Source: an optimization exercise on an open RTL-to-GDS flow (aim: small area and a short achievable clock period). Production flows keep margins and buffers that such runs may drop.
At most, simulation tests tie the RTL to the original design; equivalence was not proved.
Not every run is shown, and edits may drop behaviour that the tests do not exercise.
Only the layout flow was run in runs 2 and 4; the RTL was not checked for function there.

**flow/constraint.sdc**
```tcl
create_clock -name core_clock -period 20.0 [get_ports {clk_i}]
set_input_delay 4.0000 -clock core_clock [delete_from_list [all_inputs] [get_ports {clk_i}]]
set_output_delay 4.0000 -clock core_clock [all_outputs]
set_load 0.01 [all_outputs]
```
**flow/design.v**
```verilog
module mod_alu (
    input logic [32-1:0] pc_i,
    input logic [32-1:0] alu_operand_1_i,
    input logic [32-1:0] alu_operand_2_i,
    input logic [32-1:0] immediate_i,
    input logic [7-1:0] opcode_i,
    input logic [3-1:0] funct3_i,
    input logic [7-1:0] funct7_i,
    output logic [32-1:0] target_address_o,
    output logic b_cond_met_o,
    output logic [32-1:0] alu_result_o
);
  logic [32-1:0] pc_plus_immediate;
  logic [32-1:0] next_pc_i;
  logic [32-1:0] effective_addr;
  logic [32-1:0] jump_register_addr;
  logic [4:0] immediate_shift_amount;
  logic [4:0] register_shift_amount;
  assign next_pc_i = pc_i + 4;
  assign pc_plus_immediate = pc_i + immediate_i;
  assign effective_addr = alu_operand_1_i + immediate_i;
  assign jump_register_addr = {effective_addr[31:1], 1'b0};
  assign immediate_shift_amount = immediate_i[4:0];
  assign register_shift_amount = alu_operand_2_i[4:0];
  always_comb begin
    case (opcode_i)
      7'b0110111: alu_result_o = immediate_i;
      7'b0010111: alu_result_o = pc_plus_immediate;
      7'b1101111: alu_result_o = next_pc_i;
      7'b1100111: alu_result_o = next_pc_i;
      7'b0000011, 7'b0100011: alu_result_o = effective_addr;
      7'b0010011: begin
        case (funct3_i)
          3'b000: alu_result_o = alu_operand_1_i + immediate_i;
          3'b010:
          alu_result_o = ($signed(alu_operand_1_i) < $signed(immediate_i)) ? 32'b1 : 32'b0;
          3'b011: alu_result_o = (alu_operand_1_i < immediate_i) ? 32'b1 : 32'b0;
          3'b100: alu_result_o = alu_operand_1_i ^ immediate_i;
          3'b110: alu_result_o = alu_operand_1_i | immediate_i;
          3'b111: alu_result_o = alu_operand_1_i & immediate_i;
          3'b001: alu_result_o = alu_operand_1_i << immediate_shift_amount;
          3'b101: begin
            case (funct7_i)
              7'b0000000: alu_result_o = alu_operand_1_i >> immediate_shift_amount;
              7'b0100000: alu_result_o = $signed(alu_operand_1_i) >>> immediate_shift_amount;
              default: alu_result_o = 32'b0;
            endcase
          end
          default: alu_result_o = 32'b0;
        endcase
      end
      7'b0110011: begin
        case (funct3_i)
          3'b000: begin
            case (funct7_i)
              7'b0000000: alu_result_o = alu_operand_1_i + alu_operand_2_i;
              7'b0100000: alu_result_o = alu_operand_1_i - alu_operand_2_i;
              default: alu_result_o = 32'b0;
            endcase
          end
          3'b001: alu_result_o = alu_operand_1_i << register_shift_amount;
          3'b010:
          alu_result_o = ($signed(alu_operand_1_i) < $signed(alu_operand_2_i)) ? 32'b1 : 32'b0;
          3'b011: alu_result_o = (alu_operand_1_i < alu_operand_2_i) ? 32'b1 : 32'b0;
          3'b100: alu_result_o = alu_operand_1_i ^ alu_operand_2_i;
          3'b101: begin
            case (funct7_i)
              7'b0000000: alu_result_o = alu_operand_1_i >> register_shift_amount;
              7'b0100000: alu_result_o = $signed(alu_operand_1_i) >>> register_shift_amount;
              default: alu_result_o = 32'b0;
            endcase
          end
          3'b110: alu_result_o = alu_operand_1_i | alu_operand_2_i;
          3'b111: alu_result_o = alu_operand_1_i & alu_operand_2_i;
          default: alu_result_o = 32'b0;
        endcase
      end
      default: alu_result_o = 32'b0;
    endcase
  end
  always_comb begin
    case (opcode_i)
      7'b1101111: target_address_o = pc_plus_immediate;
      7'b1100111: target_address_o = jump_register_addr;
      7'b1100011: target_address_o = pc_plus_immediate;
      default: target_address_o = 32'b0;
    endcase
  end
  always_comb begin
    case (opcode_i)
      7'b1101111, 7'b1100111: b_cond_met_o = 1'b1;
      7'b1100011: begin
        case (funct3_i)
          3'b000: b_cond_met_o = (alu_operand_1_i == alu_operand_2_i) ? 1'b1 : 1'b0;
          3'b001: b_cond_met_o = (alu_operand_1_i != alu_operand_2_i) ? 1'b1 : 1'b0;
          3'b100:
          b_cond_met_o = ($signed(alu_operand_1_i) < $signed(alu_operand_2_i)) ? 1'b1 : 1'b0;
          3'b101:
          b_cond_met_o = ($signed(alu_operand_1_i) >= $signed(alu_operand_2_i)) ? 1'b1 : 1'b0;
          3'b110: b_cond_met_o = (alu_operand_1_i < alu_operand_2_i) ? 1'b1 : 1'b0;
          3'b111: b_cond_met_o = (alu_operand_1_i >= alu_operand_2_i) ? 1'b1 : 1'b0;
          default: b_cond_met_o = 1'b0;
        endcase
      end
      default: b_cond_met_o = 1'b0;
    endcase
  end
endmodule
module mod_control (
    input logic [7-1:0] opcode_i,
    output logic reg_write_en_o,
    output logic mem_to_reg_o,
    output logic mem_write_en_o,
    output logic mem_read_en_o,
    output logic alu_op2_src_o,
    output logic b_instr_o,
    output logic j_instr_o
);
  logic default_reg_write_en_o;
  logic default_mem_to_reg_o;
  logic default_mem_write_en_o;
  logic default_mem_read_en_o;
  logic default_alu_op2_src_o;
  logic default_b_instr_o;
  logic default_j_instr_o;
  assign default_reg_write_en_o = 1'b0;
  assign default_mem_to_reg_o   = 1'b0;
  assign default_mem_write_en_o = 1'b0;
  assign default_mem_read_en_o  = 1'b0;
  assign default_alu_op2_src_o  = 1'b0;
  assign default_b_instr_o      = 1'b0;
  assign default_j_instr_o      = 1'b0;
  always_comb begin
    reg_write_en_o = default_reg_write_en_o;
    mem_to_reg_o   = default_mem_to_reg_o;
    mem_write_en_o = default_mem_write_en_o;
    mem_read_en_o  = default_mem_read_en_o;
    alu_op2_src_o  = default_alu_op2_src_o;
    b_instr_o      = default_b_instr_o;
    j_instr_o      = default_j_instr_o;
    unique case (opcode_i)
      7'b0010111, 7'b0110111: begin
        reg_write_en_o = 1'b1;
        alu_op2_src_o  = 1'b1;
      end
      7'b0010011: begin
        reg_write_en_o = 1'b1;
        alu_op2_src_o  = 1'b1;
      end
      7'b0110011: begin
        reg_write_en_o = 1'b1;
      end
      7'b0000011: begin
        reg_write_en_o = 1'b1;
        mem_to_reg_o   = 1'b1;
        mem_read_en_o  = 1'b1;
        alu_op2_src_o  = 1'b1;
      end
      7'b0100011: begin
        mem_write_en_o = 1'b1;
        alu_op2_src_o  = 1'b1;
      end
      7'b1101111, 7'b1100111: begin
        reg_write_en_o = 1'b1;
        alu_op2_src_o  = 1'b1;
        j_instr_o      = 1'b1;
      end
      7'b1100011: begin
        b_instr_o = 1'b1;
      end
      default: begin
      end
    endcase
  end
endmodule
module mod_ex (
    input logic rst_i,
    input logic clk_i,
    input logic [32-1:0] pc_i,
    input logic [32-1:0] immediate_i,
    input logic [3-1:0] funct3_i,
    input logic [7-1:0] funct7_i,
    input logic [7-1:0] opcode_i,
    input logic [32-1:0] alu_operand_1_i,
    input logic [32-1:0] alu_operand_2_i,
    output logic [32-1:0] target_address_o,
    output logic b_cond_met_o,
    output logic [32-1:0] alu_result_o,
    output logic ex_stb_o
);
  logic muldiv_stb_o;
  logic [32-1:0] alu_result, muldiv_data;
  mod_alu u_alu (
      .pc_i(pc_i),
      .alu_operand_1_i(alu_operand_1_i),
      .alu_operand_2_i(alu_operand_2_i),
      .immediate_i(immediate_i),
      .opcode_i(opcode_i),
      .funct3_i(funct3_i),
      .funct7_i(funct7_i),
      .target_address_o(target_address_o),
      .b_cond_met_o(b_cond_met_o),
      .alu_result_o(alu_result)
  );
  mod_muldiv u_muldiv (
      .clk_i(clk_i),
      .rst_i(rst_i),
      .opcode_i(opcode_i),
      .funct3_i(funct3_i),
      .funct7_i(funct7_i),
      .muldiv_rs0_i(alu_operand_1_i),
      .muldiv_rs1_i(alu_operand_2_i),
      .muldiv_stb_o(muldiv_stb_o),
      .muldiv_data (muldiv_data)
  );
  always_comb begin
    if (opcode_i == 7'b0110011 && funct7_i == 7'b0000001) begin
      alu_result_o = muldiv_data;
      ex_stb_o = muldiv_stb_o;
    end else begin
      alu_result_o = alu_result;
      ex_stb_o = 1;
    end
  end
endmodule
module mod_ex2mem (
    input logic clk_i,
    input logic stall_i,
    input logic rst_i,
    input logic reg_write_en_i,   
    input logic mem_to_reg_i,
    input logic mem_write_en_i,
    input logic mem_read_en_i,
    input logic [3-1:0] funct3_i,   
    input logic [5-1:0] rd_i,
    input logic [          32-1:0] alu_out_i,
    input logic [          32-1:0] reg_2_i,
    input logic [          32-1:0] instr_i,
    output logic                       reg_write_en_o,
    output logic                       mem_to_reg_o,
    output logic                       mem_write_en_o,
    output logic                       mem_read_en_o,
    output logic [  3-1:0] funct3_o,
    output logic [5-1:0] rd_o,
    output logic [          32-1:0] alu_out_o,
    output logic [          32-1:0] reg_2_o,
    output logic [          32-1:0] instr_o
);
  always_ff @(posedge clk_i) begin
    if (rst_i) begin
      reg_write_en_o <= 0;
      mem_to_reg_o   <= 0;
      mem_write_en_o <= 0;
      mem_read_en_o  <= 0;
      funct3_o       <= 0;
      rd_o           <= 0;
      alu_out_o      <= 0;
      reg_2_o        <= 0;
      instr_o        <= 0;
    end else if (!stall_i) begin
      reg_write_en_o <= reg_write_en_i;
      mem_to_reg_o   <= mem_to_reg_i;
      mem_write_en_o <= mem_write_en_i;
      mem_read_en_o  <= mem_read_en_i;
      funct3_o       <= funct3_i;
      rd_o           <= rd_i;
      alu_out_o      <= alu_out_i;
      reg_2_o        <= reg_2_i;
      instr_o        <= instr_i;
    end
  end
endmodule
module mod_hazard (
    input logic [5-1:0] rs1_E_i,
    input logic [5-1:0] rs2_E_i,
    input logic [5-1:0] rd_M_i,
    input logic [5-1:0] rd_W_i,
    input logic                       reg_write_en_M_i,
    input logic                       reg_write_en_W_i,
    input logic [5-1:0] rs1_D_i,
    input logic [5-1:0] rs2_D_i,
    input logic                       mem_to_reg_E_i,
    input logic b_taken_E_i,
    output logic [1:0] alu_op1_sel_o,
    output logic [1:0] alu_op2_sel_o,
    output logic pc_stall_o,
    output logic if2id_stall_o,
    output logic if2id_flush_o,
    output logic id2ex_flush_o
);
  logic lw_hazard;
  assign pc_stall_o    = lw_hazard;
  assign if2id_stall_o = lw_hazard;
  assign id2ex_flush_o = lw_hazard || b_taken_E_i;
  assign if2id_flush_o = b_taken_E_i;
  always_comb begin
    if (reg_write_en_M_i && rd_M_i != 0) begin
      alu_op1_sel_o = (rd_M_i == rs1_E_i) ? 2'b01 : 2'b00;
      alu_op2_sel_o = (rd_M_i == rs2_E_i) ? 2'b01 : 2'b00;
    end else if (reg_write_en_W_i && rd_W_i != 0) begin
      alu_op1_sel_o = (rd_W_i == rs1_E_i && rd_M_i != rs1_E_i) ? 2'b10 : 2'b00;
      alu_op2_sel_o = (rd_W_i == rs2_E_i && rd_M_i != rs2_E_i) ? 2'b10 : 2'b00;
    end else begin
      alu_op1_sel_o = 2'b00;
      alu_op2_sel_o = 2'b00;
    end
    lw_hazard = (((rs1_D_i == rs1_E_i && rs1_D_i != 0) || (rs2_D_i == rs2_E_i && rs2_E_i != 0)) && mem_to_reg_E_i) ? 1'b1 : 1'b0;
  end
endmodule
module mod_id2ex (
    input logic clk_i,
    input logic stall_i,
    input logic rst_i,
    input logic [7-1:0] opcode_i,         
    input logic [3-1:0] funct3_i,         
    input logic [7-1:0] funct7_i,         
    input logic                     reg_write_en_i,   
    input logic                     mem_to_reg_i,
    input logic                     mem_write_en_i,
    input logic                     mem_read_en_i,
    input logic                     b_instr_i,
    input logic                     j_instr_i,
    input logic [          32-1:0] reg_1_i,       
    input logic [          32-1:0] reg_2_i,       
    input logic [          32-1:0] immediate_i,   
    input logic [          32-1:0] pc_i,          
    input logic [5-1:0] rs1_i,         
    input logic [5-1:0] rs2_i,         
    input logic [5-1:0] rd_i,
    input logic [          32-1:0] instr_i,
    output logic [  7-1:0] opcode_o,
    output logic [  3-1:0] funct3_o,
    output logic [  7-1:0] funct7_o,
    output logic                       reg_write_en_o,
    output logic                       mem_to_reg_o,
    output logic                       mem_write_en_o,
    output logic                       mem_read_en_o,
    output logic                       b_instr_o,
    output logic                       j_instr_o,
    output logic [          32-1:0] reg_1_o,
    output logic [          32-1:0] reg_2_o,
    output logic [          32-1:0] immediate_o,
    output logic [          32-1:0] pc_o,
    output logic [5-1:0] rs1_o,
    output logic [5-1:0] rs2_o,
    output logic [5-1:0] rd_o,
    output logic [          32-1:0] instr_o
);
  always_ff @(posedge clk_i) begin
    if (rst_i) begin
      opcode_o       <= 0;
      funct3_o       <= 0;
      funct7_o       <= 0;
      reg_write_en_o <= 0;
      mem_to_reg_o   <= 0;
      mem_write_en_o <= 0;
      mem_read_en_o  <= 0;
      b_instr_o      <= 0;
      j_instr_o      <= 0;
      reg_1_o        <= 0;
      reg_2_o        <= 0;
      immediate_o    <= 0;
      pc_o           <= 0;
      rs1_o          <= 0;
      rs2_o          <= 0;
      rd_o           <= 0;
      instr_o        <= 0;
    end else if (!stall_i) begin
      opcode_o       <= opcode_i;
      funct3_o       <= funct3_i;
      funct7_o       <= funct7_i;
      reg_write_en_o <= reg_write_en_i;
      mem_to_reg_o   <= mem_to_reg_i;
      mem_write_en_o <= mem_write_en_i;
      mem_read_en_o  <= mem_read_en_i;
      b_instr_o      <= b_instr_i;
      j_instr_o      <= j_instr_i;
      reg_1_o        <= reg_1_i;
      reg_2_o        <= reg_2_i;
      immediate_o    <= immediate_i;
      pc_o           <= pc_i;
      rs1_o          <= rs1_i;
      rs2_o          <= rs2_i;
      rd_o           <= rd_i;
      instr_o        <= instr_i;
    end
  end
endmodule
module mod_if2id (
    input logic clk_i,
    input logic stall_i,
    input logic rst_i,
    input  logic [32-1:0] pc_i,
    input  logic [32-1:0] instr_i,
    output logic [32-1:0] pc_o,
    output logic [32-1:0] instr_o
);
  always_ff @(posedge clk_i) begin
    if (rst_i) begin
      pc_o    <= 0;
      instr_o <= 0;
    end else if (!stall_i) begin
      pc_o    <= pc_i;
      instr_o <= instr_i;
    end
  end
endmodule
module mod_instr_decode (
    input  logic [          32-1:0] instr_i,
    output logic [  7-1:0] funct7_o,
    output logic [5-1:0] rs2_o,
    output logic [5-1:0] rs1_o,
    output logic [  3-1:0] funct3_o,
    output logic [5-1:0] rd_o,
    output logic [  7-1:0] opcode_o,
    output logic [          32-1:0] immediate_o
);
  logic [32-1:0] i_immediate;
  logic [32-1:0] s_immediate;
  logic [32-1:0] b_immediate;
  logic [32-1:0] u_immediate;
  logic [32-1:0] j_immediate;
  logic [32-1:0] data;
  assign data = instr_i;
  assign funct7_o = data[31:25];
  assign funct3_o = data[14:12];
  assign rs1_o = data[19:15];
  assign rs2_o = data[24:20];
  assign rd_o = data[11:7];
  assign opcode_o = data[6:0];
  assign i_immediate = {{20{data[31]}}, data[31:20]};
  assign s_immediate = {{20{data[31]}}, data[31:25], data[11:7]};
  assign b_immediate = {{20{data[31]}}, data[7], data[30:25], data[11:8], 1'b0};
  assign u_immediate = {data[31:12], 12'b0};
  assign j_immediate = {{12{data[31]}}, data[19:12], data[20], data[30:21], 1'b0};
  always_comb begin
    unique case (opcode_o)
      7'b0010011, 7'b0000011, 7'b1100111: begin
        immediate_o = i_immediate;
      end
      7'b0100011: begin
        immediate_o = s_immediate;
      end
      7'b1100011: begin
        immediate_o = b_immediate;
      end
      7'b0110111, 7'b0010111: begin
        immediate_o = u_immediate;
      end
      7'b1101111: begin
        immediate_o = j_immediate;
      end
      default: begin
        immediate_o = 32'b0;
      end
    endcase
  end
endmodule
module mod_mem2wb (
    input logic clk_i,
    input logic stall_i,
    input logic rst_i,
    input logic reg_write_en_i,   
    input logic mem_to_reg_i,
    input logic [5-1:0] rd_i,
    input logic [          32-1:0] mem_read_i,
    input logic [          32-1:0] alu_out_i,
    input logic [          32-1:0] instr_i,
    output logic                       reg_write_en_o,
    output logic                       mem_to_reg_o,
    output logic [5-1:0] rd_o,
    output logic [          32-1:0] mem_read_o,
    output logic [          32-1:0] alu_out_o,
    output logic [          32-1:0] instr_o
);
  always_ff @(posedge clk_i) begin
    if (rst_i) begin
      reg_write_en_o <= 0;
      mem_to_reg_o   <= 0;
      rd_o           <= 0;
      mem_read_o     <= 0;
      alu_out_o      <= 0;
      instr_o        <= 0;
    end else if (!stall_i) begin
      reg_write_en_o <= reg_write_en_i;
      mem_to_reg_o   <= mem_to_reg_i;
      rd_o           <= rd_i;
      mem_read_o     <= mem_read_i;
      alu_out_o      <= alu_out_i;
      instr_o        <= instr_i;
    end
  end
endmodule
module mod_mem_byteenable (
    input logic [3-1:0] funct3_i,
    input logic [32-1:0] memory_address_unaligned_i,
    output logic [32-1:0] memory_address_aligned_o,
    output logic [4-1:0] memory_byteenable_o
);
  logic [32-3:0] unused_byte_offset;
  logic [1:0] mem_load_store_byte_offset;
  assign {unused_byte_offset, mem_load_store_byte_offset} = memory_address_unaligned_i % 4;
  assign memory_address_aligned_o = memory_address_unaligned_i & 32'hFFFFFFFC;
  always_comb begin
    /*verilator lint_off CASEOVERLAP*/
    case (funct3_i)
      3'b000, 3'b100, 3'b000: begin
        memory_byteenable_o = 4'b0001 << mem_load_store_byte_offset;
      end
      3'b001, 3'b101, 3'b001: begin
        memory_byteenable_o = 4'b0011 << mem_load_store_byte_offset;
      end
      3'b010, 3'b010: begin
        memory_byteenable_o = 4'b1111;
      end
      default: begin
        memory_byteenable_o = 0;
      end
    endcase
    /*verilator lint_on CASEOVERLAP*/
  end
endmodule
module mod_mem_cache (
    input logic clk_i,
    input logic rst_i,
    input logic abort_i,
    input logic [32-1:0] address_i,
    input logic [32-1:0] writedata_i,
    input logic read_i,
    input logic write_i,
    input logic [4-1:0] byteenable_i,
    output logic [32-1:0] readdata_o,
    output logic [32-1:0] address_o,
    output logic stb_o,
    output logic busy_o,
    input logic [32-1:0] memory_readdata_i,
    input logic memory_operation_stb_i, 
    output logic [32-1:0] memory_address_o,
    output logic [32-1:0] memory_writedata_o,
    output logic memory_write_o,
    output logic memory_read_o,
    output logic [4-1:0] memory_byteenable_o
);
  enum {
    IDLE,
    WRITE,
    MISS,
    ABORT,
    DONE
  }
      current_state, next_state;
  assign busy_o = current_state != IDLE;
  localparam CACHE_BANK_BITS = 5;
  localparam CACHE_BANK_ENTRIES = 2 ** CACHE_BANK_BITS;
  localparam CACHE_TAG_BITS = 28;
  typedef logic [32-1:0] xlen_t;
  typedef logic [CACHE_TAG_BITS-1:0] cache_tag_t;
  typedef struct packed {
    cache_tag_t tag;
    logic valid;
    xlen_t data;
  } cache_row_t;
  logic [4-1:0] memory_byteenable_q;
  logic [32-1:0] memory_address_q, memory_writedata_q, address_q;
  logic memory_write_q, memory_read_q;
  assign memory_byteenable_o = memory_byteenable_q;
  assign memory_address_o = memory_address_q;
  assign memory_writedata_o = memory_writedata_q;
  assign memory_write_o = memory_write_q;
  assign memory_read_o = memory_read_q;
  assign address_o = address_q;
  cache_tag_t [CACHE_BANK_ENTRIES-1:0] cache_tags;
  logic [CACHE_BANK_ENTRIES-1:0] cache_valids;
  xlen_t [CACHE_BANK_ENTRIES-1:0] cache_datas;
  logic [CACHE_BANK_BITS-1:0] cache_row_number;
  assign cache_row_number = current_state == IDLE ? address_i[CACHE_BANK_BITS-1+2:2] : memory_address_q[CACHE_BANK_BITS-1+2:2];
  cache_row_t cache_row;
  assign cache_row.tag = cache_tags[cache_row_number];
  assign cache_row.valid = cache_valids[cache_row_number];
  assign cache_row.data = cache_datas[cache_row_number];
  cache_tag_t cache_row_tag;
  assign cache_row_tag = cache_row.tag;
  logic cache_row_valid;
  assign cache_row_valid = cache_row.valid;
  xlen_t cache_row_data;
  assign cache_row_data = cache_row.data;
  assign stb_o = current_state == DONE;
  xlen_t readdata_q;
  assign readdata_o = readdata_q;
  logic [CACHE_TAG_BITS-1:0] address_tag;
  assign address_tag = current_state == IDLE ? address_i[31-:CACHE_TAG_BITS] : memory_address_q[31-:CACHE_TAG_BITS];
  always_ff @(posedge clk_i) begin
    if (rst_i) begin
      cache_tags   <= '0;
      cache_valids <= '0;
      cache_datas  <= '0;
    end else if (!abort_i && current_state != next_state && next_state == DONE) begin
      if (current_state == MISS) begin
        cache_tags[cache_row_number] <= address_tag;
        cache_datas[cache_row_number] <= memory_readdata_i;
        cache_valids[cache_row_number] <= 1;
      end else if (current_state == WRITE) begin
        if (memory_byteenable_q == 4'b1111) begin
          cache_tags[cache_row_number]   <= address_tag;
          cache_datas[cache_row_number]  <= memory_writedata_q;
          cache_valids[cache_row_number] <= 1;
        end else begin
          cache_valids[cache_row_number] <= 0;
        end
      end
    end
  end
  always_ff @(posedge clk_i) begin
    if (rst_i || abort_i) begin
      memory_address_q <= 0;
      memory_writedata_q <= 0;
      memory_byteenable_q <= 0;
      memory_read_q <= 0;
      memory_write_q <= 0;
    end else if (current_state != next_state) begin 
      case (next_state)
        MISS: begin
          memory_address_q <= address_i;
          memory_writedata_q <= 0;
          memory_byteenable_q <= byteenable_i;
          memory_read_q <= 1;
          memory_write_q <= 0;
        end
        WRITE: begin
          memory_address_q <= address_i;
          memory_writedata_q <= writedata_i;
          memory_byteenable_q <= byteenable_i;
          memory_read_q <= 0;
          memory_write_q <= 1;
        end
        default: begin
          memory_address_q <= 0;
          memory_writedata_q <= 0;
          memory_byteenable_q <= 0;
          memory_read_q <= 0;
          memory_write_q <= 0;
        end
      endcase
    end
  end
  always_comb begin
    next_state = current_state;
    case (current_state)
      IDLE: begin
        if (abort_i) begin
          next_state = IDLE;
        end else if (write_i) begin
          next_state = WRITE;
        end else if (read_i) begin
          if (cache_row_valid && cache_row_tag == address_tag) begin
            next_state = DONE;
          end else begin
            next_state = MISS;
          end
        end else begin
          next_state = IDLE;
        end
      end
      DONE: begin
        next_state = IDLE;
      end
      MISS: begin
        if (memory_operation_stb_i) begin 
          next_state = DONE;
        end else if (abort_i) begin
          next_state = ABORT;
        end else begin
          next_state = MISS;
        end
      end
      ABORT: begin
        if (memory_operation_stb_i) begin
          next_state = DONE;
        end
      end
      WRITE: begin
        if (memory_operation_stb_i) begin
          next_state = DONE;
        end else if (abort_i) begin
          next_state = ABORT;
        end else begin
          next_state = WRITE;
        end
      end
    endcase
  end
  always_ff @(posedge clk_i) begin
    if (rst_i) begin
      current_state <= IDLE;
    end else begin
      current_state <= next_state;
    end
  end
  always_ff @(posedge clk_i) begin
    if (rst_i || abort_i) begin
      address_q  <= 0;
      readdata_q <= 0;
    end else if (current_state != next_state) begin
      case (next_state)
        DONE: begin
          if (current_state == IDLE) begin
            address_q <= address_i;
          end else if (current_state == ABORT) begin
            address_q <= 0;
          end else begin
            address_q <= memory_address_q;
          end
          if (current_state == IDLE) begin
            readdata_q <= cache_row_data;
          end else if (current_state == ABORT) begin
            readdata_q <= 0;
          end else if (current_state == MISS) begin
            readdata_q <= memory_readdata_i;
          end
        end
        IDLE: begin
        end
        default: begin
          address_q  <= 0;
          readdata_q <= 0;
        end
      endcase
    end
  end
endmodule
module mod_mem_ctrl (
    input logic clk_i,
    input logic rst_i,
    input logic [32-1:0] instruction_address_i, 
    input logic instruction_address_stb_i,
    output logic [32-1:0] instruction_readdata_o,
    output logic instruction_readdata_stb_o,
    input logic [32-1:0] loadstore_address_i,
    input logic loadstore_address_stb_i,
    input logic [32-1:0] loadstore_writedata_i,
    input logic loadstore_writedata_stb_i,
    output logic [32-1:0] loadstore_readdata_o,
    output logic loadstore_stb_o,
    input  logic [4-1:0] loadstore_byteenable_i,
    output logic [4-1:0] memory_byteenable_o,
    input logic memory_waitrequest_i,
    input logic [32-1:0] memory_readdata_i,
    output logic [32-1:0] memory_writedata_o,
    output logic [32-1:0] memory_address_o,
    output logic memory_write_o,
    output logic memory_read_o
);
  logic [32-1:0] loadstore_writedata_q;
  logic [32-1:0] instruction_readdata_q, loadstore_readdata_q;
  logic [4-1:0] memory_byteenable_q;
  logic [32-1:0] memory_address_q;
  logic memory_write_q, memory_read_q;
  enum {
    IDLE,
    WAIT_LOAD,
    WAIT_STORE,
    WAIT_IFETCH,
    DONE_LOAD,
    DONE_STORE,
    DONE_IFETCH
  }
      current_state, next_state;
  logic waitrequest_d;
  assign waitrequest_d = memory_waitrequest_i;
  always_comb begin
    case (current_state)
      IDLE: begin
        if (loadstore_address_stb_i && loadstore_writedata_stb_i) begin
          next_state = WAIT_STORE;
        end else if (loadstore_address_stb_i) begin
          next_state = WAIT_LOAD;
        end else if (instruction_address_stb_i) begin
          next_state = WAIT_IFETCH;
        end else begin
          next_state = current_state;
        end
      end
      WAIT_LOAD: begin
        if (waitrequest_d == 0) begin
          next_state = DONE_LOAD;
        end else begin
          next_state = current_state;
        end
      end
      WAIT_STORE: begin
        if (waitrequest_d == 0) begin
          next_state = DONE_STORE;
        end else begin
          next_state = current_state;
        end
      end
      WAIT_IFETCH: begin
        if (waitrequest_d == 0) begin
          next_state = DONE_IFETCH;
        end else begin
          next_state = current_state;
        end
      end
      DONE_LOAD: begin
        next_state = IDLE;
      end
      DONE_STORE: begin
        next_state = IDLE;
      end
      DONE_IFETCH: begin
        next_state = IDLE;
      end
      default: begin
        next_state = IDLE;
      end
    endcase
  end
  always_ff @(posedge clk_i) begin
    if (rst_i) begin
      current_state <= IDLE;
    end else begin
      current_state <= next_state;
    end
  end
  always_ff @(posedge clk_i) begin
    if (rst_i) begin
      memory_address_q <= 0;
      loadstore_writedata_q <= 0;
      memory_byteenable_q <= 0;
      memory_read_q <= 0;
      memory_write_q <= 0;
    end else if (current_state != next_state) begin 
      case (next_state)
        WAIT_LOAD: begin
          memory_address_q <= loadstore_address_i;
          memory_byteenable_q <= loadstore_byteenable_i;
          memory_read_q <= 1;
        end
        WAIT_STORE: begin
          memory_address_q <= loadstore_address_i;
          loadstore_writedata_q <= loadstore_writedata_i;
          memory_byteenable_q <= loadstore_byteenable_i;
          memory_write_q <= 1;
        end
        WAIT_IFETCH: begin
          memory_address_q <= instruction_address_i;
          memory_byteenable_q <= 4'b1111;
          memory_read_q <= 1;
        end
        default: begin
          memory_address_q <= 0;
          loadstore_writedata_q <= 0;
          memory_byteenable_q <= 0;
          memory_read_q <= 0;
          memory_write_q <= 0;
        end
      endcase
    end
  end
  assign memory_address_o = memory_address_q;
  assign memory_writedata_o = loadstore_writedata_q;
  assign memory_byteenable_o = memory_byteenable_q;
  assign memory_read_o = memory_read_q;
  assign memory_write_o = memory_write_q;
  always_ff @(posedge clk_i) begin
    if (rst_i) begin
      instruction_readdata_q <= 0;
      loadstore_readdata_q   <= 0;
    end else if (current_state != next_state) begin
      case (current_state)
        IDLE: begin
        end
        DONE_LOAD: begin
          loadstore_readdata_q <= memory_readdata_i;
        end
        DONE_STORE: begin
        end
        DONE_IFETCH: begin
          instruction_readdata_q <= memory_readdata_i;
        end
        default: begin
          instruction_readdata_q <= 0;
          loadstore_readdata_q   <= 0;
        end
      endcase
    end
  end
  assign loadstore_readdata_o = (current_state == DONE_LOAD) ? memory_readdata_i : loadstore_readdata_q;
  assign loadstore_stb_o = current_state == DONE_STORE || current_state == DONE_LOAD;
  assign instruction_readdata_o = (current_state == DONE_IFETCH) ? memory_readdata_i : instruction_readdata_q;
  assign instruction_readdata_stb_o = current_state == DONE_IFETCH;
endmodule
module mod_mem_data_cache (
    input logic clk_i,
    input logic rst_i,
    input logic [32-1:0] address_i,
    input logic [32-1:0] writedata_i,
    input logic read_i,
    input logic write_i,
    input logic [4-1:0] byteenable_i,
    output logic [32-1:0] readdata_o,
    output logic stb_o,
    output logic busy_o,
    input logic [32-1:0] memory_readdata_i,
    input logic memory_operation_stb_i,
    output logic [32-1:0] memory_address_o,
    output logic [32-1:0] memory_writedata_o,
    output logic memory_write_o,
    output logic memory_read_o,
    output logic [4-1:0] memory_byteenable_o
);
  mod_mem_cache u_mem_cache (
      .clk_i(clk_i),
      .rst_i(rst_i),
      .abort_i(1'b0),
      .address_i(address_i),
      .writedata_i(writedata_i),
      .read_i(read_i),
      .write_i(write_i),
      .byteenable_i(byteenable_i),
      .readdata_o(readdata_o),
      /*verilator lint_off PINCONNECTEMPTY*/
      .address_o(),
      /*verilator lint_on PINCONNECTEMPTY*/
      .stb_o(stb_o),
      .busy_o(busy_o),
      .memory_readdata_i(memory_readdata_i),
      .memory_operation_stb_i(memory_operation_stb_i),
      .memory_address_o(memory_address_o),
      .memory_writedata_o(memory_writedata_o),
      .memory_write_o(memory_write_o),
      .memory_read_o(memory_read_o),
      .memory_byteenable_o(memory_byteenable_o)
  );
endmodule
module mod_mem_instruction_cache (
    input logic clk_i,
    input logic rst_i,
    input logic abort_i,
    input logic [32-1:0] address_i,
    input logic read_i,
    output logic [32-1:0] readdata_o,
    output logic stb_o,
    output logic [32-1:0] address_o,
    output logic busy_o,
    input logic [32-1:0] memory_readdata_i,
    input logic memory_operation_stb_i,
    output logic [32-1:0] memory_address_o,
    output logic memory_read_o
);
  logic [4-1:0] byteenable;
  assign byteenable = 4'b1111;
  mod_mem_cache u_mem_cache (
      .clk_i(clk_i),
      .rst_i(rst_i),
      .abort_i(abort_i),
      .address_i(address_i),
      .writedata_i(32'b0),
      .read_i(read_i),
      .write_i(1'b0),
      .byteenable_i(byteenable),
      .readdata_o(readdata_o),
      .address_o(address_o),
      .stb_o(stb_o),
      .busy_o(busy_o),
      .memory_readdata_i(memory_readdata_i),
      .memory_operation_stb_i(memory_operation_stb_i),
      .memory_address_o(memory_address_o),
      /*verilator lint_off PINCONNECTEMPTY*/
      .memory_writedata_o(),
      .memory_write_o(),
      /*verilator lint_on PINCONNECTEMPTY*/
      .memory_read_o(memory_read_o),
      /*verilator lint_off PINCONNECTEMPTY*/
      .memory_byteenable_o()
      /*verilator lint_on PINCONNECTEMPTY*/
  );
endmodule
module mod_mem_load_data_aligner (
    input logic [3-1:0] funct3_i,
    input logic [32-1:0] memory_address_unaligned_i,
    input logic [32-1:0] memory_readdata_i,
    output logic [32-1:0] aligned_value_o
);
  logic [32-3:0] unused_byte_offset;
  logic [1:0] mem_load_store_byte_offset;
  assign {unused_byte_offset, mem_load_store_byte_offset} = memory_address_unaligned_i % 4;
  function automatic logic [32-1:0] signextend16to32(input [15:0] x);
    begin
      signextend16to32 = ((x & 16'h8000) != 0) ? {16'hFFFF, x} : {16'b0, x};
    end
  endfunction
  function automatic logic [32-1:0] zeroextend16to32(input [15:0] x);
    begin
      zeroextend16to32 = {16'b0, x};
    end
  endfunction
  function automatic logic [32-1:0] signextend8to32(input [7:0] x);
    begin
      signextend8to32 = ((x & 8'h80) != 0) ? {24'hFFFFFF, x} : {24'b0, x};
    end
  endfunction
  function automatic logic [32-1:0] zeroextend8to32(input [7:0] x);
    begin
      zeroextend8to32 = {24'b0, x};
    end
  endfunction
  always_comb begin
    case (funct3_i)
      3'b000: begin
        case (mem_load_store_byte_offset)
          0: aligned_value_o = signextend8to32(memory_readdata_i[7:0]);
          1: aligned_value_o = signextend8to32(memory_readdata_i[15:8]);
          2: aligned_value_o = signextend8to32(memory_readdata_i[23:16]);
          default: aligned_value_o = signextend8to32(memory_readdata_i[31:24]);
        endcase
      end
      3'b001: begin
        case (mem_load_store_byte_offset)
          0: aligned_value_o = signextend16to32(memory_readdata_i[15:0]);
          default: aligned_value_o = signextend16to32(memory_readdata_i[31:16]);
        endcase
      end
      3'b010: begin
        aligned_value_o = memory_readdata_i;
      end
      3'b100: begin
        case (mem_load_store_byte_offset)
          0: aligned_value_o = zeroextend8to32(memory_readdata_i[7:0]);
          1: aligned_value_o = zeroextend8to32(memory_readdata_i[15:8]);
          2: aligned_value_o = zeroextend8to32(memory_readdata_i[23:16]);
          default: aligned_value_o = zeroextend8to32(memory_readdata_i[31:24]);
        endcase
      end
      3'b101: begin
        case (mem_load_store_byte_offset)
          0: aligned_value_o = zeroextend16to32(memory_readdata_i[15:0]);
          default: aligned_value_o = zeroextend16to32(memory_readdata_i[31:16]);
        endcase
      end
      default: begin
        aligned_value_o = 0;
      end
    endcase
  end
endmodule
module mod_mem_store_data_aligner (
    input logic [3-1:0] funct3_i,
    input logic [32-1:0] memory_address_unaligned_i,
    input logic [32-1:0] register_value_i,
    output logic [32-1:0] aligned_value_o
);
  logic [32-3:0] unused_byte_offset;
  logic [1:0] mem_load_store_byte_offset;
  assign {unused_byte_offset, mem_load_store_byte_offset} = memory_address_unaligned_i % 4;
  always_comb begin
    case (funct3_i)
      3'b000: begin
        case (mem_load_store_byte_offset)
          3: aligned_value_o = (register_value_i << 24) & 32'hFF000000;
          2: aligned_value_o = (register_value_i << 16) & 32'h00FF0000;
          1: aligned_value_o = (register_value_i << 8) & 32'h0000FF00;
          default: aligned_value_o = register_value_i & 32'h000000FF;
        endcase
      end
      3'b001: begin
        aligned_value_o = (mem_load_store_byte_offset == 0) ? (register_value_i & 32'h0000FFFF) : (register_value_i << 16);
      end
      3'b010: begin
        aligned_value_o = register_value_i;
      end
      default: begin
        aligned_value_o = 0;
      end
    endcase
  end
endmodule
module mod_muldiv(
    input logic                                   clk_i,
    input logic                                   rst_i,
	input logic [7-1:0] 			  opcode_i,
    input logic [3-1:0] 			  funct3_i,
	input logic [7-1:0] 			  funct7_i,
	input logic [32-1:0]                       muldiv_rs0_i,
	input logic [32-1:0]                       muldiv_rs1_i,
	output logic                               	  muldiv_stb_o,
	output logic [32-1:0]                   	  muldiv_data	
);
	logic is_muldiv_special, muldiv_trigger;
	reg [3-1:0] previous_funct3;
    reg [32-1:0] previous_muldiv_rs0;
    reg [32-1:0] previous_muldiv_rs1;
    always_comb begin
		if((opcode_i == 7'b0110011)&(funct7_i == 7'b0000001)) begin
			case(funct3_i)
				3'b000: begin
					if((previous_funct3 == 3'b001)&(previous_muldiv_rs0 == muldiv_rs0_i)&(previous_muldiv_rs1 == muldiv_rs1_i)) begin
						is_muldiv_special = 1;
					end
					else begin
						is_muldiv_special = 0;
					end
				end
				3'b001: begin
					if((previous_funct3 == 3'b000)&(previous_muldiv_rs0 == muldiv_rs0_i)&(previous_muldiv_rs1 == muldiv_rs1_i)) begin
						is_muldiv_special = 1;
					end
					else begin
						is_muldiv_special = 0;
					end
				end
				3'b100: begin
					if((previous_funct3 == 3'b110)&(previous_muldiv_rs0 == muldiv_rs0_i)&(previous_muldiv_rs1 == muldiv_rs1_i)) begin
						is_muldiv_special = 1;
					end
					else begin
						is_muldiv_special = 0;
					end
				end
				3'b101: begin
					if((previous_funct3 == 3'b111)&(previous_muldiv_rs0 == muldiv_rs0_i)&(previous_muldiv_rs1 == muldiv_rs1_i)) begin
						is_muldiv_special = 1;
					end
					else begin
						is_muldiv_special = 0;
					end
				end
				3'b110: begin
					if((previous_funct3 == 3'b100)&(previous_muldiv_rs0 == muldiv_rs0_i)&(previous_muldiv_rs1 == muldiv_rs1_i)) begin
						is_muldiv_special = 1;
					end
					else begin
						is_muldiv_special = 0;
					end
				end
				3'b111: begin
					if((previous_funct3 == 3'b101)&(previous_muldiv_rs0 == muldiv_rs0_i)&(previous_muldiv_rs1 == muldiv_rs1_i)) begin
						is_muldiv_special = 1;
					end
					else begin
						is_muldiv_special = 0;
					end
				end
				default: is_muldiv_special = 0;
				endcase
		end
		else begin
			is_muldiv_special = 0;
		end
		muldiv_trigger = ((previous_funct3 != funct3_i)|(previous_muldiv_rs0 != muldiv_rs0_i)|(previous_muldiv_rs1 != muldiv_rs1_i))&!(is_muldiv_special);
    end
    always_ff@(posedge clk_i) begin
		if((opcode_i == 7'b0110011)&(funct7_i == 7'b0000001)) begin
			if(muldiv_trigger) begin
				previous_funct3 <= funct3_i;
				previous_muldiv_rs0 <= muldiv_rs0_i;
				previous_muldiv_rs1 <= muldiv_rs1_i;
			end
		end
    end
	logic muldiv_rs0_sign;
	logic muldiv_rs1_sign;
	logic [32-1:0] muldiv_rs0_data;
	logic [32-1:0] muldiv_rs1_data;
	logic muldiv_direct;
	logic highest_pos_compare;
	always_comb begin
		muldiv_rs0_sign = funct3_i[2] ? (~funct3_i[0] & muldiv_rs0_i[31]) : ( (funct3_i[1:0]!=2'b11) & muldiv_rs0_i[31] );
		muldiv_rs1_sign = funct3_i[2] ? (~funct3_i[0] & muldiv_rs1_i[31]) : ( ~funct3_i[1] & muldiv_rs1_i[31] );	
		muldiv_rs0_data = muldiv_rs0_sign ? ( ~muldiv_rs0_i + 1'b1 ) : muldiv_rs0_i;
		muldiv_rs1_data = muldiv_rs1_sign ? ( ~muldiv_rs1_i + 1'b1 ) : muldiv_rs1_i;		
		muldiv_direct = funct3_i[2] ? ((muldiv_rs1_data==0)|(muldiv_rs0_data<muldiv_rs1_data)) : ((muldiv_rs0_data==0)|(muldiv_rs1_data==0));
		highest_pos_compare = highest_pos(muldiv_rs0_data)<highest_pos(muldiv_rs1_data);
	end
    logic [5:0] i, i_next;
    logic [31:0] mul_a, mul_b;
	logic mul_valid_out;
	logic [63:0] mul_data;
	logic [63:0] mul_data_negative;
	logic [31:0] mp;
	logic [31:0] mp_next;
	logic [63:0] mc;
	logic [63:0] mc_next;
	logic [63:0] acc;
	logic [63:0] acc_next;
    logic [3:0] mp_nibble;
    assign mp_nibble = mp[3:0];
    function [5:0] highest_pos(input [32-1:0] d);
	integer k;
	begin
	    highest_pos = 0;
	    for (k=0;k<32;k++) begin
		    if ( d[k] )
	            highest_pos = k[5:0];
		end
	end
	endfunction
    always_comb begin
        mul_a = highest_pos_compare ? muldiv_rs1_data : muldiv_rs0_data;
		mul_b = highest_pos_compare ? muldiv_rs0_data : muldiv_rs1_data;
        if (muldiv_trigger == 1) begin
			if (muldiv_direct) begin
				i_next = 8;
				acc_next = 0;
				mp_next = 0;
				mc_next = 0;
			end
			else begin
				mp_next = mul_b;
				mc_next = {32'b0,mul_a};
				acc_next = 0;
				i_next = 0;
			end
        end
        else if (i != 8) begin
            acc_next = acc + mp_nibble * mc;
            mp_next = mp >> 4;
            mc_next = mc << 4;
            if (mp_next==0) begin
                i_next=8;
            end
            else begin
                i_next = i + 1;
            end
        end
		else begin
			mp_next = mp;
			mc_next = mc;
			acc_next = acc;
			i_next = i;
		end
    end
    always_ff @(posedge clk_i) begin
		if(rst_i) begin
			mp <= 0;
			mc <= 0;
			acc <= 0;
			i <= 0;
			mul_data <= 0;
			mul_data_negative <= 0;
			mul_valid_out <= 0;
		end
		else begin
			mp <= mp_next;
			mc <= mc_next;
			acc <= acc_next;
			i <= i_next;
			if (i_next==8) begin
				mul_data <= acc_next;
				mul_data_negative <= ~acc_next+1'b1;
				mul_valid_out <= 1'b1;
			end
			else begin
				mul_data <= 0;
				mul_data_negative <= 0;
				mul_valid_out <= 0;
			end
		end
    end
	logic [63:0] dividend_copy;
    logic [63:0] dividend_copy_next;
    logic [63:0] divisor_copy;
    logic [63:0] divisor_copy_next; 
    logic [31:0] quotient;
    logic [31:0] quotient_next;
    logic [5:0] j, j_next;
	logic div_valid_out;
	logic [31:0] div_quotient;
	logic [31:0] div_quotient_negative;
	logic [31:0] div_remainder;
	logic [31:0] div_remainder_negative;
    always_comb begin
        if (muldiv_trigger == 1) begin
			if (muldiv_direct) begin
				if(muldiv_rs1_data==0) begin
					j_next = 32;
					if(muldiv_rs0_sign) begin
						quotient_next = 32'b1;
					end
					else begin
						quotient_next = 32'hFFFFFFFF;
					end
					dividend_copy_next = {32'b0,muldiv_rs0_data};
					divisor_copy_next = 0;
				end
				else begin
					j_next = 32;
					quotient_next = 0;
					dividend_copy_next = {32'b0,muldiv_rs0_data};
					divisor_copy_next = 0;
				end
			end
			else begin
				j_next = highest_pos(muldiv_rs1_data)+31-highest_pos(muldiv_rs0_data);
				dividend_copy_next = {32'b0, muldiv_rs0_data};
				divisor_copy_next = {1'b0, muldiv_rs1_data, 31'b0} >> j_next;
				quotient_next = quotient << j_next;
			end
        end
        else if (j != 32) begin
            quotient_next = quotient << 1;
			dividend_copy_next = dividend_copy;
            if(dividend_copy >= divisor_copy) begin
                dividend_copy_next = dividend_copy - divisor_copy;
                quotient_next[0] = 1'b1;
            end
            divisor_copy_next = divisor_copy >> 1;
            j_next = j + 1;
        end
		else begin
			j_next = j;
			dividend_copy_next = dividend_copy;
			divisor_copy_next = divisor_copy;
			quotient_next = quotient;			
		end
    end
    always_ff@(posedge clk_i) begin
		if(rst_i) begin
			dividend_copy <= 0;
			divisor_copy <= 0;
			quotient <= 0;
			j <= 0;
			div_quotient <= 0;
			div_remainder <= 0;
			div_valid_out <= 0;
		end
		else begin
			dividend_copy <= dividend_copy_next;
			divisor_copy <= divisor_copy_next;
			quotient <= quotient_next;
			j <= j_next;
			if(j_next == 32) begin
				div_quotient <= quotient_next;
				div_quotient_negative <= ~quotient_next + 1'b1;
				div_remainder <= dividend_copy_next[31:0];
				div_remainder_negative <= ~dividend_copy_next[31:0] + 1'b1;
				div_valid_out <= 1'b1;
			end
			else begin
				div_quotient <= 0;
				div_quotient_negative <= 0;
				div_remainder <= 0;
				div_remainder_negative <= 0;
				div_valid_out <= 0;
			end
		end
    end
	always_comb begin
		if(opcode_i == 7'b0110011) begin
			if(muldiv_trigger) begin
				muldiv_data = 0;
				muldiv_stb_o = 0;
			end
			else begin
				case(funct3_i) 
					3'b000: begin
						muldiv_data = (muldiv_rs0_sign ^ muldiv_rs1_sign)? mul_data_negative[31:0] : mul_data[31:0];
						muldiv_stb_o = mul_valid_out;
					end
					3'b001,3'b010,3'b011: begin
						muldiv_data = (muldiv_rs0_sign ^ muldiv_rs1_sign)? mul_data_negative[63:32] : mul_data[63:32];
						muldiv_stb_o = mul_valid_out;
					end
					3'b100, 3'b101: begin
						muldiv_data = (muldiv_rs0_sign ^ muldiv_rs1_sign)? div_quotient_negative : div_quotient;
						muldiv_stb_o = div_valid_out;
					end
					3'b110, 3'b111: begin
						muldiv_data = (muldiv_rs0_sign)? div_remainder_negative : div_remainder;
						muldiv_stb_o = div_valid_out;
					end
					default: begin
						muldiv_data = 0;
						muldiv_stb_o = 0;
					end
				endcase
			end
		end
		else begin
			muldiv_data = 0;
			muldiv_stb_o = 0;
		end
	end
endmodule
module mod_pc (
    input logic clk_i,
    input logic rst_i,
    input  logic             stall_i,
    input  logic [32-1:0] pc_i,
    input  logic             pc_stb_i,
    output logic [32-1:0] pc_o
);
  logic [32-1:0] pc;
  assign pc_o = pc;
  always_ff @(posedge clk_i) begin
    if (rst_i) begin
      pc <= 32'hBFC00000;
    end else if (pc == 0) begin
      pc <= 0;
    end else if (pc_stb_i) begin
      pc <= pc_i;
    end else if (!stall_i) begin
      if (pc_stb_i) begin
        pc <= pc_i;
      end else begin
        pc <= pc + 4;
      end
    end
  end
endmodule
module mod_reg_file (
    input  logic                       clk_i,
    input  logic                       rst_i,
    input  logic                       write_enable_i,
    input  logic [5-1:0] read_addr_1_i,
    input  logic [5-1:0] read_addr_2_i,
    input  logic [5-1:0] write_addr_i,
    input  logic [          32-1:0] write_val_i,
    output logic [          32-1:0] reg_1_o,
    output logic [          32-1:0] reg_2_o,
    output logic [          32-1:0] register_a0
);
  logic [32-1:1][32-1:0] registers;
  assign reg_1_o = (read_addr_1_i == '0) ? 32'b0 : registers[read_addr_1_i];
  assign reg_2_o = (read_addr_2_i == '0) ? 32'b0 : registers[read_addr_2_i];
  assign register_a0 = registers[10];
  always_ff @(posedge clk_i) begin
    if (rst_i) begin   
      registers <= '0;
    end else if (write_enable_i && (write_addr_i != '0)) begin
      registers[write_addr_i] <= write_val_i;
    end
  end
endmodule
module mod_stall_control (
    input logic if_stall_req_i,
    input logic id_stall_req_i,
    input logic ex_stall_req_i,
    input logic mem_stall_req_i,
    output logic pc_stall_o,
    output logic if2id_stall_o,
    output logic id2ex_stall_o,
    output logic ex2mem_stall_o,
    output logic mem2wb_stall_o
);
  logic [4:0] stall_sig;
  assign pc_stall_o = stall_sig[0];
  assign if2id_stall_o = stall_sig[1];
  assign id2ex_stall_o = stall_sig[2];
  assign ex2mem_stall_o = stall_sig[3];
  assign mem2wb_stall_o = stall_sig[4];
  always_comb begin
    if (mem_stall_req_i) begin
      stall_sig = 5'b11111;
    end else if (ex_stall_req_i) begin
      stall_sig = 5'b01111;
    end else if (id_stall_req_i) begin
      stall_sig = 5'b00111;
    end else if (if_stall_req_i) begin
      stall_sig = 5'b00011;
    end else begin
      stall_sig = 5'b00000;
    end
  end
endmodule
module mod_cpu (
    input logic clk_i,
    input logic rst_i,
    output logic [31:0] register_a0,
    output logic [31:0] wb_adr_o,
    input logic [31:0] wb_dat_i,
    output logic [31:0] wb_dat_o,
    output logic wb_we_o,
    output logic [3:0] wb_sel_o,
    output logic wb_stb_o,
    input logic wb_ack_i,
    output logic wb_cyc_o
);
  logic read;
  logic waitrequest;
  assign waitrequest = !wb_ack_i;
  assign wb_stb_o = read || wb_we_o;
  assign wb_cyc_o = read || wb_we_o;
  logic pc_stall, if2id_stall, id2ex_stall, ex2mem_stall, mem2wb_stall;
  logic pc_stall_hazard, if2id_stall_hazard;
  logic if2id_flush_hazard, id2ex_flush_hazard;
  logic if2id_flush, id2ex_flush, ex2mem_flush, mem2wb_flush;
  assign if2id_flush  = if2id_flush_hazard;
  assign id2ex_flush  = id2ex_flush_hazard;
  assign ex2mem_flush = 0;
  assign mem2wb_flush = 0;
  logic [32-1:0] pc, id_pc_in;
  logic [32-1:0] ex_target_address;
  logic ex_branch_taken;
  mod_pc u_mod_pc (
      .clk_i(clk_i),
      .rst_i(rst_i),
      .stall_i(pc_stall || pc_stall_hazard),
      .pc_i(ex_target_address),
      .pc_stb_i(ex_branch_taken),
      .pc_o(pc)
  );
  logic is_instruction_read;
  assign is_instruction_read = !ex_branch_taken && (!pc_stall || pc == 32'hBFC00000);
  logic [32-1:0] mem_alu_out, mem_reg_2, mem_instr_o;
  logic mem_mem_write_en, mem_mem_read_en;
  /*verilator lint_off UNUSED*/
  logic instruction_cache_stb, instruction_cache_busy, data_cache_stb, data_cache_busy;
  /*verilator lint_on UNUSED*/
  logic is_data_load_operation, is_data_store_operation;
  assign is_data_load_operation  = mem_mem_read_en;
  assign is_data_store_operation = mem_mem_write_en;
  logic [32-1:0]
      instruction_cache_readdata,
      instruction_cache_readdata_address,
      data_cache_readdata,
      data_cache_writedata,
      data_cache_address,
      id_instruction_in;
  logic [32-1:0]
      mem_ctrl_instruction_address,
      mem_ctrl_instruction_readdata,
      c2m_loadstore_address,
      m2c_loadstore_readdata,
      c2m_loadstore_writedata;
  logic
      mem_ctrl_instruction_address_stb,
      mem_ctrl_instruction_readdata_stb,
      c2m_loadstore_read,
      c2m_loadstore_write,
      m2c_loadstore_stb;
  logic [4-1:0] c2m_loadstore_byteenable, data_cache_byteenable;
  mod_mem_ctrl u_mem_ctrl (
      .clk_i(clk_i),
      .rst_i(rst_i),
      .instruction_address_i(mem_ctrl_instruction_address),
      .instruction_address_stb_i(mem_ctrl_instruction_address_stb),
      .instruction_readdata_o(mem_ctrl_instruction_readdata),
      .instruction_readdata_stb_o(mem_ctrl_instruction_readdata_stb),
      .loadstore_address_i(c2m_loadstore_address),
      .loadstore_address_stb_i(c2m_loadstore_read || c2m_loadstore_write),
      .loadstore_writedata_i(c2m_loadstore_writedata),
      .loadstore_writedata_stb_i(c2m_loadstore_write),
      .loadstore_readdata_o(m2c_loadstore_readdata),
      .loadstore_stb_o(m2c_loadstore_stb),
      .loadstore_byteenable_i(c2m_loadstore_byteenable),
      .memory_byteenable_o(wb_sel_o),
      .memory_waitrequest_i(waitrequest),
      .memory_readdata_i(wb_dat_i),
      .memory_writedata_o(wb_dat_o),
      .memory_address_o(wb_adr_o),
      .memory_write_o(wb_we_o),
      .memory_read_o(read)
  );
  mod_mem_instruction_cache u_mod_mem_instruction_cache (
      .clk_i(clk_i),
      .rst_i(rst_i),
      .abort_i(ex_branch_taken),
      .address_i(pc & 32'hFFFFFFFC),
      .read_i(is_instruction_read),
      .readdata_o(instruction_cache_readdata),
      .address_o(instruction_cache_readdata_address),
      .stb_o(instruction_cache_stb),
      .busy_o(instruction_cache_busy),
      .memory_readdata_i(mem_ctrl_instruction_readdata),
      .memory_operation_stb_i(mem_ctrl_instruction_readdata_stb),
      .memory_address_o(mem_ctrl_instruction_address),
      .memory_read_o(mem_ctrl_instruction_address_stb)
  );
  mod_mem_data_cache u_mod_mem_data_cache (
      .clk_i(clk_i),
      .rst_i(rst_i),
      .address_i(data_cache_address & 32'hFFFFFFFC),
      .writedata_i(data_cache_writedata),
      .read_i(is_data_load_operation),
      .write_i(is_data_store_operation),
      .byteenable_i(data_cache_byteenable),
      .readdata_o(data_cache_readdata),
      .stb_o(data_cache_stb),
      .busy_o(data_cache_busy),
      .memory_readdata_i(m2c_loadstore_readdata),
      .memory_operation_stb_i(m2c_loadstore_stb),
      .memory_address_o(c2m_loadstore_address),
      .memory_writedata_o(c2m_loadstore_writedata),
      .memory_write_o(c2m_loadstore_write),
      .memory_read_o(c2m_loadstore_read),
      .memory_byteenable_o(c2m_loadstore_byteenable)
  );
  logic if2id_stall_input;
  assign if2id_stall_input = if2id_stall || if2id_stall_hazard;
  mod_if2id u_mod_if2id (
      .clk_i(clk_i),
      .stall_i(if2id_stall_input),
      .rst_i(rst_i || if2id_flush || (if2id_stall_input && !id2ex_stall)),
      .pc_i(instruction_cache_readdata_address),
      .instr_i(instruction_cache_readdata),
      .pc_o(id_pc_in),
      .instr_o(id_instruction_in)
  );
  logic [7-1:0] id_funct7;
  logic [5-1:0] id_rs1, id_rs2, id_rs2_muxed, id_rd;
  logic [3-1:0] id_funct3;
  logic [7-1:0] id_opcode;
  logic [32-1:0] id_immediate;
  mod_instr_decode u_mod_instr_decode (
      .instr_i(id_instruction_in),
      .funct7_o(id_funct7),
      .rs1_o(id_rs1),
      .rs2_o(id_rs2),
      .funct3_o(id_funct3),
      .rd_o(id_rd),
      .opcode_o(id_opcode),
      .immediate_o(id_immediate)
  );
  logic
      id_reg_write_en,
      id_mem_to_reg,
      id_mem_write_en,
      id_mem_read_en,
      id_alu_op2_src,
      id_b_instr,
      id_j_instr;
  assign id_rs2_muxed = id_alu_op2_src ? 0 : id_rs2;
  mod_control u_mod_control (
      .opcode_i(id_opcode),
      .reg_write_en_o(id_reg_write_en),
      .mem_to_reg_o(id_mem_to_reg),
      .mem_write_en_o(id_mem_write_en),
      .mem_read_en_o(id_mem_read_en),
      .alu_op2_src_o(id_alu_op2_src),
      .b_instr_o(id_b_instr),
      .j_instr_o(id_j_instr)
  );
  logic [32-1:0] id_reg_1_data, id_reg_1_data_muxed, id_reg_2_data, id_reg_2_data_muxed;
  logic [32-1:0] wb_value;
  logic wb_reg_write_en;
  logic [5-1:0] wb_rd;
  mod_reg_file u_mod_reg_file (
      .clk_i(clk_i),
      .rst_i(rst_i),
      .read_addr_1_i(id_rs1),
      .read_addr_2_i(id_rs2),
      .write_enable_i(wb_reg_write_en),
      .write_addr_i(wb_rd),
      .write_val_i(wb_value),
      .reg_1_o(id_reg_1_data),
      .reg_2_o(id_reg_2_data),
      .register_a0(register_a0)
  );
  assign id_reg_1_data_muxed = (wb_reg_write_en && id_rs1 == wb_rd) ? wb_value : id_reg_1_data;
  assign id_reg_2_data_muxed = (wb_reg_write_en && id_rs2 == wb_rd) ? wb_value : id_reg_2_data;
  logic [7-1:0] ex_opcode;
  logic [3-1:0] ex_funct3;
  logic [7-1:0] ex_funct7;
  logic ex_reg_write_en, ex_mem_to_reg, ex_mem_write_en, ex_mem_read_en, ex_b_instr, ex_j_instr;
  logic [32-1:0] ex_reg_1, ex_reg_2, ex_immediate, ex_pc, ex_instr_o;
  logic [5-1:0] ex_rs1, ex_rs2, ex_rd;
  mod_id2ex u_mod_id2ex (
      .clk_i         (clk_i),
      .stall_i       (id2ex_stall),
      .rst_i         (rst_i || id2ex_flush || (id2ex_stall && !ex2mem_stall)),
      .opcode_i      (id_opcode),
      .funct3_i      (id_funct3),
      .funct7_i      (id_funct7),
      .reg_write_en_i(id_reg_write_en),
      .mem_to_reg_i  (id_mem_to_reg),
      .mem_write_en_i(id_mem_write_en),
      .mem_read_en_i (id_mem_read_en),
      .b_instr_i     (id_b_instr),
      .j_instr_i     (id_j_instr),
      .reg_1_i       (id_reg_1_data_muxed),
      .reg_2_i       (id_reg_2_data_muxed),
      .immediate_i   (id_immediate),
      .pc_i          (id_pc_in),
      .rs1_i         (id_rs1),
      .rs2_i         (id_rs2_muxed),
      .rd_i          (id_rd),
      .instr_i       (id_instruction_in),
      .opcode_o      (ex_opcode),
      .funct3_o      (ex_funct3),
      .funct7_o      (ex_funct7),
      .reg_write_en_o(ex_reg_write_en),
      .mem_to_reg_o  (ex_mem_to_reg),
      .mem_write_en_o(ex_mem_write_en),
      .mem_read_en_o (ex_mem_read_en),
      .b_instr_o     (ex_b_instr),
      .j_instr_o     (ex_j_instr),
      .reg_1_o       (ex_reg_1),
      .reg_2_o       (ex_reg_2),
      .immediate_o   (ex_immediate),
      .pc_o          (ex_pc),
      .rs1_o         (ex_rs1),
      .rs2_o         (ex_rs2),
      .rd_o          (ex_rd),
      .instr_o       (ex_instr_o)
  );
  logic [1:0] alu_op1_sel, alu_op2_sel;
  logic [32-1:0] ex_alu_operand_1, ex_alu_operand_2;
  always_comb begin
    case (alu_op1_sel)
      2'b00: ex_alu_operand_1 = ex_reg_1;
      2'b01: ex_alu_operand_1 = mem_alu_out;
      2'b10: ex_alu_operand_1 = wb_value;
      default: begin
        ex_alu_operand_1 = 0;
      end
    endcase
  end
  always_comb begin
    case (alu_op2_sel)
      2'b00: ex_alu_operand_2 = ex_reg_2;
      2'b01: ex_alu_operand_2 = mem_alu_out;
      2'b10: ex_alu_operand_2 = wb_value;
      default: begin
        ex_alu_operand_2 = 0;
      end
    endcase
  end
  logic ex_b_cond_met;
  assign ex_branch_taken = ex_j_instr || (ex_b_instr && ex_b_cond_met);
  logic [32-1:0] ex_alu_result;
  logic ex_stb_o;
  mod_ex u_mod_ex (
      .rst_i(rst_i),
      .clk_i(clk_i),
      .pc_i(ex_pc),
      .alu_operand_1_i(ex_alu_operand_1),
      .alu_operand_2_i(ex_alu_operand_2),
      .immediate_i(ex_immediate),
      .opcode_i(ex_opcode),
      .funct3_i(ex_funct3),
      .funct7_i(ex_funct7),
      .target_address_o(ex_target_address),
      .b_cond_met_o(ex_b_cond_met),
      .alu_result_o(ex_alu_result),
      .ex_stb_o(ex_stb_o)
  );
  logic mem_reg_write_en, mem_mem_to_reg;
  logic [5-1:0] mem_rd;
  logic [3-1:0] mem_funct3;
  logic [32-1:0] mem_loaded_value;
  mod_ex2mem u_mod_ex2mem (
      .clk_i(clk_i),
      .stall_i(ex2mem_stall),
      .rst_i(rst_i || ex2mem_flush || (ex2mem_stall && !mem2wb_stall)),
      .reg_write_en_i(ex_reg_write_en),
      .mem_to_reg_i(ex_mem_to_reg),
      .mem_write_en_i(ex_mem_write_en),
      .mem_read_en_i(ex_mem_read_en),
      .funct3_i(ex_funct3),
      .rd_i(ex_rd),
      .alu_out_i(ex_alu_result),
      .reg_2_i(ex_alu_operand_2),
      .instr_i(ex_instr_o),
      .reg_write_en_o(mem_reg_write_en),
      .mem_to_reg_o(mem_mem_to_reg),
      .mem_write_en_o(mem_mem_write_en),
      .mem_read_en_o(mem_mem_read_en),
      .funct3_o(mem_funct3),
      .rd_o(mem_rd),
      .alu_out_o(mem_alu_out),
      .reg_2_o(mem_reg_2),
      .instr_o(mem_instr_o)
  );
  mod_mem_byteenable u_mod_mem_byteenable (
      .funct3_i(mem_funct3),
      .memory_address_unaligned_i(mem_alu_out),
      .memory_address_aligned_o(data_cache_address),
      .memory_byteenable_o(data_cache_byteenable)
  );
  mod_mem_load_data_aligner u_mod_mem_load_data_aligner (
      .funct3_i(mem_funct3),
      .memory_address_unaligned_i(mem_alu_out),
      .memory_readdata_i(data_cache_readdata),
      .aligned_value_o(mem_loaded_value)
  );
  mod_mem_store_data_aligner u_mod_mem_store_data_aligner (
      .funct3_i(mem_funct3),
      .memory_address_unaligned_i(mem_alu_out),
      .register_value_i(mem_reg_2),
      .aligned_value_o(data_cache_writedata)
  );
  logic             wb_mem_to_reg;
  logic [32-1:0] wb_mem_read;
  logic [32-1:0] wb_alu_out;
  /*verilator lint_off UNUSED*/
  logic [32-1:0] wb_instr_o;
  assign wb_value = wb_mem_to_reg ? wb_mem_read : wb_alu_out;
  mod_mem2wb u_mod_mem2wb (
      .clk_i(clk_i),
      .stall_i(mem2wb_stall),
      .rst_i(rst_i || mem2wb_flush),
      .reg_write_en_i(mem_reg_write_en),
      .mem_to_reg_i(mem_mem_to_reg),
      .rd_i(mem_rd),
      .mem_read_i(mem_loaded_value),
      .alu_out_i(mem_alu_out),
      .instr_i(mem_instr_o),
      .reg_write_en_o(wb_reg_write_en),
      .mem_to_reg_o(wb_mem_to_reg),
      .rd_o(wb_rd),
      .mem_read_o(wb_mem_read),
      .alu_out_o(wb_alu_out),
      .instr_o(wb_instr_o)
  );
  logic if_stall_req, id_stall_req, ex_stall_req, mem_stall_req;
  assign if_stall_req  = instruction_cache_busy;
  assign id_stall_req  = 0;
  assign ex_stall_req  = !ex_stb_o;
  assign mem_stall_req = !data_cache_stb && (mem_mem_read_en || mem_mem_write_en);
  mod_stall_control u_mod_stall_control (
      .if_stall_req_i(if_stall_req || id_b_instr || id_j_instr),
      .id_stall_req_i(id_stall_req),
      .ex_stall_req_i(ex_stall_req),
      .mem_stall_req_i(mem_stall_req),
      .pc_stall_o(pc_stall),
      .if2id_stall_o(if2id_stall),
      .id2ex_stall_o(id2ex_stall),
      .ex2mem_stall_o(ex2mem_stall),
      .mem2wb_stall_o(mem2wb_stall)
  );
  mod_hazard u_mod_hazard (
      .rs1_E_i(ex_rs1),
      .rs2_E_i(ex_rs2),
      .rd_M_i(mem_rd),
      .rd_W_i(wb_rd),
      .reg_write_en_M_i(mem_reg_write_en),
      .reg_write_en_W_i(wb_reg_write_en),
      .rs1_D_i(id_rs1),
      .rs2_D_i(id_rs2),
      .mem_to_reg_E_i(ex_mem_to_reg),
      .b_taken_E_i(ex_branch_taken),
      .alu_op1_sel_o(alu_op1_sel),
      .alu_op2_sel_o(alu_op2_sel),
      .pc_stall_o(pc_stall_hazard),
      .if2id_stall_o(if2id_stall_hazard),
      .if2id_flush_o(if2id_flush_hazard),
      .id2ex_flush_o(id2ex_flush_hazard)
  );
endmodule
```
**flow/config.mk**
```make
export PLATFORM = sky130hd
export DESIGN_NAME = mod_cpu
export DESIGN_NICKNAME = mod_cpu
export VERILOG_FILES = /design/flow/design.v
export SDC_FILE = /design/flow/constraint.sdc
export NUM_CORES = 8
export LEC_CHECK = 0
export CAP_MARGIN = 20
export CORE_MARGIN = 2
export CORE_UTILIZATION = 30
export PLACE_DENSITY = 0.45
export SLEW_MARGIN = 20
```
**flow/run.sh**
```bash
#!/bin/bash
# synth_recipe.tcl (not shown) runs the flow's synth.tcl, then flattens the netlist and writes it again
# the make line also repeats each setting of config.mk as NAME=value (left out here)
make -C /OpenROAD-flow-scripts/flow DESIGN_CONFIG=/design/flow/config.mk WORK_HOME=/design/flow/orfs CLKGATE_MAP_FILE= SYNTH_SCRIPT=/design/flow/synth_recipe.tcl finish
```
run_1/critical_path.png
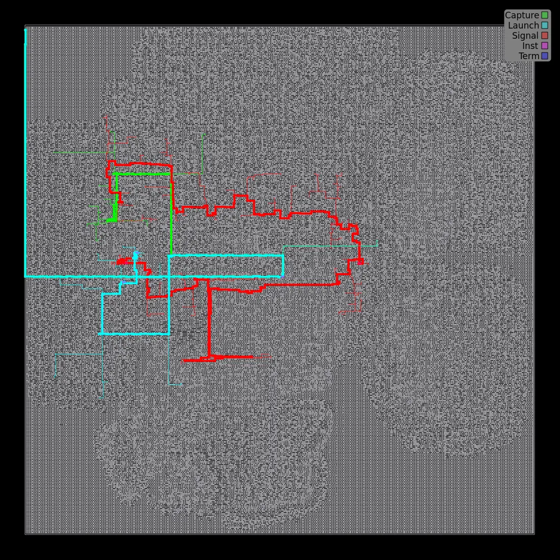
worst setup margin: 8.10 ns
fin crit period: 11.90 ns
utilization after layout: 34.3%
Non-Filler Instances: 53100
TNS Setup: 0 ns

run_1/blocks.png
Other sequential cells in the stronger gray, the rest of the logic in the fainter gray.
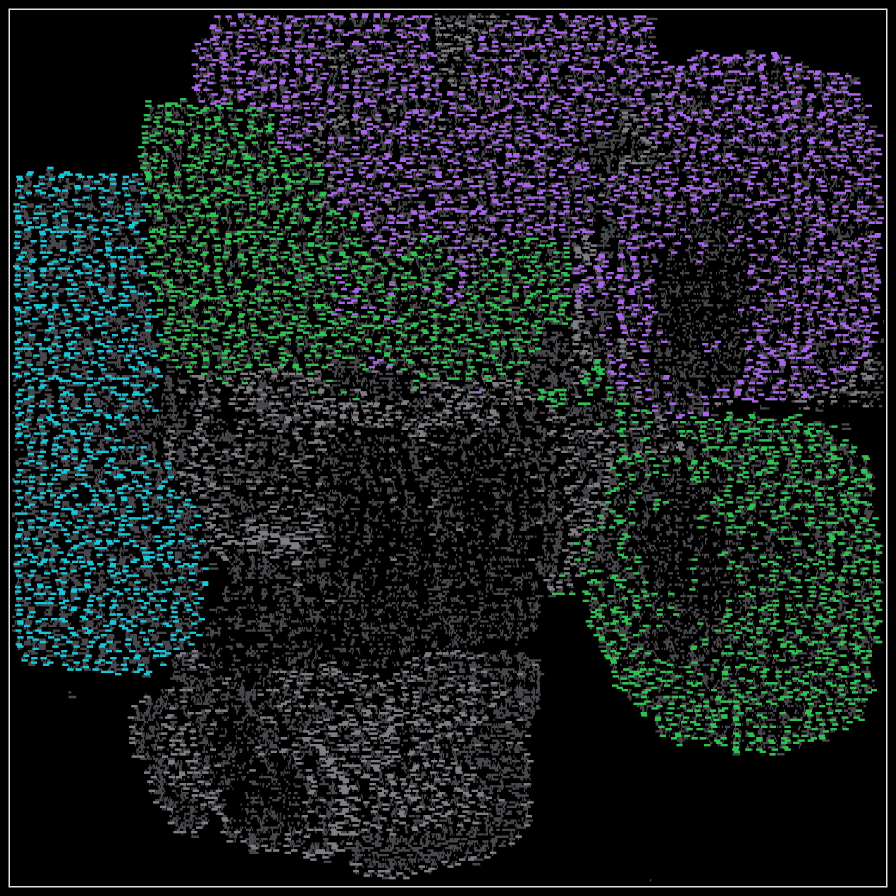
legend:
  purple:
    scope: u_mod_mem_data_cache
    flops: 2052
  cyan:
    scope: u_mod_reg_file
    flops: 992
    where: middle left
  green:
    scope: u_mod_mem_instruction_cache
    flops: 2046
not colored: 1286
die area: 1080000 µm²

==> impl_metrics.ini, run 1 <==
[layout]
syn_to_final_growth_pct = 14.0
final_cell_mix = nand2_1 (7034), dfxtp_1 (6226), nor2_1 (4398)
fillCellCount = 111000

[critical_path]
cpLargestDelayFamily = buffers and inverters
r2r-start = u_mod_mem2wb.rd_o[0]
cp_data_arrival_time_ns = 12.93
worst-path-buf-inv = 9
crit_type = flop to flop

[routing]
drt-initial-drc-count = 43100
route.met2.wl_um = 750000
wl_met3_um = 166000
dr.pass1.iters = 8
highest_layer = met5
wl_per_cell_um = 33.8
vias_per_cell = 6.03

[logic_synthesis]
synth.largest_area_cell = dfxtp_1
synth_ff_type = dfxtp_1
synth_cell_types = 126
synth_top_area_share_pct = 38.8
synth_async_sr_flop_share_pct = 0
netlist_instances = 39400
seq_area_frac_synth_pct = 40.0

[worst_hold_path]
hp-start = u_mod_if2id.pc_o[11]
whs_path_depth = 2

[floorplan]
floorplan.initialDensity_pct = 30.1
core_um2 = 1070000
die_x_um = 1040
rows = 380
ios = 138
die_h_um = 1040

[sta]
worst_pin_slew_ns = 1.34
setup_viol = 0
whs_ns = 0.446
slew_headroom_pct = 9.81
max_freq_mhz = 84.0
drv_slew = 0
hold_viol = 0
fin_crit_sh_pct = 59.5

[clock_network]
clockBufferDepth = 5
clkTransAtPathRegs_ns = 0.06
numCtsBuffers = 749
cts_hold_buf = 0
clkLatencyLatePin_ns = 1.22
h-tree-depth = 6
cts_tree = yes

[global_routing]
grt_max_degree = 196
antenna_found_initial = 173
grt_first_pass_wirelength_um = 2450000
grt_pass1_vias = 295000

[placement]
port_buffers = 135
dpl.hpwl_um = 1220000

[run_status]
status = no timing/DRC/antenna violations
run_1/m1.png
Supply wires on this layer in gray.
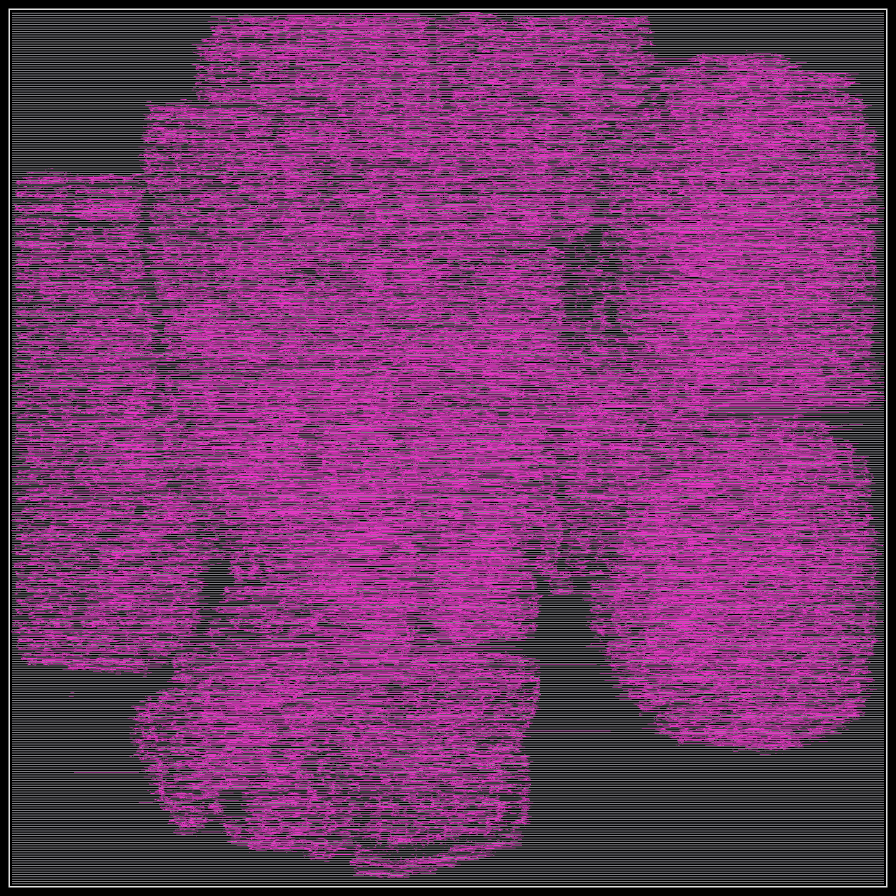
nets with wire on the layer: 36956
main direction: horizontal
wire length on this layer: 760 mm
share of all routed wire: 42%
via count: 320000
Post-Route WL: 1790000 µm
met1 GRT Util: 42.9%

run_1/m3.png
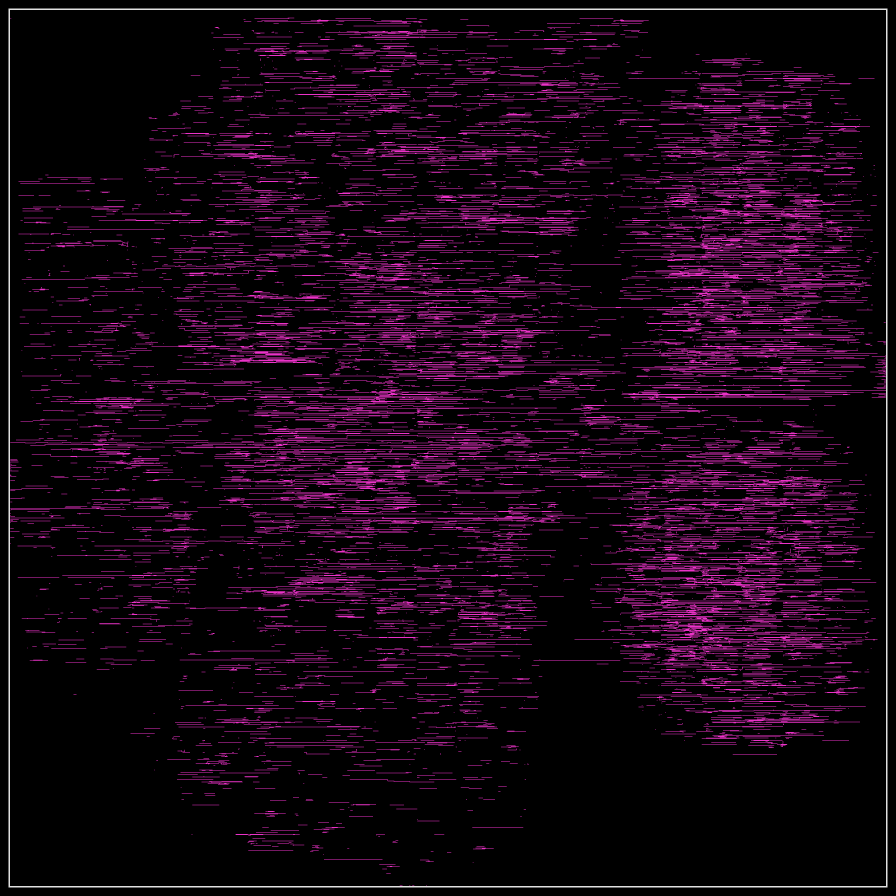
nets with wire on the layer: 4449
longest straight run: 338 µm
share of all routed wire: 9.3%
main direction: horizontal
wire length on this layer: 166 mm
routing usage on met3: 6.51%

-- run 1: cell type report --
cell class | count | area, µm² | area share (%)
Multi-Input combinational cell | 28900 | 180000 | 49.1
Sequential cell | 6376 | 129000 | 35.1
Clock buffer | 1089 | 22100 | 6.01
Tap cell | 14300 | 17900 | 4.88
Timing Repair Buffer | 1323 | 11000 | 2.98
Clock inverter | 281 | 3800 | 1.04
Inverter | 698 | 2690 | 0.732
Antenna cell | 125 | 313 | 0.0852
-- run 1: registers in the layout, summed over array words and instances (netlist names), 63 cells and up, named ones only --
register and flops:
u_mod_reg_file.registers 992, u_mod_ex.u_muldiv.dividend_copy 64, u_mod_ex.u_muldiv.mul_data 64, u_mod_mem_data_cache.u_mem_cache.cache_tags 896, u_mod_mem_instruction_cache.u_mem_cache.cache_tags 896, u_mod_ex.u_muldiv.mc 64, u_mod_ex.u_muldiv.mul_data_negative 63, u_mod_mem_data_cache.u_mem_cache.cache_datas 1024
u_mod_ex.u_muldiv.acc 64, u_mod_mem_instruction_cache.u_mem_cache.cache_datas 1024, u_mod_ex.u_muldiv.divisor_copy 63
-- run 1: cells by family after synthesis --
family | count (synthesis) | share of synthesized area (%)
XOR/XNOR | 547 | 1.49
multiplexers | 1315 | 6.52
adder cells (fa/ha/maj) | 671 | 3.07
buffers and inverters | 4166 | 4.95
AND/OR/NAND/NOR | 15000 | 19.7
flip-flops | 6376 | 40.0
other | 1 | 0.00116
AO/OA/AOI/OAI | 11300 | 24.2
-- run 1: stage by stage --
stage	utilization, %	setup slack (ns)	instances	cell area [µm²]
global route	34.3	7.70	53000	367000
detailed placement	31.9	8.53	51600	341000
CTS	34.3	8.50	53000	367000
finish	34.3	8.10	53100	367000
global placement	31.8	8.13	51600	341000
floorplan	-	9.73	39400	322000
-- run 1: synth_stat cells (590+ instances only) --
cell      count
a311oi_1    653
nand3_1    1305
clkbuf_1   2960
mux4_2      615
a211oi_1   1385
a21oi_1    2171
nor2_1     4506
o21ai_0    2295
mux2i_1     590
inv_1       663
dfxtp_1    6245
nand2_1    7080
a22o_1     2092
-- run 1: worst max-delay path by stage --
stage                     depth (start not counted)                                     endpoint
final                                            31                                         flop
after global routing                             36                                         flop
after global placement                           29  u_mod_ex.u_muldiv.div_quotient_negative[26]
after floorplan                                  40  u_mod_ex.u_muldiv.div_quotient_negative[25]
after CTS                                        28                                         flop
after detailed placement                         28                                         flop
-- run 1: per-layer routing --
metal,track usage [%],vias to the layer above
li1,-,139000
met1,42.9,160000
met2,46.6,17700
met3,6.51,3773
met4,17.5,44
met5,0,-
-- run 1: worst reg2reg max path, delay by kind of cell (launching register included) --
kind	cells	cell delay, ns
flip-flops	1	0.72
buffers and inverters	9	3.84
AO/OA/AOI/OAI	14	3.57
adder cells (fa/ha/maj)	2	0.54
AND/OR/NAND/NOR	6	3.15
## Run 2: files that changed since run 1, shown whole
==> flow/design.v <==
module mod_alu (
    input logic [32-1:0] pc_i,
    input logic [32-1:0] alu_operand_1_i,
    input logic [32-1:0] alu_operand_2_i,
    input logic [32-1:0] immediate_i,
    input logic c_lui_i,
    input logic c_auipc_i,
    input logic c_jal_i,
    input logic c_jalr_i,
    input logic c_br_i,
    input logic c_load_i,
    input logic c_store_i,
    input logic c_imm_i,
    input logic c_op_i,
    input logic [3-1:0] funct3_i,
    input logic f7_zero_i,   
    input logic f7_sub_i,    
    output logic [32-1:0] target_address_o,
    output logic branch_taken_o,
    output logic [32-1:0] alu_result_o
);
  logic [31:0] a, b;
  assign a = alu_operand_1_i;
  assign b = (c_op_i || c_br_i) ? alu_operand_2_i : immediate_i;
  logic sub;
  assign sub = c_br_i || ((c_op_i || c_imm_i) && funct3_i[2:1] == 2'b01)
               || (c_op_i && funct3_i == 3'b000 && f7_sub_i);
  logic [32:0] sum33;
  assign sum33 = {1'b0, a} + {1'b0, b ^ {32{sub}}} + {32'b0, sub};
  logic [31:0] sum;
  assign sum = sum33[31:0];
  logic ltu, lt;
  assign ltu = !sum33[32];
  assign lt  = (a[31] ^ b[31]) ? a[31] : ltu;
  logic eq;
  assign eq = alu_operand_1_i == alu_operand_2_i;
  logic cond;
  always_comb begin
    case (funct3_i)
      3'b000:  cond = eq;
      3'b001:  cond = !eq;
      3'b100:  cond = lt;
      3'b101:  cond = !lt;
      3'b110:  cond = ltu;
      3'b111:  cond = !ltu;
      default: cond = 1'b0;
    endcase
  end
  assign branch_taken_o = c_jal_i || c_jalr_i || (c_br_i && cond);
  logic [31:0] pc_imm, pc_4;
  assign pc_imm = pc_i + immediate_i;
  assign pc_4   = pc_i + 32'd4;
  assign target_address_o = c_jalr_i ? {sum[31:1], 1'b0} : pc_imm;
  logic [4:0] shamt;
  assign shamt = c_op_i ? alu_operand_2_i[4:0] : immediate_i[4:0];
  logic left;
  assign left = !funct3_i[2];
  logic [31:0] sh_in, sh_out, sh_res;
  always_comb begin
    for (int k = 0; k < 32; k++) sh_in[k] = left ? a[31-k] : a[k];
  end
  logic fill;
  assign fill = f7_sub_i && a[31] && !left;
  assign sh_out = 32'($signed({fill, sh_in}) >>> shamt);
  always_comb begin
    for (int k = 0; k < 32; k++) sh_res[k] = left ? sh_out[31-k] : sh_out[k];
  end
  logic sh_ok;
  assign sh_ok = left || f7_zero_i || f7_sub_i;
  always_comb begin
    alu_result_o = 32'b0;
    if (c_lui_i) alu_result_o = immediate_i;
    else if (c_auipc_i) alu_result_o = pc_imm;
    else if (c_jal_i || c_jalr_i) alu_result_o = pc_4;
    else if (c_load_i || c_store_i) alu_result_o = sum;
    else if (c_imm_i || c_op_i) begin
      case (funct3_i)
        3'b000: alu_result_o = (c_imm_i || f7_zero_i || f7_sub_i) ? sum : 32'b0;
        3'b010: alu_result_o = {31'b0, lt};
        3'b011: alu_result_o = {31'b0, ltu};
        3'b100: alu_result_o = a ^ b;
        3'b110: alu_result_o = a | b;
        3'b111: alu_result_o = a & b;
        default: alu_result_o = sh_ok ? sh_res : 32'b0;   
      endcase
    end
  end
endmodule
module mod_ex (
    input logic rst_i,
    input logic clk_i,
    input logic [32-1:0] pc_i,
    input logic [32-1:0] immediate_i,
    input logic c_lui_i,
    input logic c_auipc_i,
    input logic c_jal_i,
    input logic c_jalr_i,
    input logic c_br_i,
    input logic c_load_i,
    input logic c_store_i,
    input logic c_imm_i,
    input logic c_op_i,
    input logic [3-1:0] funct3_i,
    input logic f7_zero_i,
    input logic f7_sub_i,
    input logic f7_md_i,
    input logic [32-1:0] alu_operand_1_i,
    input logic [32-1:0] alu_operand_2_i,
    output logic [32-1:0] target_address_o,
    output logic branch_taken_o,
    output logic [32-1:0] alu_result_o,
    output logic ex_stb_o
);
  logic muldiv_stb;
  logic [32-1:0] alu_result, muldiv_data;
  logic is_md;
  assign is_md = c_op_i && f7_md_i;
  mod_alu u_alu (
      .pc_i(pc_i),
      .alu_operand_1_i(alu_operand_1_i),
      .alu_operand_2_i(alu_operand_2_i),
      .immediate_i(immediate_i),
      .c_lui_i(c_lui_i),
      .c_auipc_i(c_auipc_i),
      .c_jal_i(c_jal_i),
      .c_jalr_i(c_jalr_i),
      .c_br_i(c_br_i),
      .c_load_i(c_load_i),
      .c_store_i(c_store_i),
      .c_imm_i(c_imm_i),
      .c_op_i(c_op_i),
      .funct3_i(funct3_i),
      .f7_zero_i(f7_zero_i),
      .f7_sub_i(f7_sub_i),
      .target_address_o(target_address_o),
      .branch_taken_o(branch_taken_o),
      .alu_result_o(alu_result)
  );
  mod_muldiv u_muldiv (
      .clk_i(clk_i),
      .rst_i(rst_i),
      .is_muldiv_i(is_md),
      .funct3_i(funct3_i),
      .muldiv_rs0_i(alu_operand_1_i),
      .muldiv_rs1_i(alu_operand_2_i),
      .muldiv_stb_o(muldiv_stb),
      .muldiv_data(muldiv_data)
  );
  assign alu_result_o = is_md ? muldiv_data : alu_result;
  assign ex_stb_o = !is_md || muldiv_stb;
endmodule
module mod_mem_cache #(
    parameter int TAG_BITS = 25
) (
    input logic clk_i,
    input logic rst_i,
    input  logic [         4:0] rd_row_i,
    output logic [TAG_BITS-1:0] rd_tag_o,
    output logic                rd_valid_o,
    output logic [ 32-1:0]   rd_data_o,
    input logic                we_i,
    input logic                inv_i,
    input logic [         4:0] wr_row_i,
    input logic [TAG_BITS-1:0] wr_tag_i,
    input logic [ 32-1:0]   wr_data_i
);
  logic [31:0][TAG_BITS-1:0] tags;
  logic [31:0][32-1:0] datas;
  logic [31:0] valids;
  logic [31:0] rsel;
  always_comb begin
    for (int r = 0; r < 32; r++) rsel[r] = rd_row_i == r[4:0];
  end
  always_comb begin
    rd_tag_o   = '0;
    rd_data_o  = '0;
    rd_valid_o = 1'b0;
    for (int r = 0; r < 32; r++) begin
      rd_tag_o   = rd_tag_o | (tags[r] & {TAG_BITS{rsel[r]}});
      rd_data_o  = rd_data_o | (datas[r] & {32{rsel[r]}});
      rd_valid_o = rd_valid_o | (valids[r] & rsel[r]);
    end
  end
  always_ff @(posedge clk_i) begin
    for (int r = 0; r < 32; r++) begin
      if (we_i && wr_row_i == r[4:0]) begin
        tags[r]  <= wr_tag_i;
        datas[r] <= wr_data_i;
      end
    end
  end
  always_ff @(posedge clk_i) begin
    for (int r = 0; r < 32; r++) begin
      if (rst_i) valids[r] <= 1'b0;
      else if ((we_i || inv_i) && wr_row_i == r[4:0]) valids[r] <= we_i;
    end
  end
endmodule
module mod_mem_ctrl (
    input logic clk_i,
    input logic rst_i,
    input logic [32-1:0] instruction_address_i,
    input logic instruction_address_stb_i,
    output logic instruction_readdata_stb_o,
    input logic [32-1:0] loadstore_address_i,
    input logic loadstore_read_i,
    input logic loadstore_write_i,
    input logic [32-1:0] loadstore_writedata_i,
    input logic [4-1:0] loadstore_byteenable_i,
    output logic loadstore_stb_o,
    input logic memory_ack_i,
    output logic [32-1:0] memory_writedata_o,
    output logic [32-1:0] memory_address_o,
    output logic [4-1:0] memory_byteenable_o,
    output logic memory_write_o,
    output logic memory_strobe_o
);
  logic st_idle, st_wait_load, st_wait_store, st_wait_if, st_done_load, st_done_store, st_done_if;
  logic [31:2] addr_q;
  logic start_store, start_load, start_if;
  assign start_store = st_idle && loadstore_write_i;
  assign start_load  = st_idle && !loadstore_write_i && loadstore_read_i;
  assign start_if    = st_idle && !loadstore_write_i && !loadstore_read_i && instruction_address_stb_i;
  logic in_wait;
  assign in_wait = st_wait_load || st_wait_store || st_wait_if;
  always_ff @(posedge clk_i) begin
    if (rst_i) begin
      st_idle       <= 1'b1;
      st_wait_load  <= 1'b0;
      st_wait_store <= 1'b0;
      st_wait_if    <= 1'b0;
      st_done_load  <= 1'b0;
      st_done_store <= 1'b0;
      st_done_if    <= 1'b0;
    end else begin
      st_idle       <= (st_idle && !loadstore_write_i && !loadstore_read_i && !instruction_address_stb_i)
                     || st_done_load || st_done_store || st_done_if;
      st_wait_load  <= start_load || (st_wait_load && !memory_ack_i);
      st_wait_store <= start_store || (st_wait_store && !memory_ack_i);
      st_wait_if    <= start_if || (st_wait_if && !memory_ack_i);
      st_done_load  <= st_wait_load && memory_ack_i;
      st_done_store <= st_wait_store && memory_ack_i;
      st_done_if    <= st_wait_if && memory_ack_i;
    end
  end
  always_ff @(posedge clk_i) begin
    if (rst_i || (in_wait && memory_ack_i)) addr_q <= '0;
    else if (start_store || start_load) addr_q <= loadstore_address_i[31:2];
    else if (start_if) addr_q <= instruction_address_i[31:2];
  end
  assign memory_address_o = {addr_q, 2'b00};
  assign memory_writedata_o = st_wait_store ? loadstore_writedata_i : '0;
  assign memory_byteenable_o = st_wait_if ? 4'b1111 :
                               (st_wait_load || st_wait_store) ? loadstore_byteenable_i : 4'b0000;
  assign memory_write_o = st_wait_store;
  assign memory_strobe_o = in_wait;
  assign loadstore_stb_o = st_done_load || st_done_store;
  assign instruction_readdata_stb_o = st_done_if;
endmodule
module mod_mem_data_cache (
    input logic clk_i,
    input logic rst_i,
    input logic [32-1:0] address_i,   
    input logic [32-1:0] writedata_i,
    input logic read_i,
    input logic write_i,
    input logic [4-1:0] byteenable_i,
    output logic [32-1:0] readdata_o,
    output logic stb_o,
    input logic [32-1:0] memory_readdata_i,
    input logic memory_operation_stb_i,
    output logic [32-1:0] memory_address_o,
    output logic [32-1:0] memory_writedata_o,
    output logic [4-1:0] memory_byteenable_o,
    output logic memory_write_o,
    output logic memory_read_o
);
  logic st_idle, st_write, st_miss, st_done;
  logic [31:2] maddr_q;
  logic [31:0] wdata_q;
  logic [3:0] be_q;
  logic [31:0] data_q;
  logic [24:0] row_tag;
  logic row_valid;
  logic [31:0] row_data;
  logic miss_done, write_done;
  assign miss_done  = st_miss && memory_operation_stb_i;
  assign write_done = st_write && memory_operation_stb_i;
  mod_mem_cache #(.TAG_BITS(25)) u_store (
      .clk_i(clk_i),
      .rst_i(rst_i),
      .rd_row_i(address_i[6:2]),
      .rd_tag_o(row_tag),
      .rd_valid_o(row_valid),
      .rd_data_o(row_data),
      .we_i(miss_done || (write_done && be_q == 4'b1111)),
      .inv_i(write_done),
      .wr_row_i(maddr_q[6:2]),
      .wr_tag_i(maddr_q[31:7]),
      .wr_data_i(st_miss ? memory_readdata_i : wdata_q)
  );
  logic hit;
  assign hit = row_valid && (row_tag == address_i[31:7]);
  always_ff @(posedge clk_i) begin
    if (rst_i) begin
      st_idle  <= 1'b1;
      st_write <= 1'b0;
      st_miss  <= 1'b0;
      st_done  <= 1'b0;
    end else begin
      st_idle  <= st_done || (st_idle && !write_i && !read_i);
      st_write <= (st_idle && write_i) || (st_write && !memory_operation_stb_i);
      st_miss  <= (st_idle && !write_i && read_i && !hit) || (st_miss && !memory_operation_stb_i);
      st_done  <= (st_idle && !write_i && read_i && hit) || miss_done || write_done;
    end
  end
  always_ff @(posedge clk_i) begin
    if (st_idle) begin
      maddr_q <= address_i[31:2];
      wdata_q <= writedata_i;
      be_q    <= byteenable_i;
    end
  end
  always_ff @(posedge clk_i) begin
    if (!st_done) data_q <= st_miss ? memory_readdata_i : row_data;
  end
  assign stb_o = st_done;
  assign readdata_o = data_q;
  assign memory_address_o = {maddr_q, 2'b00};
  assign memory_writedata_o = wdata_q;
  assign memory_byteenable_o = be_q;
  assign memory_write_o = st_write;
  assign memory_read_o = st_miss;
endmodule
module mod_mem_instruction_cache (
    input logic clk_i,
    input logic rst_i,
    input logic abort_i,
    input logic [32-1:0] address_i,   
    input logic read_i,
    output logic [32-1:0] readdata_o,
    output logic [32-1:0] address_o,
    output logic busy_o,
    input logic [32-1:0] memory_readdata_i,
    input logic memory_operation_stb_i,
    output logic [32-1:0] memory_address_o,
    output logic memory_read_o
);
  logic st_idle, st_miss, st_abort, st_done;
  logic pend_q;
  logic [31:2] maddr_q;
  logic [31:2] addr_q;
  logic [31:0] data_q;
  logic [24:0] row_tag;
  logic row_valid;
  logic [31:0] row_data;
  mod_mem_cache #(.TAG_BITS(25)) u_store (
      .clk_i(clk_i),
      .rst_i(rst_i),
      .rd_row_i(address_i[6:2]),
      .rd_tag_o(row_tag),
      .rd_valid_o(row_valid),
      .rd_data_o(row_data),
      .we_i(pend_q),
      .inv_i(1'b0),
      .wr_row_i(addr_q[6:2]),
      .wr_tag_i(addr_q[31:7]),
      .wr_data_i(data_q)
  );
  logic hit;
  assign hit = row_valid && (row_tag == address_i[31:7]);
  logic lookup, go_done_hit, go_miss, miss_done, abort_done;
  assign lookup      = st_idle && read_i;
  assign go_done_hit = lookup && hit;
  assign go_miss     = lookup && !hit;
  assign miss_done   = st_miss && memory_operation_stb_i;
  assign abort_done  = st_abort && memory_operation_stb_i;
  always_ff @(posedge clk_i) begin
    if (rst_i) begin
      st_idle  <= 1'b1;
      st_miss  <= 1'b0;
      st_abort <= 1'b0;
      st_done  <= 1'b0;
    end else begin
      st_idle  <= st_done || (st_idle && (abort_i || !read_i));
      st_miss  <= (st_idle && !abort_i && go_miss) || (st_miss && !memory_operation_stb_i && !abort_i);
      st_abort <= (st_miss && !memory_operation_stb_i && abort_i) || (st_abort && !memory_operation_stb_i);
      st_done  <= (st_idle && !abort_i && go_done_hit) || miss_done || abort_done;
    end
  end
  always_ff @(posedge clk_i) begin
    if (st_idle) maddr_q <= address_i[31:2];
  end
  always_ff @(posedge clk_i) begin
    pend_q <= !rst_i && !abort_i && miss_done;
  end
  always_ff @(posedge clk_i) begin
    if (rst_i || abort_i) begin
      addr_q <= '0;
      data_q <= '0;
    end else if (go_done_hit) begin
      addr_q <= address_i[31:2];
      data_q <= row_data;
    end else if (go_miss || abort_done) begin
      addr_q <= '0;
      data_q <= '0;
    end else if (miss_done) begin
      addr_q <= maddr_q;
      data_q <= memory_readdata_i;
    end
  end
  assign busy_o = !st_idle;
  assign readdata_o = data_q;
  assign address_o = {addr_q, 2'b00};
  assign memory_read_o = st_miss;
  assign memory_address_o = {maddr_q, 2'b00};
endmodule
module mod_muldiv (
    input logic clk_i,
    input logic rst_i,
    input logic is_muldiv_i,   
    input logic [3-1:0] funct3_i,
    input logic [32-1:0] muldiv_rs0_i,
    input logic [32-1:0] muldiv_rs1_i,
    output logic muldiv_stb_o,   
    output logic [32-1:0] muldiv_data
);
  logic [2:0] f3;
  logic [31:0] rs0, rs1;
  assign f3  = funct3_i;
  assign rs0 = muldiv_rs0_i;
  assign rs1 = muldiv_rs1_i;
  logic [2:0] prev_f3;
  logic [31:0] prev_rs0, prev_rs1;
  logic ops_eq, f3_eq, pair;
  assign ops_eq = (prev_rs0 == rs0) && (prev_rs1 == rs1);
  assign f3_eq  = prev_f3 == f3;
  always_comb begin
    case (f3)
      3'b000:  pair = prev_f3 == 3'b001;
      3'b001:  pair = prev_f3 == 3'b000;
      3'b100:  pair = prev_f3 == 3'b110;
      3'b110:  pair = prev_f3 == 3'b100;
      3'b101:  pair = prev_f3 == 3'b111;
      3'b111:  pair = prev_f3 == 3'b101;
      default: pair = 1'b0;
    endcase
  end
  logic trigger;
  assign trigger = !(ops_eq && (f3_eq || (is_muldiv_i && pair)));
  always_ff @(posedge clk_i) begin
    if (is_muldiv_i && trigger) begin
      prev_f3  <= f3;
      prev_rs0 <= rs0;
      prev_rs1 <= rs1;
    end
  end
  logic s0, s1;
  assign s0 = f3[2] ? (!f3[0] && rs0[31]) : ((f3[1:0] != 2'b11) && rs0[31]);
  assign s1 = f3[2] ? (!f3[0] && rs1[31]) : (!f3[1] && rs1[31]);
  logic [31:0] m0, m1;
  assign m0 = s0 ? -rs0 : rs0;
  assign m1 = s1 ? -rs1 : rs1;
  function automatic logic [4:0] highest_pos(input logic [31:0] d);
    highest_pos = 5'd0;
    for (int k = 0; k < 32; k++) if (d[k]) highest_pos = k[4:0];
  endfunction
  logic [4:0] hp0, hp1;
  assign hp0 = highest_pos(m0);
  assign hp1 = highest_pos(m1);
  logic m0_zero, m1_zero;
  assign m0_zero = m0 == 32'b0;
  assign m1_zero = m1 == 32'b0;
  logic direct;
  assign direct = f3[2] ? (m1_zero || (m0 < m1)) : (m0_zero || m1_zero);
  logic hpc;   
  assign hpc = hp0 < hp1;
  logic mul_done;
  logic [2:0] mul_k;
  logic [31:0] mul_a, mul_b;
  logic [63:0] acc;
  logic [3:0] nib;
  assign nib = mul_b[{mul_k, 2'b00}+:4];
  logic [63:0] acc_step;
  assign acc_step = {acc[59:0], 4'b0} + nib * mul_a;
  always_ff @(posedge clk_i) begin
    if (rst_i) begin
      mul_done   <= 1'b0;
      mul_k      <= 3'd0;
      mul_b[3:0] <= 4'd0;
      acc        <= 64'd0;
    end else if (trigger) begin
      mul_done <= direct;
      mul_k    <= hpc ? hp0[4:2] : hp1[4:2];
      mul_b    <= hpc ? m0 : m1;
      mul_a    <= hpc ? m1 : m0;
      acc      <= 64'd0;
    end else if (!mul_done) begin
      acc <= acc_step;
      if (mul_k == 3'd0) mul_done <= 1'b1;
      mul_k <= mul_k - 3'd1;
    end
  end
  logic [5:0] div_j;
  logic [31:0] dvd, dvs, quo;
  logic [4:0] rot;
  assign rot = hp0 - hp1;
  logic [31:0] m1_rot, align_mask;
  assign m1_rot = ({m1, m1} << rot) >> 32;
  always_comb begin
    for (int k = 0; k < 32; k++) align_mask[k] = (k[4:0] <= hp0);
  end
  logic [32:0] dvd_diff;
  assign dvd_diff = {1'b0, dvd} - {1'b0, dvs};
  logic ge;
  assign ge = !dvd_diff[32];
  always_ff @(posedge clk_i) begin
    if (rst_i) begin
      div_j <= 6'd0;
      dvd   <= 32'd0;
      dvs   <= 32'd0;
      quo   <= 32'd0;
    end else if (trigger) begin
      dvd <= m0;
      if (direct) begin
        div_j <= 6'd32;
        dvs   <= 32'd0;
        quo   <= m1_zero ? (s0 ? 32'd1 : 32'hFFFFFFFF) : 32'd0;
      end else begin
        div_j <= {1'b0, hp1} + 6'd31 - {1'b0, hp0};
        dvs   <= m1_rot & align_mask;
        quo   <= 32'd0;
      end
    end else if (div_j != 6'd32) begin
      quo   <= {quo[30:0], ge};
      if (ge) dvd <= dvd_diff[31:0];
      dvs   <= dvs >> 1;
      div_j <= div_j + 6'd1;
    end
  end
  logic mul_hi, neg;
  assign mul_hi = !f3[2] && (f3[1:0] != 2'b00);
  assign neg = (f3[2] && f3[1]) ? s0 : (s0 ^ s1);
  logic [31:0] sel;
  logic cin;
  always_comb begin
    case (f3)
      3'b000:  sel = acc[31:0];
      3'b001, 3'b010, 3'b011: sel = acc[63:32];
      3'b100, 3'b101: sel = quo;
      default: sel = dvd;
    endcase
  end
  assign cin = mul_hi ? (acc[31:0] == 32'b0) : 1'b1;
  assign muldiv_data = neg ? (~sel + {31'b0, cin}) : sel;
  assign muldiv_stb_o = !trigger && (f3[2] ? (div_j == 6'd32) : mul_done);
endmodule
module mod_pc (
    input logic clk_i,
    input logic rst_i,
    input  logic             stall_i,
    input  logic [32-1:0] pc_i,
    input  logic             pc_stb_i,
    output logic [32-1:0] pc_o
);
  logic [32-1:1] pc;
  assign pc_o = {pc, 1'b0};
  logic pc_zero;
  assign pc_zero = pc == '0;
  always_ff @(posedge clk_i) begin
    if (rst_i) begin
      pc <= 32'hBFC00000 >> 1;
    end else if (pc_zero) begin
      pc <= '0;
    end else if (pc_stb_i) begin
      pc <= pc_i[32-1:1];
    end else if (!stall_i) begin
      pc <= pc + 2;
    end
  end
endmodule
module mod_reg_file (
    input  logic                       clk_i,
    input  logic                       rst_i,
    input  logic                       write_enable_i,
    input  logic [5-1:0] read_addr_1_i,
    input  logic [5-1:0] read_addr_2_i,
    input  logic [5-1:0] write_addr_i,
    input  logic [          32-1:0] write_val_i,
    output logic [          32-1:0] reg_1_o,
    output logic [          32-1:0] reg_2_o,
    output logic [          32-1:0] register_a0
);
  logic [31:1][32-1:0] registers;
  logic [32-1:0] wval;
  assign wval = rst_i ? '0 : write_val_i;
  always_ff @(posedge clk_i) begin
    for (int r = 1; r < 32; r++) begin
      if (rst_i || (write_enable_i && write_addr_i == r[4:0])) registers[r] <= wval;
    end
  end
  always_comb begin
    reg_1_o = '0;
    reg_2_o = '0;
    for (int r = 1; r < 32; r++) begin
      reg_1_o = reg_1_o | (registers[r] & {32{read_addr_1_i == r[4:0]}});
      reg_2_o = reg_2_o | (registers[r] & {32{read_addr_2_i == r[4:0]}});
    end
  end
  assign register_a0 = registers[10];
endmodule
module mod_cpu (
    input logic clk_i,
    input logic rst_i,
    output logic [31:0] register_a0,
    output logic [31:0] wb_adr_o,
    input logic [31:0] wb_dat_i,
    output logic [31:0] wb_dat_o,
    output logic wb_we_o,
    output logic [3:0] wb_sel_o,
    output logic wb_stb_o,
    input logic wb_ack_i,
    output logic wb_cyc_o
);
  logic mem_stall, ex_stall, if_stall_req, lw_hazard;
  logic pc_stall;   
  logic ex_branch_taken;
  logic [32-1:0] ex_target_address;
  logic [32-1:0] pc;
  logic [32-1:0] id_pc, id_instr;
  logic ex_c_lui, ex_c_auipc, ex_c_jal, ex_c_jalr, ex_c_br, ex_c_load, ex_c_store, ex_c_imm, ex_c_op;
  logic [2:0] ex_funct3;
  logic ex_f7_zero, ex_f7_sub, ex_f7_md;
  logic [32-1:0] ex_reg_1, ex_reg_2, ex_immediate, ex_pc;
  logic [4:0] ex_rs1, ex_rs2, ex_rd;
  logic mem_reg_write_en, mem_load, mem_store;
  logic [2:0] mem_funct3;
  logic [4:0] mem_rd;
  logic [32-1:0] mem_alu_out, mem_reg_2;
  logic wb_reg_write_en;
  logic [4:0] wb_rd;
  logic [32-1:0] wb_value;
  logic ic_busy;
  logic [32-1:0] ic_readdata, ic_readdata_address;
  logic [32-1:0] ic_mem_address;
  logic ic_mem_read, ic_mem_stb;
  logic dc_stb;
  logic [32-1:0] dc_readdata, dc_writedata;
  logic [3:0] dc_byteenable;
  logic [32-1:0] dc_mem_address, dc_mem_writedata;
  logic [3:0] dc_mem_byteenable;
  logic dc_mem_write, dc_mem_read, dc_mem_stb;
  mod_mem_ctrl u_mem_ctrl (
      .clk_i(clk_i),
      .rst_i(rst_i),
      .instruction_address_i(ic_mem_address),
      .instruction_address_stb_i(ic_mem_read),
      .instruction_readdata_stb_o(ic_mem_stb),
      .loadstore_address_i(dc_mem_address),
      .loadstore_read_i(dc_mem_read),
      .loadstore_write_i(dc_mem_write),
      .loadstore_writedata_i(dc_mem_writedata),
      .loadstore_byteenable_i(dc_mem_byteenable),
      .loadstore_stb_o(dc_mem_stb),
      .memory_ack_i(wb_ack_i),
      .memory_writedata_o(wb_dat_o),
      .memory_address_o(wb_adr_o),
      .memory_byteenable_o(wb_sel_o),
      .memory_write_o(wb_we_o),
      .memory_strobe_o(wb_stb_o)
  );
  assign wb_cyc_o = wb_stb_o;
  mod_pc u_mod_pc (
      .clk_i(clk_i),
      .rst_i(rst_i),
      .stall_i(pc_stall || lw_hazard),
      .pc_i(ex_target_address),
      .pc_stb_i(ex_branch_taken),
      .pc_o(pc)
  );
  logic is_instruction_read;
  assign is_instruction_read = !ex_branch_taken && (!pc_stall || pc == 32'hBFC00000);
  mod_mem_instruction_cache u_mod_mem_instruction_cache (
      .clk_i(clk_i),
      .rst_i(rst_i),
      .abort_i(ex_branch_taken),
      .address_i({pc[31:2], 2'b00}),
      .read_i(is_instruction_read),
      .readdata_o(ic_readdata),
      .address_o(ic_readdata_address),
      .busy_o(ic_busy),
      .memory_readdata_i(wb_dat_i),
      .memory_operation_stb_i(ic_mem_stb),
      .memory_address_o(ic_mem_address),
      .memory_read_o(ic_mem_read)
  );
  logic if2id_stall;
  assign if2id_stall = pc_stall || lw_hazard;
  always_ff @(posedge clk_i) begin
    if (rst_i || ex_branch_taken || (if2id_stall && !(mem_stall || ex_stall))) begin
      id_pc    <= '0;
      id_instr <= '0;
    end else if (!if2id_stall) begin
      id_pc    <= ic_readdata_address;
      id_instr <= ic_readdata;
    end
  end
  logic [6:0] id_opcode;
  logic [2:0] id_funct3;
  logic [6:0] id_funct7;
  logic [4:0] id_rs1, id_rs2, id_rd;
  assign id_opcode = id_instr[6:0];
  assign id_funct3 = id_instr[14:12];
  assign id_funct7 = id_instr[31:25];
  assign id_rs1 = id_instr[19:15];
  assign id_rs2 = id_instr[24:20];
  assign id_rd = id_instr[11:7];
  logic id_c_lui, id_c_auipc, id_c_jal, id_c_jalr, id_c_br, id_c_load, id_c_store, id_c_imm, id_c_op;
  assign id_c_lui   = id_opcode == 7'b0110111;
  assign id_c_auipc = id_opcode == 7'b0010111;
  assign id_c_jal   = id_opcode == 7'b1101111;
  assign id_c_jalr  = id_opcode == 7'b1100111;
  assign id_c_br    = id_opcode == 7'b1100011;
  assign id_c_load  = id_opcode == 7'b0000011;
  assign id_c_store = id_opcode == 7'b0100011;
  assign id_c_imm   = id_opcode == 7'b0010011;
  assign id_c_op    = id_opcode == 7'b0110011;
  logic id_alu_op2_src;
  assign id_alu_op2_src = id_c_lui || id_c_auipc || id_c_imm || id_c_load || id_c_store
                          || id_c_jal || id_c_jalr;
  logic [4:0] id_rs2_muxed;
  assign id_rs2_muxed = id_alu_op2_src ? 5'd0 : id_rs2;
  logic [32-1:0] id_immediate;
  always_comb begin
    if (id_c_imm || id_c_load || id_c_jalr) id_immediate = {{20{id_instr[31]}}, id_instr[31:20]};
    else if (id_c_store) id_immediate = {{20{id_instr[31]}}, id_instr[31:25], id_instr[11:7]};
    else if (id_c_br)
      id_immediate = {{20{id_instr[31]}}, id_instr[7], id_instr[30:25], id_instr[11:8], 1'b0};
    else if (id_c_lui || id_c_auipc) id_immediate = {id_instr[31:12], 12'b0};
    else if (id_c_jal)
      id_immediate = {{12{id_instr[31]}}, id_instr[19:12], id_instr[20], id_instr[30:21], 1'b0};
    else id_immediate = '0;
  end
  logic [32-1:0] id_reg_1_data, id_reg_2_data, id_reg_1_fwd, id_reg_2_fwd;
  mod_reg_file u_mod_reg_file (
      .clk_i(clk_i),
      .rst_i(rst_i),
      .read_addr_1_i(id_rs1),
      .read_addr_2_i(id_rs2),
      .write_enable_i(wb_reg_write_en),
      .write_addr_i(wb_rd),
      .write_val_i(wb_value),
      .reg_1_o(id_reg_1_data),
      .reg_2_o(id_reg_2_data),
      .register_a0(register_a0)
  );
  assign id_reg_1_fwd = (wb_reg_write_en && id_rs1 == wb_rd) ? wb_value : id_reg_1_data;
  assign id_reg_2_fwd = (wb_reg_write_en && id_rs2 == wb_rd) ? wb_value : id_reg_2_data;
  assign lw_hazard = ((id_rs1 == ex_rs1 && id_rs1 != 0) || (id_rs2 == ex_rs2 && ex_rs2 != 0))
                     && ex_c_load;
  always_ff @(posedge clk_i) begin
    if (rst_i || lw_hazard || ex_branch_taken) begin
      ex_c_lui     <= 1'b0;
      ex_c_auipc   <= 1'b0;
      ex_c_jal     <= 1'b0;
      ex_c_jalr    <= 1'b0;
      ex_c_br      <= 1'b0;
      ex_c_load    <= 1'b0;
      ex_c_store   <= 1'b0;
      ex_c_imm     <= 1'b0;
      ex_c_op      <= 1'b0;
      ex_funct3    <= '0;
      ex_f7_zero   <= 1'b1;
      ex_f7_sub    <= 1'b0;
      ex_f7_md     <= 1'b0;
      ex_reg_1     <= '0;
      ex_reg_2     <= '0;
      ex_immediate <= '0;
      ex_pc        <= '0;
      ex_rs1       <= '0;
      ex_rs2       <= '0;
      ex_rd        <= '0;
    end else if (!(mem_stall || ex_stall)) begin
      ex_c_lui     <= id_c_lui;
      ex_c_auipc   <= id_c_auipc;
      ex_c_jal     <= id_c_jal;
      ex_c_jalr    <= id_c_jalr;
      ex_c_br      <= id_c_br;
      ex_c_load    <= id_c_load;
      ex_c_store   <= id_c_store;
      ex_c_imm     <= id_c_imm;
      ex_c_op      <= id_c_op;
      ex_funct3    <= id_funct3;
      ex_f7_zero   <= id_funct7 == 7'b0000000;
      ex_f7_sub    <= id_funct7 == 7'b0100000;
      ex_f7_md     <= id_funct7 == 7'b0000001;
      ex_reg_1     <= id_reg_1_fwd;
      ex_reg_2     <= id_reg_2_fwd;
      ex_immediate <= id_immediate;
      ex_pc        <= id_pc;
      ex_rs1       <= id_rs1;
      ex_rs2       <= id_rs2_muxed;
      ex_rd        <= id_rd;
    end
  end
  logic fw1_m, fw2_m, fw1_w, fw2_w;
  logic ex_reg_write_en;
  assign ex_reg_write_en = ex_c_lui || ex_c_auipc || ex_c_imm || ex_c_op || ex_c_load
                           || ex_c_jal || ex_c_jalr;
  function automatic logic [1:0] fw_sel(input logic m_wen, input logic [4:0] m_rd,
                                        input logic w_wen, input logic [4:0] w_rd,
                                        input logic [4:0] rs);
    if (m_wen && m_rd != 0) fw_sel = {m_rd == rs, 1'b0};
    else if (w_wen && w_rd != 0) fw_sel = {1'b0, w_rd == rs && m_rd != rs};
    else fw_sel = 2'b00;
  endfunction
  logic [1:0] fw1_go, fw2_go, fw1_ex, fw2_ex;
  assign fw1_go = fw_sel(ex_reg_write_en, ex_rd, mem_reg_write_en, mem_rd, id_rs1);
  assign fw2_go = fw_sel(ex_reg_write_en, ex_rd, mem_reg_write_en, mem_rd, id_rs2_muxed);
  assign fw1_ex = fw_sel(1'b0, 5'd0, mem_reg_write_en, mem_rd, ex_rs1);
  assign fw2_ex = fw_sel(1'b0, 5'd0, mem_reg_write_en, mem_rd, ex_rs2);
  always_ff @(posedge clk_i) begin
    if (rst_i || lw_hazard || ex_branch_taken) begin
      {fw1_m, fw1_w} <= 2'b00;
      {fw2_m, fw2_w} <= 2'b00;
    end else if (!mem_stall) begin
      {fw1_m, fw1_w} <= ex_stall ? fw1_ex : fw1_go;
      {fw2_m, fw2_w} <= ex_stall ? fw2_ex : fw2_go;
    end
  end
  logic [32-1:0] ex_op1, ex_op2;
  assign ex_op1 = fw1_m ? mem_alu_out : fw1_w ? wb_value : ex_reg_1;
  assign ex_op2 = fw2_m ? mem_alu_out : fw2_w ? wb_value : ex_reg_2;
  logic [32-1:0] ex_alu_result;
  logic ex_stb;
  mod_ex u_mod_ex (
      .rst_i(rst_i),
      .clk_i(clk_i),
      .pc_i(ex_pc),
      .immediate_i(ex_immediate),
      .c_lui_i(ex_c_lui),
      .c_auipc_i(ex_c_auipc),
      .c_jal_i(ex_c_jal),
      .c_jalr_i(ex_c_jalr),
      .c_br_i(ex_c_br),
      .c_load_i(ex_c_load),
      .c_store_i(ex_c_store),
      .c_imm_i(ex_c_imm),
      .c_op_i(ex_c_op),
      .funct3_i(ex_funct3),
      .f7_zero_i(ex_f7_zero),
      .f7_sub_i(ex_f7_sub),
      .f7_md_i(ex_f7_md),
      .alu_operand_1_i(ex_op1),
      .alu_operand_2_i(ex_op2),
      .target_address_o(ex_target_address),
      .branch_taken_o(ex_branch_taken),
      .alu_result_o(ex_alu_result),
      .ex_stb_o(ex_stb)
  );
  always_ff @(posedge clk_i) begin
    if (rst_i || (ex_stall && !mem_stall)) begin
      mem_reg_write_en <= 1'b0;
      mem_load         <= 1'b0;
      mem_store        <= 1'b0;
      mem_funct3       <= '0;
      mem_rd           <= '0;
      mem_alu_out      <= '0;
      mem_reg_2        <= '0;
    end else if (!(mem_stall || ex_stall)) begin
      mem_reg_write_en <= ex_reg_write_en;
      mem_load         <= ex_c_load;
      mem_store        <= ex_c_store;
      mem_funct3       <= ex_funct3;
      mem_rd           <= ex_rd;
      mem_alu_out      <= ex_alu_result;
      mem_reg_2        <= ex_op2;
    end
  end
  logic [1:0] mem_off;
  assign mem_off = mem_alu_out[1:0];
  always_comb begin
    case (mem_funct3)
      3'b000, 3'b100: dc_byteenable = 4'b0001 << mem_off;
      3'b001, 3'b101: dc_byteenable = 4'b0011 << mem_off;
      3'b010: dc_byteenable = 4'b1111;
      default: dc_byteenable = 4'b0000;
    endcase
  end
  always_comb begin
    case (mem_funct3)
      3'b000: begin
        case (mem_off)
          2'd3: dc_writedata = {mem_reg_2[7:0], 24'b0};
          2'd2: dc_writedata = {8'b0, mem_reg_2[7:0], 16'b0};
          2'd1: dc_writedata = {16'b0, mem_reg_2[7:0], 8'b0};
          default: dc_writedata = {24'b0, mem_reg_2[7:0]};
        endcase
      end
      3'b001: dc_writedata = (mem_off == 2'd0) ? {16'b0, mem_reg_2[15:0]} : {mem_reg_2[15:0], 16'b0};
      3'b010: dc_writedata = mem_reg_2;
      default: dc_writedata = '0;
    endcase
  end
  mod_mem_data_cache u_mod_mem_data_cache (
      .clk_i(clk_i),
      .rst_i(rst_i),
      .address_i({mem_alu_out[31:2], 2'b00}),
      .writedata_i(dc_writedata),
      .read_i(mem_load),
      .write_i(mem_store),
      .byteenable_i(dc_byteenable),
      .readdata_o(dc_readdata),
      .stb_o(dc_stb),
      .memory_readdata_i(wb_dat_i),
      .memory_operation_stb_i(dc_mem_stb),
      .memory_address_o(dc_mem_address),
      .memory_writedata_o(dc_mem_writedata),
      .memory_byteenable_o(dc_mem_byteenable),
      .memory_write_o(dc_mem_write),
      .memory_read_o(dc_mem_read)
  );
  logic [32-1:0] mem_loaded_value;
  logic [7:0] ld_byte;
  logic [15:0] ld_half;
  always_comb begin
    case (mem_off)
      2'd0: ld_byte = dc_readdata[7:0];
      2'd1: ld_byte = dc_readdata[15:8];
      2'd2: ld_byte = dc_readdata[23:16];
      default: ld_byte = dc_readdata[31:24];
    endcase
    ld_half = (mem_off == 2'd0) ? dc_readdata[15:0] : dc_readdata[31:16];
    case (mem_funct3)
      3'b000: mem_loaded_value = {{24{ld_byte[7]}}, ld_byte};
      3'b001: mem_loaded_value = {{16{ld_half[15]}}, ld_half};
      3'b010: mem_loaded_value = dc_readdata;
      3'b100: mem_loaded_value = {24'b0, ld_byte};
      3'b101: mem_loaded_value = {16'b0, ld_half};
      default: mem_loaded_value = '0;
    endcase
  end
  always_ff @(posedge clk_i) begin
    if (rst_i) begin
      wb_reg_write_en <= 1'b0;
      wb_rd           <= '0;
      wb_value        <= '0;
    end else if (!mem_stall) begin
      wb_reg_write_en <= mem_reg_write_en;
      wb_rd           <= mem_rd;
      wb_value        <= mem_load ? mem_loaded_value : mem_alu_out;
    end
  end
  assign mem_stall = !dc_stb && (mem_load || mem_store);
  assign ex_stall = !ex_stb;
  assign if_stall_req = ic_busy || id_c_br || id_c_jal || id_c_jalr;
  assign pc_stall = mem_stall || ex_stall || if_stall_req;
endmodule
run_2/m1.png
Supply wires on this layer in gray.
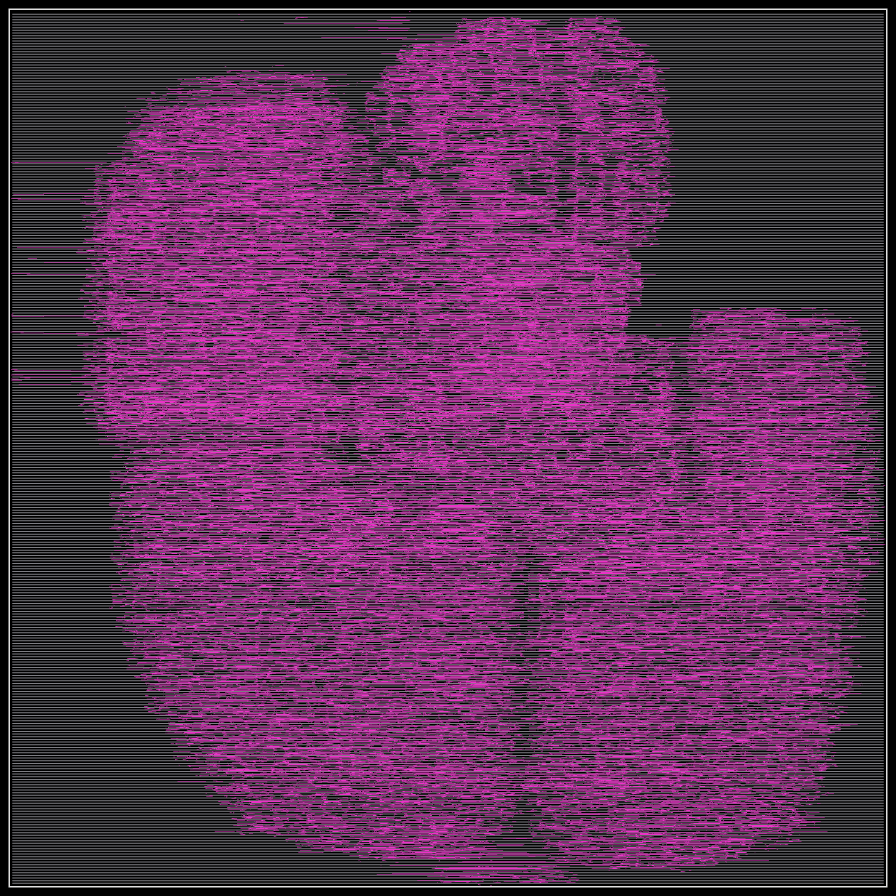
main direction: horizontal
longest straight run: 171 µm
met1 GRT Util: 36.9%
via count: 176000

run_2/blocks.png
Other sequential cells in the stronger gray, the rest of the logic in the fainter gray.
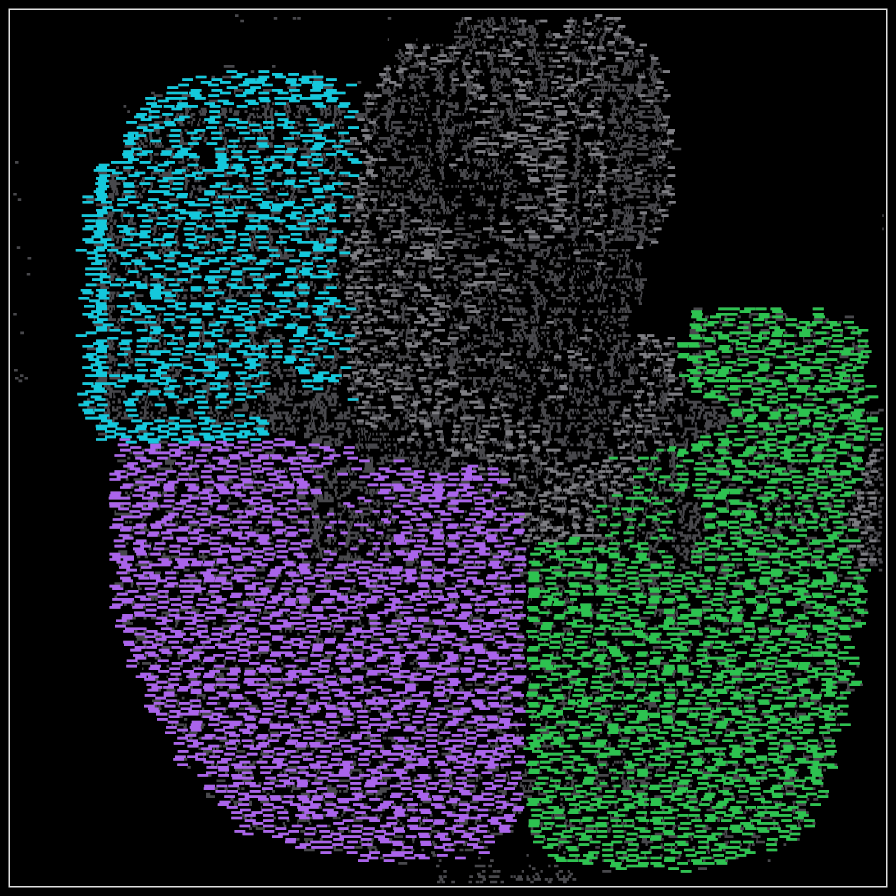
legend:
  green:
    scope: u_mod_mem_instruction_cache
    flops: 1953
  purple:
    scope: u_mod_mem_data_cache
    flops: 1958
  cyan:
    scope: u_mod_reg_file
    flops: 992
not colored: 704
die area: 799000 µm²
Non-Filler Instances: 28700
utilization after layout: 34.9%

==> run 2 against run 1 <==
Wire length is 36% lower. Design area down 25%. Register-to-register slack better by 2.7 ns. Setup slack better by 2.7 ns. Fmax increased by 29%. Sequential share of layout area increased by 23 points. Synthesized area fell by 26%. Critical path depth is 13 lower. Clock skew decreased by 0.038 ns. Global-route usage decreased by 4.0 points.
==> impl_metrics.ini, run 2 <==
[sta]
hold_viol = 0
fin_ws_ns = 10.76
setup-tns-final_ns = 0
post-route-min-period_ns = 9.24
max_freq_mhz = 108
fin_crit_sh_pct = 46.2
slew_headroom_pct = 12.5
setup_viol = 0
worst_pin_slew_ns = 1.31
drv_slew = 0
whs_ns = 0.428

[logic_synthesis]
synth.most_common_cell = edfxtp_1
synth_ff_type = edfxtp_1
synth_async_sr_flop_share_pct = 0
yosys_warnings = 9
seq_area_frac_synth_pct = 67.9
netlist_instances = 17400
synth.largest_area_cell = edfxtp_1
synth_cell_types = 106
synth.avg_cell_area_um2 = 13.6
synth_top_area_share_pct = 61.9
synth_common_cells = edfxtp_1 (4895), a22oi_1 (1825), nor2_1 (1146)

[critical_path]
worst_ep_required_time_ns = 20.89
worst-path-buf-inv = 3
endpoint = u_mod_ex.u_muldiv.mul_a[31]
crit_type = flop to flop
cpLargestDelayFamily = simple AND/OR/NAND/NOR gates
r2r-start = fw1_m
cp_data_arrival_time_ns = 10.13
crit_cells = 18

[clock_network]
h-tree-depth = 6
cts_hold_buf = 0
numCtsBuffers = 619
ctsResizeCount = 0
cts_tree = yes
clockBufferDepth = 4
clkLatencyLatePin_ns = 1.18
clkTransAtPathRegs_ns = 0.06

[floorplan]
rows = 326
ios = 138
floorplan.initialDensity_pct = 30.1
die_h_um = 894
core_um2 = 788000
die_x_um = 894

[routing]
drt_wl_total_um = 1150000
route.met2.wl_um = 511000
highest_layer = met5
wl_per_cell_um = 40.2
wl_met3_um = 120000
vias_per_cell = 6.14
dr.pass1.iters = 8
drt-initial-drc-count = 30400
postRouteAntennaNets = 0

[run_status]
status = no timing/DRC/antenna violations

[layout]
top_regs = u_mod_mem_data_cache.u_store.datas x1024, u_mod_mem_instruction_cache.u_store.datas x1024, u_mod_reg_file.registers x992
finish.instance_area_um2 = 275000
syn_to_final_growth_pct = 15.8
final_cell_mix = edfxtp_1 (4895), a22oi_1 (1825), nand2_1 (971)

[global_routing]
grt_first_pass_wirelength_um = 1520000
grt_pass1_vias = 165000
grt_max_degree = 94
antenna_found_initial = 101
grt.overflow.total = 0

[placement]
placed_area_um2 = 255000
dpl.hpwl_um = 672000
dp.cells = 27500
pre_cts_ws_ns = 11.16
place_congestion = 0.943
port_buffers = 135
run 2: cell types whose count changed in the layout (fill, tap and decap cells not counted), moves of 926 or more:
cell,before,now
a21oi_1,2128,775
nand2_1,7034,971
o21ai_0,2258,438
edfxtp_1,131,4895
dfxtp_1,6226,672
a22oi_1,412,1825
a22o_1,2092,460
a211oi_1,1380,159
nand3_1,1296,370
nor2_1,4398,961
run 2: area by class of cell:
type,instances,area [µm²]
Clock inverter,316,3460
Clock buffer,786,16500
Sequential cell,5607,161000
Antenna cell,96,240
Multi-Input combinational cell,10200,72200
Tap cell,10500,13100
Fill cell,76200,513000
Inverter,354,1360
Timing Repair Buffer,835,7030
run 2: layer usage:
| metal | vias up | global-route usage [%] |
|---|---|---|
| met5 | - | 0 |
| met4 | 34 | 12.7 |
| met3 | 2496 | 6.60 |
| met2 | 11500 | 42.4 |
| met1 | 92400 | 36.9 |
| li1 | 70000 | - |
run 2: how the worst min path moves through the flow:
stage	cells after the start	slack (ns)	startpoint	endpoint
finish	1	0.43	u_mod_mem_instruction_cache.st_done	u_mod_mem_instruction_cache.st_idle
CTS	1	0.43	u_mod_mem_instruction_cache.st_done	u_mod_mem_instruction_cache.st_idle
detailed placement	1	0.41	u_mod_mem_instruction_cache.st_done	u_mod_mem_instruction_cache.st_idle
floorplan	1	0.39	u_mod_mem_instruction_cache.st_done	u_mod_mem_instruction_cache.st_idle
global placement	1	0.41	u_mod_mem_instruction_cache.st_done	u_mod_mem_instruction_cache.st_idle
global route	1	0.45	u_mod_mem_instruction_cache.st_done	u_mod_mem_instruction_cache.st_idle
run 2: cells by family after synthesis:
family	count (synthesis)	share of synthesized area, %
AND/OR/NAND/NOR	3824	7.66
other	1	0.00158
adder cells (fa/ha/maj)	352	2.15
XOR/XNOR	502	1.88
flip-flops	5607	67.9
multiplexers	427	2.08
AO/OA/AOI/OAI	5116	15.7
buffers and inverters	1609	2.67
run 2: worst reg2reg max path: stages (launching register included):
cell and delay (ns):
dfxtp_2 0.59, buf_4 0.60, o21a_1 0.78, ha_1 0.36, o311ai_1 0.31, nor3_2 0.64
and4_1 0.66, nand4_1 0.29, o21ai_0 0.27, xnor2_1 0.39, nand2_1 0.31, nor4_1 0.66
nand2_1 0.50, inv_1 0.25, ha_1 0.35, a21o_1 0.24, a31oi_4 0.41, clkinv_1 0.89
o21ai_0 0.53
==> run 3: changes to the inputs <==
--- a/flow/design.v
+++ b/flow/design.v
@@ -167,20 +167,9 @@
   logic [31:0][TAG_BITS-1:0] tags;
   logic [31:0][32-1:0] datas;
   logic [31:0] valids;
-  logic [31:0] rsel;
-  always_comb begin
-    for (int r = 0; r < 32; r++) rsel[r] = rd_row_i == r[4:0];
-  end
-  always_comb begin
-    rd_tag_o   = '0;
-    rd_data_o  = '0;
-    rd_valid_o = 1'b0;
-    for (int r = 0; r < 32; r++) begin
-      rd_tag_o   = rd_tag_o | (tags[r] & {TAG_BITS{rsel[r]}});
-      rd_data_o  = rd_data_o | (datas[r] & {32{rsel[r]}});
-      rd_valid_o = rd_valid_o | (valids[r] & rsel[r]);
-    end
-  end
+  assign rd_tag_o   = tags[rd_row_i];
+  assign rd_data_o  = datas[rd_row_i];
+  assign rd_valid_o = valids[rd_row_i];
   always_ff @(posedge clk_i) begin
     for (int r = 0; r < 32; r++) begin
       if (we_i && wr_row_i == r[4:0]) begin
@@ -481,8 +470,9 @@
   logic [63:0] acc;
   logic [3:0] nib;
   assign nib = mul_b[{mul_k, 2'b00}+:4];
-  logic [63:0] acc_step;
-  assign acc_step = {acc[59:0], 4'b0} + nib * mul_a;
+  logic [35:0] nib_a;
+  assign nib_a = (nib[0] ? {4'b0, mul_a} : 36'b0) + (nib[1] ? {3'b0, mul_a, 1'b0} : 36'b0)
+               + (nib[2] ? {2'b0, mul_a, 2'b0} : 36'b0) + (nib[3] ? {1'b0, mul_a, 3'b0} : 36'b0);
   always_ff @(posedge clk_i) begin
     if (rst_i) begin
       mul_done   <= 1'b0;
@@ -496,7 +486,7 @@
       mul_a    <= hpc ? m1 : m0;
       acc      <= 64'd0;
     end else if (!mul_done) begin
-      acc <= acc_step;
+      acc <= {acc[59:0], 4'b0} + {28'b0, nib_a};
       if (mul_k == 3'd0) mul_done <= 1'b1;
       mul_k <= mul_k - 3'd1;
     end
@@ -592,6 +582,8 @@
     output logic [          32-1:0] register_a0
 );
   logic [31:1][32-1:0] registers;
+  logic [31:0][32-1:0] table_r;
+  assign table_r = {registers, 32'b0};
   logic [32-1:0] wval;
   assign wval = rst_i ? '0 : write_val_i;
   always_ff @(posedge clk_i) begin
@@ -599,14 +591,8 @@
       if (rst_i || (write_enable_i && write_addr_i == r[4:0])) registers[r] <= wval;
     end
   end
-  always_comb begin
-    reg_1_o = '0;
-    reg_2_o = '0;
-    for (int r = 1; r < 32; r++) begin
-      reg_1_o = reg_1_o | (registers[r] & {32{read_addr_1_i == r[4:0]}});
-      reg_2_o = reg_2_o | (registers[r] & {32{read_addr_2_i == r[4:0]}});
-    end
-  end
+  assign reg_1_o = table_r[read_addr_1_i];
+  assign reg_2_o = table_r[read_addr_2_i];
   assign register_a0 = registers[10];
 endmodule
 module mod_cpu (
@@ -728,8 +714,6 @@
   logic id_alu_op2_src;
   assign id_alu_op2_src = id_c_lui || id_c_auipc || id_c_imm || id_c_load || id_c_store
                           || id_c_jal || id_c_jalr;
-  logic [4:0] id_rs2_muxed;
-  assign id_rs2_muxed = id_alu_op2_src ? 5'd0 : id_rs2;
   logic [32-1:0] id_immediate;
   always_comb begin
     if (id_c_imm || id_c_load || id_c_jalr) id_immediate = {{20{id_instr[31]}}, id_instr[31:20]};
@@ -799,33 +783,22 @@
       ex_immediate <= id_immediate;
       ex_pc        <= id_pc;
       ex_rs1       <= id_rs1;
-      ex_rs2       <= id_rs2_muxed;
+      ex_rs2       <= id_alu_op2_src ? 5'd0 : id_rs2;
       ex_rd        <= id_rd;
     end
   end
   logic fw1_m, fw2_m, fw1_w, fw2_w;
-  logic ex_reg_write_en;
-  assign ex_reg_write_en = ex_c_lui || ex_c_auipc || ex_c_imm || ex_c_op || ex_c_load
-                           || ex_c_jal || ex_c_jalr;
-  function automatic logic [1:0] fw_sel(input logic m_wen, input logic [4:0] m_rd,
-                                        input logic w_wen, input logic [4:0] w_rd,
-                                        input logic [4:0] rs);
-    if (m_wen && m_rd != 0) fw_sel = {m_rd == rs, 1'b0};
-    else if (w_wen && w_rd != 0) fw_sel = {1'b0, w_rd == rs && m_rd != rs};
-    else fw_sel = 2'b00;
-  endfunction
-  logic [1:0] fw1_go, fw2_go, fw1_ex, fw2_ex;
-  assign fw1_go = fw_sel(ex_reg_write_en, ex_rd, mem_reg_write_en, mem_rd, id_rs1);
-  assign fw2_go = fw_sel(ex_reg_write_en, ex_rd, mem_reg_write_en, mem_rd, id_rs2_muxed);
-  assign fw1_ex = fw_sel(1'b0, 5'd0, mem_reg_write_en, mem_rd, ex_rs1);
-  assign fw2_ex = fw_sel(1'b0, 5'd0, mem_reg_write_en, mem_rd, ex_rs2);
-  always_ff @(posedge clk_i) begin
-    if (rst_i || lw_hazard || ex_branch_taken) begin
-      {fw1_m, fw1_w} <= 2'b00;
-      {fw2_m, fw2_w} <= 2'b00;
-    end else if (!mem_stall) begin
-      {fw1_m, fw1_w} <= ex_stall ? fw1_ex : fw1_go;
-      {fw2_m, fw2_w} <= ex_stall ? fw2_ex : fw2_go;
+  always_comb begin
+    fw1_m = 1'b0;
+    fw2_m = 1'b0;
+    fw1_w = 1'b0;
+    fw2_w = 1'b0;
+    if (mem_reg_write_en && mem_rd != 0) begin
+      fw1_m = mem_rd == ex_rs1;
+      fw2_m = mem_rd == ex_rs2;
+    end else if (wb_reg_write_en && wb_rd != 0) begin
+      fw1_w = wb_rd == ex_rs1 && mem_rd != ex_rs1;
+      fw2_w = wb_rd == ex_rs2 && mem_rd != ex_rs2;
     end
   end
   logic [32-1:0] ex_op1, ex_op2;
@@ -858,6 +831,9 @@
       .alu_result_o(ex_alu_result),
       .ex_stb_o(ex_stb)
   );
+  logic ex_reg_write_en;
+  assign ex_reg_write_en = ex_c_lui || ex_c_auipc || ex_c_imm || ex_c_op || ex_c_load
+                           || ex_c_jal || ex_c_jalr;
   always_ff @(posedge clk_i) begin
     if (rst_i || (ex_stall && !mem_stall)) begin
       mem_reg_write_en <= 1'b0;
==> run 3 against run 2 <==
Still clean on timing, DRC and antenna. Count of clock-buffer cells in the layout up 38. Via count down 15%. Register-to-register slack worse by 1.3 ns. Wire length down 19%. Flip-flop and latch count down 4. First-iteration DRC count down 42%. Synthesized cell count down 11%. Setup slack worse by 1.3 ns. Critical path type unchanged. Largest cell class unchanged.
==> impl_metrics.ini, run 3 <==
[logic_synthesis]
synth.largest_area_cell = edfxtp_1
synth-edff-count = 4895
syn-cell-area_um2 = 251000
synth_top_area_share_pct = 58.6
seq_area_frac_synth_pct = 64.2
synth_common_cells = edfxtp_1 (4895), mux4_2 (1782), nor2_1 (1029)
synth_ff_type = edfxtp_1
synth_cell_types = 111
synth_area_leaders = edfxtp_1 (59%), mux4_2 (16%), dfxtp_1 (5.6%)
netlist_instances = 15400
synth.most_common_cell = edfxtp_1
synth_async_sr_flop_share_pct = 0
yosys_warnings = 9
synth.avg_cell_area_um2 = 16.3

[sta]
max_freq_mhz = 94.9
fin_crit_sh_pct = 52.7
setup-tns-final_ns = 0
grt_setup_unrepaired = false
slew_headroom_pct = 17.0
whs_ns = 0.446
clock_skew_ns = 0.106
setup_viol = 0
drv_slew = 0
worst_pin_slew_ns = 1.24
hold_viol = 0

[clock_network]
h-tree-depth = 6
clkLatencyLatePin_ns = 1.17
cts_hold_buf = 0
numCtsBuffers = 635
cts_root_buf = clkbuf_16
cts_setup_buffers = 0
clockBufferDepth = 4
cts_tree = yes
clkTransAtPathRegs_ns = 0.06
ctsResizeCount = 0

[global_routing]
grt_first_pass_wirelength_um = 1270000
grt_max_degree = 139
grt_pass1_vias = 148000
antenna_found_initial = 60
grt.overflow.total = 0
gr-usage-all-layers_pct = 21.4

[worst_hold_path]
whs_path_depth = 2
hp-start = u_mod_ex.u_muldiv.mul_b[3]
whs_endpoint = u_mod_ex.u_muldiv.mul_b[3]
worst_hold_path_type = flop to flop

[critical_path]
cp_data_arrival_time_ns = 11.45
crit_type = flop to flop
r2r_slack_ns = 9.46
r2r-start = mem_rd[1]
worst_path_largest_cell_delay_ns = 0.77
endpoint_kind = flop
worst_ep_required_time_ns = 20.91
crit_top_cell = buf_4
critPathLaunchType = flop

[routing]
dr.pass1.iters = 8
wl_per_cell_um = 34.0
vias_per_cell = 5.48
drt-initial-drc-count = 17700
postRouteAntennaNets = 0

[floorplan]
die_area_um2 = 844000
core_um2 = 833000
die_h_um = 919
rows = 335
floorplan.initialDensity_pct = 30.1
ios = 138
die_x_um = 919

[placement]
dpl.hpwl_um = 584000
port_buffers = 135
place_congestion = 0.942
placed_area_um2 = 268000
pre_cts_ws_ns = 9.21

[layout]
finish.instance_area_um2 = 288000
syn_to_final_growth_pct = 15.0
drive_gt1_share_pct = 22.9
final_common_cell = edfxtp_1
fillCellCount = 79400
regArea_um2 = 161000
top_regs = u_mod_mem_data_cache.u_store.datas x1024, u_mod_mem_instruction_cache.u_store.datas x1024, u_mod_reg_file.registers x992
final_cell_mix = edfxtp_1 (4895), mux4_2 (1782), nor2_1 (963)
multiInputGateArea_um2 = 85300

[run_status]
status = no timing/DRC/antenna violations
[run 3: cell count changes after synthesis, sizes merged, moves of 190 or more]
cell    before   now
a21oi      778   588
a221oi     481    38
mux4        44  1782
a22oi     1825   135
a22o       460    80
mux2i      296   550
clkbuf     952   751
nand4      531    60
nand3      373   166
[run 3: through the flow]
stage                     instances  utilization, %
after CTS                     27300            34.6
after global routing          27400            34.6
after detailed placement      26200            32.1
after global placement        26200            32.1
after floorplan               15400               -
final                         27400            34.6
[run 3: worst max-delay path: cells and delay by family (launching register included)]
family | cells | cell delay, ns
compound gates | 14 | 4.52
buf+inv | 4 | 2.34
simple gates | 7 | 2.29
fa+ha+maj | 1 | 0.51
flops | 1 | 0.36
[run 3: worst max path at each step]
stage / from / to / slack, ns
finish: mem_rd[1] / ex_reg_2[27] / 9.46
global route: mem_rd[1] / ex_reg_2[24] / 8.86
CTS: mem_rd[1] / ex_reg_2[27] / 9.14
detailed placement: mem_rd[1] / ex_reg_2[7] / 9.21
global placement: mem_rd[1] / u_mod_mem_instruction_cache.data_q[20] / 9.46
floorplan: u_mod_ex.u_muldiv.mul_k[0] / u_mod_ex.u_muldiv.acc[62] / 13.00
[run 3: layout make-up]
type                       instances  area share [%]
sequential                      5603            55.9
multi-input combinational       8344            29.6
clock buffer                     824            5.90
tap                            11100            4.82
timing repair buffer             695            2.03
clock inverter                   330            1.13
inverter                         428           0.568
antenna                           62          0.0538
[run 3: cell families after synthesis]
group                    share of synthesized area, %
AO/OA/AOI/OAI                                    6.10
XOR/XNOR                                         1.64
adder cells (fa/ha/maj)                          1.99
buffers and inverters                            2.33
flip-flops                                       64.2
multiplexers                                     18.9
other                                         0.00149
AND/OR/NAND/NOR                                  4.85
[run 3: routing by layer]
layer  wire length [µm]  GRT usage, %  share of wire (%)
met4              33600          6.81                3.6
met3              58300          3.17                6.2
met2             437000          34.4                 47
met5                158             0              0.017
met1             404000          29.9                 43
run_3/m3.png
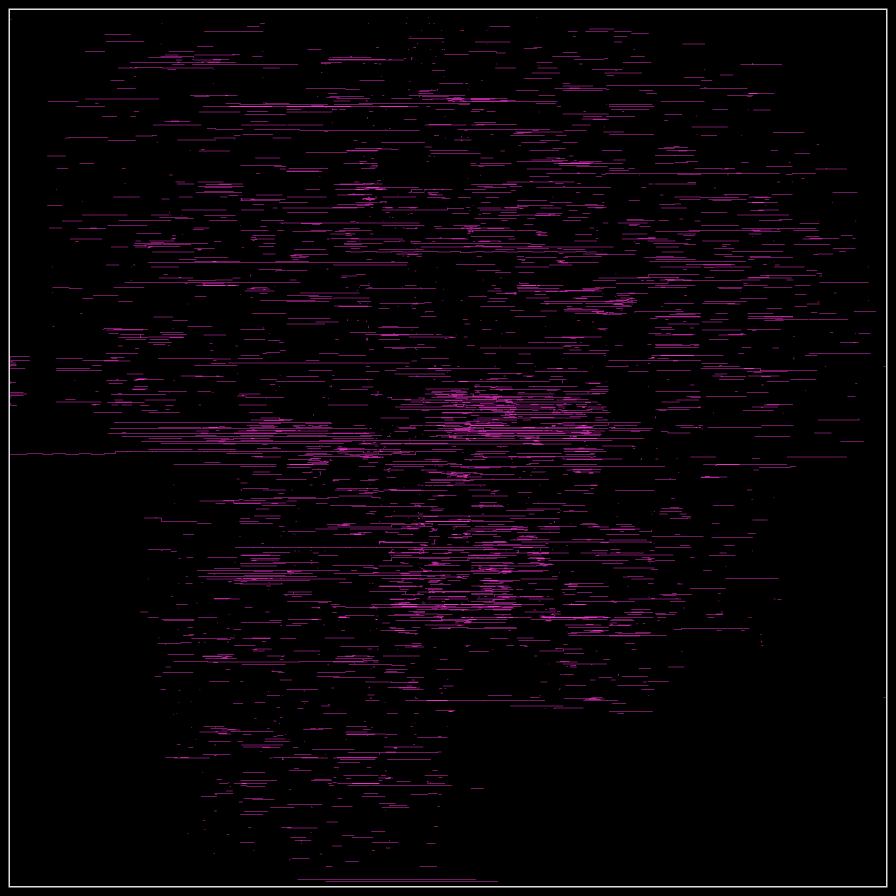
longest straight run: 307 µm
nets with wire on the layer: 1503
Post-Route WL: 933000 µm
via count: 150000
routing usage on met3: 3.17%

run_3/critical_path.png
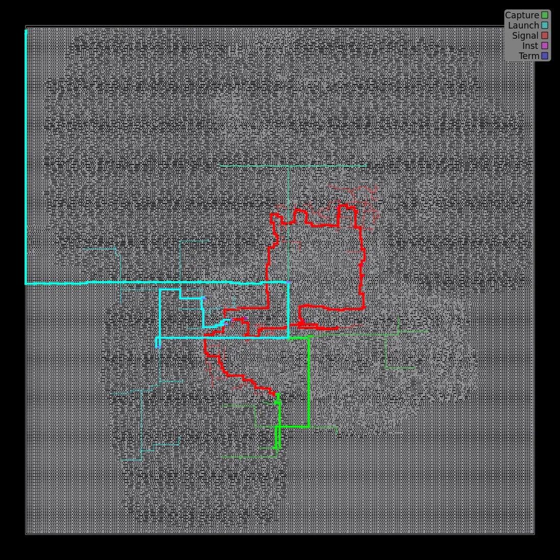
utilization after layout: 34.6%
fin crit period: 10.54 ns
worst setup margin: 9.46 ns

==> run 4: changes to the inputs <==
--- a/flow/design.v
+++ b/flow/design.v
@@ -150,26 +150,38 @@
   assign ex_stb_o = !is_md || muldiv_stb;
 endmodule
 module mod_mem_cache #(
-    parameter int TAG_BITS = 25
+    parameter int TAG_BITS  = 25,
+    parameter int DATA_BITS = 32
 ) (
     input logic clk_i,
     input logic rst_i,
     input  logic [         4:0] rd_row_i,
     output logic [TAG_BITS-1:0] rd_tag_o,
     output logic                rd_valid_o,
-    output logic [ 32-1:0]   rd_data_o,
+    output logic [DATA_BITS-1:0] rd_data_o,
     input logic                we_i,
     input logic                inv_i,
     input logic [         4:0] wr_row_i,
     input logic [TAG_BITS-1:0] wr_tag_i,
-    input logic [ 32-1:0]   wr_data_i
+    input logic [DATA_BITS-1:0] wr_data_i
 );
   logic [31:0][TAG_BITS-1:0] tags;
-  logic [31:0][32-1:0] datas;
+  logic [31:0][DATA_BITS-1:0] datas;
   logic [31:0] valids;
-  assign rd_tag_o   = tags[rd_row_i];
-  assign rd_data_o  = datas[rd_row_i];
-  assign rd_valid_o = valids[rd_row_i];
+  logic [31:0] rsel;
+  always_comb begin
+    for (int r = 0; r < 32; r++) rsel[r] = rd_row_i == r[4:0];
+  end
+  always_comb begin
+    rd_tag_o   = '0;
+    rd_data_o  = '0;
+    rd_valid_o = 1'b0;
+    for (int r = 0; r < 32; r++) begin
+      rd_tag_o   = rd_tag_o | (tags[r] & {TAG_BITS{rsel[r]}});
+      rd_data_o  = rd_data_o | (datas[r] & {DATA_BITS{rsel[r]}});
+      rd_valid_o = rd_valid_o | (valids[r] & rsel[r]);
+    end
+  end
   always_ff @(posedge clk_i) begin
     for (int r = 0; r < 32; r++) begin
       if (we_i && wr_row_i == r[4:0]) begin
@@ -206,6 +218,9 @@
 );
   logic st_idle, st_wait_load, st_wait_store, st_wait_if, st_done_load, st_done_store, st_done_if;
   logic [31:2] addr_q;
+  logic [31:0] wdata_q;
+  logic [3:0] be_q;
+  logic stb_q;
   logic start_store, start_load, start_if;
   assign start_store = st_idle && loadstore_write_i;
   assign start_load  = st_idle && !loadstore_write_i && loadstore_read_i;
@@ -237,12 +252,22 @@
     else if (start_store || start_load) addr_q <= loadstore_address_i[31:2];
     else if (start_if) addr_q <= instruction_address_i[31:2];
   end
+  always_ff @(posedge clk_i) begin
+    if (rst_i || (in_wait && memory_ack_i)) begin
+      wdata_q <= '0;
+      be_q    <= '0;
+      stb_q   <= 1'b0;
+    end else if (start_store || start_load || start_if) begin
+      wdata_q <= start_store ? loadstore_writedata_i : '0;
+      be_q    <= start_if ? 4'b1111 : loadstore_byteenable_i;
+      stb_q   <= 1'b1;
+    end
+  end
   assign memory_address_o = {addr_q, 2'b00};
-  assign memory_writedata_o = st_wait_store ? loadstore_writedata_i : '0;
-  assign memory_byteenable_o = st_wait_if ? 4'b1111 :
-                               (st_wait_load || st_wait_store) ? loadstore_byteenable_i : 4'b0000;
+  assign memory_writedata_o = wdata_q;
+  assign memory_byteenable_o = be_q;
   assign memory_write_o = st_wait_store;
-  assign memory_strobe_o = in_wait;
+  assign memory_strobe_o = stb_q;
   assign loadstore_stb_o = st_done_load || st_done_store;
   assign instruction_readdata_stb_o = st_done_if;
 endmodule
@@ -327,7 +352,7 @@
     input logic abort_i,
     input logic [32-1:0] address_i,   
     input logic read_i,
-    output logic [32-1:0] readdata_o,
+    output logic [28:0] readdata_o,   
     output logic [32-1:0] address_o,
     output logic busy_o,
     input logic [32-1:0] memory_readdata_i,
@@ -339,11 +364,27 @@
   logic pend_q;
   logic [31:2] maddr_q;
   logic [31:2] addr_q;
-  logic [31:0] data_q;
+  logic [28:0] data_q;
   logic [24:0] row_tag;
   logic row_valid;
-  logic [31:0] row_data;
-  mod_mem_cache #(.TAG_BITS(25)) u_store (
+  logic [28:0] row_data;
+  function automatic logic [3:0] opcode_class(input logic [6:0] op);
+    case (op)
+      7'b0110111:    opcode_class = 4'd1;
+      7'b0010111:  opcode_class = 4'd2;
+      7'b1101111:    opcode_class = 4'd3;
+      7'b1100111:   opcode_class = 4'd4;
+      7'b1100011: opcode_class = 4'd5;
+      7'b0000011:   opcode_class = 4'd6;
+      7'b0100011:  opcode_class = 4'd7;
+      7'b0010011:    opcode_class = 4'd8;
+      7'b0110011:     opcode_class = 4'd9;
+      default:    opcode_class = 4'd0;
+    endcase
+  endfunction
+  logic [28:0] mem_word;
+  assign mem_word = {memory_readdata_i[31:7], opcode_class(memory_readdata_i[6:0])};
+  mod_mem_cache #(.TAG_BITS(25), .DATA_BITS(29)) u_store (
       .clk_i(clk_i),
       .rst_i(rst_i),
       .rd_row_i(address_i[6:2]),
@@ -385,19 +426,19 @@
   end
   always_ff @(posedge clk_i) begin
     if (rst_i || abort_i) begin
-      addr_q <= '0;
       data_q <= '0;
     end else if (go_done_hit) begin
-      addr_q <= address_i[31:2];
       data_q <= row_data;
     end else if (go_miss || abort_done) begin
-      addr_q <= '0;
       data_q <= '0;
     end else if (miss_done) begin
-      addr_q <= maddr_q;
-      data_q <= memory_readdata_i;
+      data_q <= mem_word;
     end
   end
+  always_ff @(posedge clk_i) begin
+    if (go_done_hit) addr_q <= address_i[31:2];
+    else if (miss_done) addr_q <= maddr_q;
+  end
   assign busy_o = !st_idle;
   assign readdata_o = data_q;
   assign address_o = {addr_q, 2'b00};
@@ -447,85 +488,118 @@
   logic s0, s1;
   assign s0 = f3[2] ? (!f3[0] && rs0[31]) : ((f3[1:0] != 2'b11) && rs0[31]);
   assign s1 = f3[2] ? (!f3[0] && rs1[31]) : (!f3[1] && rs1[31]);
-  logic [31:0] m0, m1;
-  assign m0 = s0 ? -rs0 : rs0;
-  assign m1 = s1 ? -rs1 : rs1;
+  logic [31:0] y0, y1, m0, m1;
+  assign y0 = rs0 ^ {32{s0}};
+  assign y1 = rs1 ^ {32{s1}};
+  assign m0 = y0 + {31'b0, s0};
+  assign m1 = y1 + {31'b0, s1};
   function automatic logic [4:0] highest_pos(input logic [31:0] d);
     highest_pos = 5'd0;
     for (int k = 0; k < 32; k++) if (d[k]) highest_pos = k[4:0];
   endfunction
+  function automatic logic carries_out_top(input logic [31:0] x);
+    carries_out_top = !x[0];
+    for (int k = 0; k < 31; k++) if (x[k] && !x[k+1]) carries_out_top = 1'b0;
+  endfunction
   logic [4:0] hp0, hp1;
-  assign hp0 = highest_pos(m0);
-  assign hp1 = highest_pos(m1);
+  assign hp0 = highest_pos(y0) + {4'b0, s0 && carries_out_top(rs0)};
+  assign hp1 = highest_pos(y1) + {4'b0, s1 && carries_out_top(rs1)};
   logic m0_zero, m1_zero;
-  assign m0_zero = m0 == 32'b0;
-  assign m1_zero = m1 == 32'b0;
+  assign m0_zero = rs0 == 32'b0;
+  assign m1_zero = rs1 == 32'b0;
+  logic [32:0] yd;
+  assign yd = {1'b0, y0} - {1'b0, y1};
+  logic yd_neg, yd_zero, yd_m1;
+  assign yd_neg  = yd[32];
+  assign yd_zero = y0 == y1;
+  assign yd_m1   = yd == 33'h1FFFFFFFF;
+  logic m_lt;
+  always_comb begin
+    case ({s0, s1})
+      2'b10:   m_lt = yd_neg && !yd_m1;
+      2'b01:   m_lt = yd_neg || yd_zero;
+      default: m_lt = yd_neg;
+    endcase
+  end
   logic direct;
-  assign direct = f3[2] ? (m1_zero || (m0 < m1)) : (m0_zero || m1_zero);
+  assign direct = f3[2] ? (m1_zero || m_lt) : (m0_zero || m1_zero);
   logic hpc;   
   assign hpc = hp0 < hp1;
-  logic mul_done;
+  logic mul_done, mul_sw;
   logic [2:0] mul_k;
-  logic [31:0] mul_a, mul_b;
+  logic [31:0] mul_x, mul_y;
   logic [63:0] acc;
   logic [3:0] nib;
-  assign nib = mul_b[{mul_k, 2'b00}+:4];
-  logic [35:0] nib_a;
-  assign nib_a = (nib[0] ? {4'b0, mul_a} : 36'b0) + (nib[1] ? {3'b0, mul_a, 1'b0} : 36'b0)
-               + (nib[2] ? {2'b0, mul_a, 2'b0} : 36'b0) + (nib[3] ? {1'b0, mul_a, 3'b0} : 36'b0);
+  assign nib = mul_sw ? mul_x[{mul_k, 2'b00}+:4] : mul_y[{mul_k, 2'b00}+:4];
+  logic [31:0] mul_a;
+  assign mul_a = mul_sw ? mul_y : mul_x;
+  logic [63:0] acc_step;
+  assign acc_step = {acc[59:0], 4'b0} + nib * mul_a;
   always_ff @(posedge clk_i) begin
     if (rst_i) begin
       mul_done   <= 1'b0;
+      mul_sw     <= 1'b0;
       mul_k      <= 3'd0;
-      mul_b[3:0] <= 4'd0;
+      mul_y[3:0] <= 4'd0;
       acc        <= 64'd0;
     end else if (trigger) begin
       mul_done <= direct;
+      mul_sw   <= hpc;
       mul_k    <= hpc ? hp0[4:2] : hp1[4:2];
-      mul_b    <= hpc ? m0 : m1;
-      mul_a    <= hpc ? m1 : m0;
+      mul_x    <= m0;
+      mul_y    <= m1;
       acc      <= 64'd0;
     end else if (!mul_done) begin
-      acc <= {acc[59:0], 4'b0} + {28'b0, nib_a};
+      acc <= acc_step;
       if (mul_k == 3'd0) mul_done <= 1'b1;
       mul_k <= mul_k - 3'd1;
     end
   end
   logic [5:0] div_j;
   logic [31:0] dvd, dvs, quo;
-  logic [4:0] rot;
-  assign rot = hp0 - hp1;
-  logic [31:0] m1_rot, align_mask;
-  assign m1_rot = ({m1, m1} << rot) >> 32;
+  logic div_first;
+  logic [4:0] div_rot, div_top;
+  logic [31:0] dvs_rot, align_mask, dvs_eff;
+  assign dvs_rot = ({dvs, dvs} << div_rot) >> 32;
   always_comb begin
-    for (int k = 0; k < 32; k++) align_mask[k] = (k[4:0] <= hp0);
+    for (int k = 0; k < 32; k++) align_mask[k] = (k[4:0] <= div_top);
   end
+  assign dvs_eff = div_first ? (dvs_rot & align_mask) : dvs;
   logic [32:0] dvd_diff;
-  assign dvd_diff = {1'b0, dvd} - {1'b0, dvs};
+  assign dvd_diff = {1'b0, dvd} - {1'b0, dvs_eff};
   logic ge;
   assign ge = !dvd_diff[32];
   always_ff @(posedge clk_i) begin
     if (rst_i) begin
-      div_j <= 6'd0;
-      dvd   <= 32'd0;
-      dvs   <= 32'd0;
-      quo   <= 32'd0;
+      div_j     <= 6'd0;
+      dvd       <= 32'd0;
+      dvs       <= 32'd0;
+      quo       <= 32'd0;
+      div_first <= 1'b0;
     end else if (trigger) begin
-      dvd <= m0;
+      dvd       <= m0;
+      div_first <= !direct;
       if (direct) begin
         div_j <= 6'd32;
         dvs   <= 32'd0;
         quo   <= m1_zero ? (s0 ? 32'd1 : 32'hFFFFFFFF) : 32'd0;
       end else begin
         div_j <= {1'b0, hp1} + 6'd31 - {1'b0, hp0};
-        dvs   <= m1_rot & align_mask;
+        dvs   <= m1;
         quo   <= 32'd0;
       end
     end else if (div_j != 6'd32) begin
-      quo   <= {quo[30:0], ge};
+      quo       <= {quo[30:0], ge};
       if (ge) dvd <= dvd_diff[31:0];
-      dvs   <= dvs >> 1;
-      div_j <= div_j + 6'd1;
+      dvs       <= dvs_eff >> 1;
+      div_j     <= div_j + 6'd1;
+      div_first <= 1'b0;
+    end
+  end
+  always_ff @(posedge clk_i) begin
+    if (trigger) begin
+      div_rot <= hp0 - hp1;
+      div_top <= hp0;
     end
   end
   logic mul_hi, neg;
@@ -582,8 +656,6 @@
     output logic [          32-1:0] register_a0
 );
   logic [31:1][32-1:0] registers;
-  logic [31:0][32-1:0] table_r;
-  assign table_r = {registers, 32'b0};
   logic [32-1:0] wval;
   assign wval = rst_i ? '0 : write_val_i;
   always_ff @(posedge clk_i) begin
@@ -591,8 +663,14 @@
       if (rst_i || (write_enable_i && write_addr_i == r[4:0])) registers[r] <= wval;
     end
   end
-  assign reg_1_o = table_r[read_addr_1_i];
-  assign reg_2_o = table_r[read_addr_2_i];
+  always_comb begin
+    reg_1_o = '0;
+    reg_2_o = '0;
+    for (int r = 1; r < 32; r++) begin
+      reg_1_o = reg_1_o | (registers[r] & {32{read_addr_1_i == r[4:0]}});
+      reg_2_o = reg_2_o | (registers[r] & {32{read_addr_2_i == r[4:0]}});
+    end
+  end
   assign register_a0 = registers[10];
 endmodule
 module mod_cpu (
@@ -613,7 +691,8 @@
   logic ex_branch_taken;
   logic [32-1:0] ex_target_address;
   logic [32-1:0] pc;
-  logic [32-1:0] id_pc, id_instr;
+  logic [32-1:0] id_pc;
+  logic [28:0] id_instr;   
   logic ex_c_lui, ex_c_auipc, ex_c_jal, ex_c_jalr, ex_c_br, ex_c_load, ex_c_store, ex_c_imm, ex_c_op;
   logic [2:0] ex_funct3;
   logic ex_f7_zero, ex_f7_sub, ex_f7_md;
@@ -627,7 +706,8 @@
   logic [4:0] wb_rd;
   logic [32-1:0] wb_value;
   logic ic_busy;
-  logic [32-1:0] ic_readdata, ic_readdata_address;
+  logic [28:0] ic_readdata;
+  logic [32-1:0] ic_readdata_address;
   logic [32-1:0] ic_mem_address;
   logic ic_mem_read, ic_mem_stb;
   logic dc_stb;
@@ -684,45 +764,50 @@
   assign if2id_stall = pc_stall || lw_hazard;
   always_ff @(posedge clk_i) begin
     if (rst_i || ex_branch_taken || (if2id_stall && !(mem_stall || ex_stall))) begin
-      id_pc    <= '0;
       id_instr <= '0;
     end else if (!if2id_stall) begin
-      id_pc    <= ic_readdata_address;
       id_instr <= ic_readdata;
     end
   end
-  logic [6:0] id_opcode;
+  always_ff @(posedge clk_i) begin
+    if (!if2id_stall) id_pc <= ic_readdata_address;
+  end
+  logic [32-1:0] id_ins;   
+  assign id_ins = {id_instr[28:4], 7'b0};
+  logic [3:0] id_code;
+  assign id_code = id_instr[3:0];
   logic [2:0] id_funct3;
   logic [6:0] id_funct7;
   logic [4:0] id_rs1, id_rs2, id_rd;
-  assign id_opcode = id_instr[6:0];
-  assign id_funct3 = id_instr[14:12];
-  assign id_funct7 = id_instr[31:25];
-  assign id_rs1 = id_instr[19:15];
-  assign id_rs2 = id_instr[24:20];
-  assign id_rd = id_instr[11:7];
+  assign id_funct3 = id_ins[14:12];
+  assign id_funct7 = id_ins[31:25];
+  assign id_rs1 = id_ins[19:15];
+  assign id_rs2 = id_ins[24:20];
+  assign id_rd = id_ins[11:7];
   logic id_c_lui, id_c_auipc, id_c_jal, id_c_jalr, id_c_br, id_c_load, id_c_store, id_c_imm, id_c_op;
-  assign id_c_lui   = id_opcode == 7'b0110111;
-  assign id_c_auipc = id_opcode == 7'b0010111;
-  assign id_c_jal   = id_opcode == 7'b1101111;
-  assign id_c_jalr  = id_opcode == 7'b1100111;
-  assign id_c_br    = id_opcode == 7'b1100011;
-  assign id_c_load  = id_opcode == 7'b0000011;
-  assign id_c_store = id_opcode == 7'b0100011;
-  assign id_c_imm   = id_opcode == 7'b0010011;
-  assign id_c_op    = id_opcode == 7'b0110011;
+  assign id_c_lui   = id_code == 4'd1;
+  assign id_c_auipc = id_code == 4'd2;
+  assign id_c_jal   = id_code == 4'd3;
+  assign id_c_jalr  = id_code == 4'd4;
+  assign id_c_br    = id_code == 4'd5;
+  assign id_c_load  = id_code == 4'd6;
+  assign id_c_store = id_code == 4'd7;
+  assign id_c_imm   = id_code == 4'd8;
+  assign id_c_op    = id_code == 4'd9;
   logic id_alu_op2_src;
   assign id_alu_op2_src = id_c_lui || id_c_auipc || id_c_imm || id_c_load || id_c_store
                           || id_c_jal || id_c_jalr;
+  logic [4:0] id_rs2_muxed;
+  assign id_rs2_muxed = id_alu_op2_src ? 5'd0 : id_rs2;
   logic [32-1:0] id_immediate;
   always_comb begin
-    if (id_c_imm || id_c_load || id_c_jalr) id_immediate = {{20{id_instr[31]}}, id_instr[31:20]};
-    else if (id_c_store) id_immediate = {{20{id_instr[31]}}, id_instr[31:25], id_instr[11:7]};
+    if (id_c_imm || id_c_load || id_c_jalr) id_immediate = {{20{id_ins[31]}}, id_ins[31:20]};
+    else if (id_c_store) id_immediate = {{20{id_ins[31]}}, id_ins[31:25], id_ins[11:7]};
     else if (id_c_br)
-      id_immediate = {{20{id_instr[31]}}, id_instr[7], id_instr[30:25], id_instr[11:8], 1'b0};
-    else if (id_c_lui || id_c_auipc) id_immediate = {id_instr[31:12], 12'b0};
+      id_immediate = {{20{id_ins[31]}}, id_ins[7], id_ins[30:25], id_ins[11:8], 1'b0};
+    else if (id_c_lui || id_c_auipc) id_immediate = {id_ins[31:12], 12'b0};
     else if (id_c_jal)
-      id_immediate = {{12{id_instr[31]}}, id_instr[19:12], id_instr[20], id_instr[30:21], 1'b0};
+      id_immediate = {{12{id_ins[31]}}, id_ins[19:12], id_ins[20], id_ins[30:21], 1'b0};
     else id_immediate = '0;
   end
   logic [32-1:0] id_reg_1_data, id_reg_2_data, id_reg_1_fwd, id_reg_2_fwd;
@@ -754,13 +839,8 @@
       ex_c_imm     <= 1'b0;
       ex_c_op      <= 1'b0;
       ex_funct3    <= '0;
-      ex_f7_zero   <= 1'b1;
-      ex_f7_sub    <= 1'b0;
-      ex_f7_md     <= 1'b0;
       ex_reg_1     <= '0;
       ex_reg_2     <= '0;
-      ex_immediate <= '0;
-      ex_pc        <= '0;
       ex_rs1       <= '0;
       ex_rs2       <= '0;
       ex_rd        <= '0;
@@ -775,30 +855,45 @@
       ex_c_imm     <= id_c_imm;
       ex_c_op      <= id_c_op;
       ex_funct3    <= id_funct3;
+      ex_reg_1     <= id_reg_1_fwd;
+      ex_reg_2     <= id_reg_2_fwd;
+      ex_rs1       <= id_rs1;
+      ex_rs2       <= id_rs2_muxed;
+      ex_rd        <= id_rd;
+    end
+  end
+  always_ff @(posedge clk_i) begin
+    if (!(mem_stall || ex_stall)) begin
       ex_f7_zero   <= id_funct7 == 7'b0000000;
       ex_f7_sub    <= id_funct7 == 7'b0100000;
       ex_f7_md     <= id_funct7 == 7'b0000001;
-      ex_reg_1     <= id_reg_1_fwd;
-      ex_reg_2     <= id_reg_2_fwd;
       ex_immediate <= id_immediate;
       ex_pc        <= id_pc;
-      ex_rs1       <= id_rs1;
-      ex_rs2       <= id_alu_op2_src ? 5'd0 : id_rs2;
-      ex_rd        <= id_rd;
     end
   end
   logic fw1_m, fw2_m, fw1_w, fw2_w;
-  always_comb begin
-    fw1_m = 1'b0;
-    fw2_m = 1'b0;
-    fw1_w = 1'b0;
-    fw2_w = 1'b0;
-    if (mem_reg_write_en && mem_rd != 0) begin
-      fw1_m = mem_rd == ex_rs1;
-      fw2_m = mem_rd == ex_rs2;
-    end else if (wb_reg_write_en && wb_rd != 0) begin
-      fw1_w = wb_rd == ex_rs1 && mem_rd != ex_rs1;
-      fw2_w = wb_rd == ex_rs2 && mem_rd != ex_rs2;
+  logic ex_reg_write_en;
+  assign ex_reg_write_en = ex_c_lui || ex_c_auipc || ex_c_imm || ex_c_op || ex_c_load
+                           || ex_c_jal || ex_c_jalr;
+  function automatic logic [1:0] fw_sel(input logic m_wen, input logic [4:0] m_rd,
+                                        input logic w_wen, input logic [4:0] w_rd,
+                                        input logic [4:0] rs);
+    if (m_wen && m_rd != 0) fw_sel = {m_rd == rs, 1'b0};
+    else if (w_wen && w_rd != 0) fw_sel = {1'b0, w_rd == rs && m_rd != rs};
+    else fw_sel = 2'b00;
+  endfunction
+  logic [1:0] fw1_go, fw2_go, fw1_ex, fw2_ex;
+  assign fw1_go = fw_sel(ex_reg_write_en, ex_rd, mem_reg_write_en, mem_rd, id_rs1);
+  assign fw2_go = fw_sel(ex_reg_write_en, ex_rd, mem_reg_write_en, mem_rd, id_rs2_muxed);
+  assign fw1_ex = fw_sel(1'b0, 5'd0, mem_reg_write_en, mem_rd, ex_rs1);
+  assign fw2_ex = fw_sel(1'b0, 5'd0, mem_reg_write_en, mem_rd, ex_rs2);
+  always_ff @(posedge clk_i) begin
+    if (rst_i || lw_hazard || ex_branch_taken) begin
+      {fw1_m, fw1_w} <= 2'b00;
+      {fw2_m, fw2_w} <= 2'b00;
+    end else if (!mem_stall) begin
+      {fw1_m, fw1_w} <= ex_stall ? fw1_ex : fw1_go;
+      {fw2_m, fw2_w} <= ex_stall ? fw2_ex : fw2_go;
     end
   end
   logic [32-1:0] ex_op1, ex_op2;
@@ -831,9 +926,6 @@
       .alu_result_o(ex_alu_result),
       .ex_stb_o(ex_stb)
   );
-  logic ex_reg_write_en;
-  assign ex_reg_write_en = ex_c_lui || ex_c_auipc || ex_c_imm || ex_c_op || ex_c_load
-                           || ex_c_jal || ex_c_jalr;
   always_ff @(posedge clk_i) begin
     if (rst_i || (ex_stall && !mem_stall)) begin
       mem_reg_write_en <= 1'b0;
==> flow/flow/run.sh (new file) <==
#!/bin/bash
# Layout: the standard flow (standard.sh), unchanged except that every
# setup repair (after floorplan, CTS and global routing) aims for a slack
# margin well above zero. The clock period and all constraints stay as they
# are; the margin only makes the resizer shorten the critical paths, which
# lowers the period the layout achieves.
export SETUP_SLACK_MARGIN=13.5
bash standard.sh finish > standard.log 2>&1
==> flow/standard.sh (new file) <==
#!/bin/bash
# synth_recipe.tcl (not shown) runs the flow's synth.tcl, then flattens the netlist and writes it again
# the make line also repeats each setting of config.mk as NAME=value (left out here)
make -C /OpenROAD-flow-scripts/flow DESIGN_CONFIG=/design/flow/config.mk WORK_HOME=/design/flow/orfs CLKGATE_MAP_FILE= SYNTH_SCRIPT=/design/flow/synth_recipe.tcl "${@:-finish}"
removed: flow/run.sh
run_4/m1.png
Supply wires on this layer in gray.
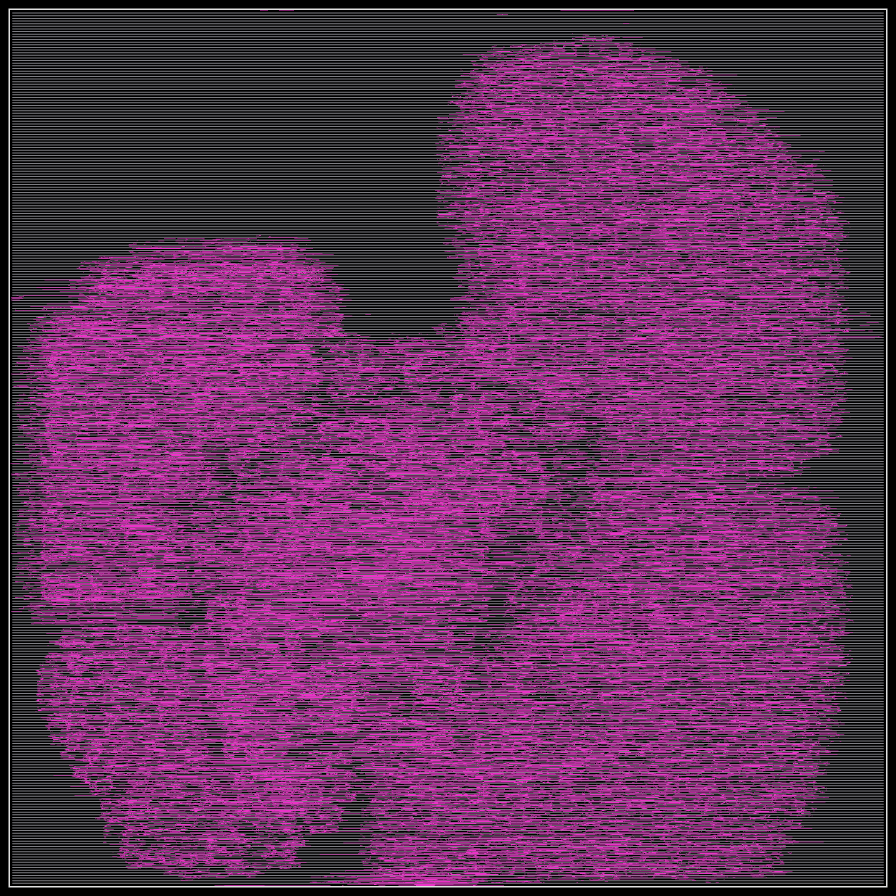
nets with wire on the layer: 18027
share of all routed wire: 41%
longest straight run: 246 µm
met1 GRT Util: 39.6%
Post-Route WL: 1230000 µm
via count: 185000

==> run 4 against run 3 <==
Critical path type unchanged. Highest routed layer unchanged. Via count rose by 23%. Sequential share of layout area grew 0.88 points. Still clean on timing, DRC and antenna. Critical path depth down 8. Register-to-register slack better by 4.0 ns. First-iteration DRC count grew 79%. Wire length up 32%. Final cell count grew 8.6%.
==> impl_metrics.ini, run 4 <==
[sta]
grt_setup_unrepaired = false
post-route-min-period_ns = 6.57
whs_ns = 0.415
setup-tns-final_ns = 0
fin_crit_sh_pct = 32.9
clock_skew_ns = 0.127
max_freq_mhz = 152
hold_viol = 0
setup_viol = 0
drv_slew = 0
slew_headroom_pct = 11.0

[critical_path]
crit_type = flop to flop
cp_data_arrival_time_ns = 7.61
worst_path_largest_cell_delay_ns = 0.64
r2r-start = fw2_w
worst_ep_required_time_ns = 21.04
critPathLaunchType = flop
worst-path-buf-inv = 3
crit_cells = 18
cpLargestDelayFamily = compound AO/OA/AOI/OAI gates
critical_path.startpoint = fw2_w
endpoint_kind = flop
cp_max_fo = 17

[layout]
top_regs = u_mod_mem_data_cache.u_store.datas x1024, u_mod_reg_file.registers x992, u_mod_mem_instruction_cache.u_store.datas x928
final_cell_mix = edfxtp_1 (4934), a22oi_1 (1815), nand2_1 (1121)
largest_register_ffs = 1024
drive_gt1_share_pct = 14.2
final_cells = 29800
final_common_cell = edfxtp_1
syn_to_final_growth_pct = 16.5
top_register = u_mod_mem_data_cache.u_store.datas

[logic_synthesis]
synth_common_cells = edfxtp_1 (4934), a22oi_1 (1815), nand2_1 (1142)
seq_area_frac_synth_pct = 66.1
synth_cell_types = 103
netlist_instances = 18100
synth_area_leaders = edfxtp_1 (61%), a22oi_1 (5.6%), dfxtp_1 (5.1%)
synth-edff-count = 4934
syn-cell-area_um2 = 243000
yosys_warnings = 10
synth.avg_cell_area_um2 = 13.4
synth.most_common_cell = edfxtp_1
synth_ff_type = edfxtp_1
synth_async_sr_flop_share_pct = 0
synth.largest_area_cell = edfxtp_1
synth_top_area_share_pct = 61.0

[floorplan]
die_h_um = 904
die_x_um = 904
floorplan.initialDensity_pct = 30.1
core_um2 = 807000
ios = 138
rows = 330
die_area_um2 = 816000

[global_routing]
grt_pass1_vias = 172000
gr-usage-all-layers_pct = 28.8
grt.overflow.total = 0
grt_max_degree = 84
antenna_found_initial = 112

[clock_network]
clockBufferDepth = 4
clkLatencyLatePin_ns = 1.17
numCtsBuffers = 623
cts_root_buf = clkbuf_16
clkTransAtPathRegs_ns = 0.07
cts_tree = yes
h-tree-depth = 6

[placement]
dpl.hpwl_um = 759000
port_buffers = 135
place_congestion = 0.994

[routing]
drt-initial-drc-count = 31800
wl_per_cell_um = 41.4
dr.pass1.iters = 11
vias_per_cell = 6.21
postRouteAntennaNets = 0

[worst_hold_path]
whs_path_depth = 0
hp-start = id_pc[20]
worst_hold_path_type = flop to flop

[run_status]
status = no timing/DRC/antenna violations
run_4/m3.png
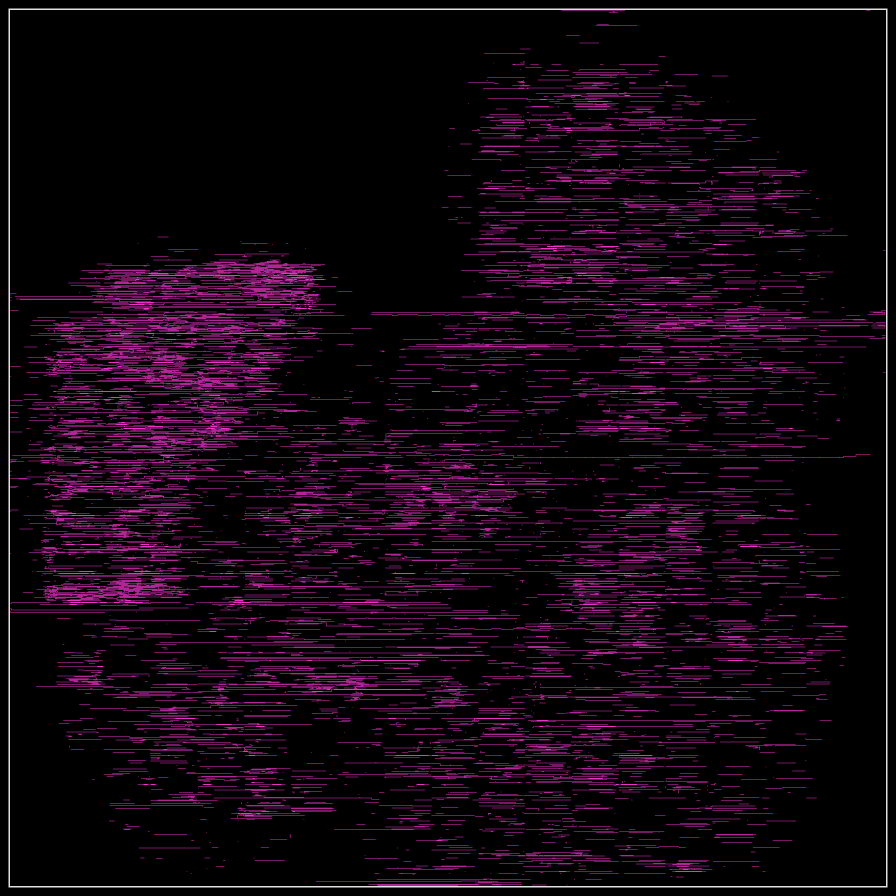
longest straight run: 275 µm
wire length on this layer: 124 mm
nets with wire on the layer: 2585
share of all routed wire: 10%
main direction: horizontal
routing usage on met3: 6.09%

==> run 4: changes by cell type in the layout (fill, tap and decap cells not counted), sizes merged, moves of 173 or more <==
cell	before	now
a22o	80	347
a22oi	135	1815
nand3	166	342
nor3	159	332
nand2	833	1142
a221oi	38	382
mux4	1782	99
nand4	60	477
buf	560	874
mux2i	550	250
==> run 4: kinds of logic (layout without fill, tap and decap cells) <==
group | count (synthesis) | in the layout | synth area share (%)
and+or+nand+nor | 4157 | 4160 | 8.27
buffers and inverters | 1654 | 2499 | 2.70
muxes | 615 | 618 | 3.21
AOI/OAI and AO/OA | 5175 | 5175 | 15.5
other | 1 | 56 | 0.00154
adders and majority gates | 362 | 362 | 2.17
DFF | 5554 | 5554 | 66.1
xor gates and xnor gates | 543 | 543 | 1.96
==> run 4: cell type report <==
type                            instances  area (µm²)
Tap cell                            10800       13500
Fill cell                           78400      524000
Sequential cell                      5554      161000
Clock buffer                          804       16500
Inverter                              352        1380
Clock inverter                        326        3200
Timing Repair Buffer                 1017        8770
Multi-Input combinational cell      10900       78700
Antenna cell                           54         135
==> run 4: layer usage <==
| metal | part of all wire (%) | wire length [µm] | global-route usage (%) |
|---|---|---|---|
| met5 | 0.044 | 537 | 0.127 |
| met4 | 5.4 | 66000 | 12.7 |
| met3 | 10 | 124000 | 6.09 |
| met2 | 44 | 540000 | 44.0 |
| met1 | 41 | 502000 | 39.6 |
==> run 4: path summary, 6_finish.rpt <==
check	to	slack [ns]
max	u_mod_ex.u_muldiv.div_j[5]	13.43
min	ex_pc[20]	0.41
max reg2reg	u_mod_ex.u_muldiv.div_j[5]	13.43
min reg2reg	ex_pc[20]	0.41
==> run 4: repair_timing <==
item	4_1_cts	5_1_grt
setup buffers	31	35
pin swaps	11	26
gates resized for setup	124	89
endpoints found under the setup margin	434	306
hold buffers	0	0
gates cloned	13	5
==> run 4: through the flow <==
stage	instance area (µm²)	util, %	setup slack (ns)
finish	283000	35.1	13.43
global route	283000	35.0	13.48
CTS	282000	34.9	13.50
floorplan	243000	-	13.51
detailed placement	261000	32.3	11.11
global placement	261000	32.3	11.10
==> run 5: changes to the inputs <==
--- a/flow/design.v
+++ b/flow/design.v
@@ -290,10 +290,6 @@
     output logic memory_read_o
 );
   logic st_idle, st_write, st_miss, st_done;
-  logic [31:2] maddr_q;
-  logic [31:0] wdata_q;
-  logic [3:0] be_q;
-  logic [31:0] data_q;
   logic [24:0] row_tag;
   logic row_valid;
   logic [31:0] row_data;
@@ -307,11 +303,11 @@
       .rd_tag_o(row_tag),
       .rd_valid_o(row_valid),
       .rd_data_o(row_data),
-      .we_i(miss_done || (write_done && be_q == 4'b1111)),
+      .we_i(miss_done || (write_done && byteenable_i == 4'b1111)),
       .inv_i(write_done),
-      .wr_row_i(maddr_q[6:2]),
-      .wr_tag_i(maddr_q[31:7]),
-      .wr_data_i(st_miss ? memory_readdata_i : wdata_q)
+      .wr_row_i(address_i[6:2]),
+      .wr_tag_i(address_i[31:7]),
+      .wr_data_i(st_miss ? memory_readdata_i : writedata_i)
   );
   logic hit;
   assign hit = row_valid && (row_tag == address_i[31:7]);
@@ -328,21 +324,11 @@
       st_done  <= (st_idle && !write_i && read_i && hit) || miss_done || write_done;
     end
   end
-  always_ff @(posedge clk_i) begin
-    if (st_idle) begin
-      maddr_q <= address_i[31:2];
-      wdata_q <= writedata_i;
-      be_q    <= byteenable_i;
-    end
-  end
-  always_ff @(posedge clk_i) begin
-    if (!st_done) data_q <= st_miss ? memory_readdata_i : row_data;
-  end
   assign stb_o = st_done;
-  assign readdata_o = data_q;
-  assign memory_address_o = {maddr_q, 2'b00};
-  assign memory_writedata_o = wdata_q;
-  assign memory_byteenable_o = be_q;
+  assign readdata_o = row_data;
+  assign memory_address_o = {address_i[31:2], 2'b00};
+  assign memory_writedata_o = writedata_i;
+  assign memory_byteenable_o = byteenable_i;
   assign memory_write_o = st_write;
   assign memory_read_o = st_miss;
 endmodule
--- a/flow/flow/run.sh
+++ b/flow/flow/run.sh
@@ -4,5 +4,5 @@
 # margin well above zero. The clock period and all constraints stay as they
 # are; the margin only makes the resizer shorten the critical paths, which
 # lowers the period the layout achieves.
-export SETUP_SLACK_MARGIN=13.5
+export SETUP_SLACK_MARGIN=14.5
 bash standard.sh finish > standard.log 2>&1
--- a/flow/config.mk
+++ b/flow/config.mk
@@ -7,6 +7,6 @@
 export LEC_CHECK = 0
 export CAP_MARGIN = 20
 export CORE_MARGIN = 2
-export CORE_UTILIZATION = 30
-export PLACE_DENSITY = 0.45
+export CORE_UTILIZATION = 45
+export PLACE_DENSITY = 0.6
 export SLEW_MARGIN = 20
run_5/blocks.png
(1 px per µm) Other sequential cells in the stronger gray, the rest of the logic in the fainter gray.
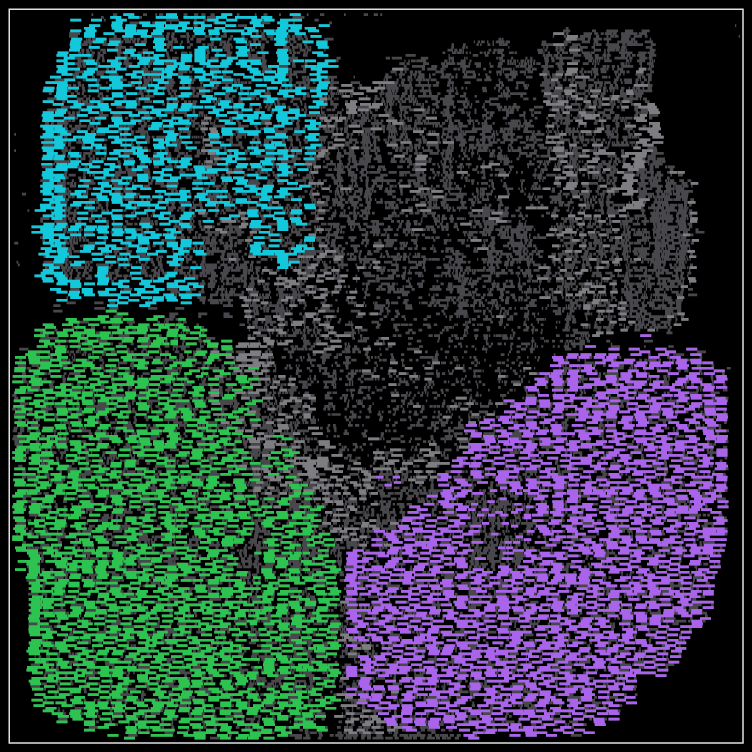
legend:
  purple:
    scope: u_mod_mem_data_cache
    flops: 1860
  cyan:
    scope: u_mod_reg_file
    flops: 992
    where: upper left
  green:
    scope: u_mod_mem_instruction_cache
    flops: 1854
not colored: 750
die area: 536000 µm²
Non-Filler Instances: 25800
utilization after layout: 52.7%

==> run 5 against run 4 <==
Now fails the layout checks on capacitance limit, slew limit. Fmax rose by 6.4%. Sequential share of layout area shrank 0.099 points. Critical path type unchanged. Design area is 1.5% lower. Synthesized cell count is 1.4% lower. Flip-flop and latch count fell by 98. Setup slack better by 0.39 ns. Utilization is 18 points higher. Final cell count fell by 13%.
==> impl_metrics.ini, run 5 <==
[logic_synthesis]
seq_area_frac_synth_pct = 66.0
synth_top_area_share_pct = 60.8
synth_fa_ha_area_share_pct = 2.19
synth-edff-count = 4836
syn-cell-area_um2 = 239000
synth-simple-area-share_pct = 8.25
yosys_warnings = 10
synth_area_leaders = edfxtp_1 (61%), a22oi_1 (5.5%), dfxtp_1 (5.2%)
synth_top_family_by_area = compound AO/OA/AOI/OAI gates
synth_async_sr_flop_share_pct = 0
synthXorXnorAreaFrac_pct = 1.94
synth_ff_type = edfxtp_1

[critical_path]
critPathLaunchType = flop
worst_ep_required_time_ns = 21.02
worst_path_largest_cell_delay_ns = 0.59
r2r_slack_ns = 13.82
cp_max_fo = 7
worst-path-buf-inv = 4
crit_type = flop to flop
cp_data_arrival_time_ns = 7.20

[run_status]
status = complete, but fails checks
so_faults = capacitance limit, slew limit

[sta]
drv_slew = 7
post-route-min-period_ns = 6.18
clock_skew_ns = 0.108
setup-tns-final_ns = 0
grt_setup_unrepaired = true
hold_viol = 0
fin_crit_sh_pct = 30.9
slew_headroom_pct = -0.675
setup_viol = 0
fin_ws_ns = 13.82

[run]
maxCapViolCount = 1

[global_routing]
grt.overflow.total = 0
grt_pass1_vias = 170000
grt_first_pass_wirelength_um = 1470000
grt_max_degree = 84

[clock_network]
h-tree-depth = 6
numCtsBuffers = 576
cts_hold_buf = 0
clkLatencyLatePin_ns = 1.17

[placement]
dpl.hpwl_um = 655000
port_buffers = 135
place_congestion = 1.08
pre_cts_ws_ns = 11.91

[layout]
drive_gt1_share_pct = 17.8
final_common_cell = edfxtp_1
top_register = u_mod_mem_data_cache.u_store.datas
largest_register_ffs = 1024

[floorplan]
rows = 267
ios = 138
die_x_um = 732

[routing]
wl_per_cell_um = 42.9
drt-initial-drc-count = 36100
postRouteAntennaNets = 0

[worst_hold_path]
whs_path_depth = 0
whs_endpoint = ex_pc[13]
run_5/m3.png
(1 px per µm)
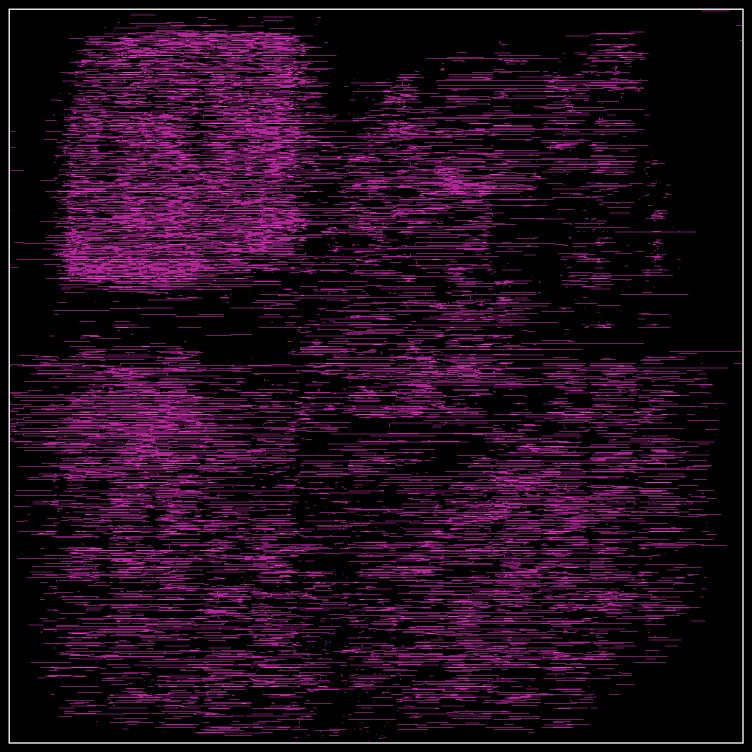
share of all routed wire: 15%
wire length on this layer: 162 mm
main direction: horizontal
routing usage on met3: 12.4%
Post-Route WL: 1110000 µm
via count: 186000

run 5: cell count changes after synthesis, sizes merged, moves of 60 or more:
| cell | delta |
|---|---|
| a221oi | +89 |
| a22o | +60 |
| and3 | -85 |
| edfxtp | -98 |
| o21ai | -106 |
| nand2 | +91 |
| a22oi | -68 |
| clkbuf | -61 |
run 5: layout make-up:
class | count | area (µm²) | area share, %
repair inverters | 1 | 5.00 | 0.00180
clock buffers | 766 | 15700 | 5.64
inverters | 321 | 1450 | 0.519
multi-input cells | 10800 | 80000 | 28.7
flip-flops and latches | 5456 | 158000 | 56.7
repair buffers | 1222 | 11800 | 4.23
clock inverters | 275 | 2830 | 1.02
diodes | 27 | 67.6 | 0.0242
well taps | 6994 | 8750 | 3.14
run 5: routing by layer:
| layer | vias up | track usage, % | wire length, µm |
|---|---|---|---|
| li1 | 72000 | - | - |
| met1 | 93200 | 52.1 | 398000 |
| met2 | 16800 | 57.2 | 463000 |
| met3 | 3763 | 12.4 | 162000 |
| met4 | 44 | 23.2 | 85300 |
| met5 | - | 0.0623 | 521 |
run 5: stage by stage:
step,cells,cell area [µm²]
2_1_floorplan,17800,239000
3_3_place_gp,24300,251000
3_5_place_dp,24300,251000
4_1_cts,25700,275000
5_1_grt,25800,279000
6_report,25800,279000
run 5: cells by family (layout without fill, tap and decap cells):
group | after synthesis | after routing
AOI/OAI and AO/OA | 5116 | 5121
xor gates and xnor gates | 528 | 528
adders and majority gates | 359 | 359
buffers and inverters | 1613 | 2585
DFF | 5456 | 5456
muxes | 606 | 612
other | 1 | 29
and+or+nand+nor | 4125 | 4133
run 5: how the worst max path moves through the flow:
stage / slack (ns) / start / cells after the start / endpoint
floorplan: 14.09 / rst_i / 4 / u_mod_reg_file.registers[640]
global placement: 12.02 / fw1_w / 19 / u_mod_mem_instruction_cache.data_q[28]
detailed placement: 11.91 / fw1_w / 19 / u_mod_mem_instruction_cache.data_q[28]
CTS: 13.78 / u_mod_ex.u_muldiv.mul_sw / 20 / u_mod_ex.u_muldiv.acc[59]
global route: 13.63 / u_mod_ex.u_muldiv.mul_sw / 23 / u_mod_ex.u_muldiv.acc[57]
finish: 13.82 / u_mod_ex.u_muldiv.mul_y[30] / 23 / u_mod_ex.u_muldiv.acc[23]
run 5: repair_timing:
item / in CTS / in global routing
endpoints found under the hold margin: 0 / 0
gates cloned: 39 / 18
resized for setup: 1176 / 354
setup endpoints to repair: 1664 / 686
pin swaps: 123 / 184
setup buffers: 308 / 101
==> run 6: changes to the inputs <==
--- a/flow/design.v
+++ b/flow/design.v
@@ -513,32 +513,51 @@
   assign hpc = hp0 < hp1;
   logic mul_done, mul_sw;
   logic [2:0] mul_k;
+  logic [3:0] nib;
   logic [31:0] mul_x, mul_y;
   logic [63:0] acc;
-  logic [3:0] nib;
-  assign nib = mul_sw ? mul_x[{mul_k, 2'b00}+:4] : mul_y[{mul_k, 2'b00}+:4];
-  logic [31:0] mul_a;
+  function automatic logic [6:0] top_nibble(input logic [31:0] m);
+    logic [7:0] nz;
+    logic seen;
+    for (int j = 0; j < 8; j++) nz[j] = |m[4*j+:4];
+    top_nibble = 7'd0;
+    seen = 1'b0;
+    for (int j = 7; j >= 0; j--) begin
+      if (nz[j] && !seen) top_nibble = {j[2:0], m[4*j+:4]};
+      seen = seen | nz[j];
+    end
+  endfunction
+  logic [6:0] top0, top1, top_b;
+  assign top0 = top_nibble(m0);
+  assign top1 = top_nibble(m1);
+  assign top_b = hpc ? top0 : top1;
+  logic [31:0] mul_a, mul_b;
   assign mul_a = mul_sw ? mul_y : mul_x;
+  assign mul_b = mul_sw ? mul_x : mul_y;
+  logic [2:0] mul_k_next;
+  assign mul_k_next = mul_k - 3'd1;
   logic [63:0] acc_step;
   assign acc_step = {acc[59:0], 4'b0} + nib * mul_a;
   always_ff @(posedge clk_i) begin
     if (rst_i) begin
-      mul_done   <= 1'b0;
-      mul_sw     <= 1'b0;
-      mul_k      <= 3'd0;
-      mul_y[3:0] <= 4'd0;
-      acc        <= 64'd0;
+      mul_done <= 1'b0;
+      mul_sw   <= 1'b0;
+      mul_k    <= 3'd0;
+      nib      <= 4'd0;
+      acc      <= 64'd0;
     end else if (trigger) begin
       mul_done <= direct;
       mul_sw   <= hpc;
-      mul_k    <= hpc ? hp0[4:2] : hp1[4:2];
+      mul_k    <= top_b[6:4];
+      nib      <= top_b[3:0];
       mul_x    <= m0;
       mul_y    <= m1;
       acc      <= 64'd0;
     end else if (!mul_done) begin
       acc <= acc_step;
       if (mul_k == 3'd0) mul_done <= 1'b1;
-      mul_k <= mul_k - 3'd1;
+      mul_k <= mul_k_next;
+      nib   <= mul_b[{mul_k_next, 2'b00}+:4];
     end
   end
   logic [5:0] div_j;
==> flow/flow/run.sh (replaced) <==
#!/bin/bash
# Layout: the standard flow (standard.sh), unchanged except that every
# setup repair (after floorplan, CTS and global routing) aims for a slack
# margin well above zero, and does not clone gates (cloning once overloaded a
# driver past its max slew / max capacitance). The clock period and all
# constraints stay as they are; the margin only makes the resizer shorten the
# critical paths, which lowers the period the layout achieves.
export SETUP_SLACK_MARGIN=14.2
export SKIP_GATE_CLONING=1
bash standard.sh finish > standard.log 2>&1
--- a/flow/config.mk
+++ b/flow/config.mk
@@ -7,6 +7,9 @@
 export LEC_CHECK = 0
 export CAP_MARGIN = 20
 export CORE_MARGIN = 2
-export CORE_UTILIZATION = 45
-export PLACE_DENSITY = 0.6
+export CORE_UTILIZATION = 50
+export CTS_BUF_LIST = sky130_fd_sc_hd__clkbuf_16
+export CTS_CLUSTER_DIAMETER = 80
+export CTS_CLUSTER_SIZE = 24
+export PLACE_DENSITY = 0.65
 export SLEW_MARGIN = 20
==> run 6 against run 5 <==
Register-to-register slack better by 0.12 ns. Synthesized cell count shrank 1.4%. Design area shrank 6.1%. Now clean on timing, DRC and antenna. Die area shrank 11%. Synthesized area fell by 0.78%. Final cell count down 6.7%.
==> impl_metrics.ini, run 6 <==
[run_status]
status = no timing/DRC/antenna violations

[layout]
syn_to_final_growth_pct = 10.4
fillCellCount = 38100
top_register = u_mod_mem_data_cache.u_store.datas
finish.instance_area_um2 = 262000
largest_register_ffs = 1024
final_cell_mix = edfxtp_1 (4840), a22oi_1 (1821), nand2_1 (1079)
final_common_cell = edfxtp_1
regArea_um2 = 158000
drive_gt1_share_pct = 12.7

[logic_synthesis]
synth_top_area_share_pct = 61.4
netlist_instances = 17600
synth_cell_types = 128
synth.avg_cell_area_um2 = 13.5
synth.largest_area_cell = edfxtp_1
synth_ff_type = edfxtp_1
synth-edff-count = 4840
synth_common_cells = edfxtp_1 (4840), a22oi_1 (1821), nor2_1 (1154)
syn-cell-area_um2 = 237000
synth_area_leaders = edfxtp_1 (61%), a22oi_1 (5.8%), dfxtp_1 (5.2%)
seq_area_frac_synth_pct = 66.6
synth_async_sr_flop_share_pct = 0
synth.most_common_cell = edfxtp_1
yosys_warnings = 10

[clock_network]
numCtsBuffers = 294
cts_root_buf = clkbuf_16
h-tree-depth = 5
clockBufferDepth = 4
cts_tree = yes
clkLatencyLatePin_ns = 1.10
clkTransAtPathRegs_ns = 0.10

[global_routing]
grt_first_pass_wirelength_um = 1380000
gr-usage-all-layers_pct = 41.6
grt_pass1_vias = 165000
grt_max_degree = 138
grt.overflow.total = 0
antenna_found_initial = 78

[sta]
hold_viol = 0
setup_viol = 0
clock_skew_ns = 0.123
max_freq_mhz = 165
grt_setup_unrepaired = true
setup-tns-final_ns = 0
fin_crit_sh_pct = 30.3
slew_headroom_pct = 8.95
worst_pin_slew_ns = 1.37
drv_slew = 0

[placement]
port_buffers = 135
place_congestion = 1.08
placed_area_um2 = 248000
dpl.hpwl_um = 619000
pre_cts_ws_ns = 12.08

[floorplan]
die_x_um = 692
rows = 252
core_um2 = 471000
ios = 138
die_h_um = 692
floorplan.initialDensity_pct = 50.2

[critical_path]
worst_ep_required_time_ns = 20.80
crit_type = flop to flop
cp_max_fo = 26
worst_path_largest_cell_delay_ns = 0.93
crit_top_cell = buf_4
endpoint_kind = flop

[routing]
postRouteAntennaNets = 0
wl_per_cell_um = 43.2

[worst_hold_path]
worst_hold_path_type = flop to flop
hp-start = id_pc[31]

[run]
maxCapViolCount = 0
run 6: metal layers:
layer | global-route usage (%) | part of all wire (%)
met3 | 15.8 | 17
met1 | 54.6 | 35
met5 | 0.630 | 0.065
met2 | 59.0 | 41
met4 | 23.9 | 7.5
run 6: cells by family (layout without fill, tap and decap cells):
| logic type | after synthesis | in the layout | synth area share [%] |
|---|---|---|---|
| buffers and inverters | 1582 | 1788 | 2.72 |
| and+or+nand+nor | 4048 | 4048 | 8.19 |
| muxes | 471 | 471 | 2.50 |
| xor gates and xnor gates | 564 | 564 | 2.09 |
| adders and majority gates | 362 | 362 | 2.22 |
| DFF | 5460 | 5460 | 66.6 |
| AOI/OAI and AO/OA | 5068 | 5068 | 15.7 |
| other | 1 | 97 | 0.00158 |
run 6: what timing repair did:
action | CTS | global route
endpoints found under the hold margin | 0 | 0
buffers inserted | 90 | 128
pin swaps | 17 | 47
endpoints found under the setup margin | 552 | 685
resized for setup | 592 | 317
run 6: cell type report:
| cell class | instances | share of cell area [%] |
|---|---|---|
| antenna | 95 | 0.0909 |
| clock buffer | 301 | 2.88 |
| clock inverter | 165 | 0.605 |
| inverter | 334 | 0.555 |
| multi-input combinational | 10500 | 29.1 |
| sequential | 5460 | 60.4 |
| tap | 6223 | 2.98 |
| timing repair buffer | 988 | 3.40 |
run 6: final timing paths:
check / depth (start not counted) / to / slack [ns]
worst max-delay path: 13 / mem_alu_out[3] / 13.95
worst min-delay path: 0 / ex_pc[31] / 0.33
worst max register to register: 13 / mem_alu_out[3] / 13.95
worst min register to register: 0 / ex_pc[31] / 0.33
run 6: metrics by stage:
stage	util (%)	hold WS, ns	instances
floorplan	-	0.393	17600
global placement	52.5	0.402	23300
detailed placement	52.5	0.405	23300
CTS	54.8	0.332	23800
global route	55.4	0.369	24000
finish	55.5	0.331	24100
run 6: critical path: cells and delay by family (launching register included):
family,cells,cell delay (ns)
DFF,1,0.44
buffers and inverters,4,1.50
AOI/OAI and AO/OA,5,2.28
and+or+nand+nor,4,1.53
run_6/critical_path.png
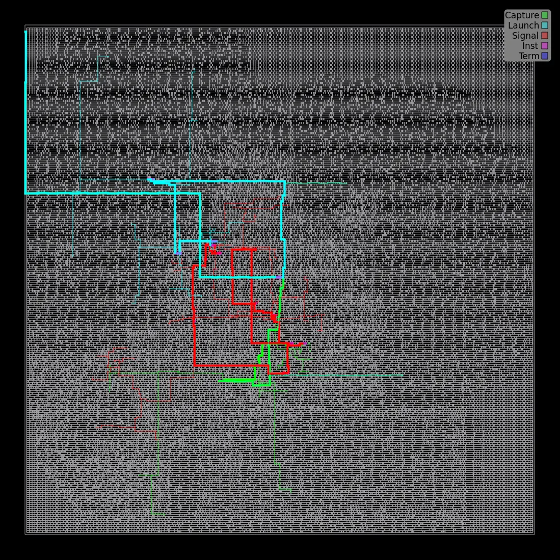
fin crit period: 6.05 ns
worst setup margin: 13.95 ns
Non-Filler Instances: 24100

run_6/m3.png
(1 px per µm)
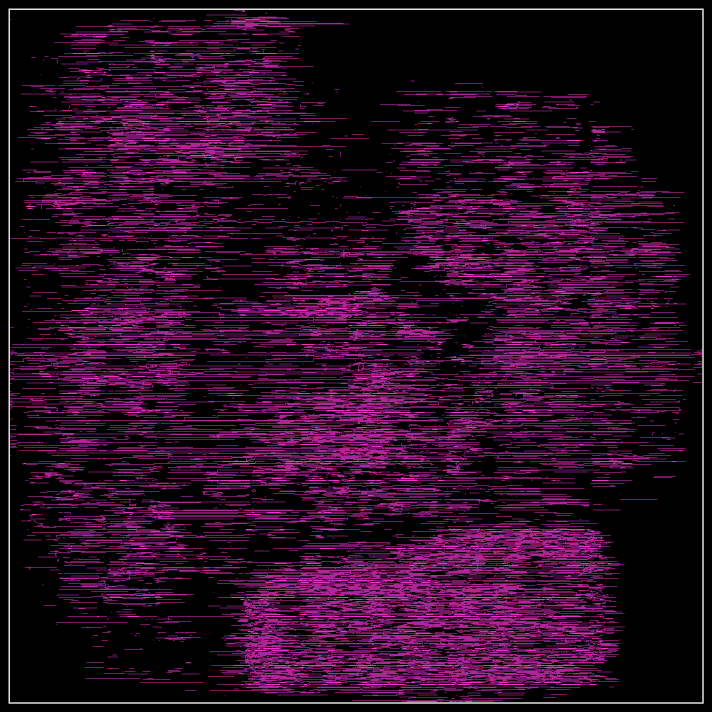
longest straight run: 373 µm
nets with wire on the layer: 3036
share of all routed wire: 17%
main direction: horizontal
routing usage on met3: 15.8%
Post-Route WL: 1040000 µm
via count: 182000

run_6/blocks.png
(1 px per µm) Other sequential cells in the stronger gray, the rest of the logic in the fainter gray.
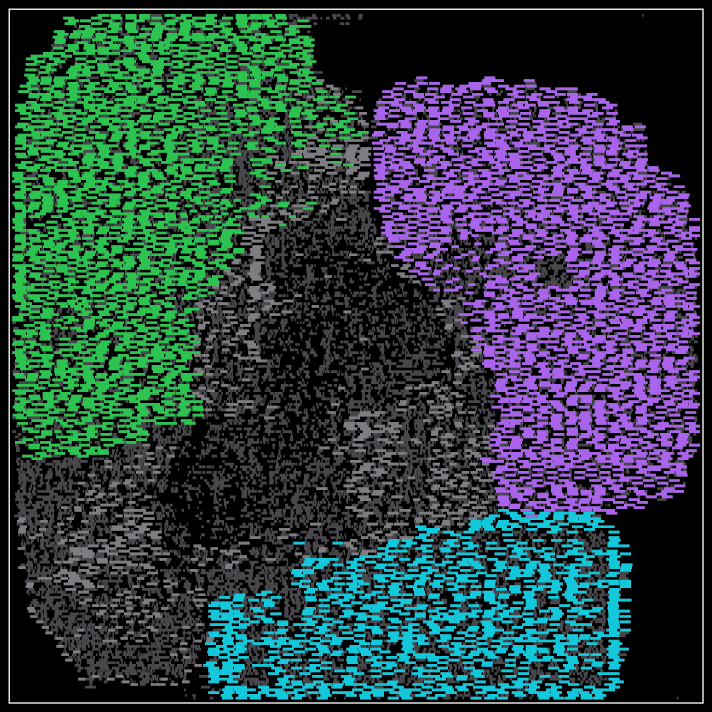

==> run 7: changes to the inputs <==
--- a/flow/design.v
+++ b/flow/design.v
@@ -936,18 +936,19 @@
       mem_reg_write_en <= 1'b0;
       mem_load         <= 1'b0;
       mem_store        <= 1'b0;
-      mem_funct3       <= '0;
       mem_rd           <= '0;
-      mem_alu_out      <= '0;
-      mem_reg_2        <= '0;
     end else if (!(mem_stall || ex_stall)) begin
       mem_reg_write_en <= ex_reg_write_en;
       mem_load         <= ex_c_load;
       mem_store        <= ex_c_store;
-      mem_funct3       <= ex_funct3;
       mem_rd           <= ex_rd;
-      mem_alu_out      <= ex_alu_result;
-      mem_reg_2        <= ex_op2;
+    end
+  end
+  always_ff @(posedge clk_i) begin
+    if (!(mem_stall || ex_stall)) begin
+      mem_funct3  <= ex_funct3;
+      mem_alu_out <= ex_alu_result;
+      mem_reg_2   <= ex_op2;
     end
   end
   logic [1:0] mem_off;
@@ -1016,12 +1017,14 @@
   always_ff @(posedge clk_i) begin
     if (rst_i) begin
       wb_reg_write_en <= 1'b0;
-      wb_rd           <= '0;
-      wb_value        <= '0;
     end else if (!mem_stall) begin
       wb_reg_write_en <= mem_reg_write_en;
-      wb_rd           <= mem_rd;
-      wb_value        <= mem_load ? mem_loaded_value : mem_alu_out;
+    end
+  end
+  always_ff @(posedge clk_i) begin
+    if (!mem_stall) begin
+      wb_rd    <= mem_rd;
+      wb_value <= mem_load ? mem_loaded_value : mem_alu_out;
     end
   end
   assign mem_stall = !dc_stb && (mem_load || mem_store);
run_7/blocks.png
(1 px per µm) Other sequential cells in the stronger gray, the rest of the logic in the fainter gray.
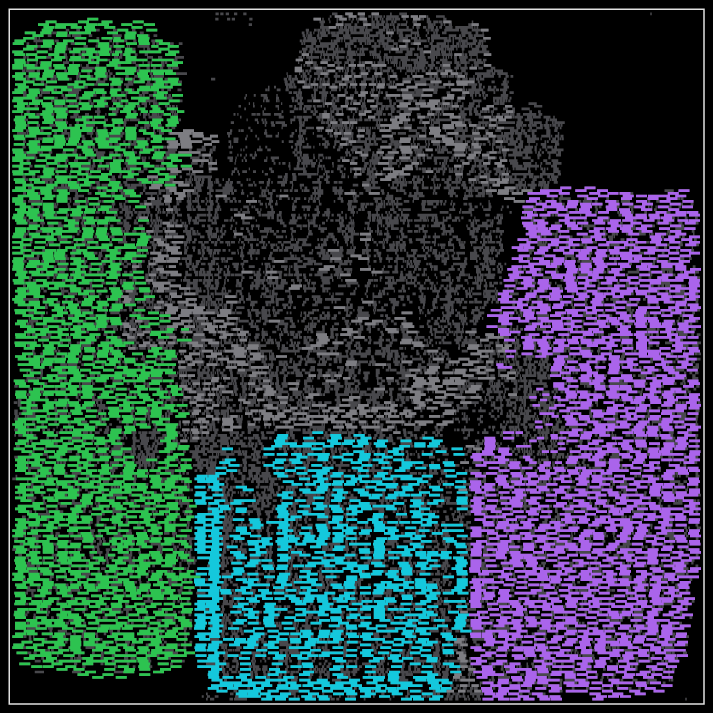
legend:
  cyan:
    scope: u_mod_reg_file
    flops: 992
    where: bottom center
  green:
    scope: u_mod_mem_instruction_cache
    flops: 1854
    where: a column on the left
  purple:
    scope: u_mod_mem_data_cache
    flops: 1860
not colored: 754
die area: 481000 µm²
utilization after layout: 55.1%
Non-Filler Instances: 24000

==> run 7 against run 6 <==
Fmax is 1.7% lower. Synthesized area increased by 0.32%. Setup slack worse by 0.11 ns.
==> impl_metrics.ini, run 7 <==
[run_status]
status = no timing/DRC/antenna violations

[routing]
drt-initial-drc-count = 35600
vias_per_cell = 7.44
dr.pass1.iters = 14
wl_per_cell_um = 42.8
postRouteAntennaNets = 0

[sta]
setup_viol = 0
drv_slew = 0
setup-tns-final_ns = 0
worst_pin_slew_ns = 1.33
fin_crit_sh_pct = 30.8
max_freq_mhz = 162
fin_ws_ns = 13.84
whs_ns = 0.418
slew_headroom_pct = 10.9
post-route-min-period_ns = 6.16

[layout]
final_common_cell = edfxtp_1
top_regs = u_mod_mem_data_cache.u_store.datas x1024, u_mod_reg_file.registers x992, u_mod_mem_instruction_cache.u_store.datas x928
largest_register_ffs = 1024
top_register = u_mod_mem_data_cache.u_store.datas
syn_to_final_growth_pct = 10.0
drive_gt1_share_pct = 12.2
final_cell_mix = edfxtp_1 (4944), a22oi_1 (2075), nand2_1 (1183)
fin_nets = 18000
finish.instance_area_um2 = 261000

[logic_synthesis]
seq_area_frac_synth_pct = 66.8
synth.most_common_cell = edfxtp_1
synth_top_area_share_pct = 62.5
synth.avg_cell_area_um2 = 13.5
synth.largest_area_cell = edfxtp_1
ys_ff_latch = 5460
synth_async_sr_flop_share_pct = 0
synth_ff_type = edfxtp_1
syn-cell-area_um2 = 238000
synth_common_cells = edfxtp_1 (4944), a22oi_1 (2076), nand2_1 (1202)
synth_area_leaders = edfxtp_1 (62%), a22oi_1 (6.6%), dfxtp_1 (4.3%)
yosys_warnings = 10
synth_cell_types = 112
netlist_instances = 17600

[global_routing]
grt_first_pass_wirelength_um = 1370000
gr-usage-all-layers_pct = 41.3
antenna_found_initial = 67
grt_pass1_vias = 164000
met2_usage_pct = 61.4
grt_max_degree = 85

[placement]
port_buffers = 135
dpl.hpwl_um = 606000
pre_cts_ws_ns = 11.49
dp.cells = 23300
place_congestion = 1.02

[floorplan]
ios = 138
rows = 253
die_x_um = 693
core_um2 = 474000
floorplan.initialDensity_pct = 50.1

[critical_path]
critPathLaunchType = flop
endpoint_kind = flop
crit_type = flop to flop
crit_top_cell = buf_12
worst_path_largest_cell_delay_ns = 0.52
worst_ep_required_time_ns = 20.90
cpLargestDelayFamily = compound AO/OA/AOI/OAI gates

[run]
maxCapViolCount = 0

[clock_network]
clkLatencyLatePin_ns = 1.07
numCtsBuffers = 288
h-tree-depth = 5
clkTransAtPathRegs_ns = 0.10
cts_root_buf = clkbuf_16
cts_tree = yes
clockBufferDepth = 4

[worst_hold_path]
worst_hold_path_type = flop to flop
run_7/m3.png
(1 px per µm)
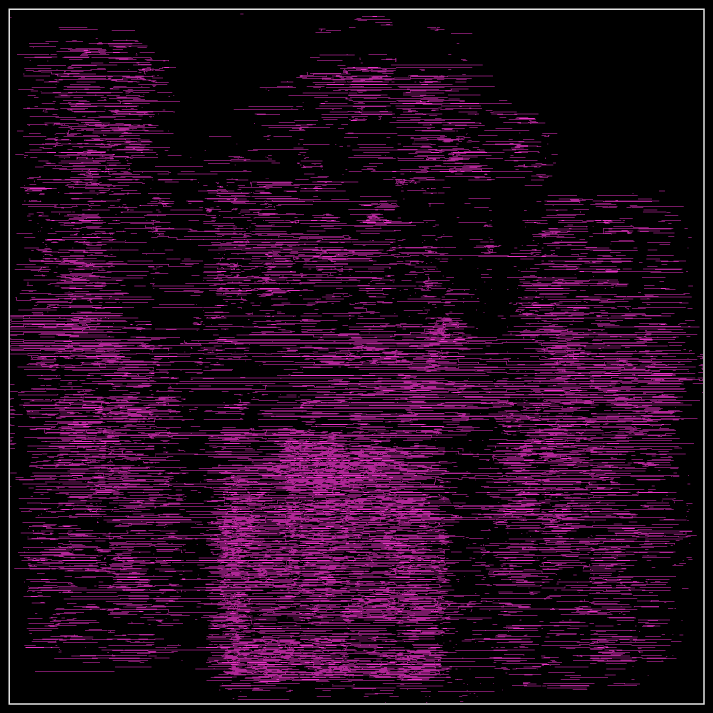
longest straight run: 317 µm
nets with wire on the layer: 2856
share of all routed wire: 15%
main direction: horizontal
wire length on this layer: 152 mm
via count: 179000
routing usage on met3: 13.9%
Post-Route WL: 1030000 µm

## run 7: cell types whose count changed after synthesis, moves of 109 or more
| cell | before | now |
|---|---|---|
| a22oi_1 | 1821 | 2076 |
| a22o_1 | 441 | 280 |
| nand2_1 | 1093 | 1202 |
| a221oi_1 | 456 | 303 |
| nor3_1 | 371 | 249 |
## run 7: cell families (layout without fill, tap and decap cells)
| family | count (synthesis) | count (layout) | synth area share, % |
|---|---|---|---|
| buf+inv | 1623 | 1761 | 2.74 |
| fa+ha+maj | 362 | 362 | 2.21 |
| flops | 5460 | 5460 | 66.8 |
| compound gates | 5038 | 5038 | 15.5 |
| other cells | 1 | 66 | 0.00158 |
| xor+xnor | 564 | 564 | 2.08 |
| mux | 462 | 462 | 2.49 |
| simple gates | 4066 | 4066 | 8.17 |
## run 7: repair_timing
action | 4_1_cts | 5_1_grt
pin swaps | 19 | 32
hold buffers | 0 | 0
resized for setup | 537 | 225
buffers inserted | 111 | 103
setup endpoints to repair | 1597 | 904
## run 7: final timing paths
| path | slack (ns) | to | cells past startpoint | from |
|---|---|---|---|---|
| setup / recovery | 13.84 | u_mod_ex.u_muldiv.dvs[20] | 22 | fw2_w |
| hold / removal | 0.42 | u_mod_mem_instruction_cache.st_idle | 2 | u_mod_mem_instruction_cache.st_done |
| setup reg to reg | 13.84 | u_mod_ex.u_muldiv.dvs[20] | 22 | fw2_w |
| hold reg to reg | 0.42 | u_mod_mem_instruction_cache.st_idle | 2 | u_mod_mem_instruction_cache.st_done |
## run 7: worst reg2reg max path: stages, from the launching register on
cell and delay (ns):
dfxtp_2 0.36, buf_12 0.15, buf_12 0.13, mux2i_1 0.30
o21a_2 0.52, inv_1 0.39, xnor2_1 0.27, ha_1 0.43
a21oi_1 0.12, xnor2_1 0.39, nand4_1 0.15, nor2_1 0.22
o2111ai_1 0.17, nor4_2 0.19, nand4_1 0.18, nor4_2 0.22
o2111ai_1 0.18, a2111oi_2 0.32, or4b_4 0.51, o31a_1 0.29
buf_12 0.17, buf_8 0.17, o31ai_1 0.21
## run 7: cell type report
class                   count  area (µm²)
clock buffers             290        7260
diodes                     64         160
inverters                 383        1660
repair buffers            927        8170
clock inverters           161        1480
flip-flops and latches   5460      159000
well taps                6247        7820
fillers                 38500      213000
multi-input cells       10500       75800
## run 7: routing by layer
layer	up-vias	share of wire, %
met2	16200	43
met5	-	0.075
li1	69500	-
met3	4106	15
met4	54	8.8
met1	88900	34
run_7/m1.png
(1 px per µm) Supply wires on this layer in gray.
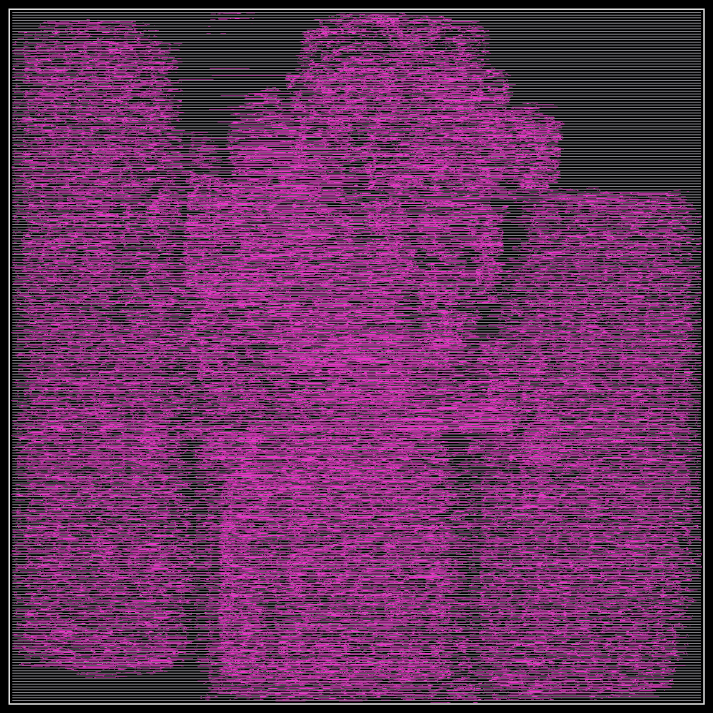

==> run 8: changes to the inputs <==
--- a/flow/design.v
+++ b/flow/design.v
@@ -561,50 +561,43 @@
     end
   end
   logic [5:0] div_j;
-  logic [31:0] dvd, dvs, quo;
-  logic div_first;
-  logic [4:0] div_rot, div_top;
+  logic [31:0] dvd, quo;
+  logic [4:0] div_rot;
+  logic [5:0] div_top;   
   logic [31:0] dvs_rot, align_mask, dvs_eff;
-  assign dvs_rot = ({dvs, dvs} << div_rot) >> 32;
+  assign dvs_rot = ({mul_y, mul_y} << div_rot) >> 32;
   always_comb begin
-    for (int k = 0; k < 32; k++) align_mask[k] = (k[4:0] <= div_top);
+    for (int k = 0; k < 32; k++) align_mask[k] = !div_top[5] && (k[4:0] <= div_top[4:0]);
   end
-  assign dvs_eff = div_first ? (dvs_rot & align_mask) : dvs;
+  assign dvs_eff = dvs_rot & align_mask;
   logic [32:0] dvd_diff;
   assign dvd_diff = {1'b0, dvd} - {1'b0, dvs_eff};
   logic ge;
   assign ge = !dvd_diff[32];
   always_ff @(posedge clk_i) begin
     if (rst_i) begin
-      div_j     <= 6'd0;
-      dvd       <= 32'd0;
-      dvs       <= 32'd0;
-      quo       <= 32'd0;
-      div_first <= 1'b0;
+      div_j   <= 6'd0;
+      dvd     <= 32'd0;
+      quo     <= 32'd0;
+      div_top <= 6'h3F;
     end else if (trigger) begin
-      dvd       <= m0;
-      div_first <= !direct;
+      dvd     <= m0;
+      div_rot <= hp0 - hp1;
       if (direct) begin
-        div_j <= 6'd32;
-        dvs   <= 32'd0;
-        quo   <= m1_zero ? (s0 ? 32'd1 : 32'hFFFFFFFF) : 32'd0;
+        div_j   <= 6'd32;
+        div_top <= 6'h3F;
+        quo     <= m1_zero ? (s0 ? 32'd1 : 32'hFFFFFFFF) : 32'd0;
       end else begin
-        div_j <= {1'b0, hp1} + 6'd31 - {1'b0, hp0};
-        dvs   <= m1;
-        quo   <= 32'd0;
+        div_j   <= {1'b0, hp1} + 6'd31 - {1'b0, hp0};
+        div_top <= {1'b0, hp0};
+        quo     <= 32'd0;
       end
     end else if (div_j != 6'd32) begin
-      quo       <= {quo[30:0], ge};
+      quo     <= {quo[30:0], ge};
       if (ge) dvd <= dvd_diff[31:0];
-      dvs       <= dvs_eff >> 1;
-      div_j     <= div_j + 6'd1;
-      div_first <= 1'b0;
-    end
-  end
-  always_ff @(posedge clk_i) begin
-    if (trigger) begin
-      div_rot <= hp0 - hp1;
-      div_top <= hp0;
+      div_rot <= div_rot - 5'd1;
+      if (!div_top[5]) div_top <= div_top - 6'd1;
+      div_j   <= div_j + 6'd1;
     end
   end
   logic mul_hi, neg;
@@ -936,19 +929,18 @@
       mem_reg_write_en <= 1'b0;
       mem_load         <= 1'b0;
       mem_store        <= 1'b0;
+      mem_funct3       <= '0;
       mem_rd           <= '0;
+      mem_alu_out      <= '0;
+      mem_reg_2        <= '0;
     end else if (!(mem_stall || ex_stall)) begin
       mem_reg_write_en <= ex_reg_write_en;
       mem_load         <= ex_c_load;
       mem_store        <= ex_c_store;
+      mem_funct3       <= ex_funct3;
       mem_rd           <= ex_rd;
-    end
-  end
-  always_ff @(posedge clk_i) begin
-    if (!(mem_stall || ex_stall)) begin
-      mem_funct3  <= ex_funct3;
-      mem_alu_out <= ex_alu_result;
-      mem_reg_2   <= ex_op2;
+      mem_alu_out      <= ex_alu_result;
+      mem_reg_2        <= ex_op2;
     end
   end
   logic [1:0] mem_off;
@@ -1017,14 +1009,12 @@
   always_ff @(posedge clk_i) begin
     if (rst_i) begin
       wb_reg_write_en <= 1'b0;
+      wb_rd           <= '0;
+      wb_value        <= '0;
     end else if (!mem_stall) begin
       wb_reg_write_en <= mem_reg_write_en;
-    end
-  end
-  always_ff @(posedge clk_i) begin
-    if (!mem_stall) begin
-      wb_rd    <= mem_rd;
-      wb_value <= mem_load ? mem_loaded_value : mem_alu_out;
+      wb_rd           <= mem_rd;
+      wb_value        <= mem_load ? mem_loaded_value : mem_alu_out;
     end
   end
   assign mem_stall = !dc_stb && (mem_load || mem_store);
run_8/m1.png
(1 px per µm) Supply wires on this layer in gray.
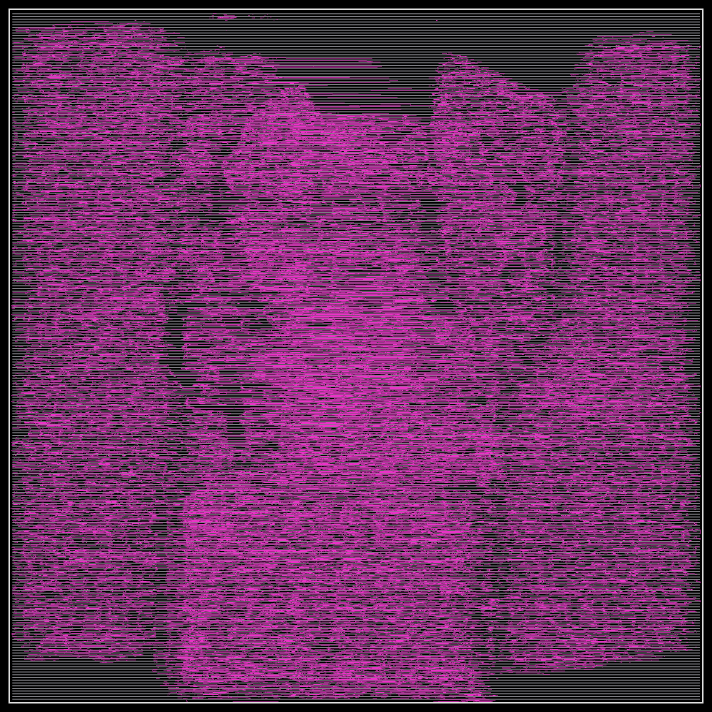
longest straight run: 162 µm
wire length on this layer: 356 mm
main direction: horizontal
nets with wire on the layer: 17284
share of all routed wire: 34%
Post-Route WL: 1060000 µm
via count: 182000
met1 GRT Util: 52.9%

run_8/critical_path.png
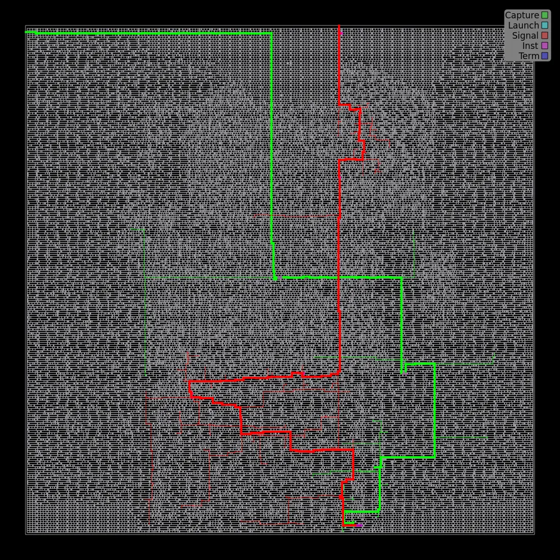
worst setup margin: 14.06 ns
utilization after layout: 55.9%
Non-Filler Instances: 24200

==> run 8 against run 7 <==
Now fails the layout checks on antenna rules. Non-clock buffer count grew 143. Hold slack gained 0.0071 ns. Register-to-register slack gained 0.26 ns. Fmax grew 3.7%. Final cell count grew 0.77%. Synthesized area shrank 0.37%. Flip-flop and latch count shrank 32. Highest routed layer unchanged. Wire length grew 2.8%.
==> impl_metrics.ini, run 8 <==
[run_status]
status = complete, but fails checks
so_faults = antenna rules

[global_routing]
grt_pass1_vias = 166000
grt_first_pass_wirelength_um = 1410000
met2_usage_pct = 63.1
grt_max_degree = 80
grt.busiest_layer = met2
met3_usage_pct = 15.1

[logic_synthesis]
netlist_instances = 17600
synth.avg_cell_area_um2 = 13.4
synth_common_cells = edfxtp_1 (4835), a22oi_1 (2096), nand2_1 (1173)
seq_area_frac_synth_pct = 66.4
synth_top_area_share_pct = 61.3
synth_ff_type = edfxtp_1
syn-cell-area_um2 = 237000
synth.largest_area_cell = edfxtp_1
synth_async_sr_flop_share_pct = 0
yosys_warnings = 10
ys_ff_latch = 5428

[sta]
post-route-min-period_ns = 5.94
slew_headroom_pct = 1.33
hold_viol = 0
setup-tns-final_ns = 0
grt_setup_unrepaired = true

[clock_network]
numCtsBuffers = 296
cts_tree = yes
clockBufferDepth = 4
h-tree-depth = 5

[floorplan]
die_x_um = 692
ios = 138
floorplan.initialDensity_pct = 50.2

[routing]
postRouteAntennaNets = 1
vias_per_cell = 7.51
wl_per_cell_um = 43.7
drt-initial-drc-count = 37500

[critical_path]
cp_max_fo = 46
timing.rr.end = u_mod_mem_instruction_cache.addr_q[25]
crit_top_cell = buf_4
endpoint_kind = flop
cpLargestDelayFamily = buffers and inverters
cp_data_arrival_time_ns = 6.58
worst-path-buf-inv = 4
r2r_cells = 19
critPathLaunchType = input pin
crit_type = input pin to flop
worst_path_largest_cell_delay_ns = 0.78

[placement]
port_buffers = 135
pre_cts_ws_ns = 11.60
place_congestion = 1.07
dpl.hpwl_um = 635000

[layout]
drive_gt1_share_pct = 13.7
final_cell_mix = edfxtp_1 (4835), a22oi_1 (2096), nand2_1 (1157)
largest_register_ffs = 1024
fin_nets = 18100

[run]
maxCapViolCount = 0
-- run 8: repair_timing --
item,CTS,global route
cloned,0,0
gates resized for setup,637,329
setup buffers,166,147
hold buffers,0,0
pin swaps,36,99
setup endpoints to repair,621,313
-- run 8: per-layer routing --
metal  share of wire, %  up-vias  wire [µm]
li1                   -    70200          -
met1                 34    90100     356000
met2                 43    17000     452000
met3                 15     4391     159000
met4                8.4       50      89200
met5              0.082        -        862
-- run 8: kinds of logic after synthesis --
group,Yosys count,synth area share (%)
compound gates,5107,15.8
xor+xnor,537,1.99
fa+ha+maj,367,2.25
buf+inv,1612,2.71
flops,5428,66.4
mux,513,2.68
other cells,1,0.00158
simple gates,4083,8.22
-- run 8: metrics by stage --
stage / util, % / instance area, µm² / hold slack (ns) / std cells
finish: 55.9 / 263000 / 0.425 / 24200
global route: 55.9 / 263000 / 0.431 / 24100
CTS: 55.1 / 260000 / 0.421 / 24000
detailed placement: 52.5 / 247000 / 0.405 / 23300
global placement: 52.5 / 247000 / 0.401 / 23300
floorplan: - / 237000 / 0.394 / 17600
-- run 8: layout make-up --
cell class              count  area, µm²  area share [%]
flip-flops and latches   5428     157000            59.7
multi-input cells       10600      77900            29.6
repair buffers           1070       9750            3.70
well taps                6223       7790            2.96
clock buffers             304       7610            2.89
clock inverters           161       1530           0.581
inverters                 341       1510           0.575
diodes                     75        188          0.0712
-- run 8: worst max path at each step --
| stage | from | endpoint | cells past startpoint |
|---|---|---|---|
| 3_5_place_dp | ex_funct3[0] | u_mod_mem_instruction_cache.addr_q[18] | 22 |
| 4_1_cts | fw1_w | u_mod_ex.u_muldiv.div_top[3] | 23 |
| 3_3_place_gp | ex_funct3[0] | u_mod_mem_instruction_cache.addr_q[14] | 22 |
| 5_1_grt | ex_c_br | u_mod_mem_instruction_cache.addr_q[29] | 24 |
| 2_1_floorplan | rst_i | u_mod_reg_file.registers[640] | 5 |
| 6_report | rst_i | u_mod_reg_file.registers[348] | 5 |
==> run 9: changes to the inputs <==
--- a/flow/design.v
+++ b/flow/design.v
@@ -103,7 +103,7 @@
     input logic [3-1:0] funct3_i,
     input logic f7_zero_i,
     input logic f7_sub_i,
-    input logic f7_md_i,
+    input logic is_md_i,   
     input logic [32-1:0] alu_operand_1_i,
     input logic [32-1:0] alu_operand_2_i,
     output logic [32-1:0] target_address_o,
@@ -114,7 +114,7 @@
   logic muldiv_stb;
   logic [32-1:0] alu_result, muldiv_data;
   logic is_md;
-  assign is_md = c_op_i && f7_md_i;
+  assign is_md = is_md_i;
   mod_alu u_alu (
       .pc_i(pc_i),
       .alu_operand_1_i(alu_operand_1_i),
@@ -693,7 +693,7 @@
   logic [28:0] id_instr;   
   logic ex_c_lui, ex_c_auipc, ex_c_jal, ex_c_jalr, ex_c_br, ex_c_load, ex_c_store, ex_c_imm, ex_c_op;
   logic [2:0] ex_funct3;
-  logic ex_f7_zero, ex_f7_sub, ex_f7_md;
+  logic ex_f7_zero, ex_f7_sub, ex_is_md;
   logic [32-1:0] ex_reg_1, ex_reg_2, ex_immediate, ex_pc;
   logic [4:0] ex_rs1, ex_rs2, ex_rd;
   logic mem_reg_write_en, mem_load, mem_store;
@@ -836,6 +836,7 @@
       ex_c_store   <= 1'b0;
       ex_c_imm     <= 1'b0;
       ex_c_op      <= 1'b0;
+      ex_is_md     <= 1'b0;
       ex_funct3    <= '0;
       ex_reg_1     <= '0;
       ex_reg_2     <= '0;
@@ -852,6 +853,7 @@
       ex_c_store   <= id_c_store;
       ex_c_imm     <= id_c_imm;
       ex_c_op      <= id_c_op;
+      ex_is_md     <= id_c_op && id_funct7 == 7'b0000001;
       ex_funct3    <= id_funct3;
       ex_reg_1     <= id_reg_1_fwd;
       ex_reg_2     <= id_reg_2_fwd;
@@ -864,7 +866,6 @@
     if (!(mem_stall || ex_stall)) begin
       ex_f7_zero   <= id_funct7 == 7'b0000000;
       ex_f7_sub    <= id_funct7 == 7'b0100000;
-      ex_f7_md     <= id_funct7 == 7'b0000001;
       ex_immediate <= id_immediate;
       ex_pc        <= id_pc;
     end
@@ -916,7 +917,7 @@
       .funct3_i(ex_funct3),
       .f7_zero_i(ex_f7_zero),
       .f7_sub_i(ex_f7_sub),
-      .f7_md_i(ex_f7_md),
+      .is_md_i(ex_is_md),
       .alu_operand_1_i(ex_op1),
       .alu_operand_2_i(ex_op2),
       .target_address_o(ex_target_address),
==> run 9 against run 8 <==
Clock skew rose by 0.032 ns. Register-to-register slack improved by 0.10 ns. Setup slack got worse by 0.0020 ns. Utilization fell by 0.77 points. Synthesized area rose by 0.45%. Now clean on timing, DRC and antenna. Fmax barely moved. Critical path depth fell by 4. Count of clock-buffer cells in the layout fell by 7. Global-route usage fell by 0.44 points. Final cell count fell by 0.19%.
==> impl_metrics.ini, run 9 <==
[clock_network]
cts_root_buf = clkbuf_16
clkLatencyLatePin_ns = 1.13
cts_tree = yes
h-tree-depth = 5
numCtsBuffers = 291
clockBufferDepth = 4

[sta]
clock_skew_ns = 0.111
drv_slew = 0
hold_viol = 0
slew_headroom_pct = 5.37
setup-tns-final_ns = 0
setup_viol = 0
worst_pin_slew_ns = 1.42
fin_ws_ns = 14.06
fin_crit_sh_pct = 29.7
grt_setup_unrepaired = true

[floorplan]
die_x_um = 694
core_um2 = 474000
die_area_um2 = 481000
floorplan.initialDensity_pct = 50.1
die_h_um = 694
ios = 138
rows = 253

[layout]
drive_gt1_share_pct = 12.3
final_cells = 24200
fin_nets = 18100
fillCellCount = 38500
syn_to_final_growth_pct = 9.96
multiInputGateArea_um2 = 77500
largest_register_ffs = 1024
final_common_cell = edfxtp_1
top_regs = u_mod_mem_data_cache.u_store.datas x1024, u_mod_reg_file.registers x992, u_mod_mem_instruction_cache.u_store.datas x928
final_cell_mix = edfxtp_1 (4834), a22oi_1 (2019), nand2_1 (1191)
regArea_um2 = 157000
top_register = u_mod_mem_data_cache.u_store.datas

[logic_synthesis]
synthXorXnorAreaFrac_pct = 2.03
synth_fa_ha_area_share_pct = 2.24
synth_area_leaders = edfxtp_1 (61%), a22oi_1 (6.4%), dfxtp_1 (5.0%)
synthMuxAreaShare_pct = 2.80
yosys_warnings = 10
synth_top_area_share_pct = 61.1
synth.most_common_cell = edfxtp_1
synth.largest_area_cell = edfxtp_1
seq_area_frac_synth_pct = 66.1
synth-edff-count = 4834
synth_top_family_by_area = compound AO/OA/AOI/OAI gates
synth_common_cells = edfxtp_1 (4834), a22oi_1 (2019), nand2_1 (1206)
ys_ff_latch = 5428
synth_cell_types = 101
synth_ff_type = edfxtp_1
synth_async_sr_flop_share_pct = 0
synth.avg_cell_area_um2 = 13.4
syn-cell-area_um2 = 238000
synth_compound_area_share_pct = 15.9

[critical_path]
r2r_slack_ns = 14.20
cp_data_arrival_time_ns = 1.94
worst-path-buf-inv = 1
critPathLaunchType = flop
cpLargestDelayFamily = flip-flops
crit_cells = 1
r2r-start = fw2_w
endpoint = register_a0[29]

[placement]
dp.cells = 23500
pre_cts_ws_ns = 11.84
place_congestion = 1.05
dpl.hpwl_um = 638000

[routing]
m1WireLength_um = 370000
vias_per_cell = 7.61
wl_met3_um = 179000
route.met2.wl_um = 424000
postRouteAntennaNets = 0
wl_per_cell_um = 43.5

[global_routing]
gr-usage-all-layers_pct = 42.0
antenna_found_initial = 70
grt.overflow.total = 0
grt_first_pass_wirelength_um = 1400000
grt_pass1_vias = 166000
grt_max_degree = 88

[run_status]
status = no timing/DRC/antenna violations

[run]
maxCapViolCount = 0

[worst_hold_path]
worst_hold_path_type = flop to flop
## run 9: changes by cell type after synthesis, sizes merged, moves of 36 or more
cell	previous run	this run
nor2	1055	910
a21oi	652	710
clkbuf	909	962
a22oi	2097	2019
o21ai	444	480
xnor2	337	380
## run 9: area by class of cell
type / instances / share of cell area, %
Clock buffer: 297 / 2.84
Antenna cell: 38 / 0.0364
Inverter: 347 / 0.583
Sequential cell: 5428 / 60.2
Clock inverter: 159 / 0.600
Timing Repair Buffer: 922 / 3.11
Multi-Input combinational cell: 10700 / 29.7
Tap cell: 6247 / 2.99
## run 9: per-stage QoR
| step | hold slack [ns] | area [µm²] | util (%) |
|---|---|---|---|
| floorplan | 0.382 | 238000 | - |
| global placement | 0.401 | 248000 | 52.4 |
| detailed placement | 0.401 | 249000 | 52.4 |
| CTS | 0.392 | 259000 | 54.7 |
| global route | 0.403 | 261000 | 55.1 |
| finish | 0.405 | 261000 | 55.1 |
## run 9: timing repair
item / 4_1_cts / 5_1_grt
pin swaps: 10 / 25
buffers inserted: 73 / 86
cloned: 0 / 0
hold buffers: 0 / 0
resized for setup: 566 / 225
setup endpoints to repair: 708 / 659
## run 9: kinds of logic (layout without fill, tap and decap cells)
| group | after synthesis | in the layout |
|---|---|---|
| fa+ha+maj | 367 | 367 |
| other cells | 1 | 40 |
| buf+inv | 1640 | 1725 |
| mux | 526 | 526 |
| xor+xnor | 551 | 551 |
| simple gates | 4087 | 4087 |
| flops | 5428 | 5428 |
| compound gates | 5194 | 5194 |
## run 9: worst min path at each step
stage,end,slack [ns],depth (start not counted)
finish,ex_pc[19],0.40,0
detailed placement,u_mod_mem_instruction_cache.st_idle,0.40,2
global route,ex_pc[3],0.40,0
floorplan,u_mod_mem_instruction_cache.st_idle,0.38,2
CTS,ex_pc[3],0.39,0
global placement,ex_pc[4],0.40,0
## run 9: metal layers
layer / up-vias / global-route usage (%)
met2: 18100 / 58.4
met1: 91400 / 57.0
met5: - / 0.830
met3: 3881 / 15.5
met4: 70 / 23.1
li1: 70400 / -
run_9/m1.png
(1 px per µm) Supply wires on this layer in gray.
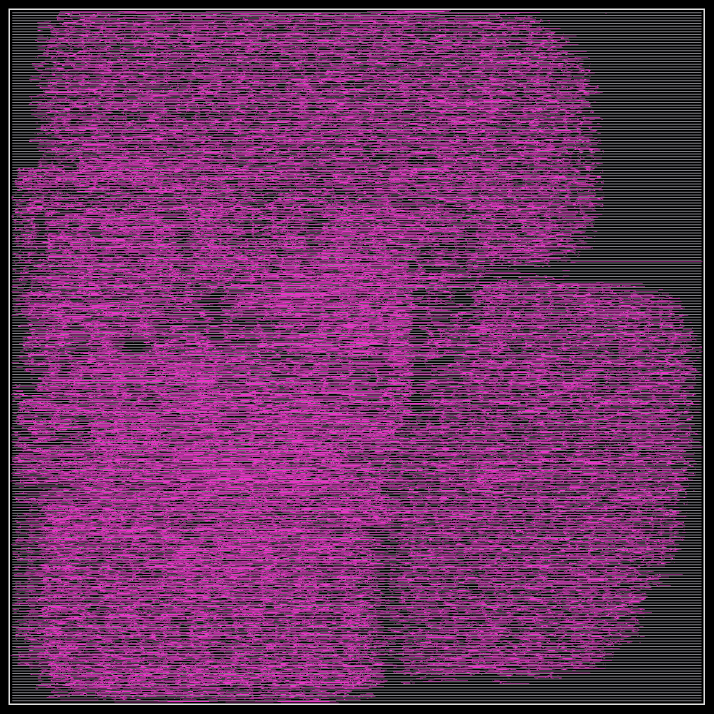
longest straight run: 170 µm
nets with wire on the layer: 17324
share of all routed wire: 35%
main direction: horizontal
via count: 184000
Post-Route WL: 1050000 µm
met1 GRT Util: 57.0%

run_9/m3.png
(1 px per µm)
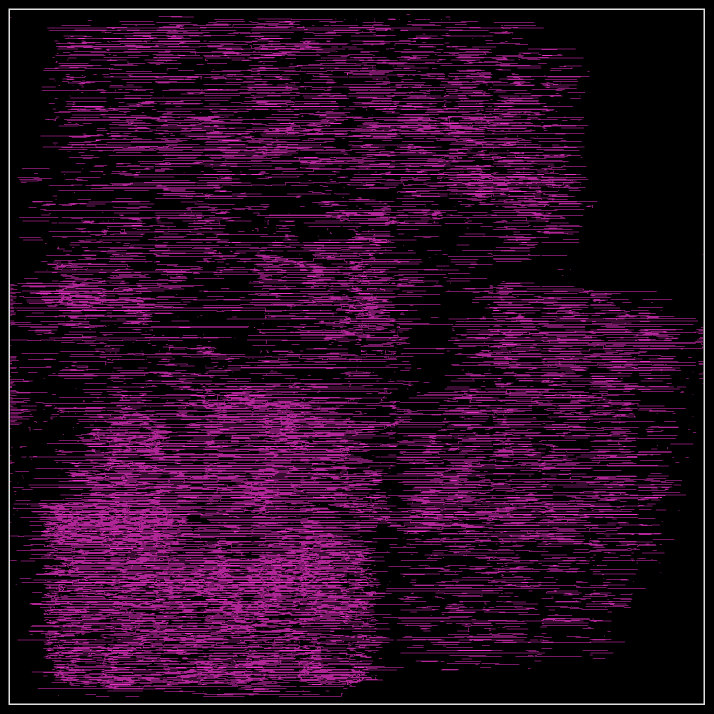
main direction: horizontal
longest straight run: 318 µm
wire length on this layer: 179 mm
routing usage on met3: 15.5%

==> run 10: changes to the inputs <==
--- a/flow/design.v
+++ b/flow/design.v
@@ -493,20 +493,10 @@
   logic m0_zero, m1_zero;
   assign m0_zero = rs0 == 32'b0;
   assign m1_zero = rs1 == 32'b0;
-  logic [32:0] yd;
-  assign yd = {1'b0, y0} - {1'b0, y1};
-  logic yd_neg, yd_zero, yd_m1;
-  assign yd_neg  = yd[32];
-  assign yd_zero = y0 == y1;
-  assign yd_m1   = yd == 33'h1FFFFFFFF;
+  logic [33:0] mdiff;
+  assign mdiff = {2'b0, y0} + {2'b11, ~y1} + {33'b0, s0} + {33'b0, !s1};
   logic m_lt;
-  always_comb begin
-    case ({s0, s1})
-      2'b10:   m_lt = yd_neg && !yd_m1;
-      2'b01:   m_lt = yd_neg || yd_zero;
-      default: m_lt = yd_neg;
-    endcase
-  end
+  assign m_lt = mdiff[33];
   logic direct;
   assign direct = f3[2] ? (m1_zero || m_lt) : (m0_zero || m1_zero);
   logic hpc;   
--- a/flow/flow/run.sh
+++ b/flow/flow/run.sh
@@ -7,4 +7,6 @@
 # critical paths, which lowers the period the layout achieves.
 export SETUP_SLACK_MARGIN=14.2
 export SKIP_GATE_CLONING=1
+# more rounds of antenna repair after detailed routing (default 5)
+export MAX_REPAIR_ANTENNAS_ITER_DRT=12
 bash standard.sh finish > standard.log 2>&1
==> run 10 against run 9 <==
Utilization about the same. Non-clock buffer count up 43. Clock skew down 0.017 ns. Final cell count down 1.2%. First-iteration DRC count down 4.6%. Critical path depth up 1. Synthesized cell count down 2.1%. Largest cell class unchanged. Sequential share of layout area up 0.47 points. Via count down 2.4%.
==> impl_metrics.ini, run 10 <==
[floorplan]
die_h_um = 691
rows = 252
floorplan.initialDensity_pct = 50.2
ios = 138
die_area_um2 = 478000
die_x_um = 691

[layout]
fin_nets = 17900
finish.instance_area_um2 = 259000
final_cell_mix = edfxtp_1 (4834), a22oi_1 (1884), nand2_1 (1140)
final_common_cell = edfxtp_1
largest_register_ffs = 1024
fillCellCount = 38300

[routing]
vias_per_cell = 7.52
dr.pass1.iters = 13
wl_per_cell_um = 43.4
postRouteAntennaNets = 0
drt-initial-drc-count = 39700

[sta]
drv_slew = 0
hold_viol = 0
worst_pin_slew_ns = 1.31
fin_ws_ns = 14.14
slew_headroom_pct = 12.6
setup_viol = 0
clock_skew_ns = 0.0938
setup-tns-final_ns = 0
fin_crit_sh_pct = 29.3
max_freq_mhz = 171
grt_setup_unrepaired = true

[global_routing]
gr-usage-all-layers_pct = 41.6
grt_max_degree = 113
grt_first_pass_wirelength_um = 1380000
antenna_found_initial = 67
grt_pass1_vias = 164000

[logic_synthesis]
syn-cell-area_um2 = 236000
synth_area_leaders = edfxtp_1 (61%), a22oi_1 (6.0%), dfxtp_1 (5.0%)
yosys_warnings = 10
synth_cell_types = 129
synth-edff-count = 4834
netlist_instances = 17400
synth_top_area_share_pct = 61.5
synth_common_cells = edfxtp_1 (4834), a22oi_1 (1884), nand2_1 (1160)
synth_ff_type = edfxtp_1
synth.most_common_cell = edfxtp_1
synth.largest_area_cell = edfxtp_1
seq_area_frac_synth_pct = 66.5

[critical_path]
cp_data_arrival_time_ns = 1.86
timing.rr.end = mem_alu_out[28]
critPathLaunchType = flop
crit_type = flop to output pin
endpoint_kind = output pin
r2r-start = fw2_w
r2r_slack_ns = 14.14
worst_ep_required_time_ns = 16.00
cp_max_fo = 2

[clock_network]
clkTransAtPathRegs_ns = 0.09
cts_root_buf = clkbuf_16
numCtsBuffers = 290
clkLatencyLatePin_ns = 1.08
cts_tree = yes
cts_hold_buf = 0
clockBufferDepth = 4
h-tree-depth = 5

[worst_hold_path]
whs_path_depth = 0
whs_endpoint = ex_pc[4]
hp-start = id_pc[4]

[placement]
dpl.hpwl_um = 625000
placed_area_um2 = 247000
port_buffers = 135
place_congestion = 1.04

[run_status]
status = no timing/DRC/antenna violations

[run]
maxCapViolCount = 0
==> run 10: worst max-delay path by stage <==
stage                     cells after the start                                      to                          start
final                                         2                         register_a0[30]  u_mod_reg_file.registers[318]
after global routing                          2                         register_a0[30]  u_mod_reg_file.registers[318]
after CTS                                     1                         register_a0[11]  u_mod_reg_file.registers[299]
after detailed placement                     22  u_mod_mem_instruction_cache.addr_q[12]                   ex_funct3[2]
after global placement                       22  u_mod_mem_instruction_cache.addr_q[27]                   ex_funct3[2]
after floorplan                               5           u_mod_reg_file.registers[512]                          rst_i
==> run 10: critical path, cell delays in order (launching register included) <==
cell and delay, ns:
edfxtp_1 0.45, buf_12 0.19, buf_8 0.14
==> run 10: what timing repair did <==
action                     in CTS  in global routing
setup endpoints to repair     710                343
resized for setup             573                118
gates cloned                    0                  0
setup buffers                 115                 48
pin swaps                      23                 25
==> run 10: logic make-up (layout without fill, tap and decap cells) <==
logic type               count (synthesis)  in the layout  share of synthesized area, %
AND/OR/NAND/NOR                       3896           3896                          7.88
other                                    1             35                       0.00159
flip-flops                            5428           5428                          66.5
XOR/XNOR                               534            534                          1.99
adder cells (fa/ha/maj)                394            394                          2.40
multiplexers                           492            492                          2.66
buffers and inverters                 1586           1778                          2.76
AO/OA/AOI/OAI                         5091           5091                          15.8
==> run 10: final cells by class <==
cell class	count	area, µm²	area share [%]
Tap cell	6223	7790	3.00
Clock inverter	192	1650	0.638
Sequential cell	5428	157000	60.6
Timing Repair Buffer	965	8370	3.23
Antenna cell	33	82.6	0.0318
Multi-Input combinational cell	10400	75400	29.1
Clock buffer	293	7330	2.83
Inverter	328	1400	0.539
==> run 10: metrics by stage <==
stage | std cells | utilization (%) | hold slack, ns
6_report | 23900 | 55.1 | 0.424
3_3_place_gp | 23200 | 52.5 | 0.391
2_1_floorplan | 17400 | - | 0.382
3_5_place_dp | 23200 | 52.5 | 0.405
4_1_cts | 23800 | 54.8 | 0.424
5_1_grt | 23800 | 55.1 | 0.426
==> run 10: layer usage <==
layer,track usage (%),wire length [µm],part of all wire [%],vias up
met4,24.9,80100,7.7,38
li1,-,-,-,69100
met1,54.9,357000,35,89000
met2,58.9,424000,41,17500
met3,15.1,173000,17,3848
met5,0.860,806,0.078,-
run_10/critical_path.png
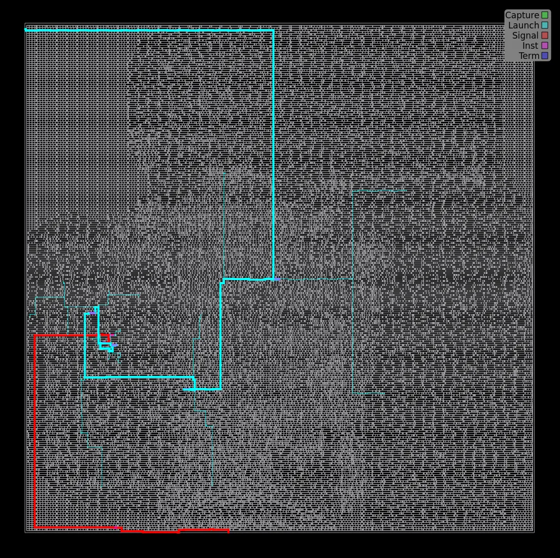
fin crit period: 5.86 ns
Non-Filler Instances: 23900

run_10/m3.png
(1 px per µm)
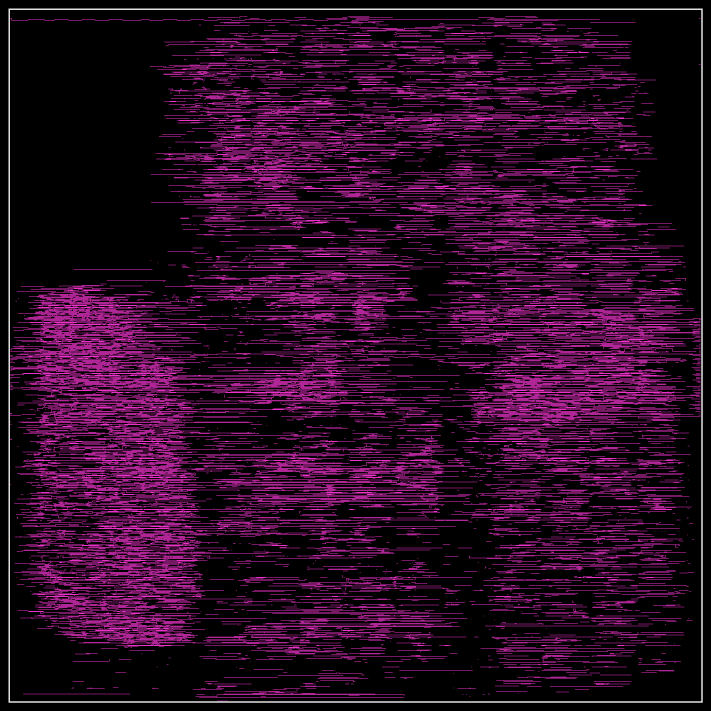
share of all routed wire: 17%
longest straight run: 253 µm
wire length on this layer: 173 mm
nets with wire on the layer: 3069
routing usage on met3: 15.1%
Post-Route WL: 1030000 µm
via count: 179000

==> run 11: changes to the inputs <==
--- a/flow/config.mk
+++ b/flow/config.mk
@@ -7,9 +7,9 @@
 export LEC_CHECK = 0
 export CAP_MARGIN = 20
 export CORE_MARGIN = 2
-export CORE_UTILIZATION = 50
+export CORE_UTILIZATION = 55
 export CTS_BUF_LIST = sky130_fd_sc_hd__clkbuf_16
 export CTS_CLUSTER_DIAMETER = 80
 export CTS_CLUSTER_SIZE = 24
-export PLACE_DENSITY = 0.65
+export PLACE_DENSITY = 0.7
 export SLEW_MARGIN = 20
==> run 11 against run 10 <==
Synthesized cell count is the same. Utilization grew 5.2 points. Fmax shrank 4.1%. Setup slack lost 0.25 ns. Highest routed layer unchanged. Critical path depth grew 12. Register-to-register slack lost 0.25 ns. Hold slack is essentially flat. Critical path type is now flop to flop. Flip-flop and latch count is the same. Clock skew grew 0.018 ns. Largest cell class unchanged. Via count grew 0.29%. Count of clock-buffer cells in the layout grew 4.
==> impl_metrics.ini, run 11 <==
[run_status]
status = no timing/DRC/antenna violations

[logic_synthesis]
synth-edff-count = 4834
synth_async_sr_flop_share_pct = 0
synth_top_area_share_pct = 61.5
synth_area_leaders = edfxtp_1 (61%), a22oi_1 (6.0%), dfxtp_1 (5.0%)
synth_cell_types = 129
synth.most_common_cell = edfxtp_1
netlist_instances = 17400

[sta]
grt_setup_unrepaired = true
max_freq_mhz = 164
drv_slew = 0
clock_skew_ns = 0.112
worst_pin_slew_ns = 1.40
setup-tns-final_ns = 0

[floorplan]
ios = 138
core_um2 = 427000
rows = 240

[critical_path]
worst_ep_required_time_ns = 20.95
crit_type = flop to flop
slowest_stage = nor4_1
critPathLaunchType = flop
path_cells = buf_4 > nand3b_1 > nor2_4 > buf_4 > buf_4 > a22oi_1 > nand4_1 > nor2_1 > nand2_1 > xor2_1 > nor4_1 > nand4_1 > o22a_1 > nor2_1

[layout]
fillCellCount = 32600
finish.instance_area_um2 = 258000
syn_to_final_growth_pct = 9.14
largest_register_ffs = 1024
top_regs = u_mod_mem_data_cache.u_store.datas x1024, u_mod_reg_file.registers x992, u_mod_mem_instruction_cache.u_store.datas x928

[clock_network]
clockBufferDepth = 4
clkTransAtPathRegs_ns = 0.10
numCtsBuffers = 290

[global_routing]
antenna_found_initial = 67
met3_usage_pct = 15.1
met2_usage_pct = 66.0
grt_first_pass_wirelength_um = 1380000
grt_pass1_vias = 164000
grt.busiest_layer = met2

[worst_hold_path]
worst_hold_path_type = flop to flop
hp-start = id_pc[31]

[placement]
port_buffers = 135
pre_cts_ws_ns = 12.03

[routing]
vias_per_cell = 7.74
## run 11: worst max-delay path by stage
| stage | startpoint | to | slack, ns | cells past startpoint |
|---|---|---|---|---|
| final | mem_alu_out[5] | u_mod_mem_data_cache.st_done | 13.89 | 14 |
| after global routing | fw2_w | mem_alu_out[13] | 14.14 | 22 |
| after CTS | u_mod_reg_file.registers[299] | register_a0[11] | 14.17 | 1 |
| after detailed placement | ex_funct3[2] | u_mod_mem_instruction_cache.addr_q[27] | 12.03 | 21 |
| after global placement | ex_funct3[2] | u_mod_mem_instruction_cache.addr_q[22] | 11.99 | 21 |
| after floorplan | rst_i | u_mod_reg_file.registers[512] | 13.95 | 5 |
## run 11: layout make-up
| cell class | instances | area (µm²) | area share [%] |
|---|---|---|---|
| clock inverters | 148 | 1250 | 0.486 |
| diodes | 52 | 130 | 0.0505 |
| repair buffers | 891 | 7740 | 3.00 |
| well taps | 5687 | 7120 | 2.76 |
| flip-flops and latches | 5428 | 157000 | 61.0 |
| inverters | 328 | 1390 | 0.538 |
| multi-input cells | 10400 | 75400 | 29.2 |
| clock buffers | 297 | 7430 | 2.88 |
## run 11: metal layers
metal / vias to the layer above / part of all wire (%)
met2: 18300 / 41
met3: 4441 / 16
met5: - / 0.072
li1: 68900 / -
met1: 88300 / 34
met4: 61 / 9.1
## run 11: cells by family (layout without fill, tap and decap cells)
kind of cell               after synthesis  count (layout)  synth area share (%)
DFF                                   5428            5428                  66.5
AOI/OAI and AO/OA                     5091            5091                  15.8
and+or+nand+nor                       3896            3896                  7.88
buffers and inverters                 1586            1664                  2.76
xor gates and xnor gates               534             534                  1.99
muxes                                  492             492                  2.66
adders and majority gates              394             394                  2.40
other                                    1              54               0.00159
## run 11: repair_timing
item / 4_1_cts / 5_1_grt
endpoints found under the setup margin: 571 / 319
gates resized for setup: 521 / 138
buffers inserted: 92 / 45
pin swaps: 14 / 15
hold buffers: 0 / 0
gates cloned: 0 / 0
## run 11: critical path: cells and delay by family, from the launching register on
family | cells | cell delay, ns
buffers and inverters | 3 | 1.76
XOR/XNOR | 1 | 0.13
AO/OA/AOI/OAI | 2 | 0.59
AND/OR/NAND/NOR | 8 | 3.19
flip-flops | 1 | 0.32
## run 11: metrics by stage
stage | cells | util [%]
after floorplan | 17400 | -
after global placement | 22600 | 57.6
after detailed placement | 22600 | 57.6
after CTS | 23100 | 60.0
after global routing | 23200 | 60.3
final | 23200 | 60.3
run_11/m1.png
(1 px per µm) Supply wires on this layer in gray.
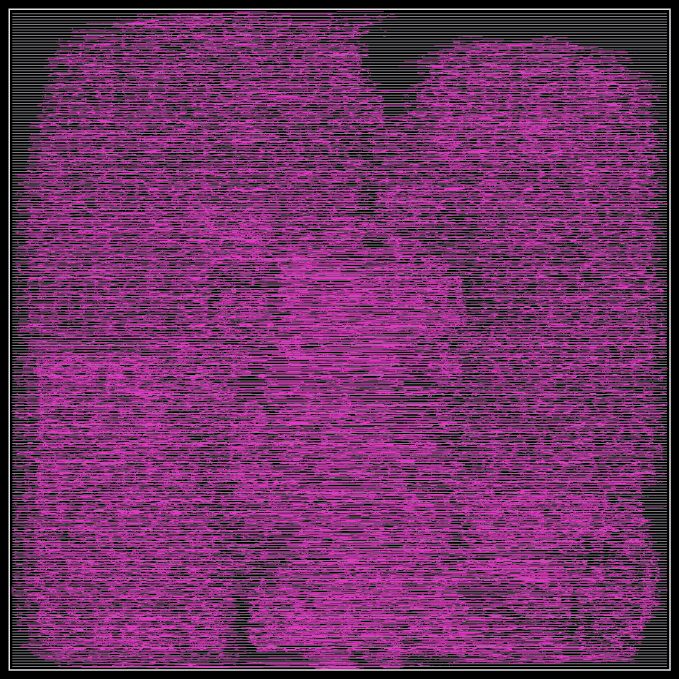
main direction: horizontal
nets with wire on the layer: 17019
wire length on this layer: 349 mm
share of all routed wire: 34%
met1 GRT Util: 60.0%
Post-Route WL: 1040000 µm
via count: 180000

run_11/critical_path.png
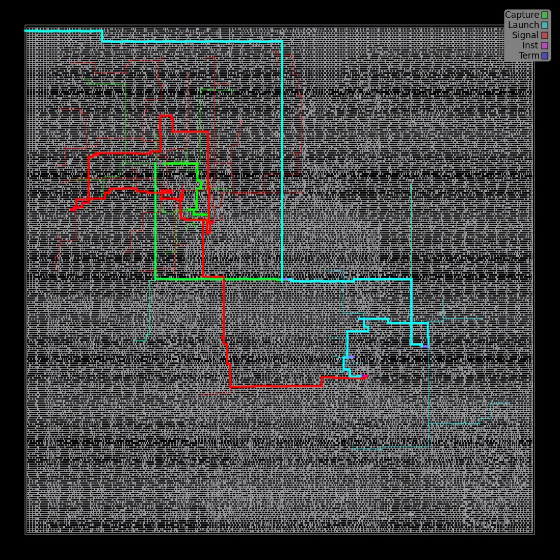
fin crit period: 6.11 ns
utilization after layout: 60.3%
worst setup margin: 13.89 ns


==> layout pictures side by side <==
Flops by top-level scope.
image #1
Other sequential cells in the stronger gray, the rest of the logic in the fainter gray.
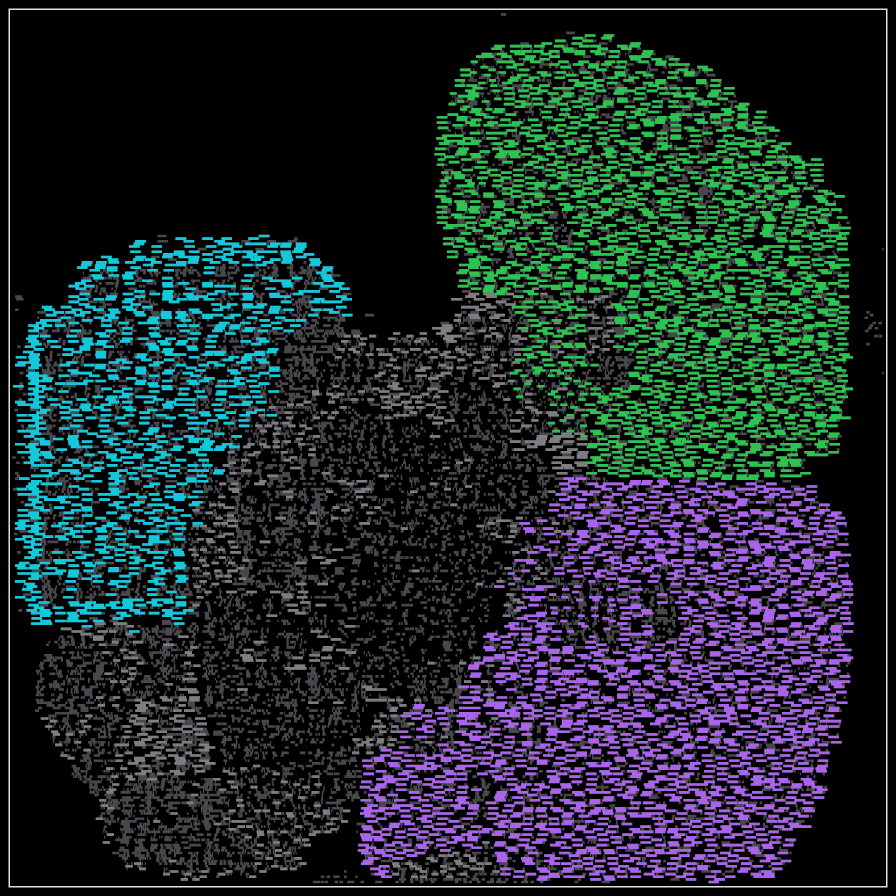
image #2
(1 px per µm) Other sequential cells in the stronger gray, the rest of the logic in the fainter gray.
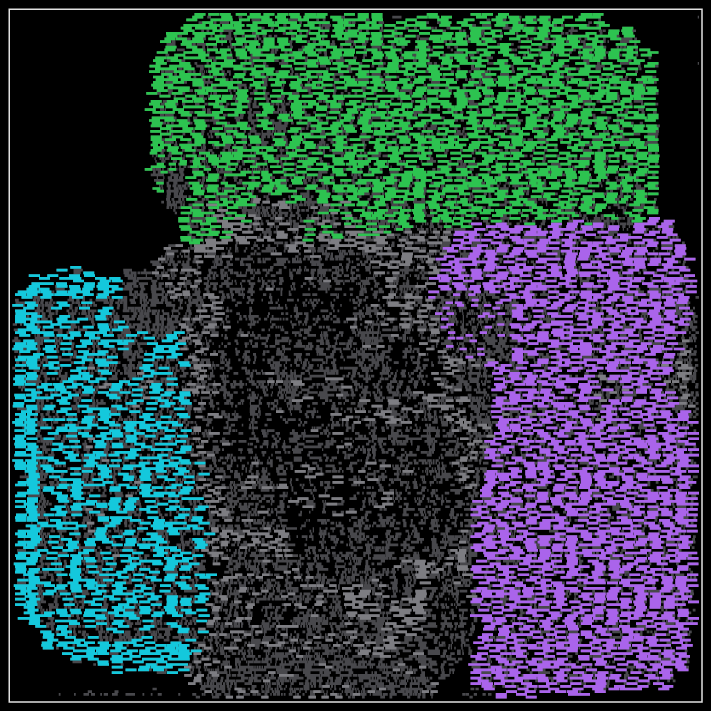
image #3
(1 px per µm) Other sequential cells in the stronger gray, the rest of the logic in the fainter gray.
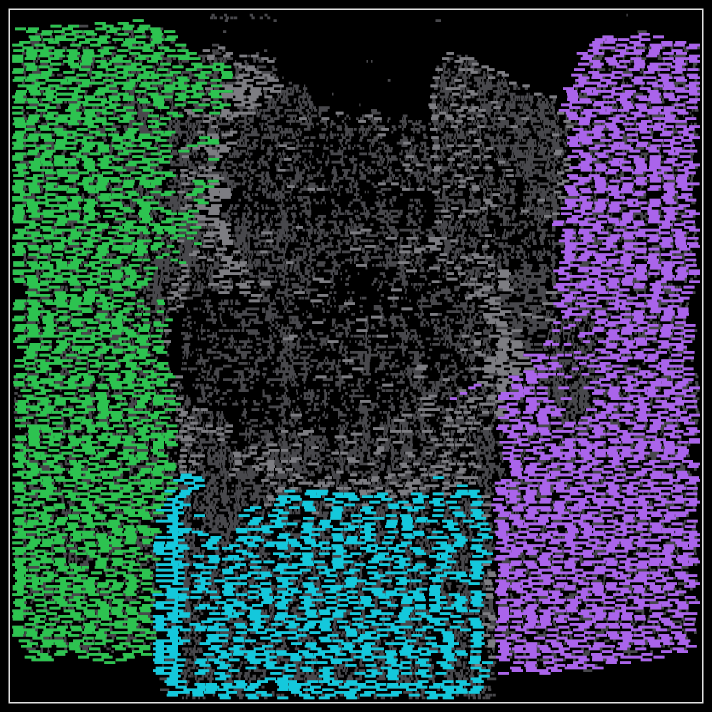
image #4
Other sequential cells in the stronger gray, the rest of the logic in the fainter gray.
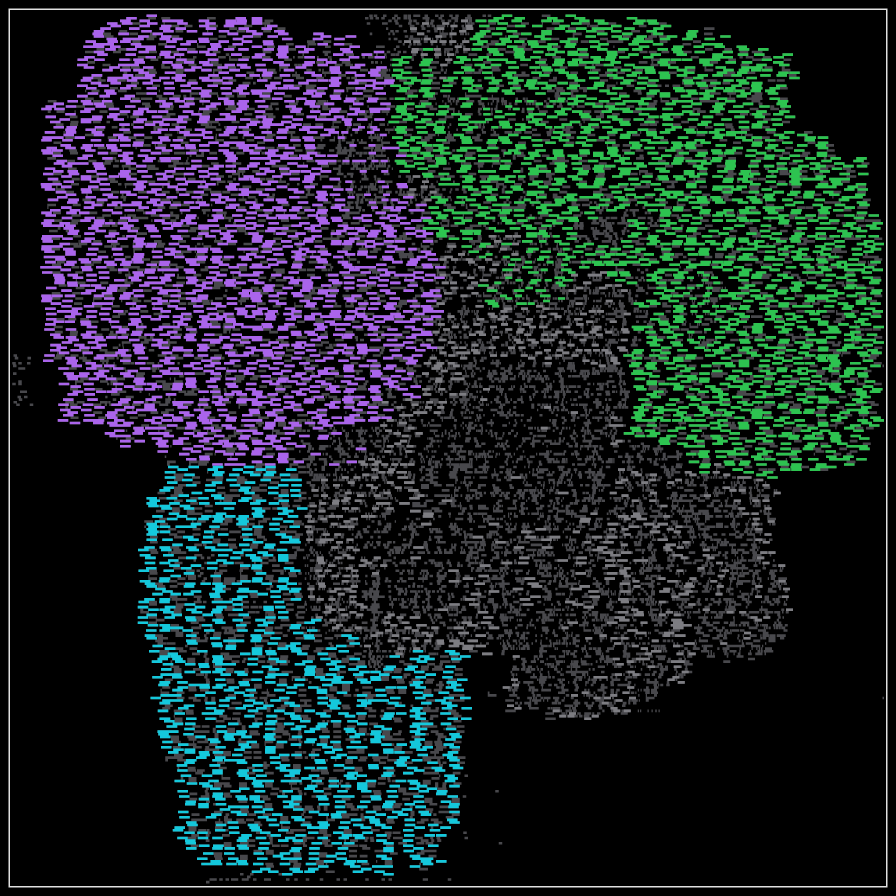
image #5
(1 px per µm) Other sequential cells in the stronger gray, the rest of the logic in the fainter gray.
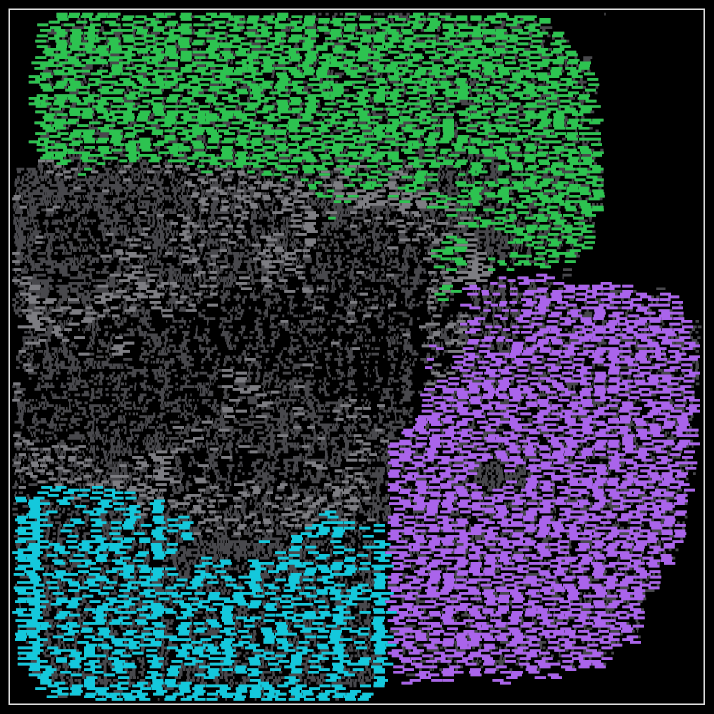
image #6
(1 px per µm) Other sequential cells in the stronger gray, the rest of the logic in the fainter gray.
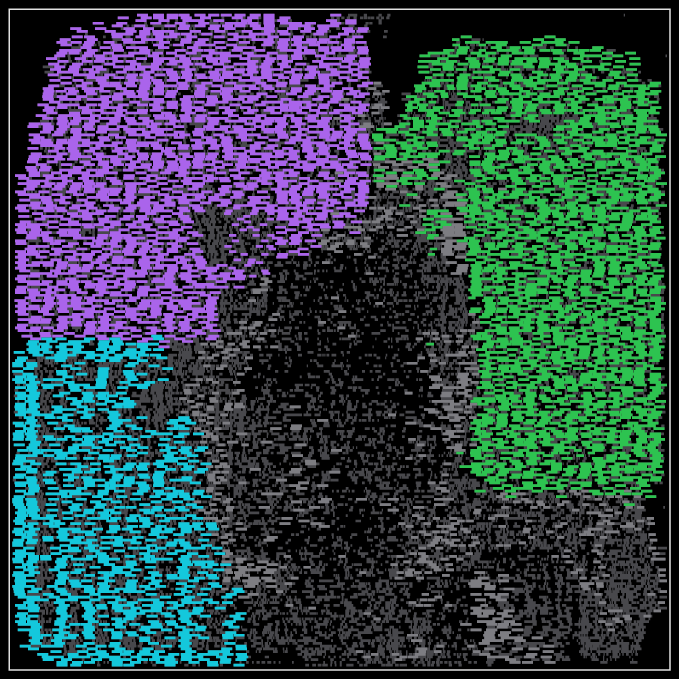
| from | picture |
|---|---|
| run 3 | image #4 |
| run 8 | image #3 |
| run 4 | image #1 |
| run 11 | image #6 |
| run 9 | image #5 |
| run 10 | image #2 |


## Gallery

Metal 1.
(a)
(1 px per µm) Supply wires on this layer in gray.
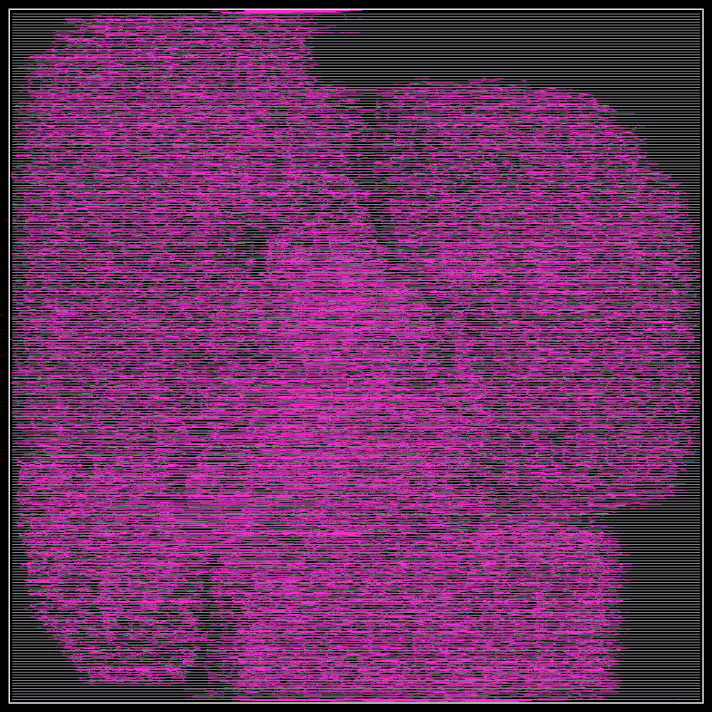
(b)
(1 px per µm) Supply wires on this layer in gray.
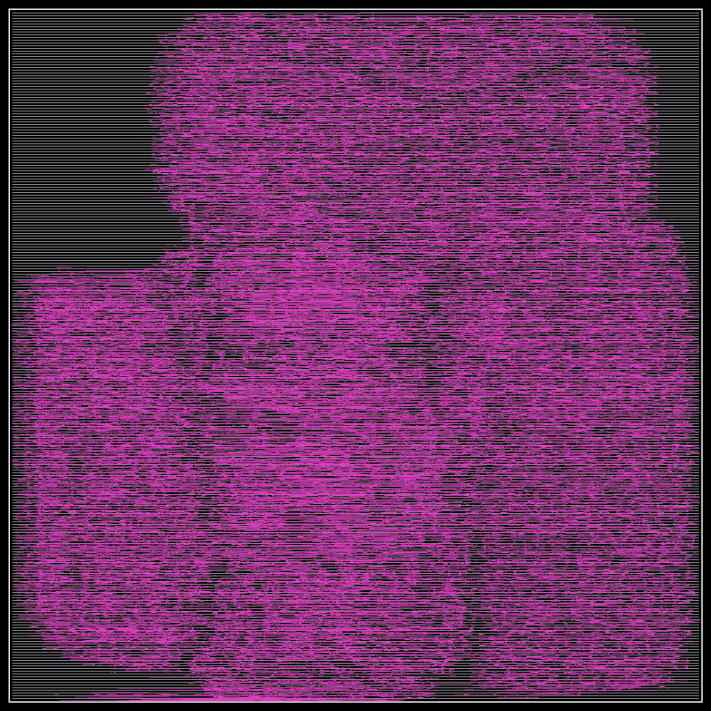
(c)
Supply wires on this layer in gray.
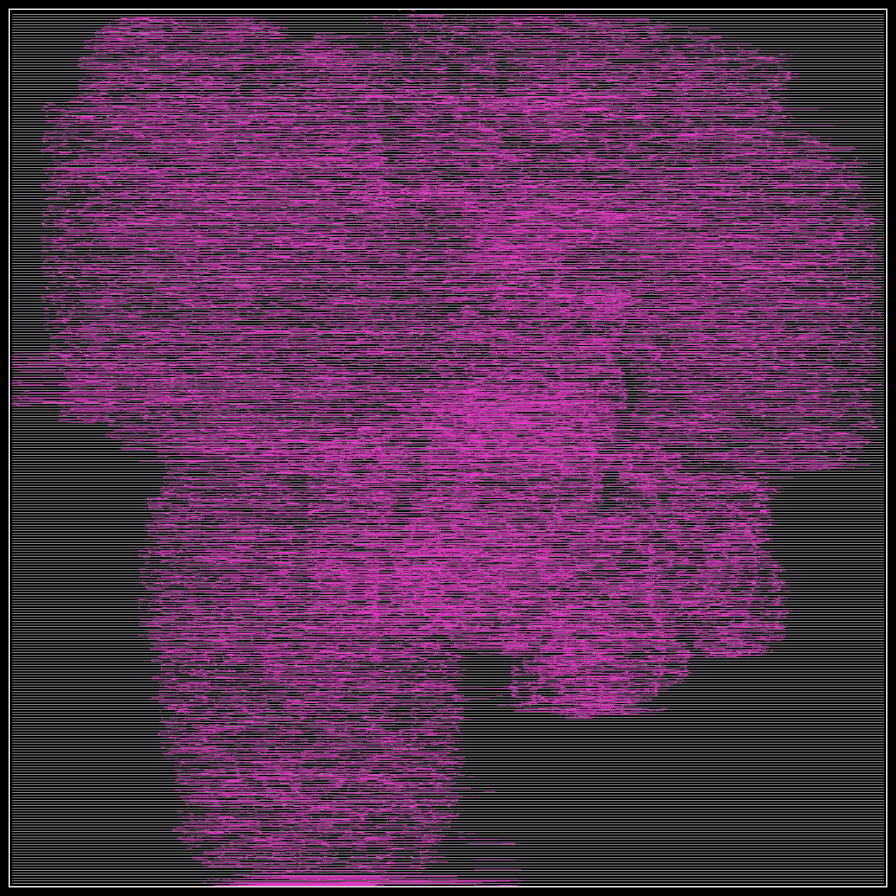
(d)
(1 px per µm) Supply wires on this layer in gray.
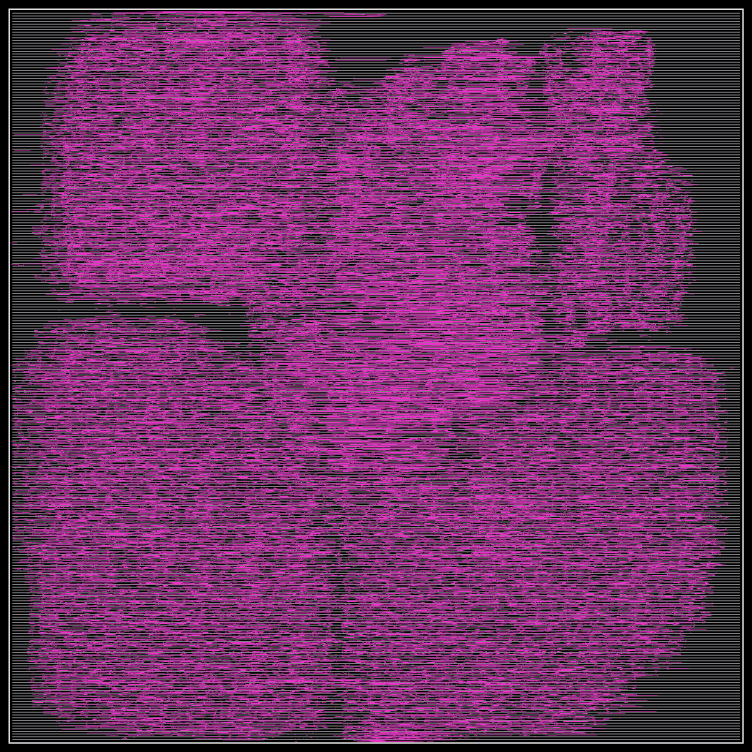
| from | picture |
|---|---|
| run 10 | (b) |
| run 6 | (a) |
| run 3 | (c) |
| run 5 | (d) |
The one with the largest die is (c).

Key to (b):
main direction: horizontal
nets with wire on the layer: 17029
share of all routed wire: 35%
longest straight run: 180 µm
wire length on this layer: 357 mm

-- separate check: timing with driven ports --
How much do the figures lean on ideal ports? The routed layouts below were timed once more, with nothing changed but the port constraints.
Step 1: set_driving_cell puts a clkbuf_16 on clk_i and a buf_2 on each other input, an assumption about the parent block.
Step 2 moves the port delays by t, midway between the first and last clock arrival at a register: inputs arrive t later, outputs are due t later. That takes back most of the time a late clock gives input paths.
a / b / c = ideal ports / drivers / drivers and shift; a / b = the first two.
run | t, ns | setup slack, ns | worst register clock-pin slew, ns | worst slew at a driven data input, ns | pins driven straight from the clock port
run 1 | 1.304 | 8.098 / 8.098 / 8.098 | 0.08 / 0.08 | 0.60 | 1
run 2 | 1.292 | 10.764 / 10.764 / 10.764 | 0.07 / 0.07 | 0.23 | 1
run 3 | 1.249 | 9.457 / 9.457 / 9.457 | 0.07 / 0.07 | 0.08 | 1
run 4 | 1.278 | 13.429 / 13.367 / 12.526 | 0.08 / 0.08 | 0.27 | 1
run 5 | 1.254 | 13.823 / 13.823 / 13.176 | 0.07 / 0.07 | 0.23 | 1
run 6 | 1.157 | 13.947 / 13.947 / 12.953 | 0.11 / 0.11 | 0.51 | 1
run 7 | 1.152 | 13.840 / 13.840 / 13.027 | 0.11 / 0.11 | 0.24 | 1
run 8 | 1.130 | 14.058 / 14.029 / 13.000 | 0.11 / 0.11 | 0.53 | 1
run 9 | 1.184 | 14.056 / 13.955 / 12.896 | 0.11 / 0.11 | 0.27 | 1
run 10 | 1.170 | 14.143 / 14.010 / 13.096 | 0.11 / 0.11 | 0.33 | 1
run 11 | 1.150 | 13.892 / 13.892 / 13.073 | 0.10 / 0.10 | 0.25 | 1
For run 9, which loses most, drivers alone change the setup slack by -0.101 ns; drivers and shift together by -1.160 ns.
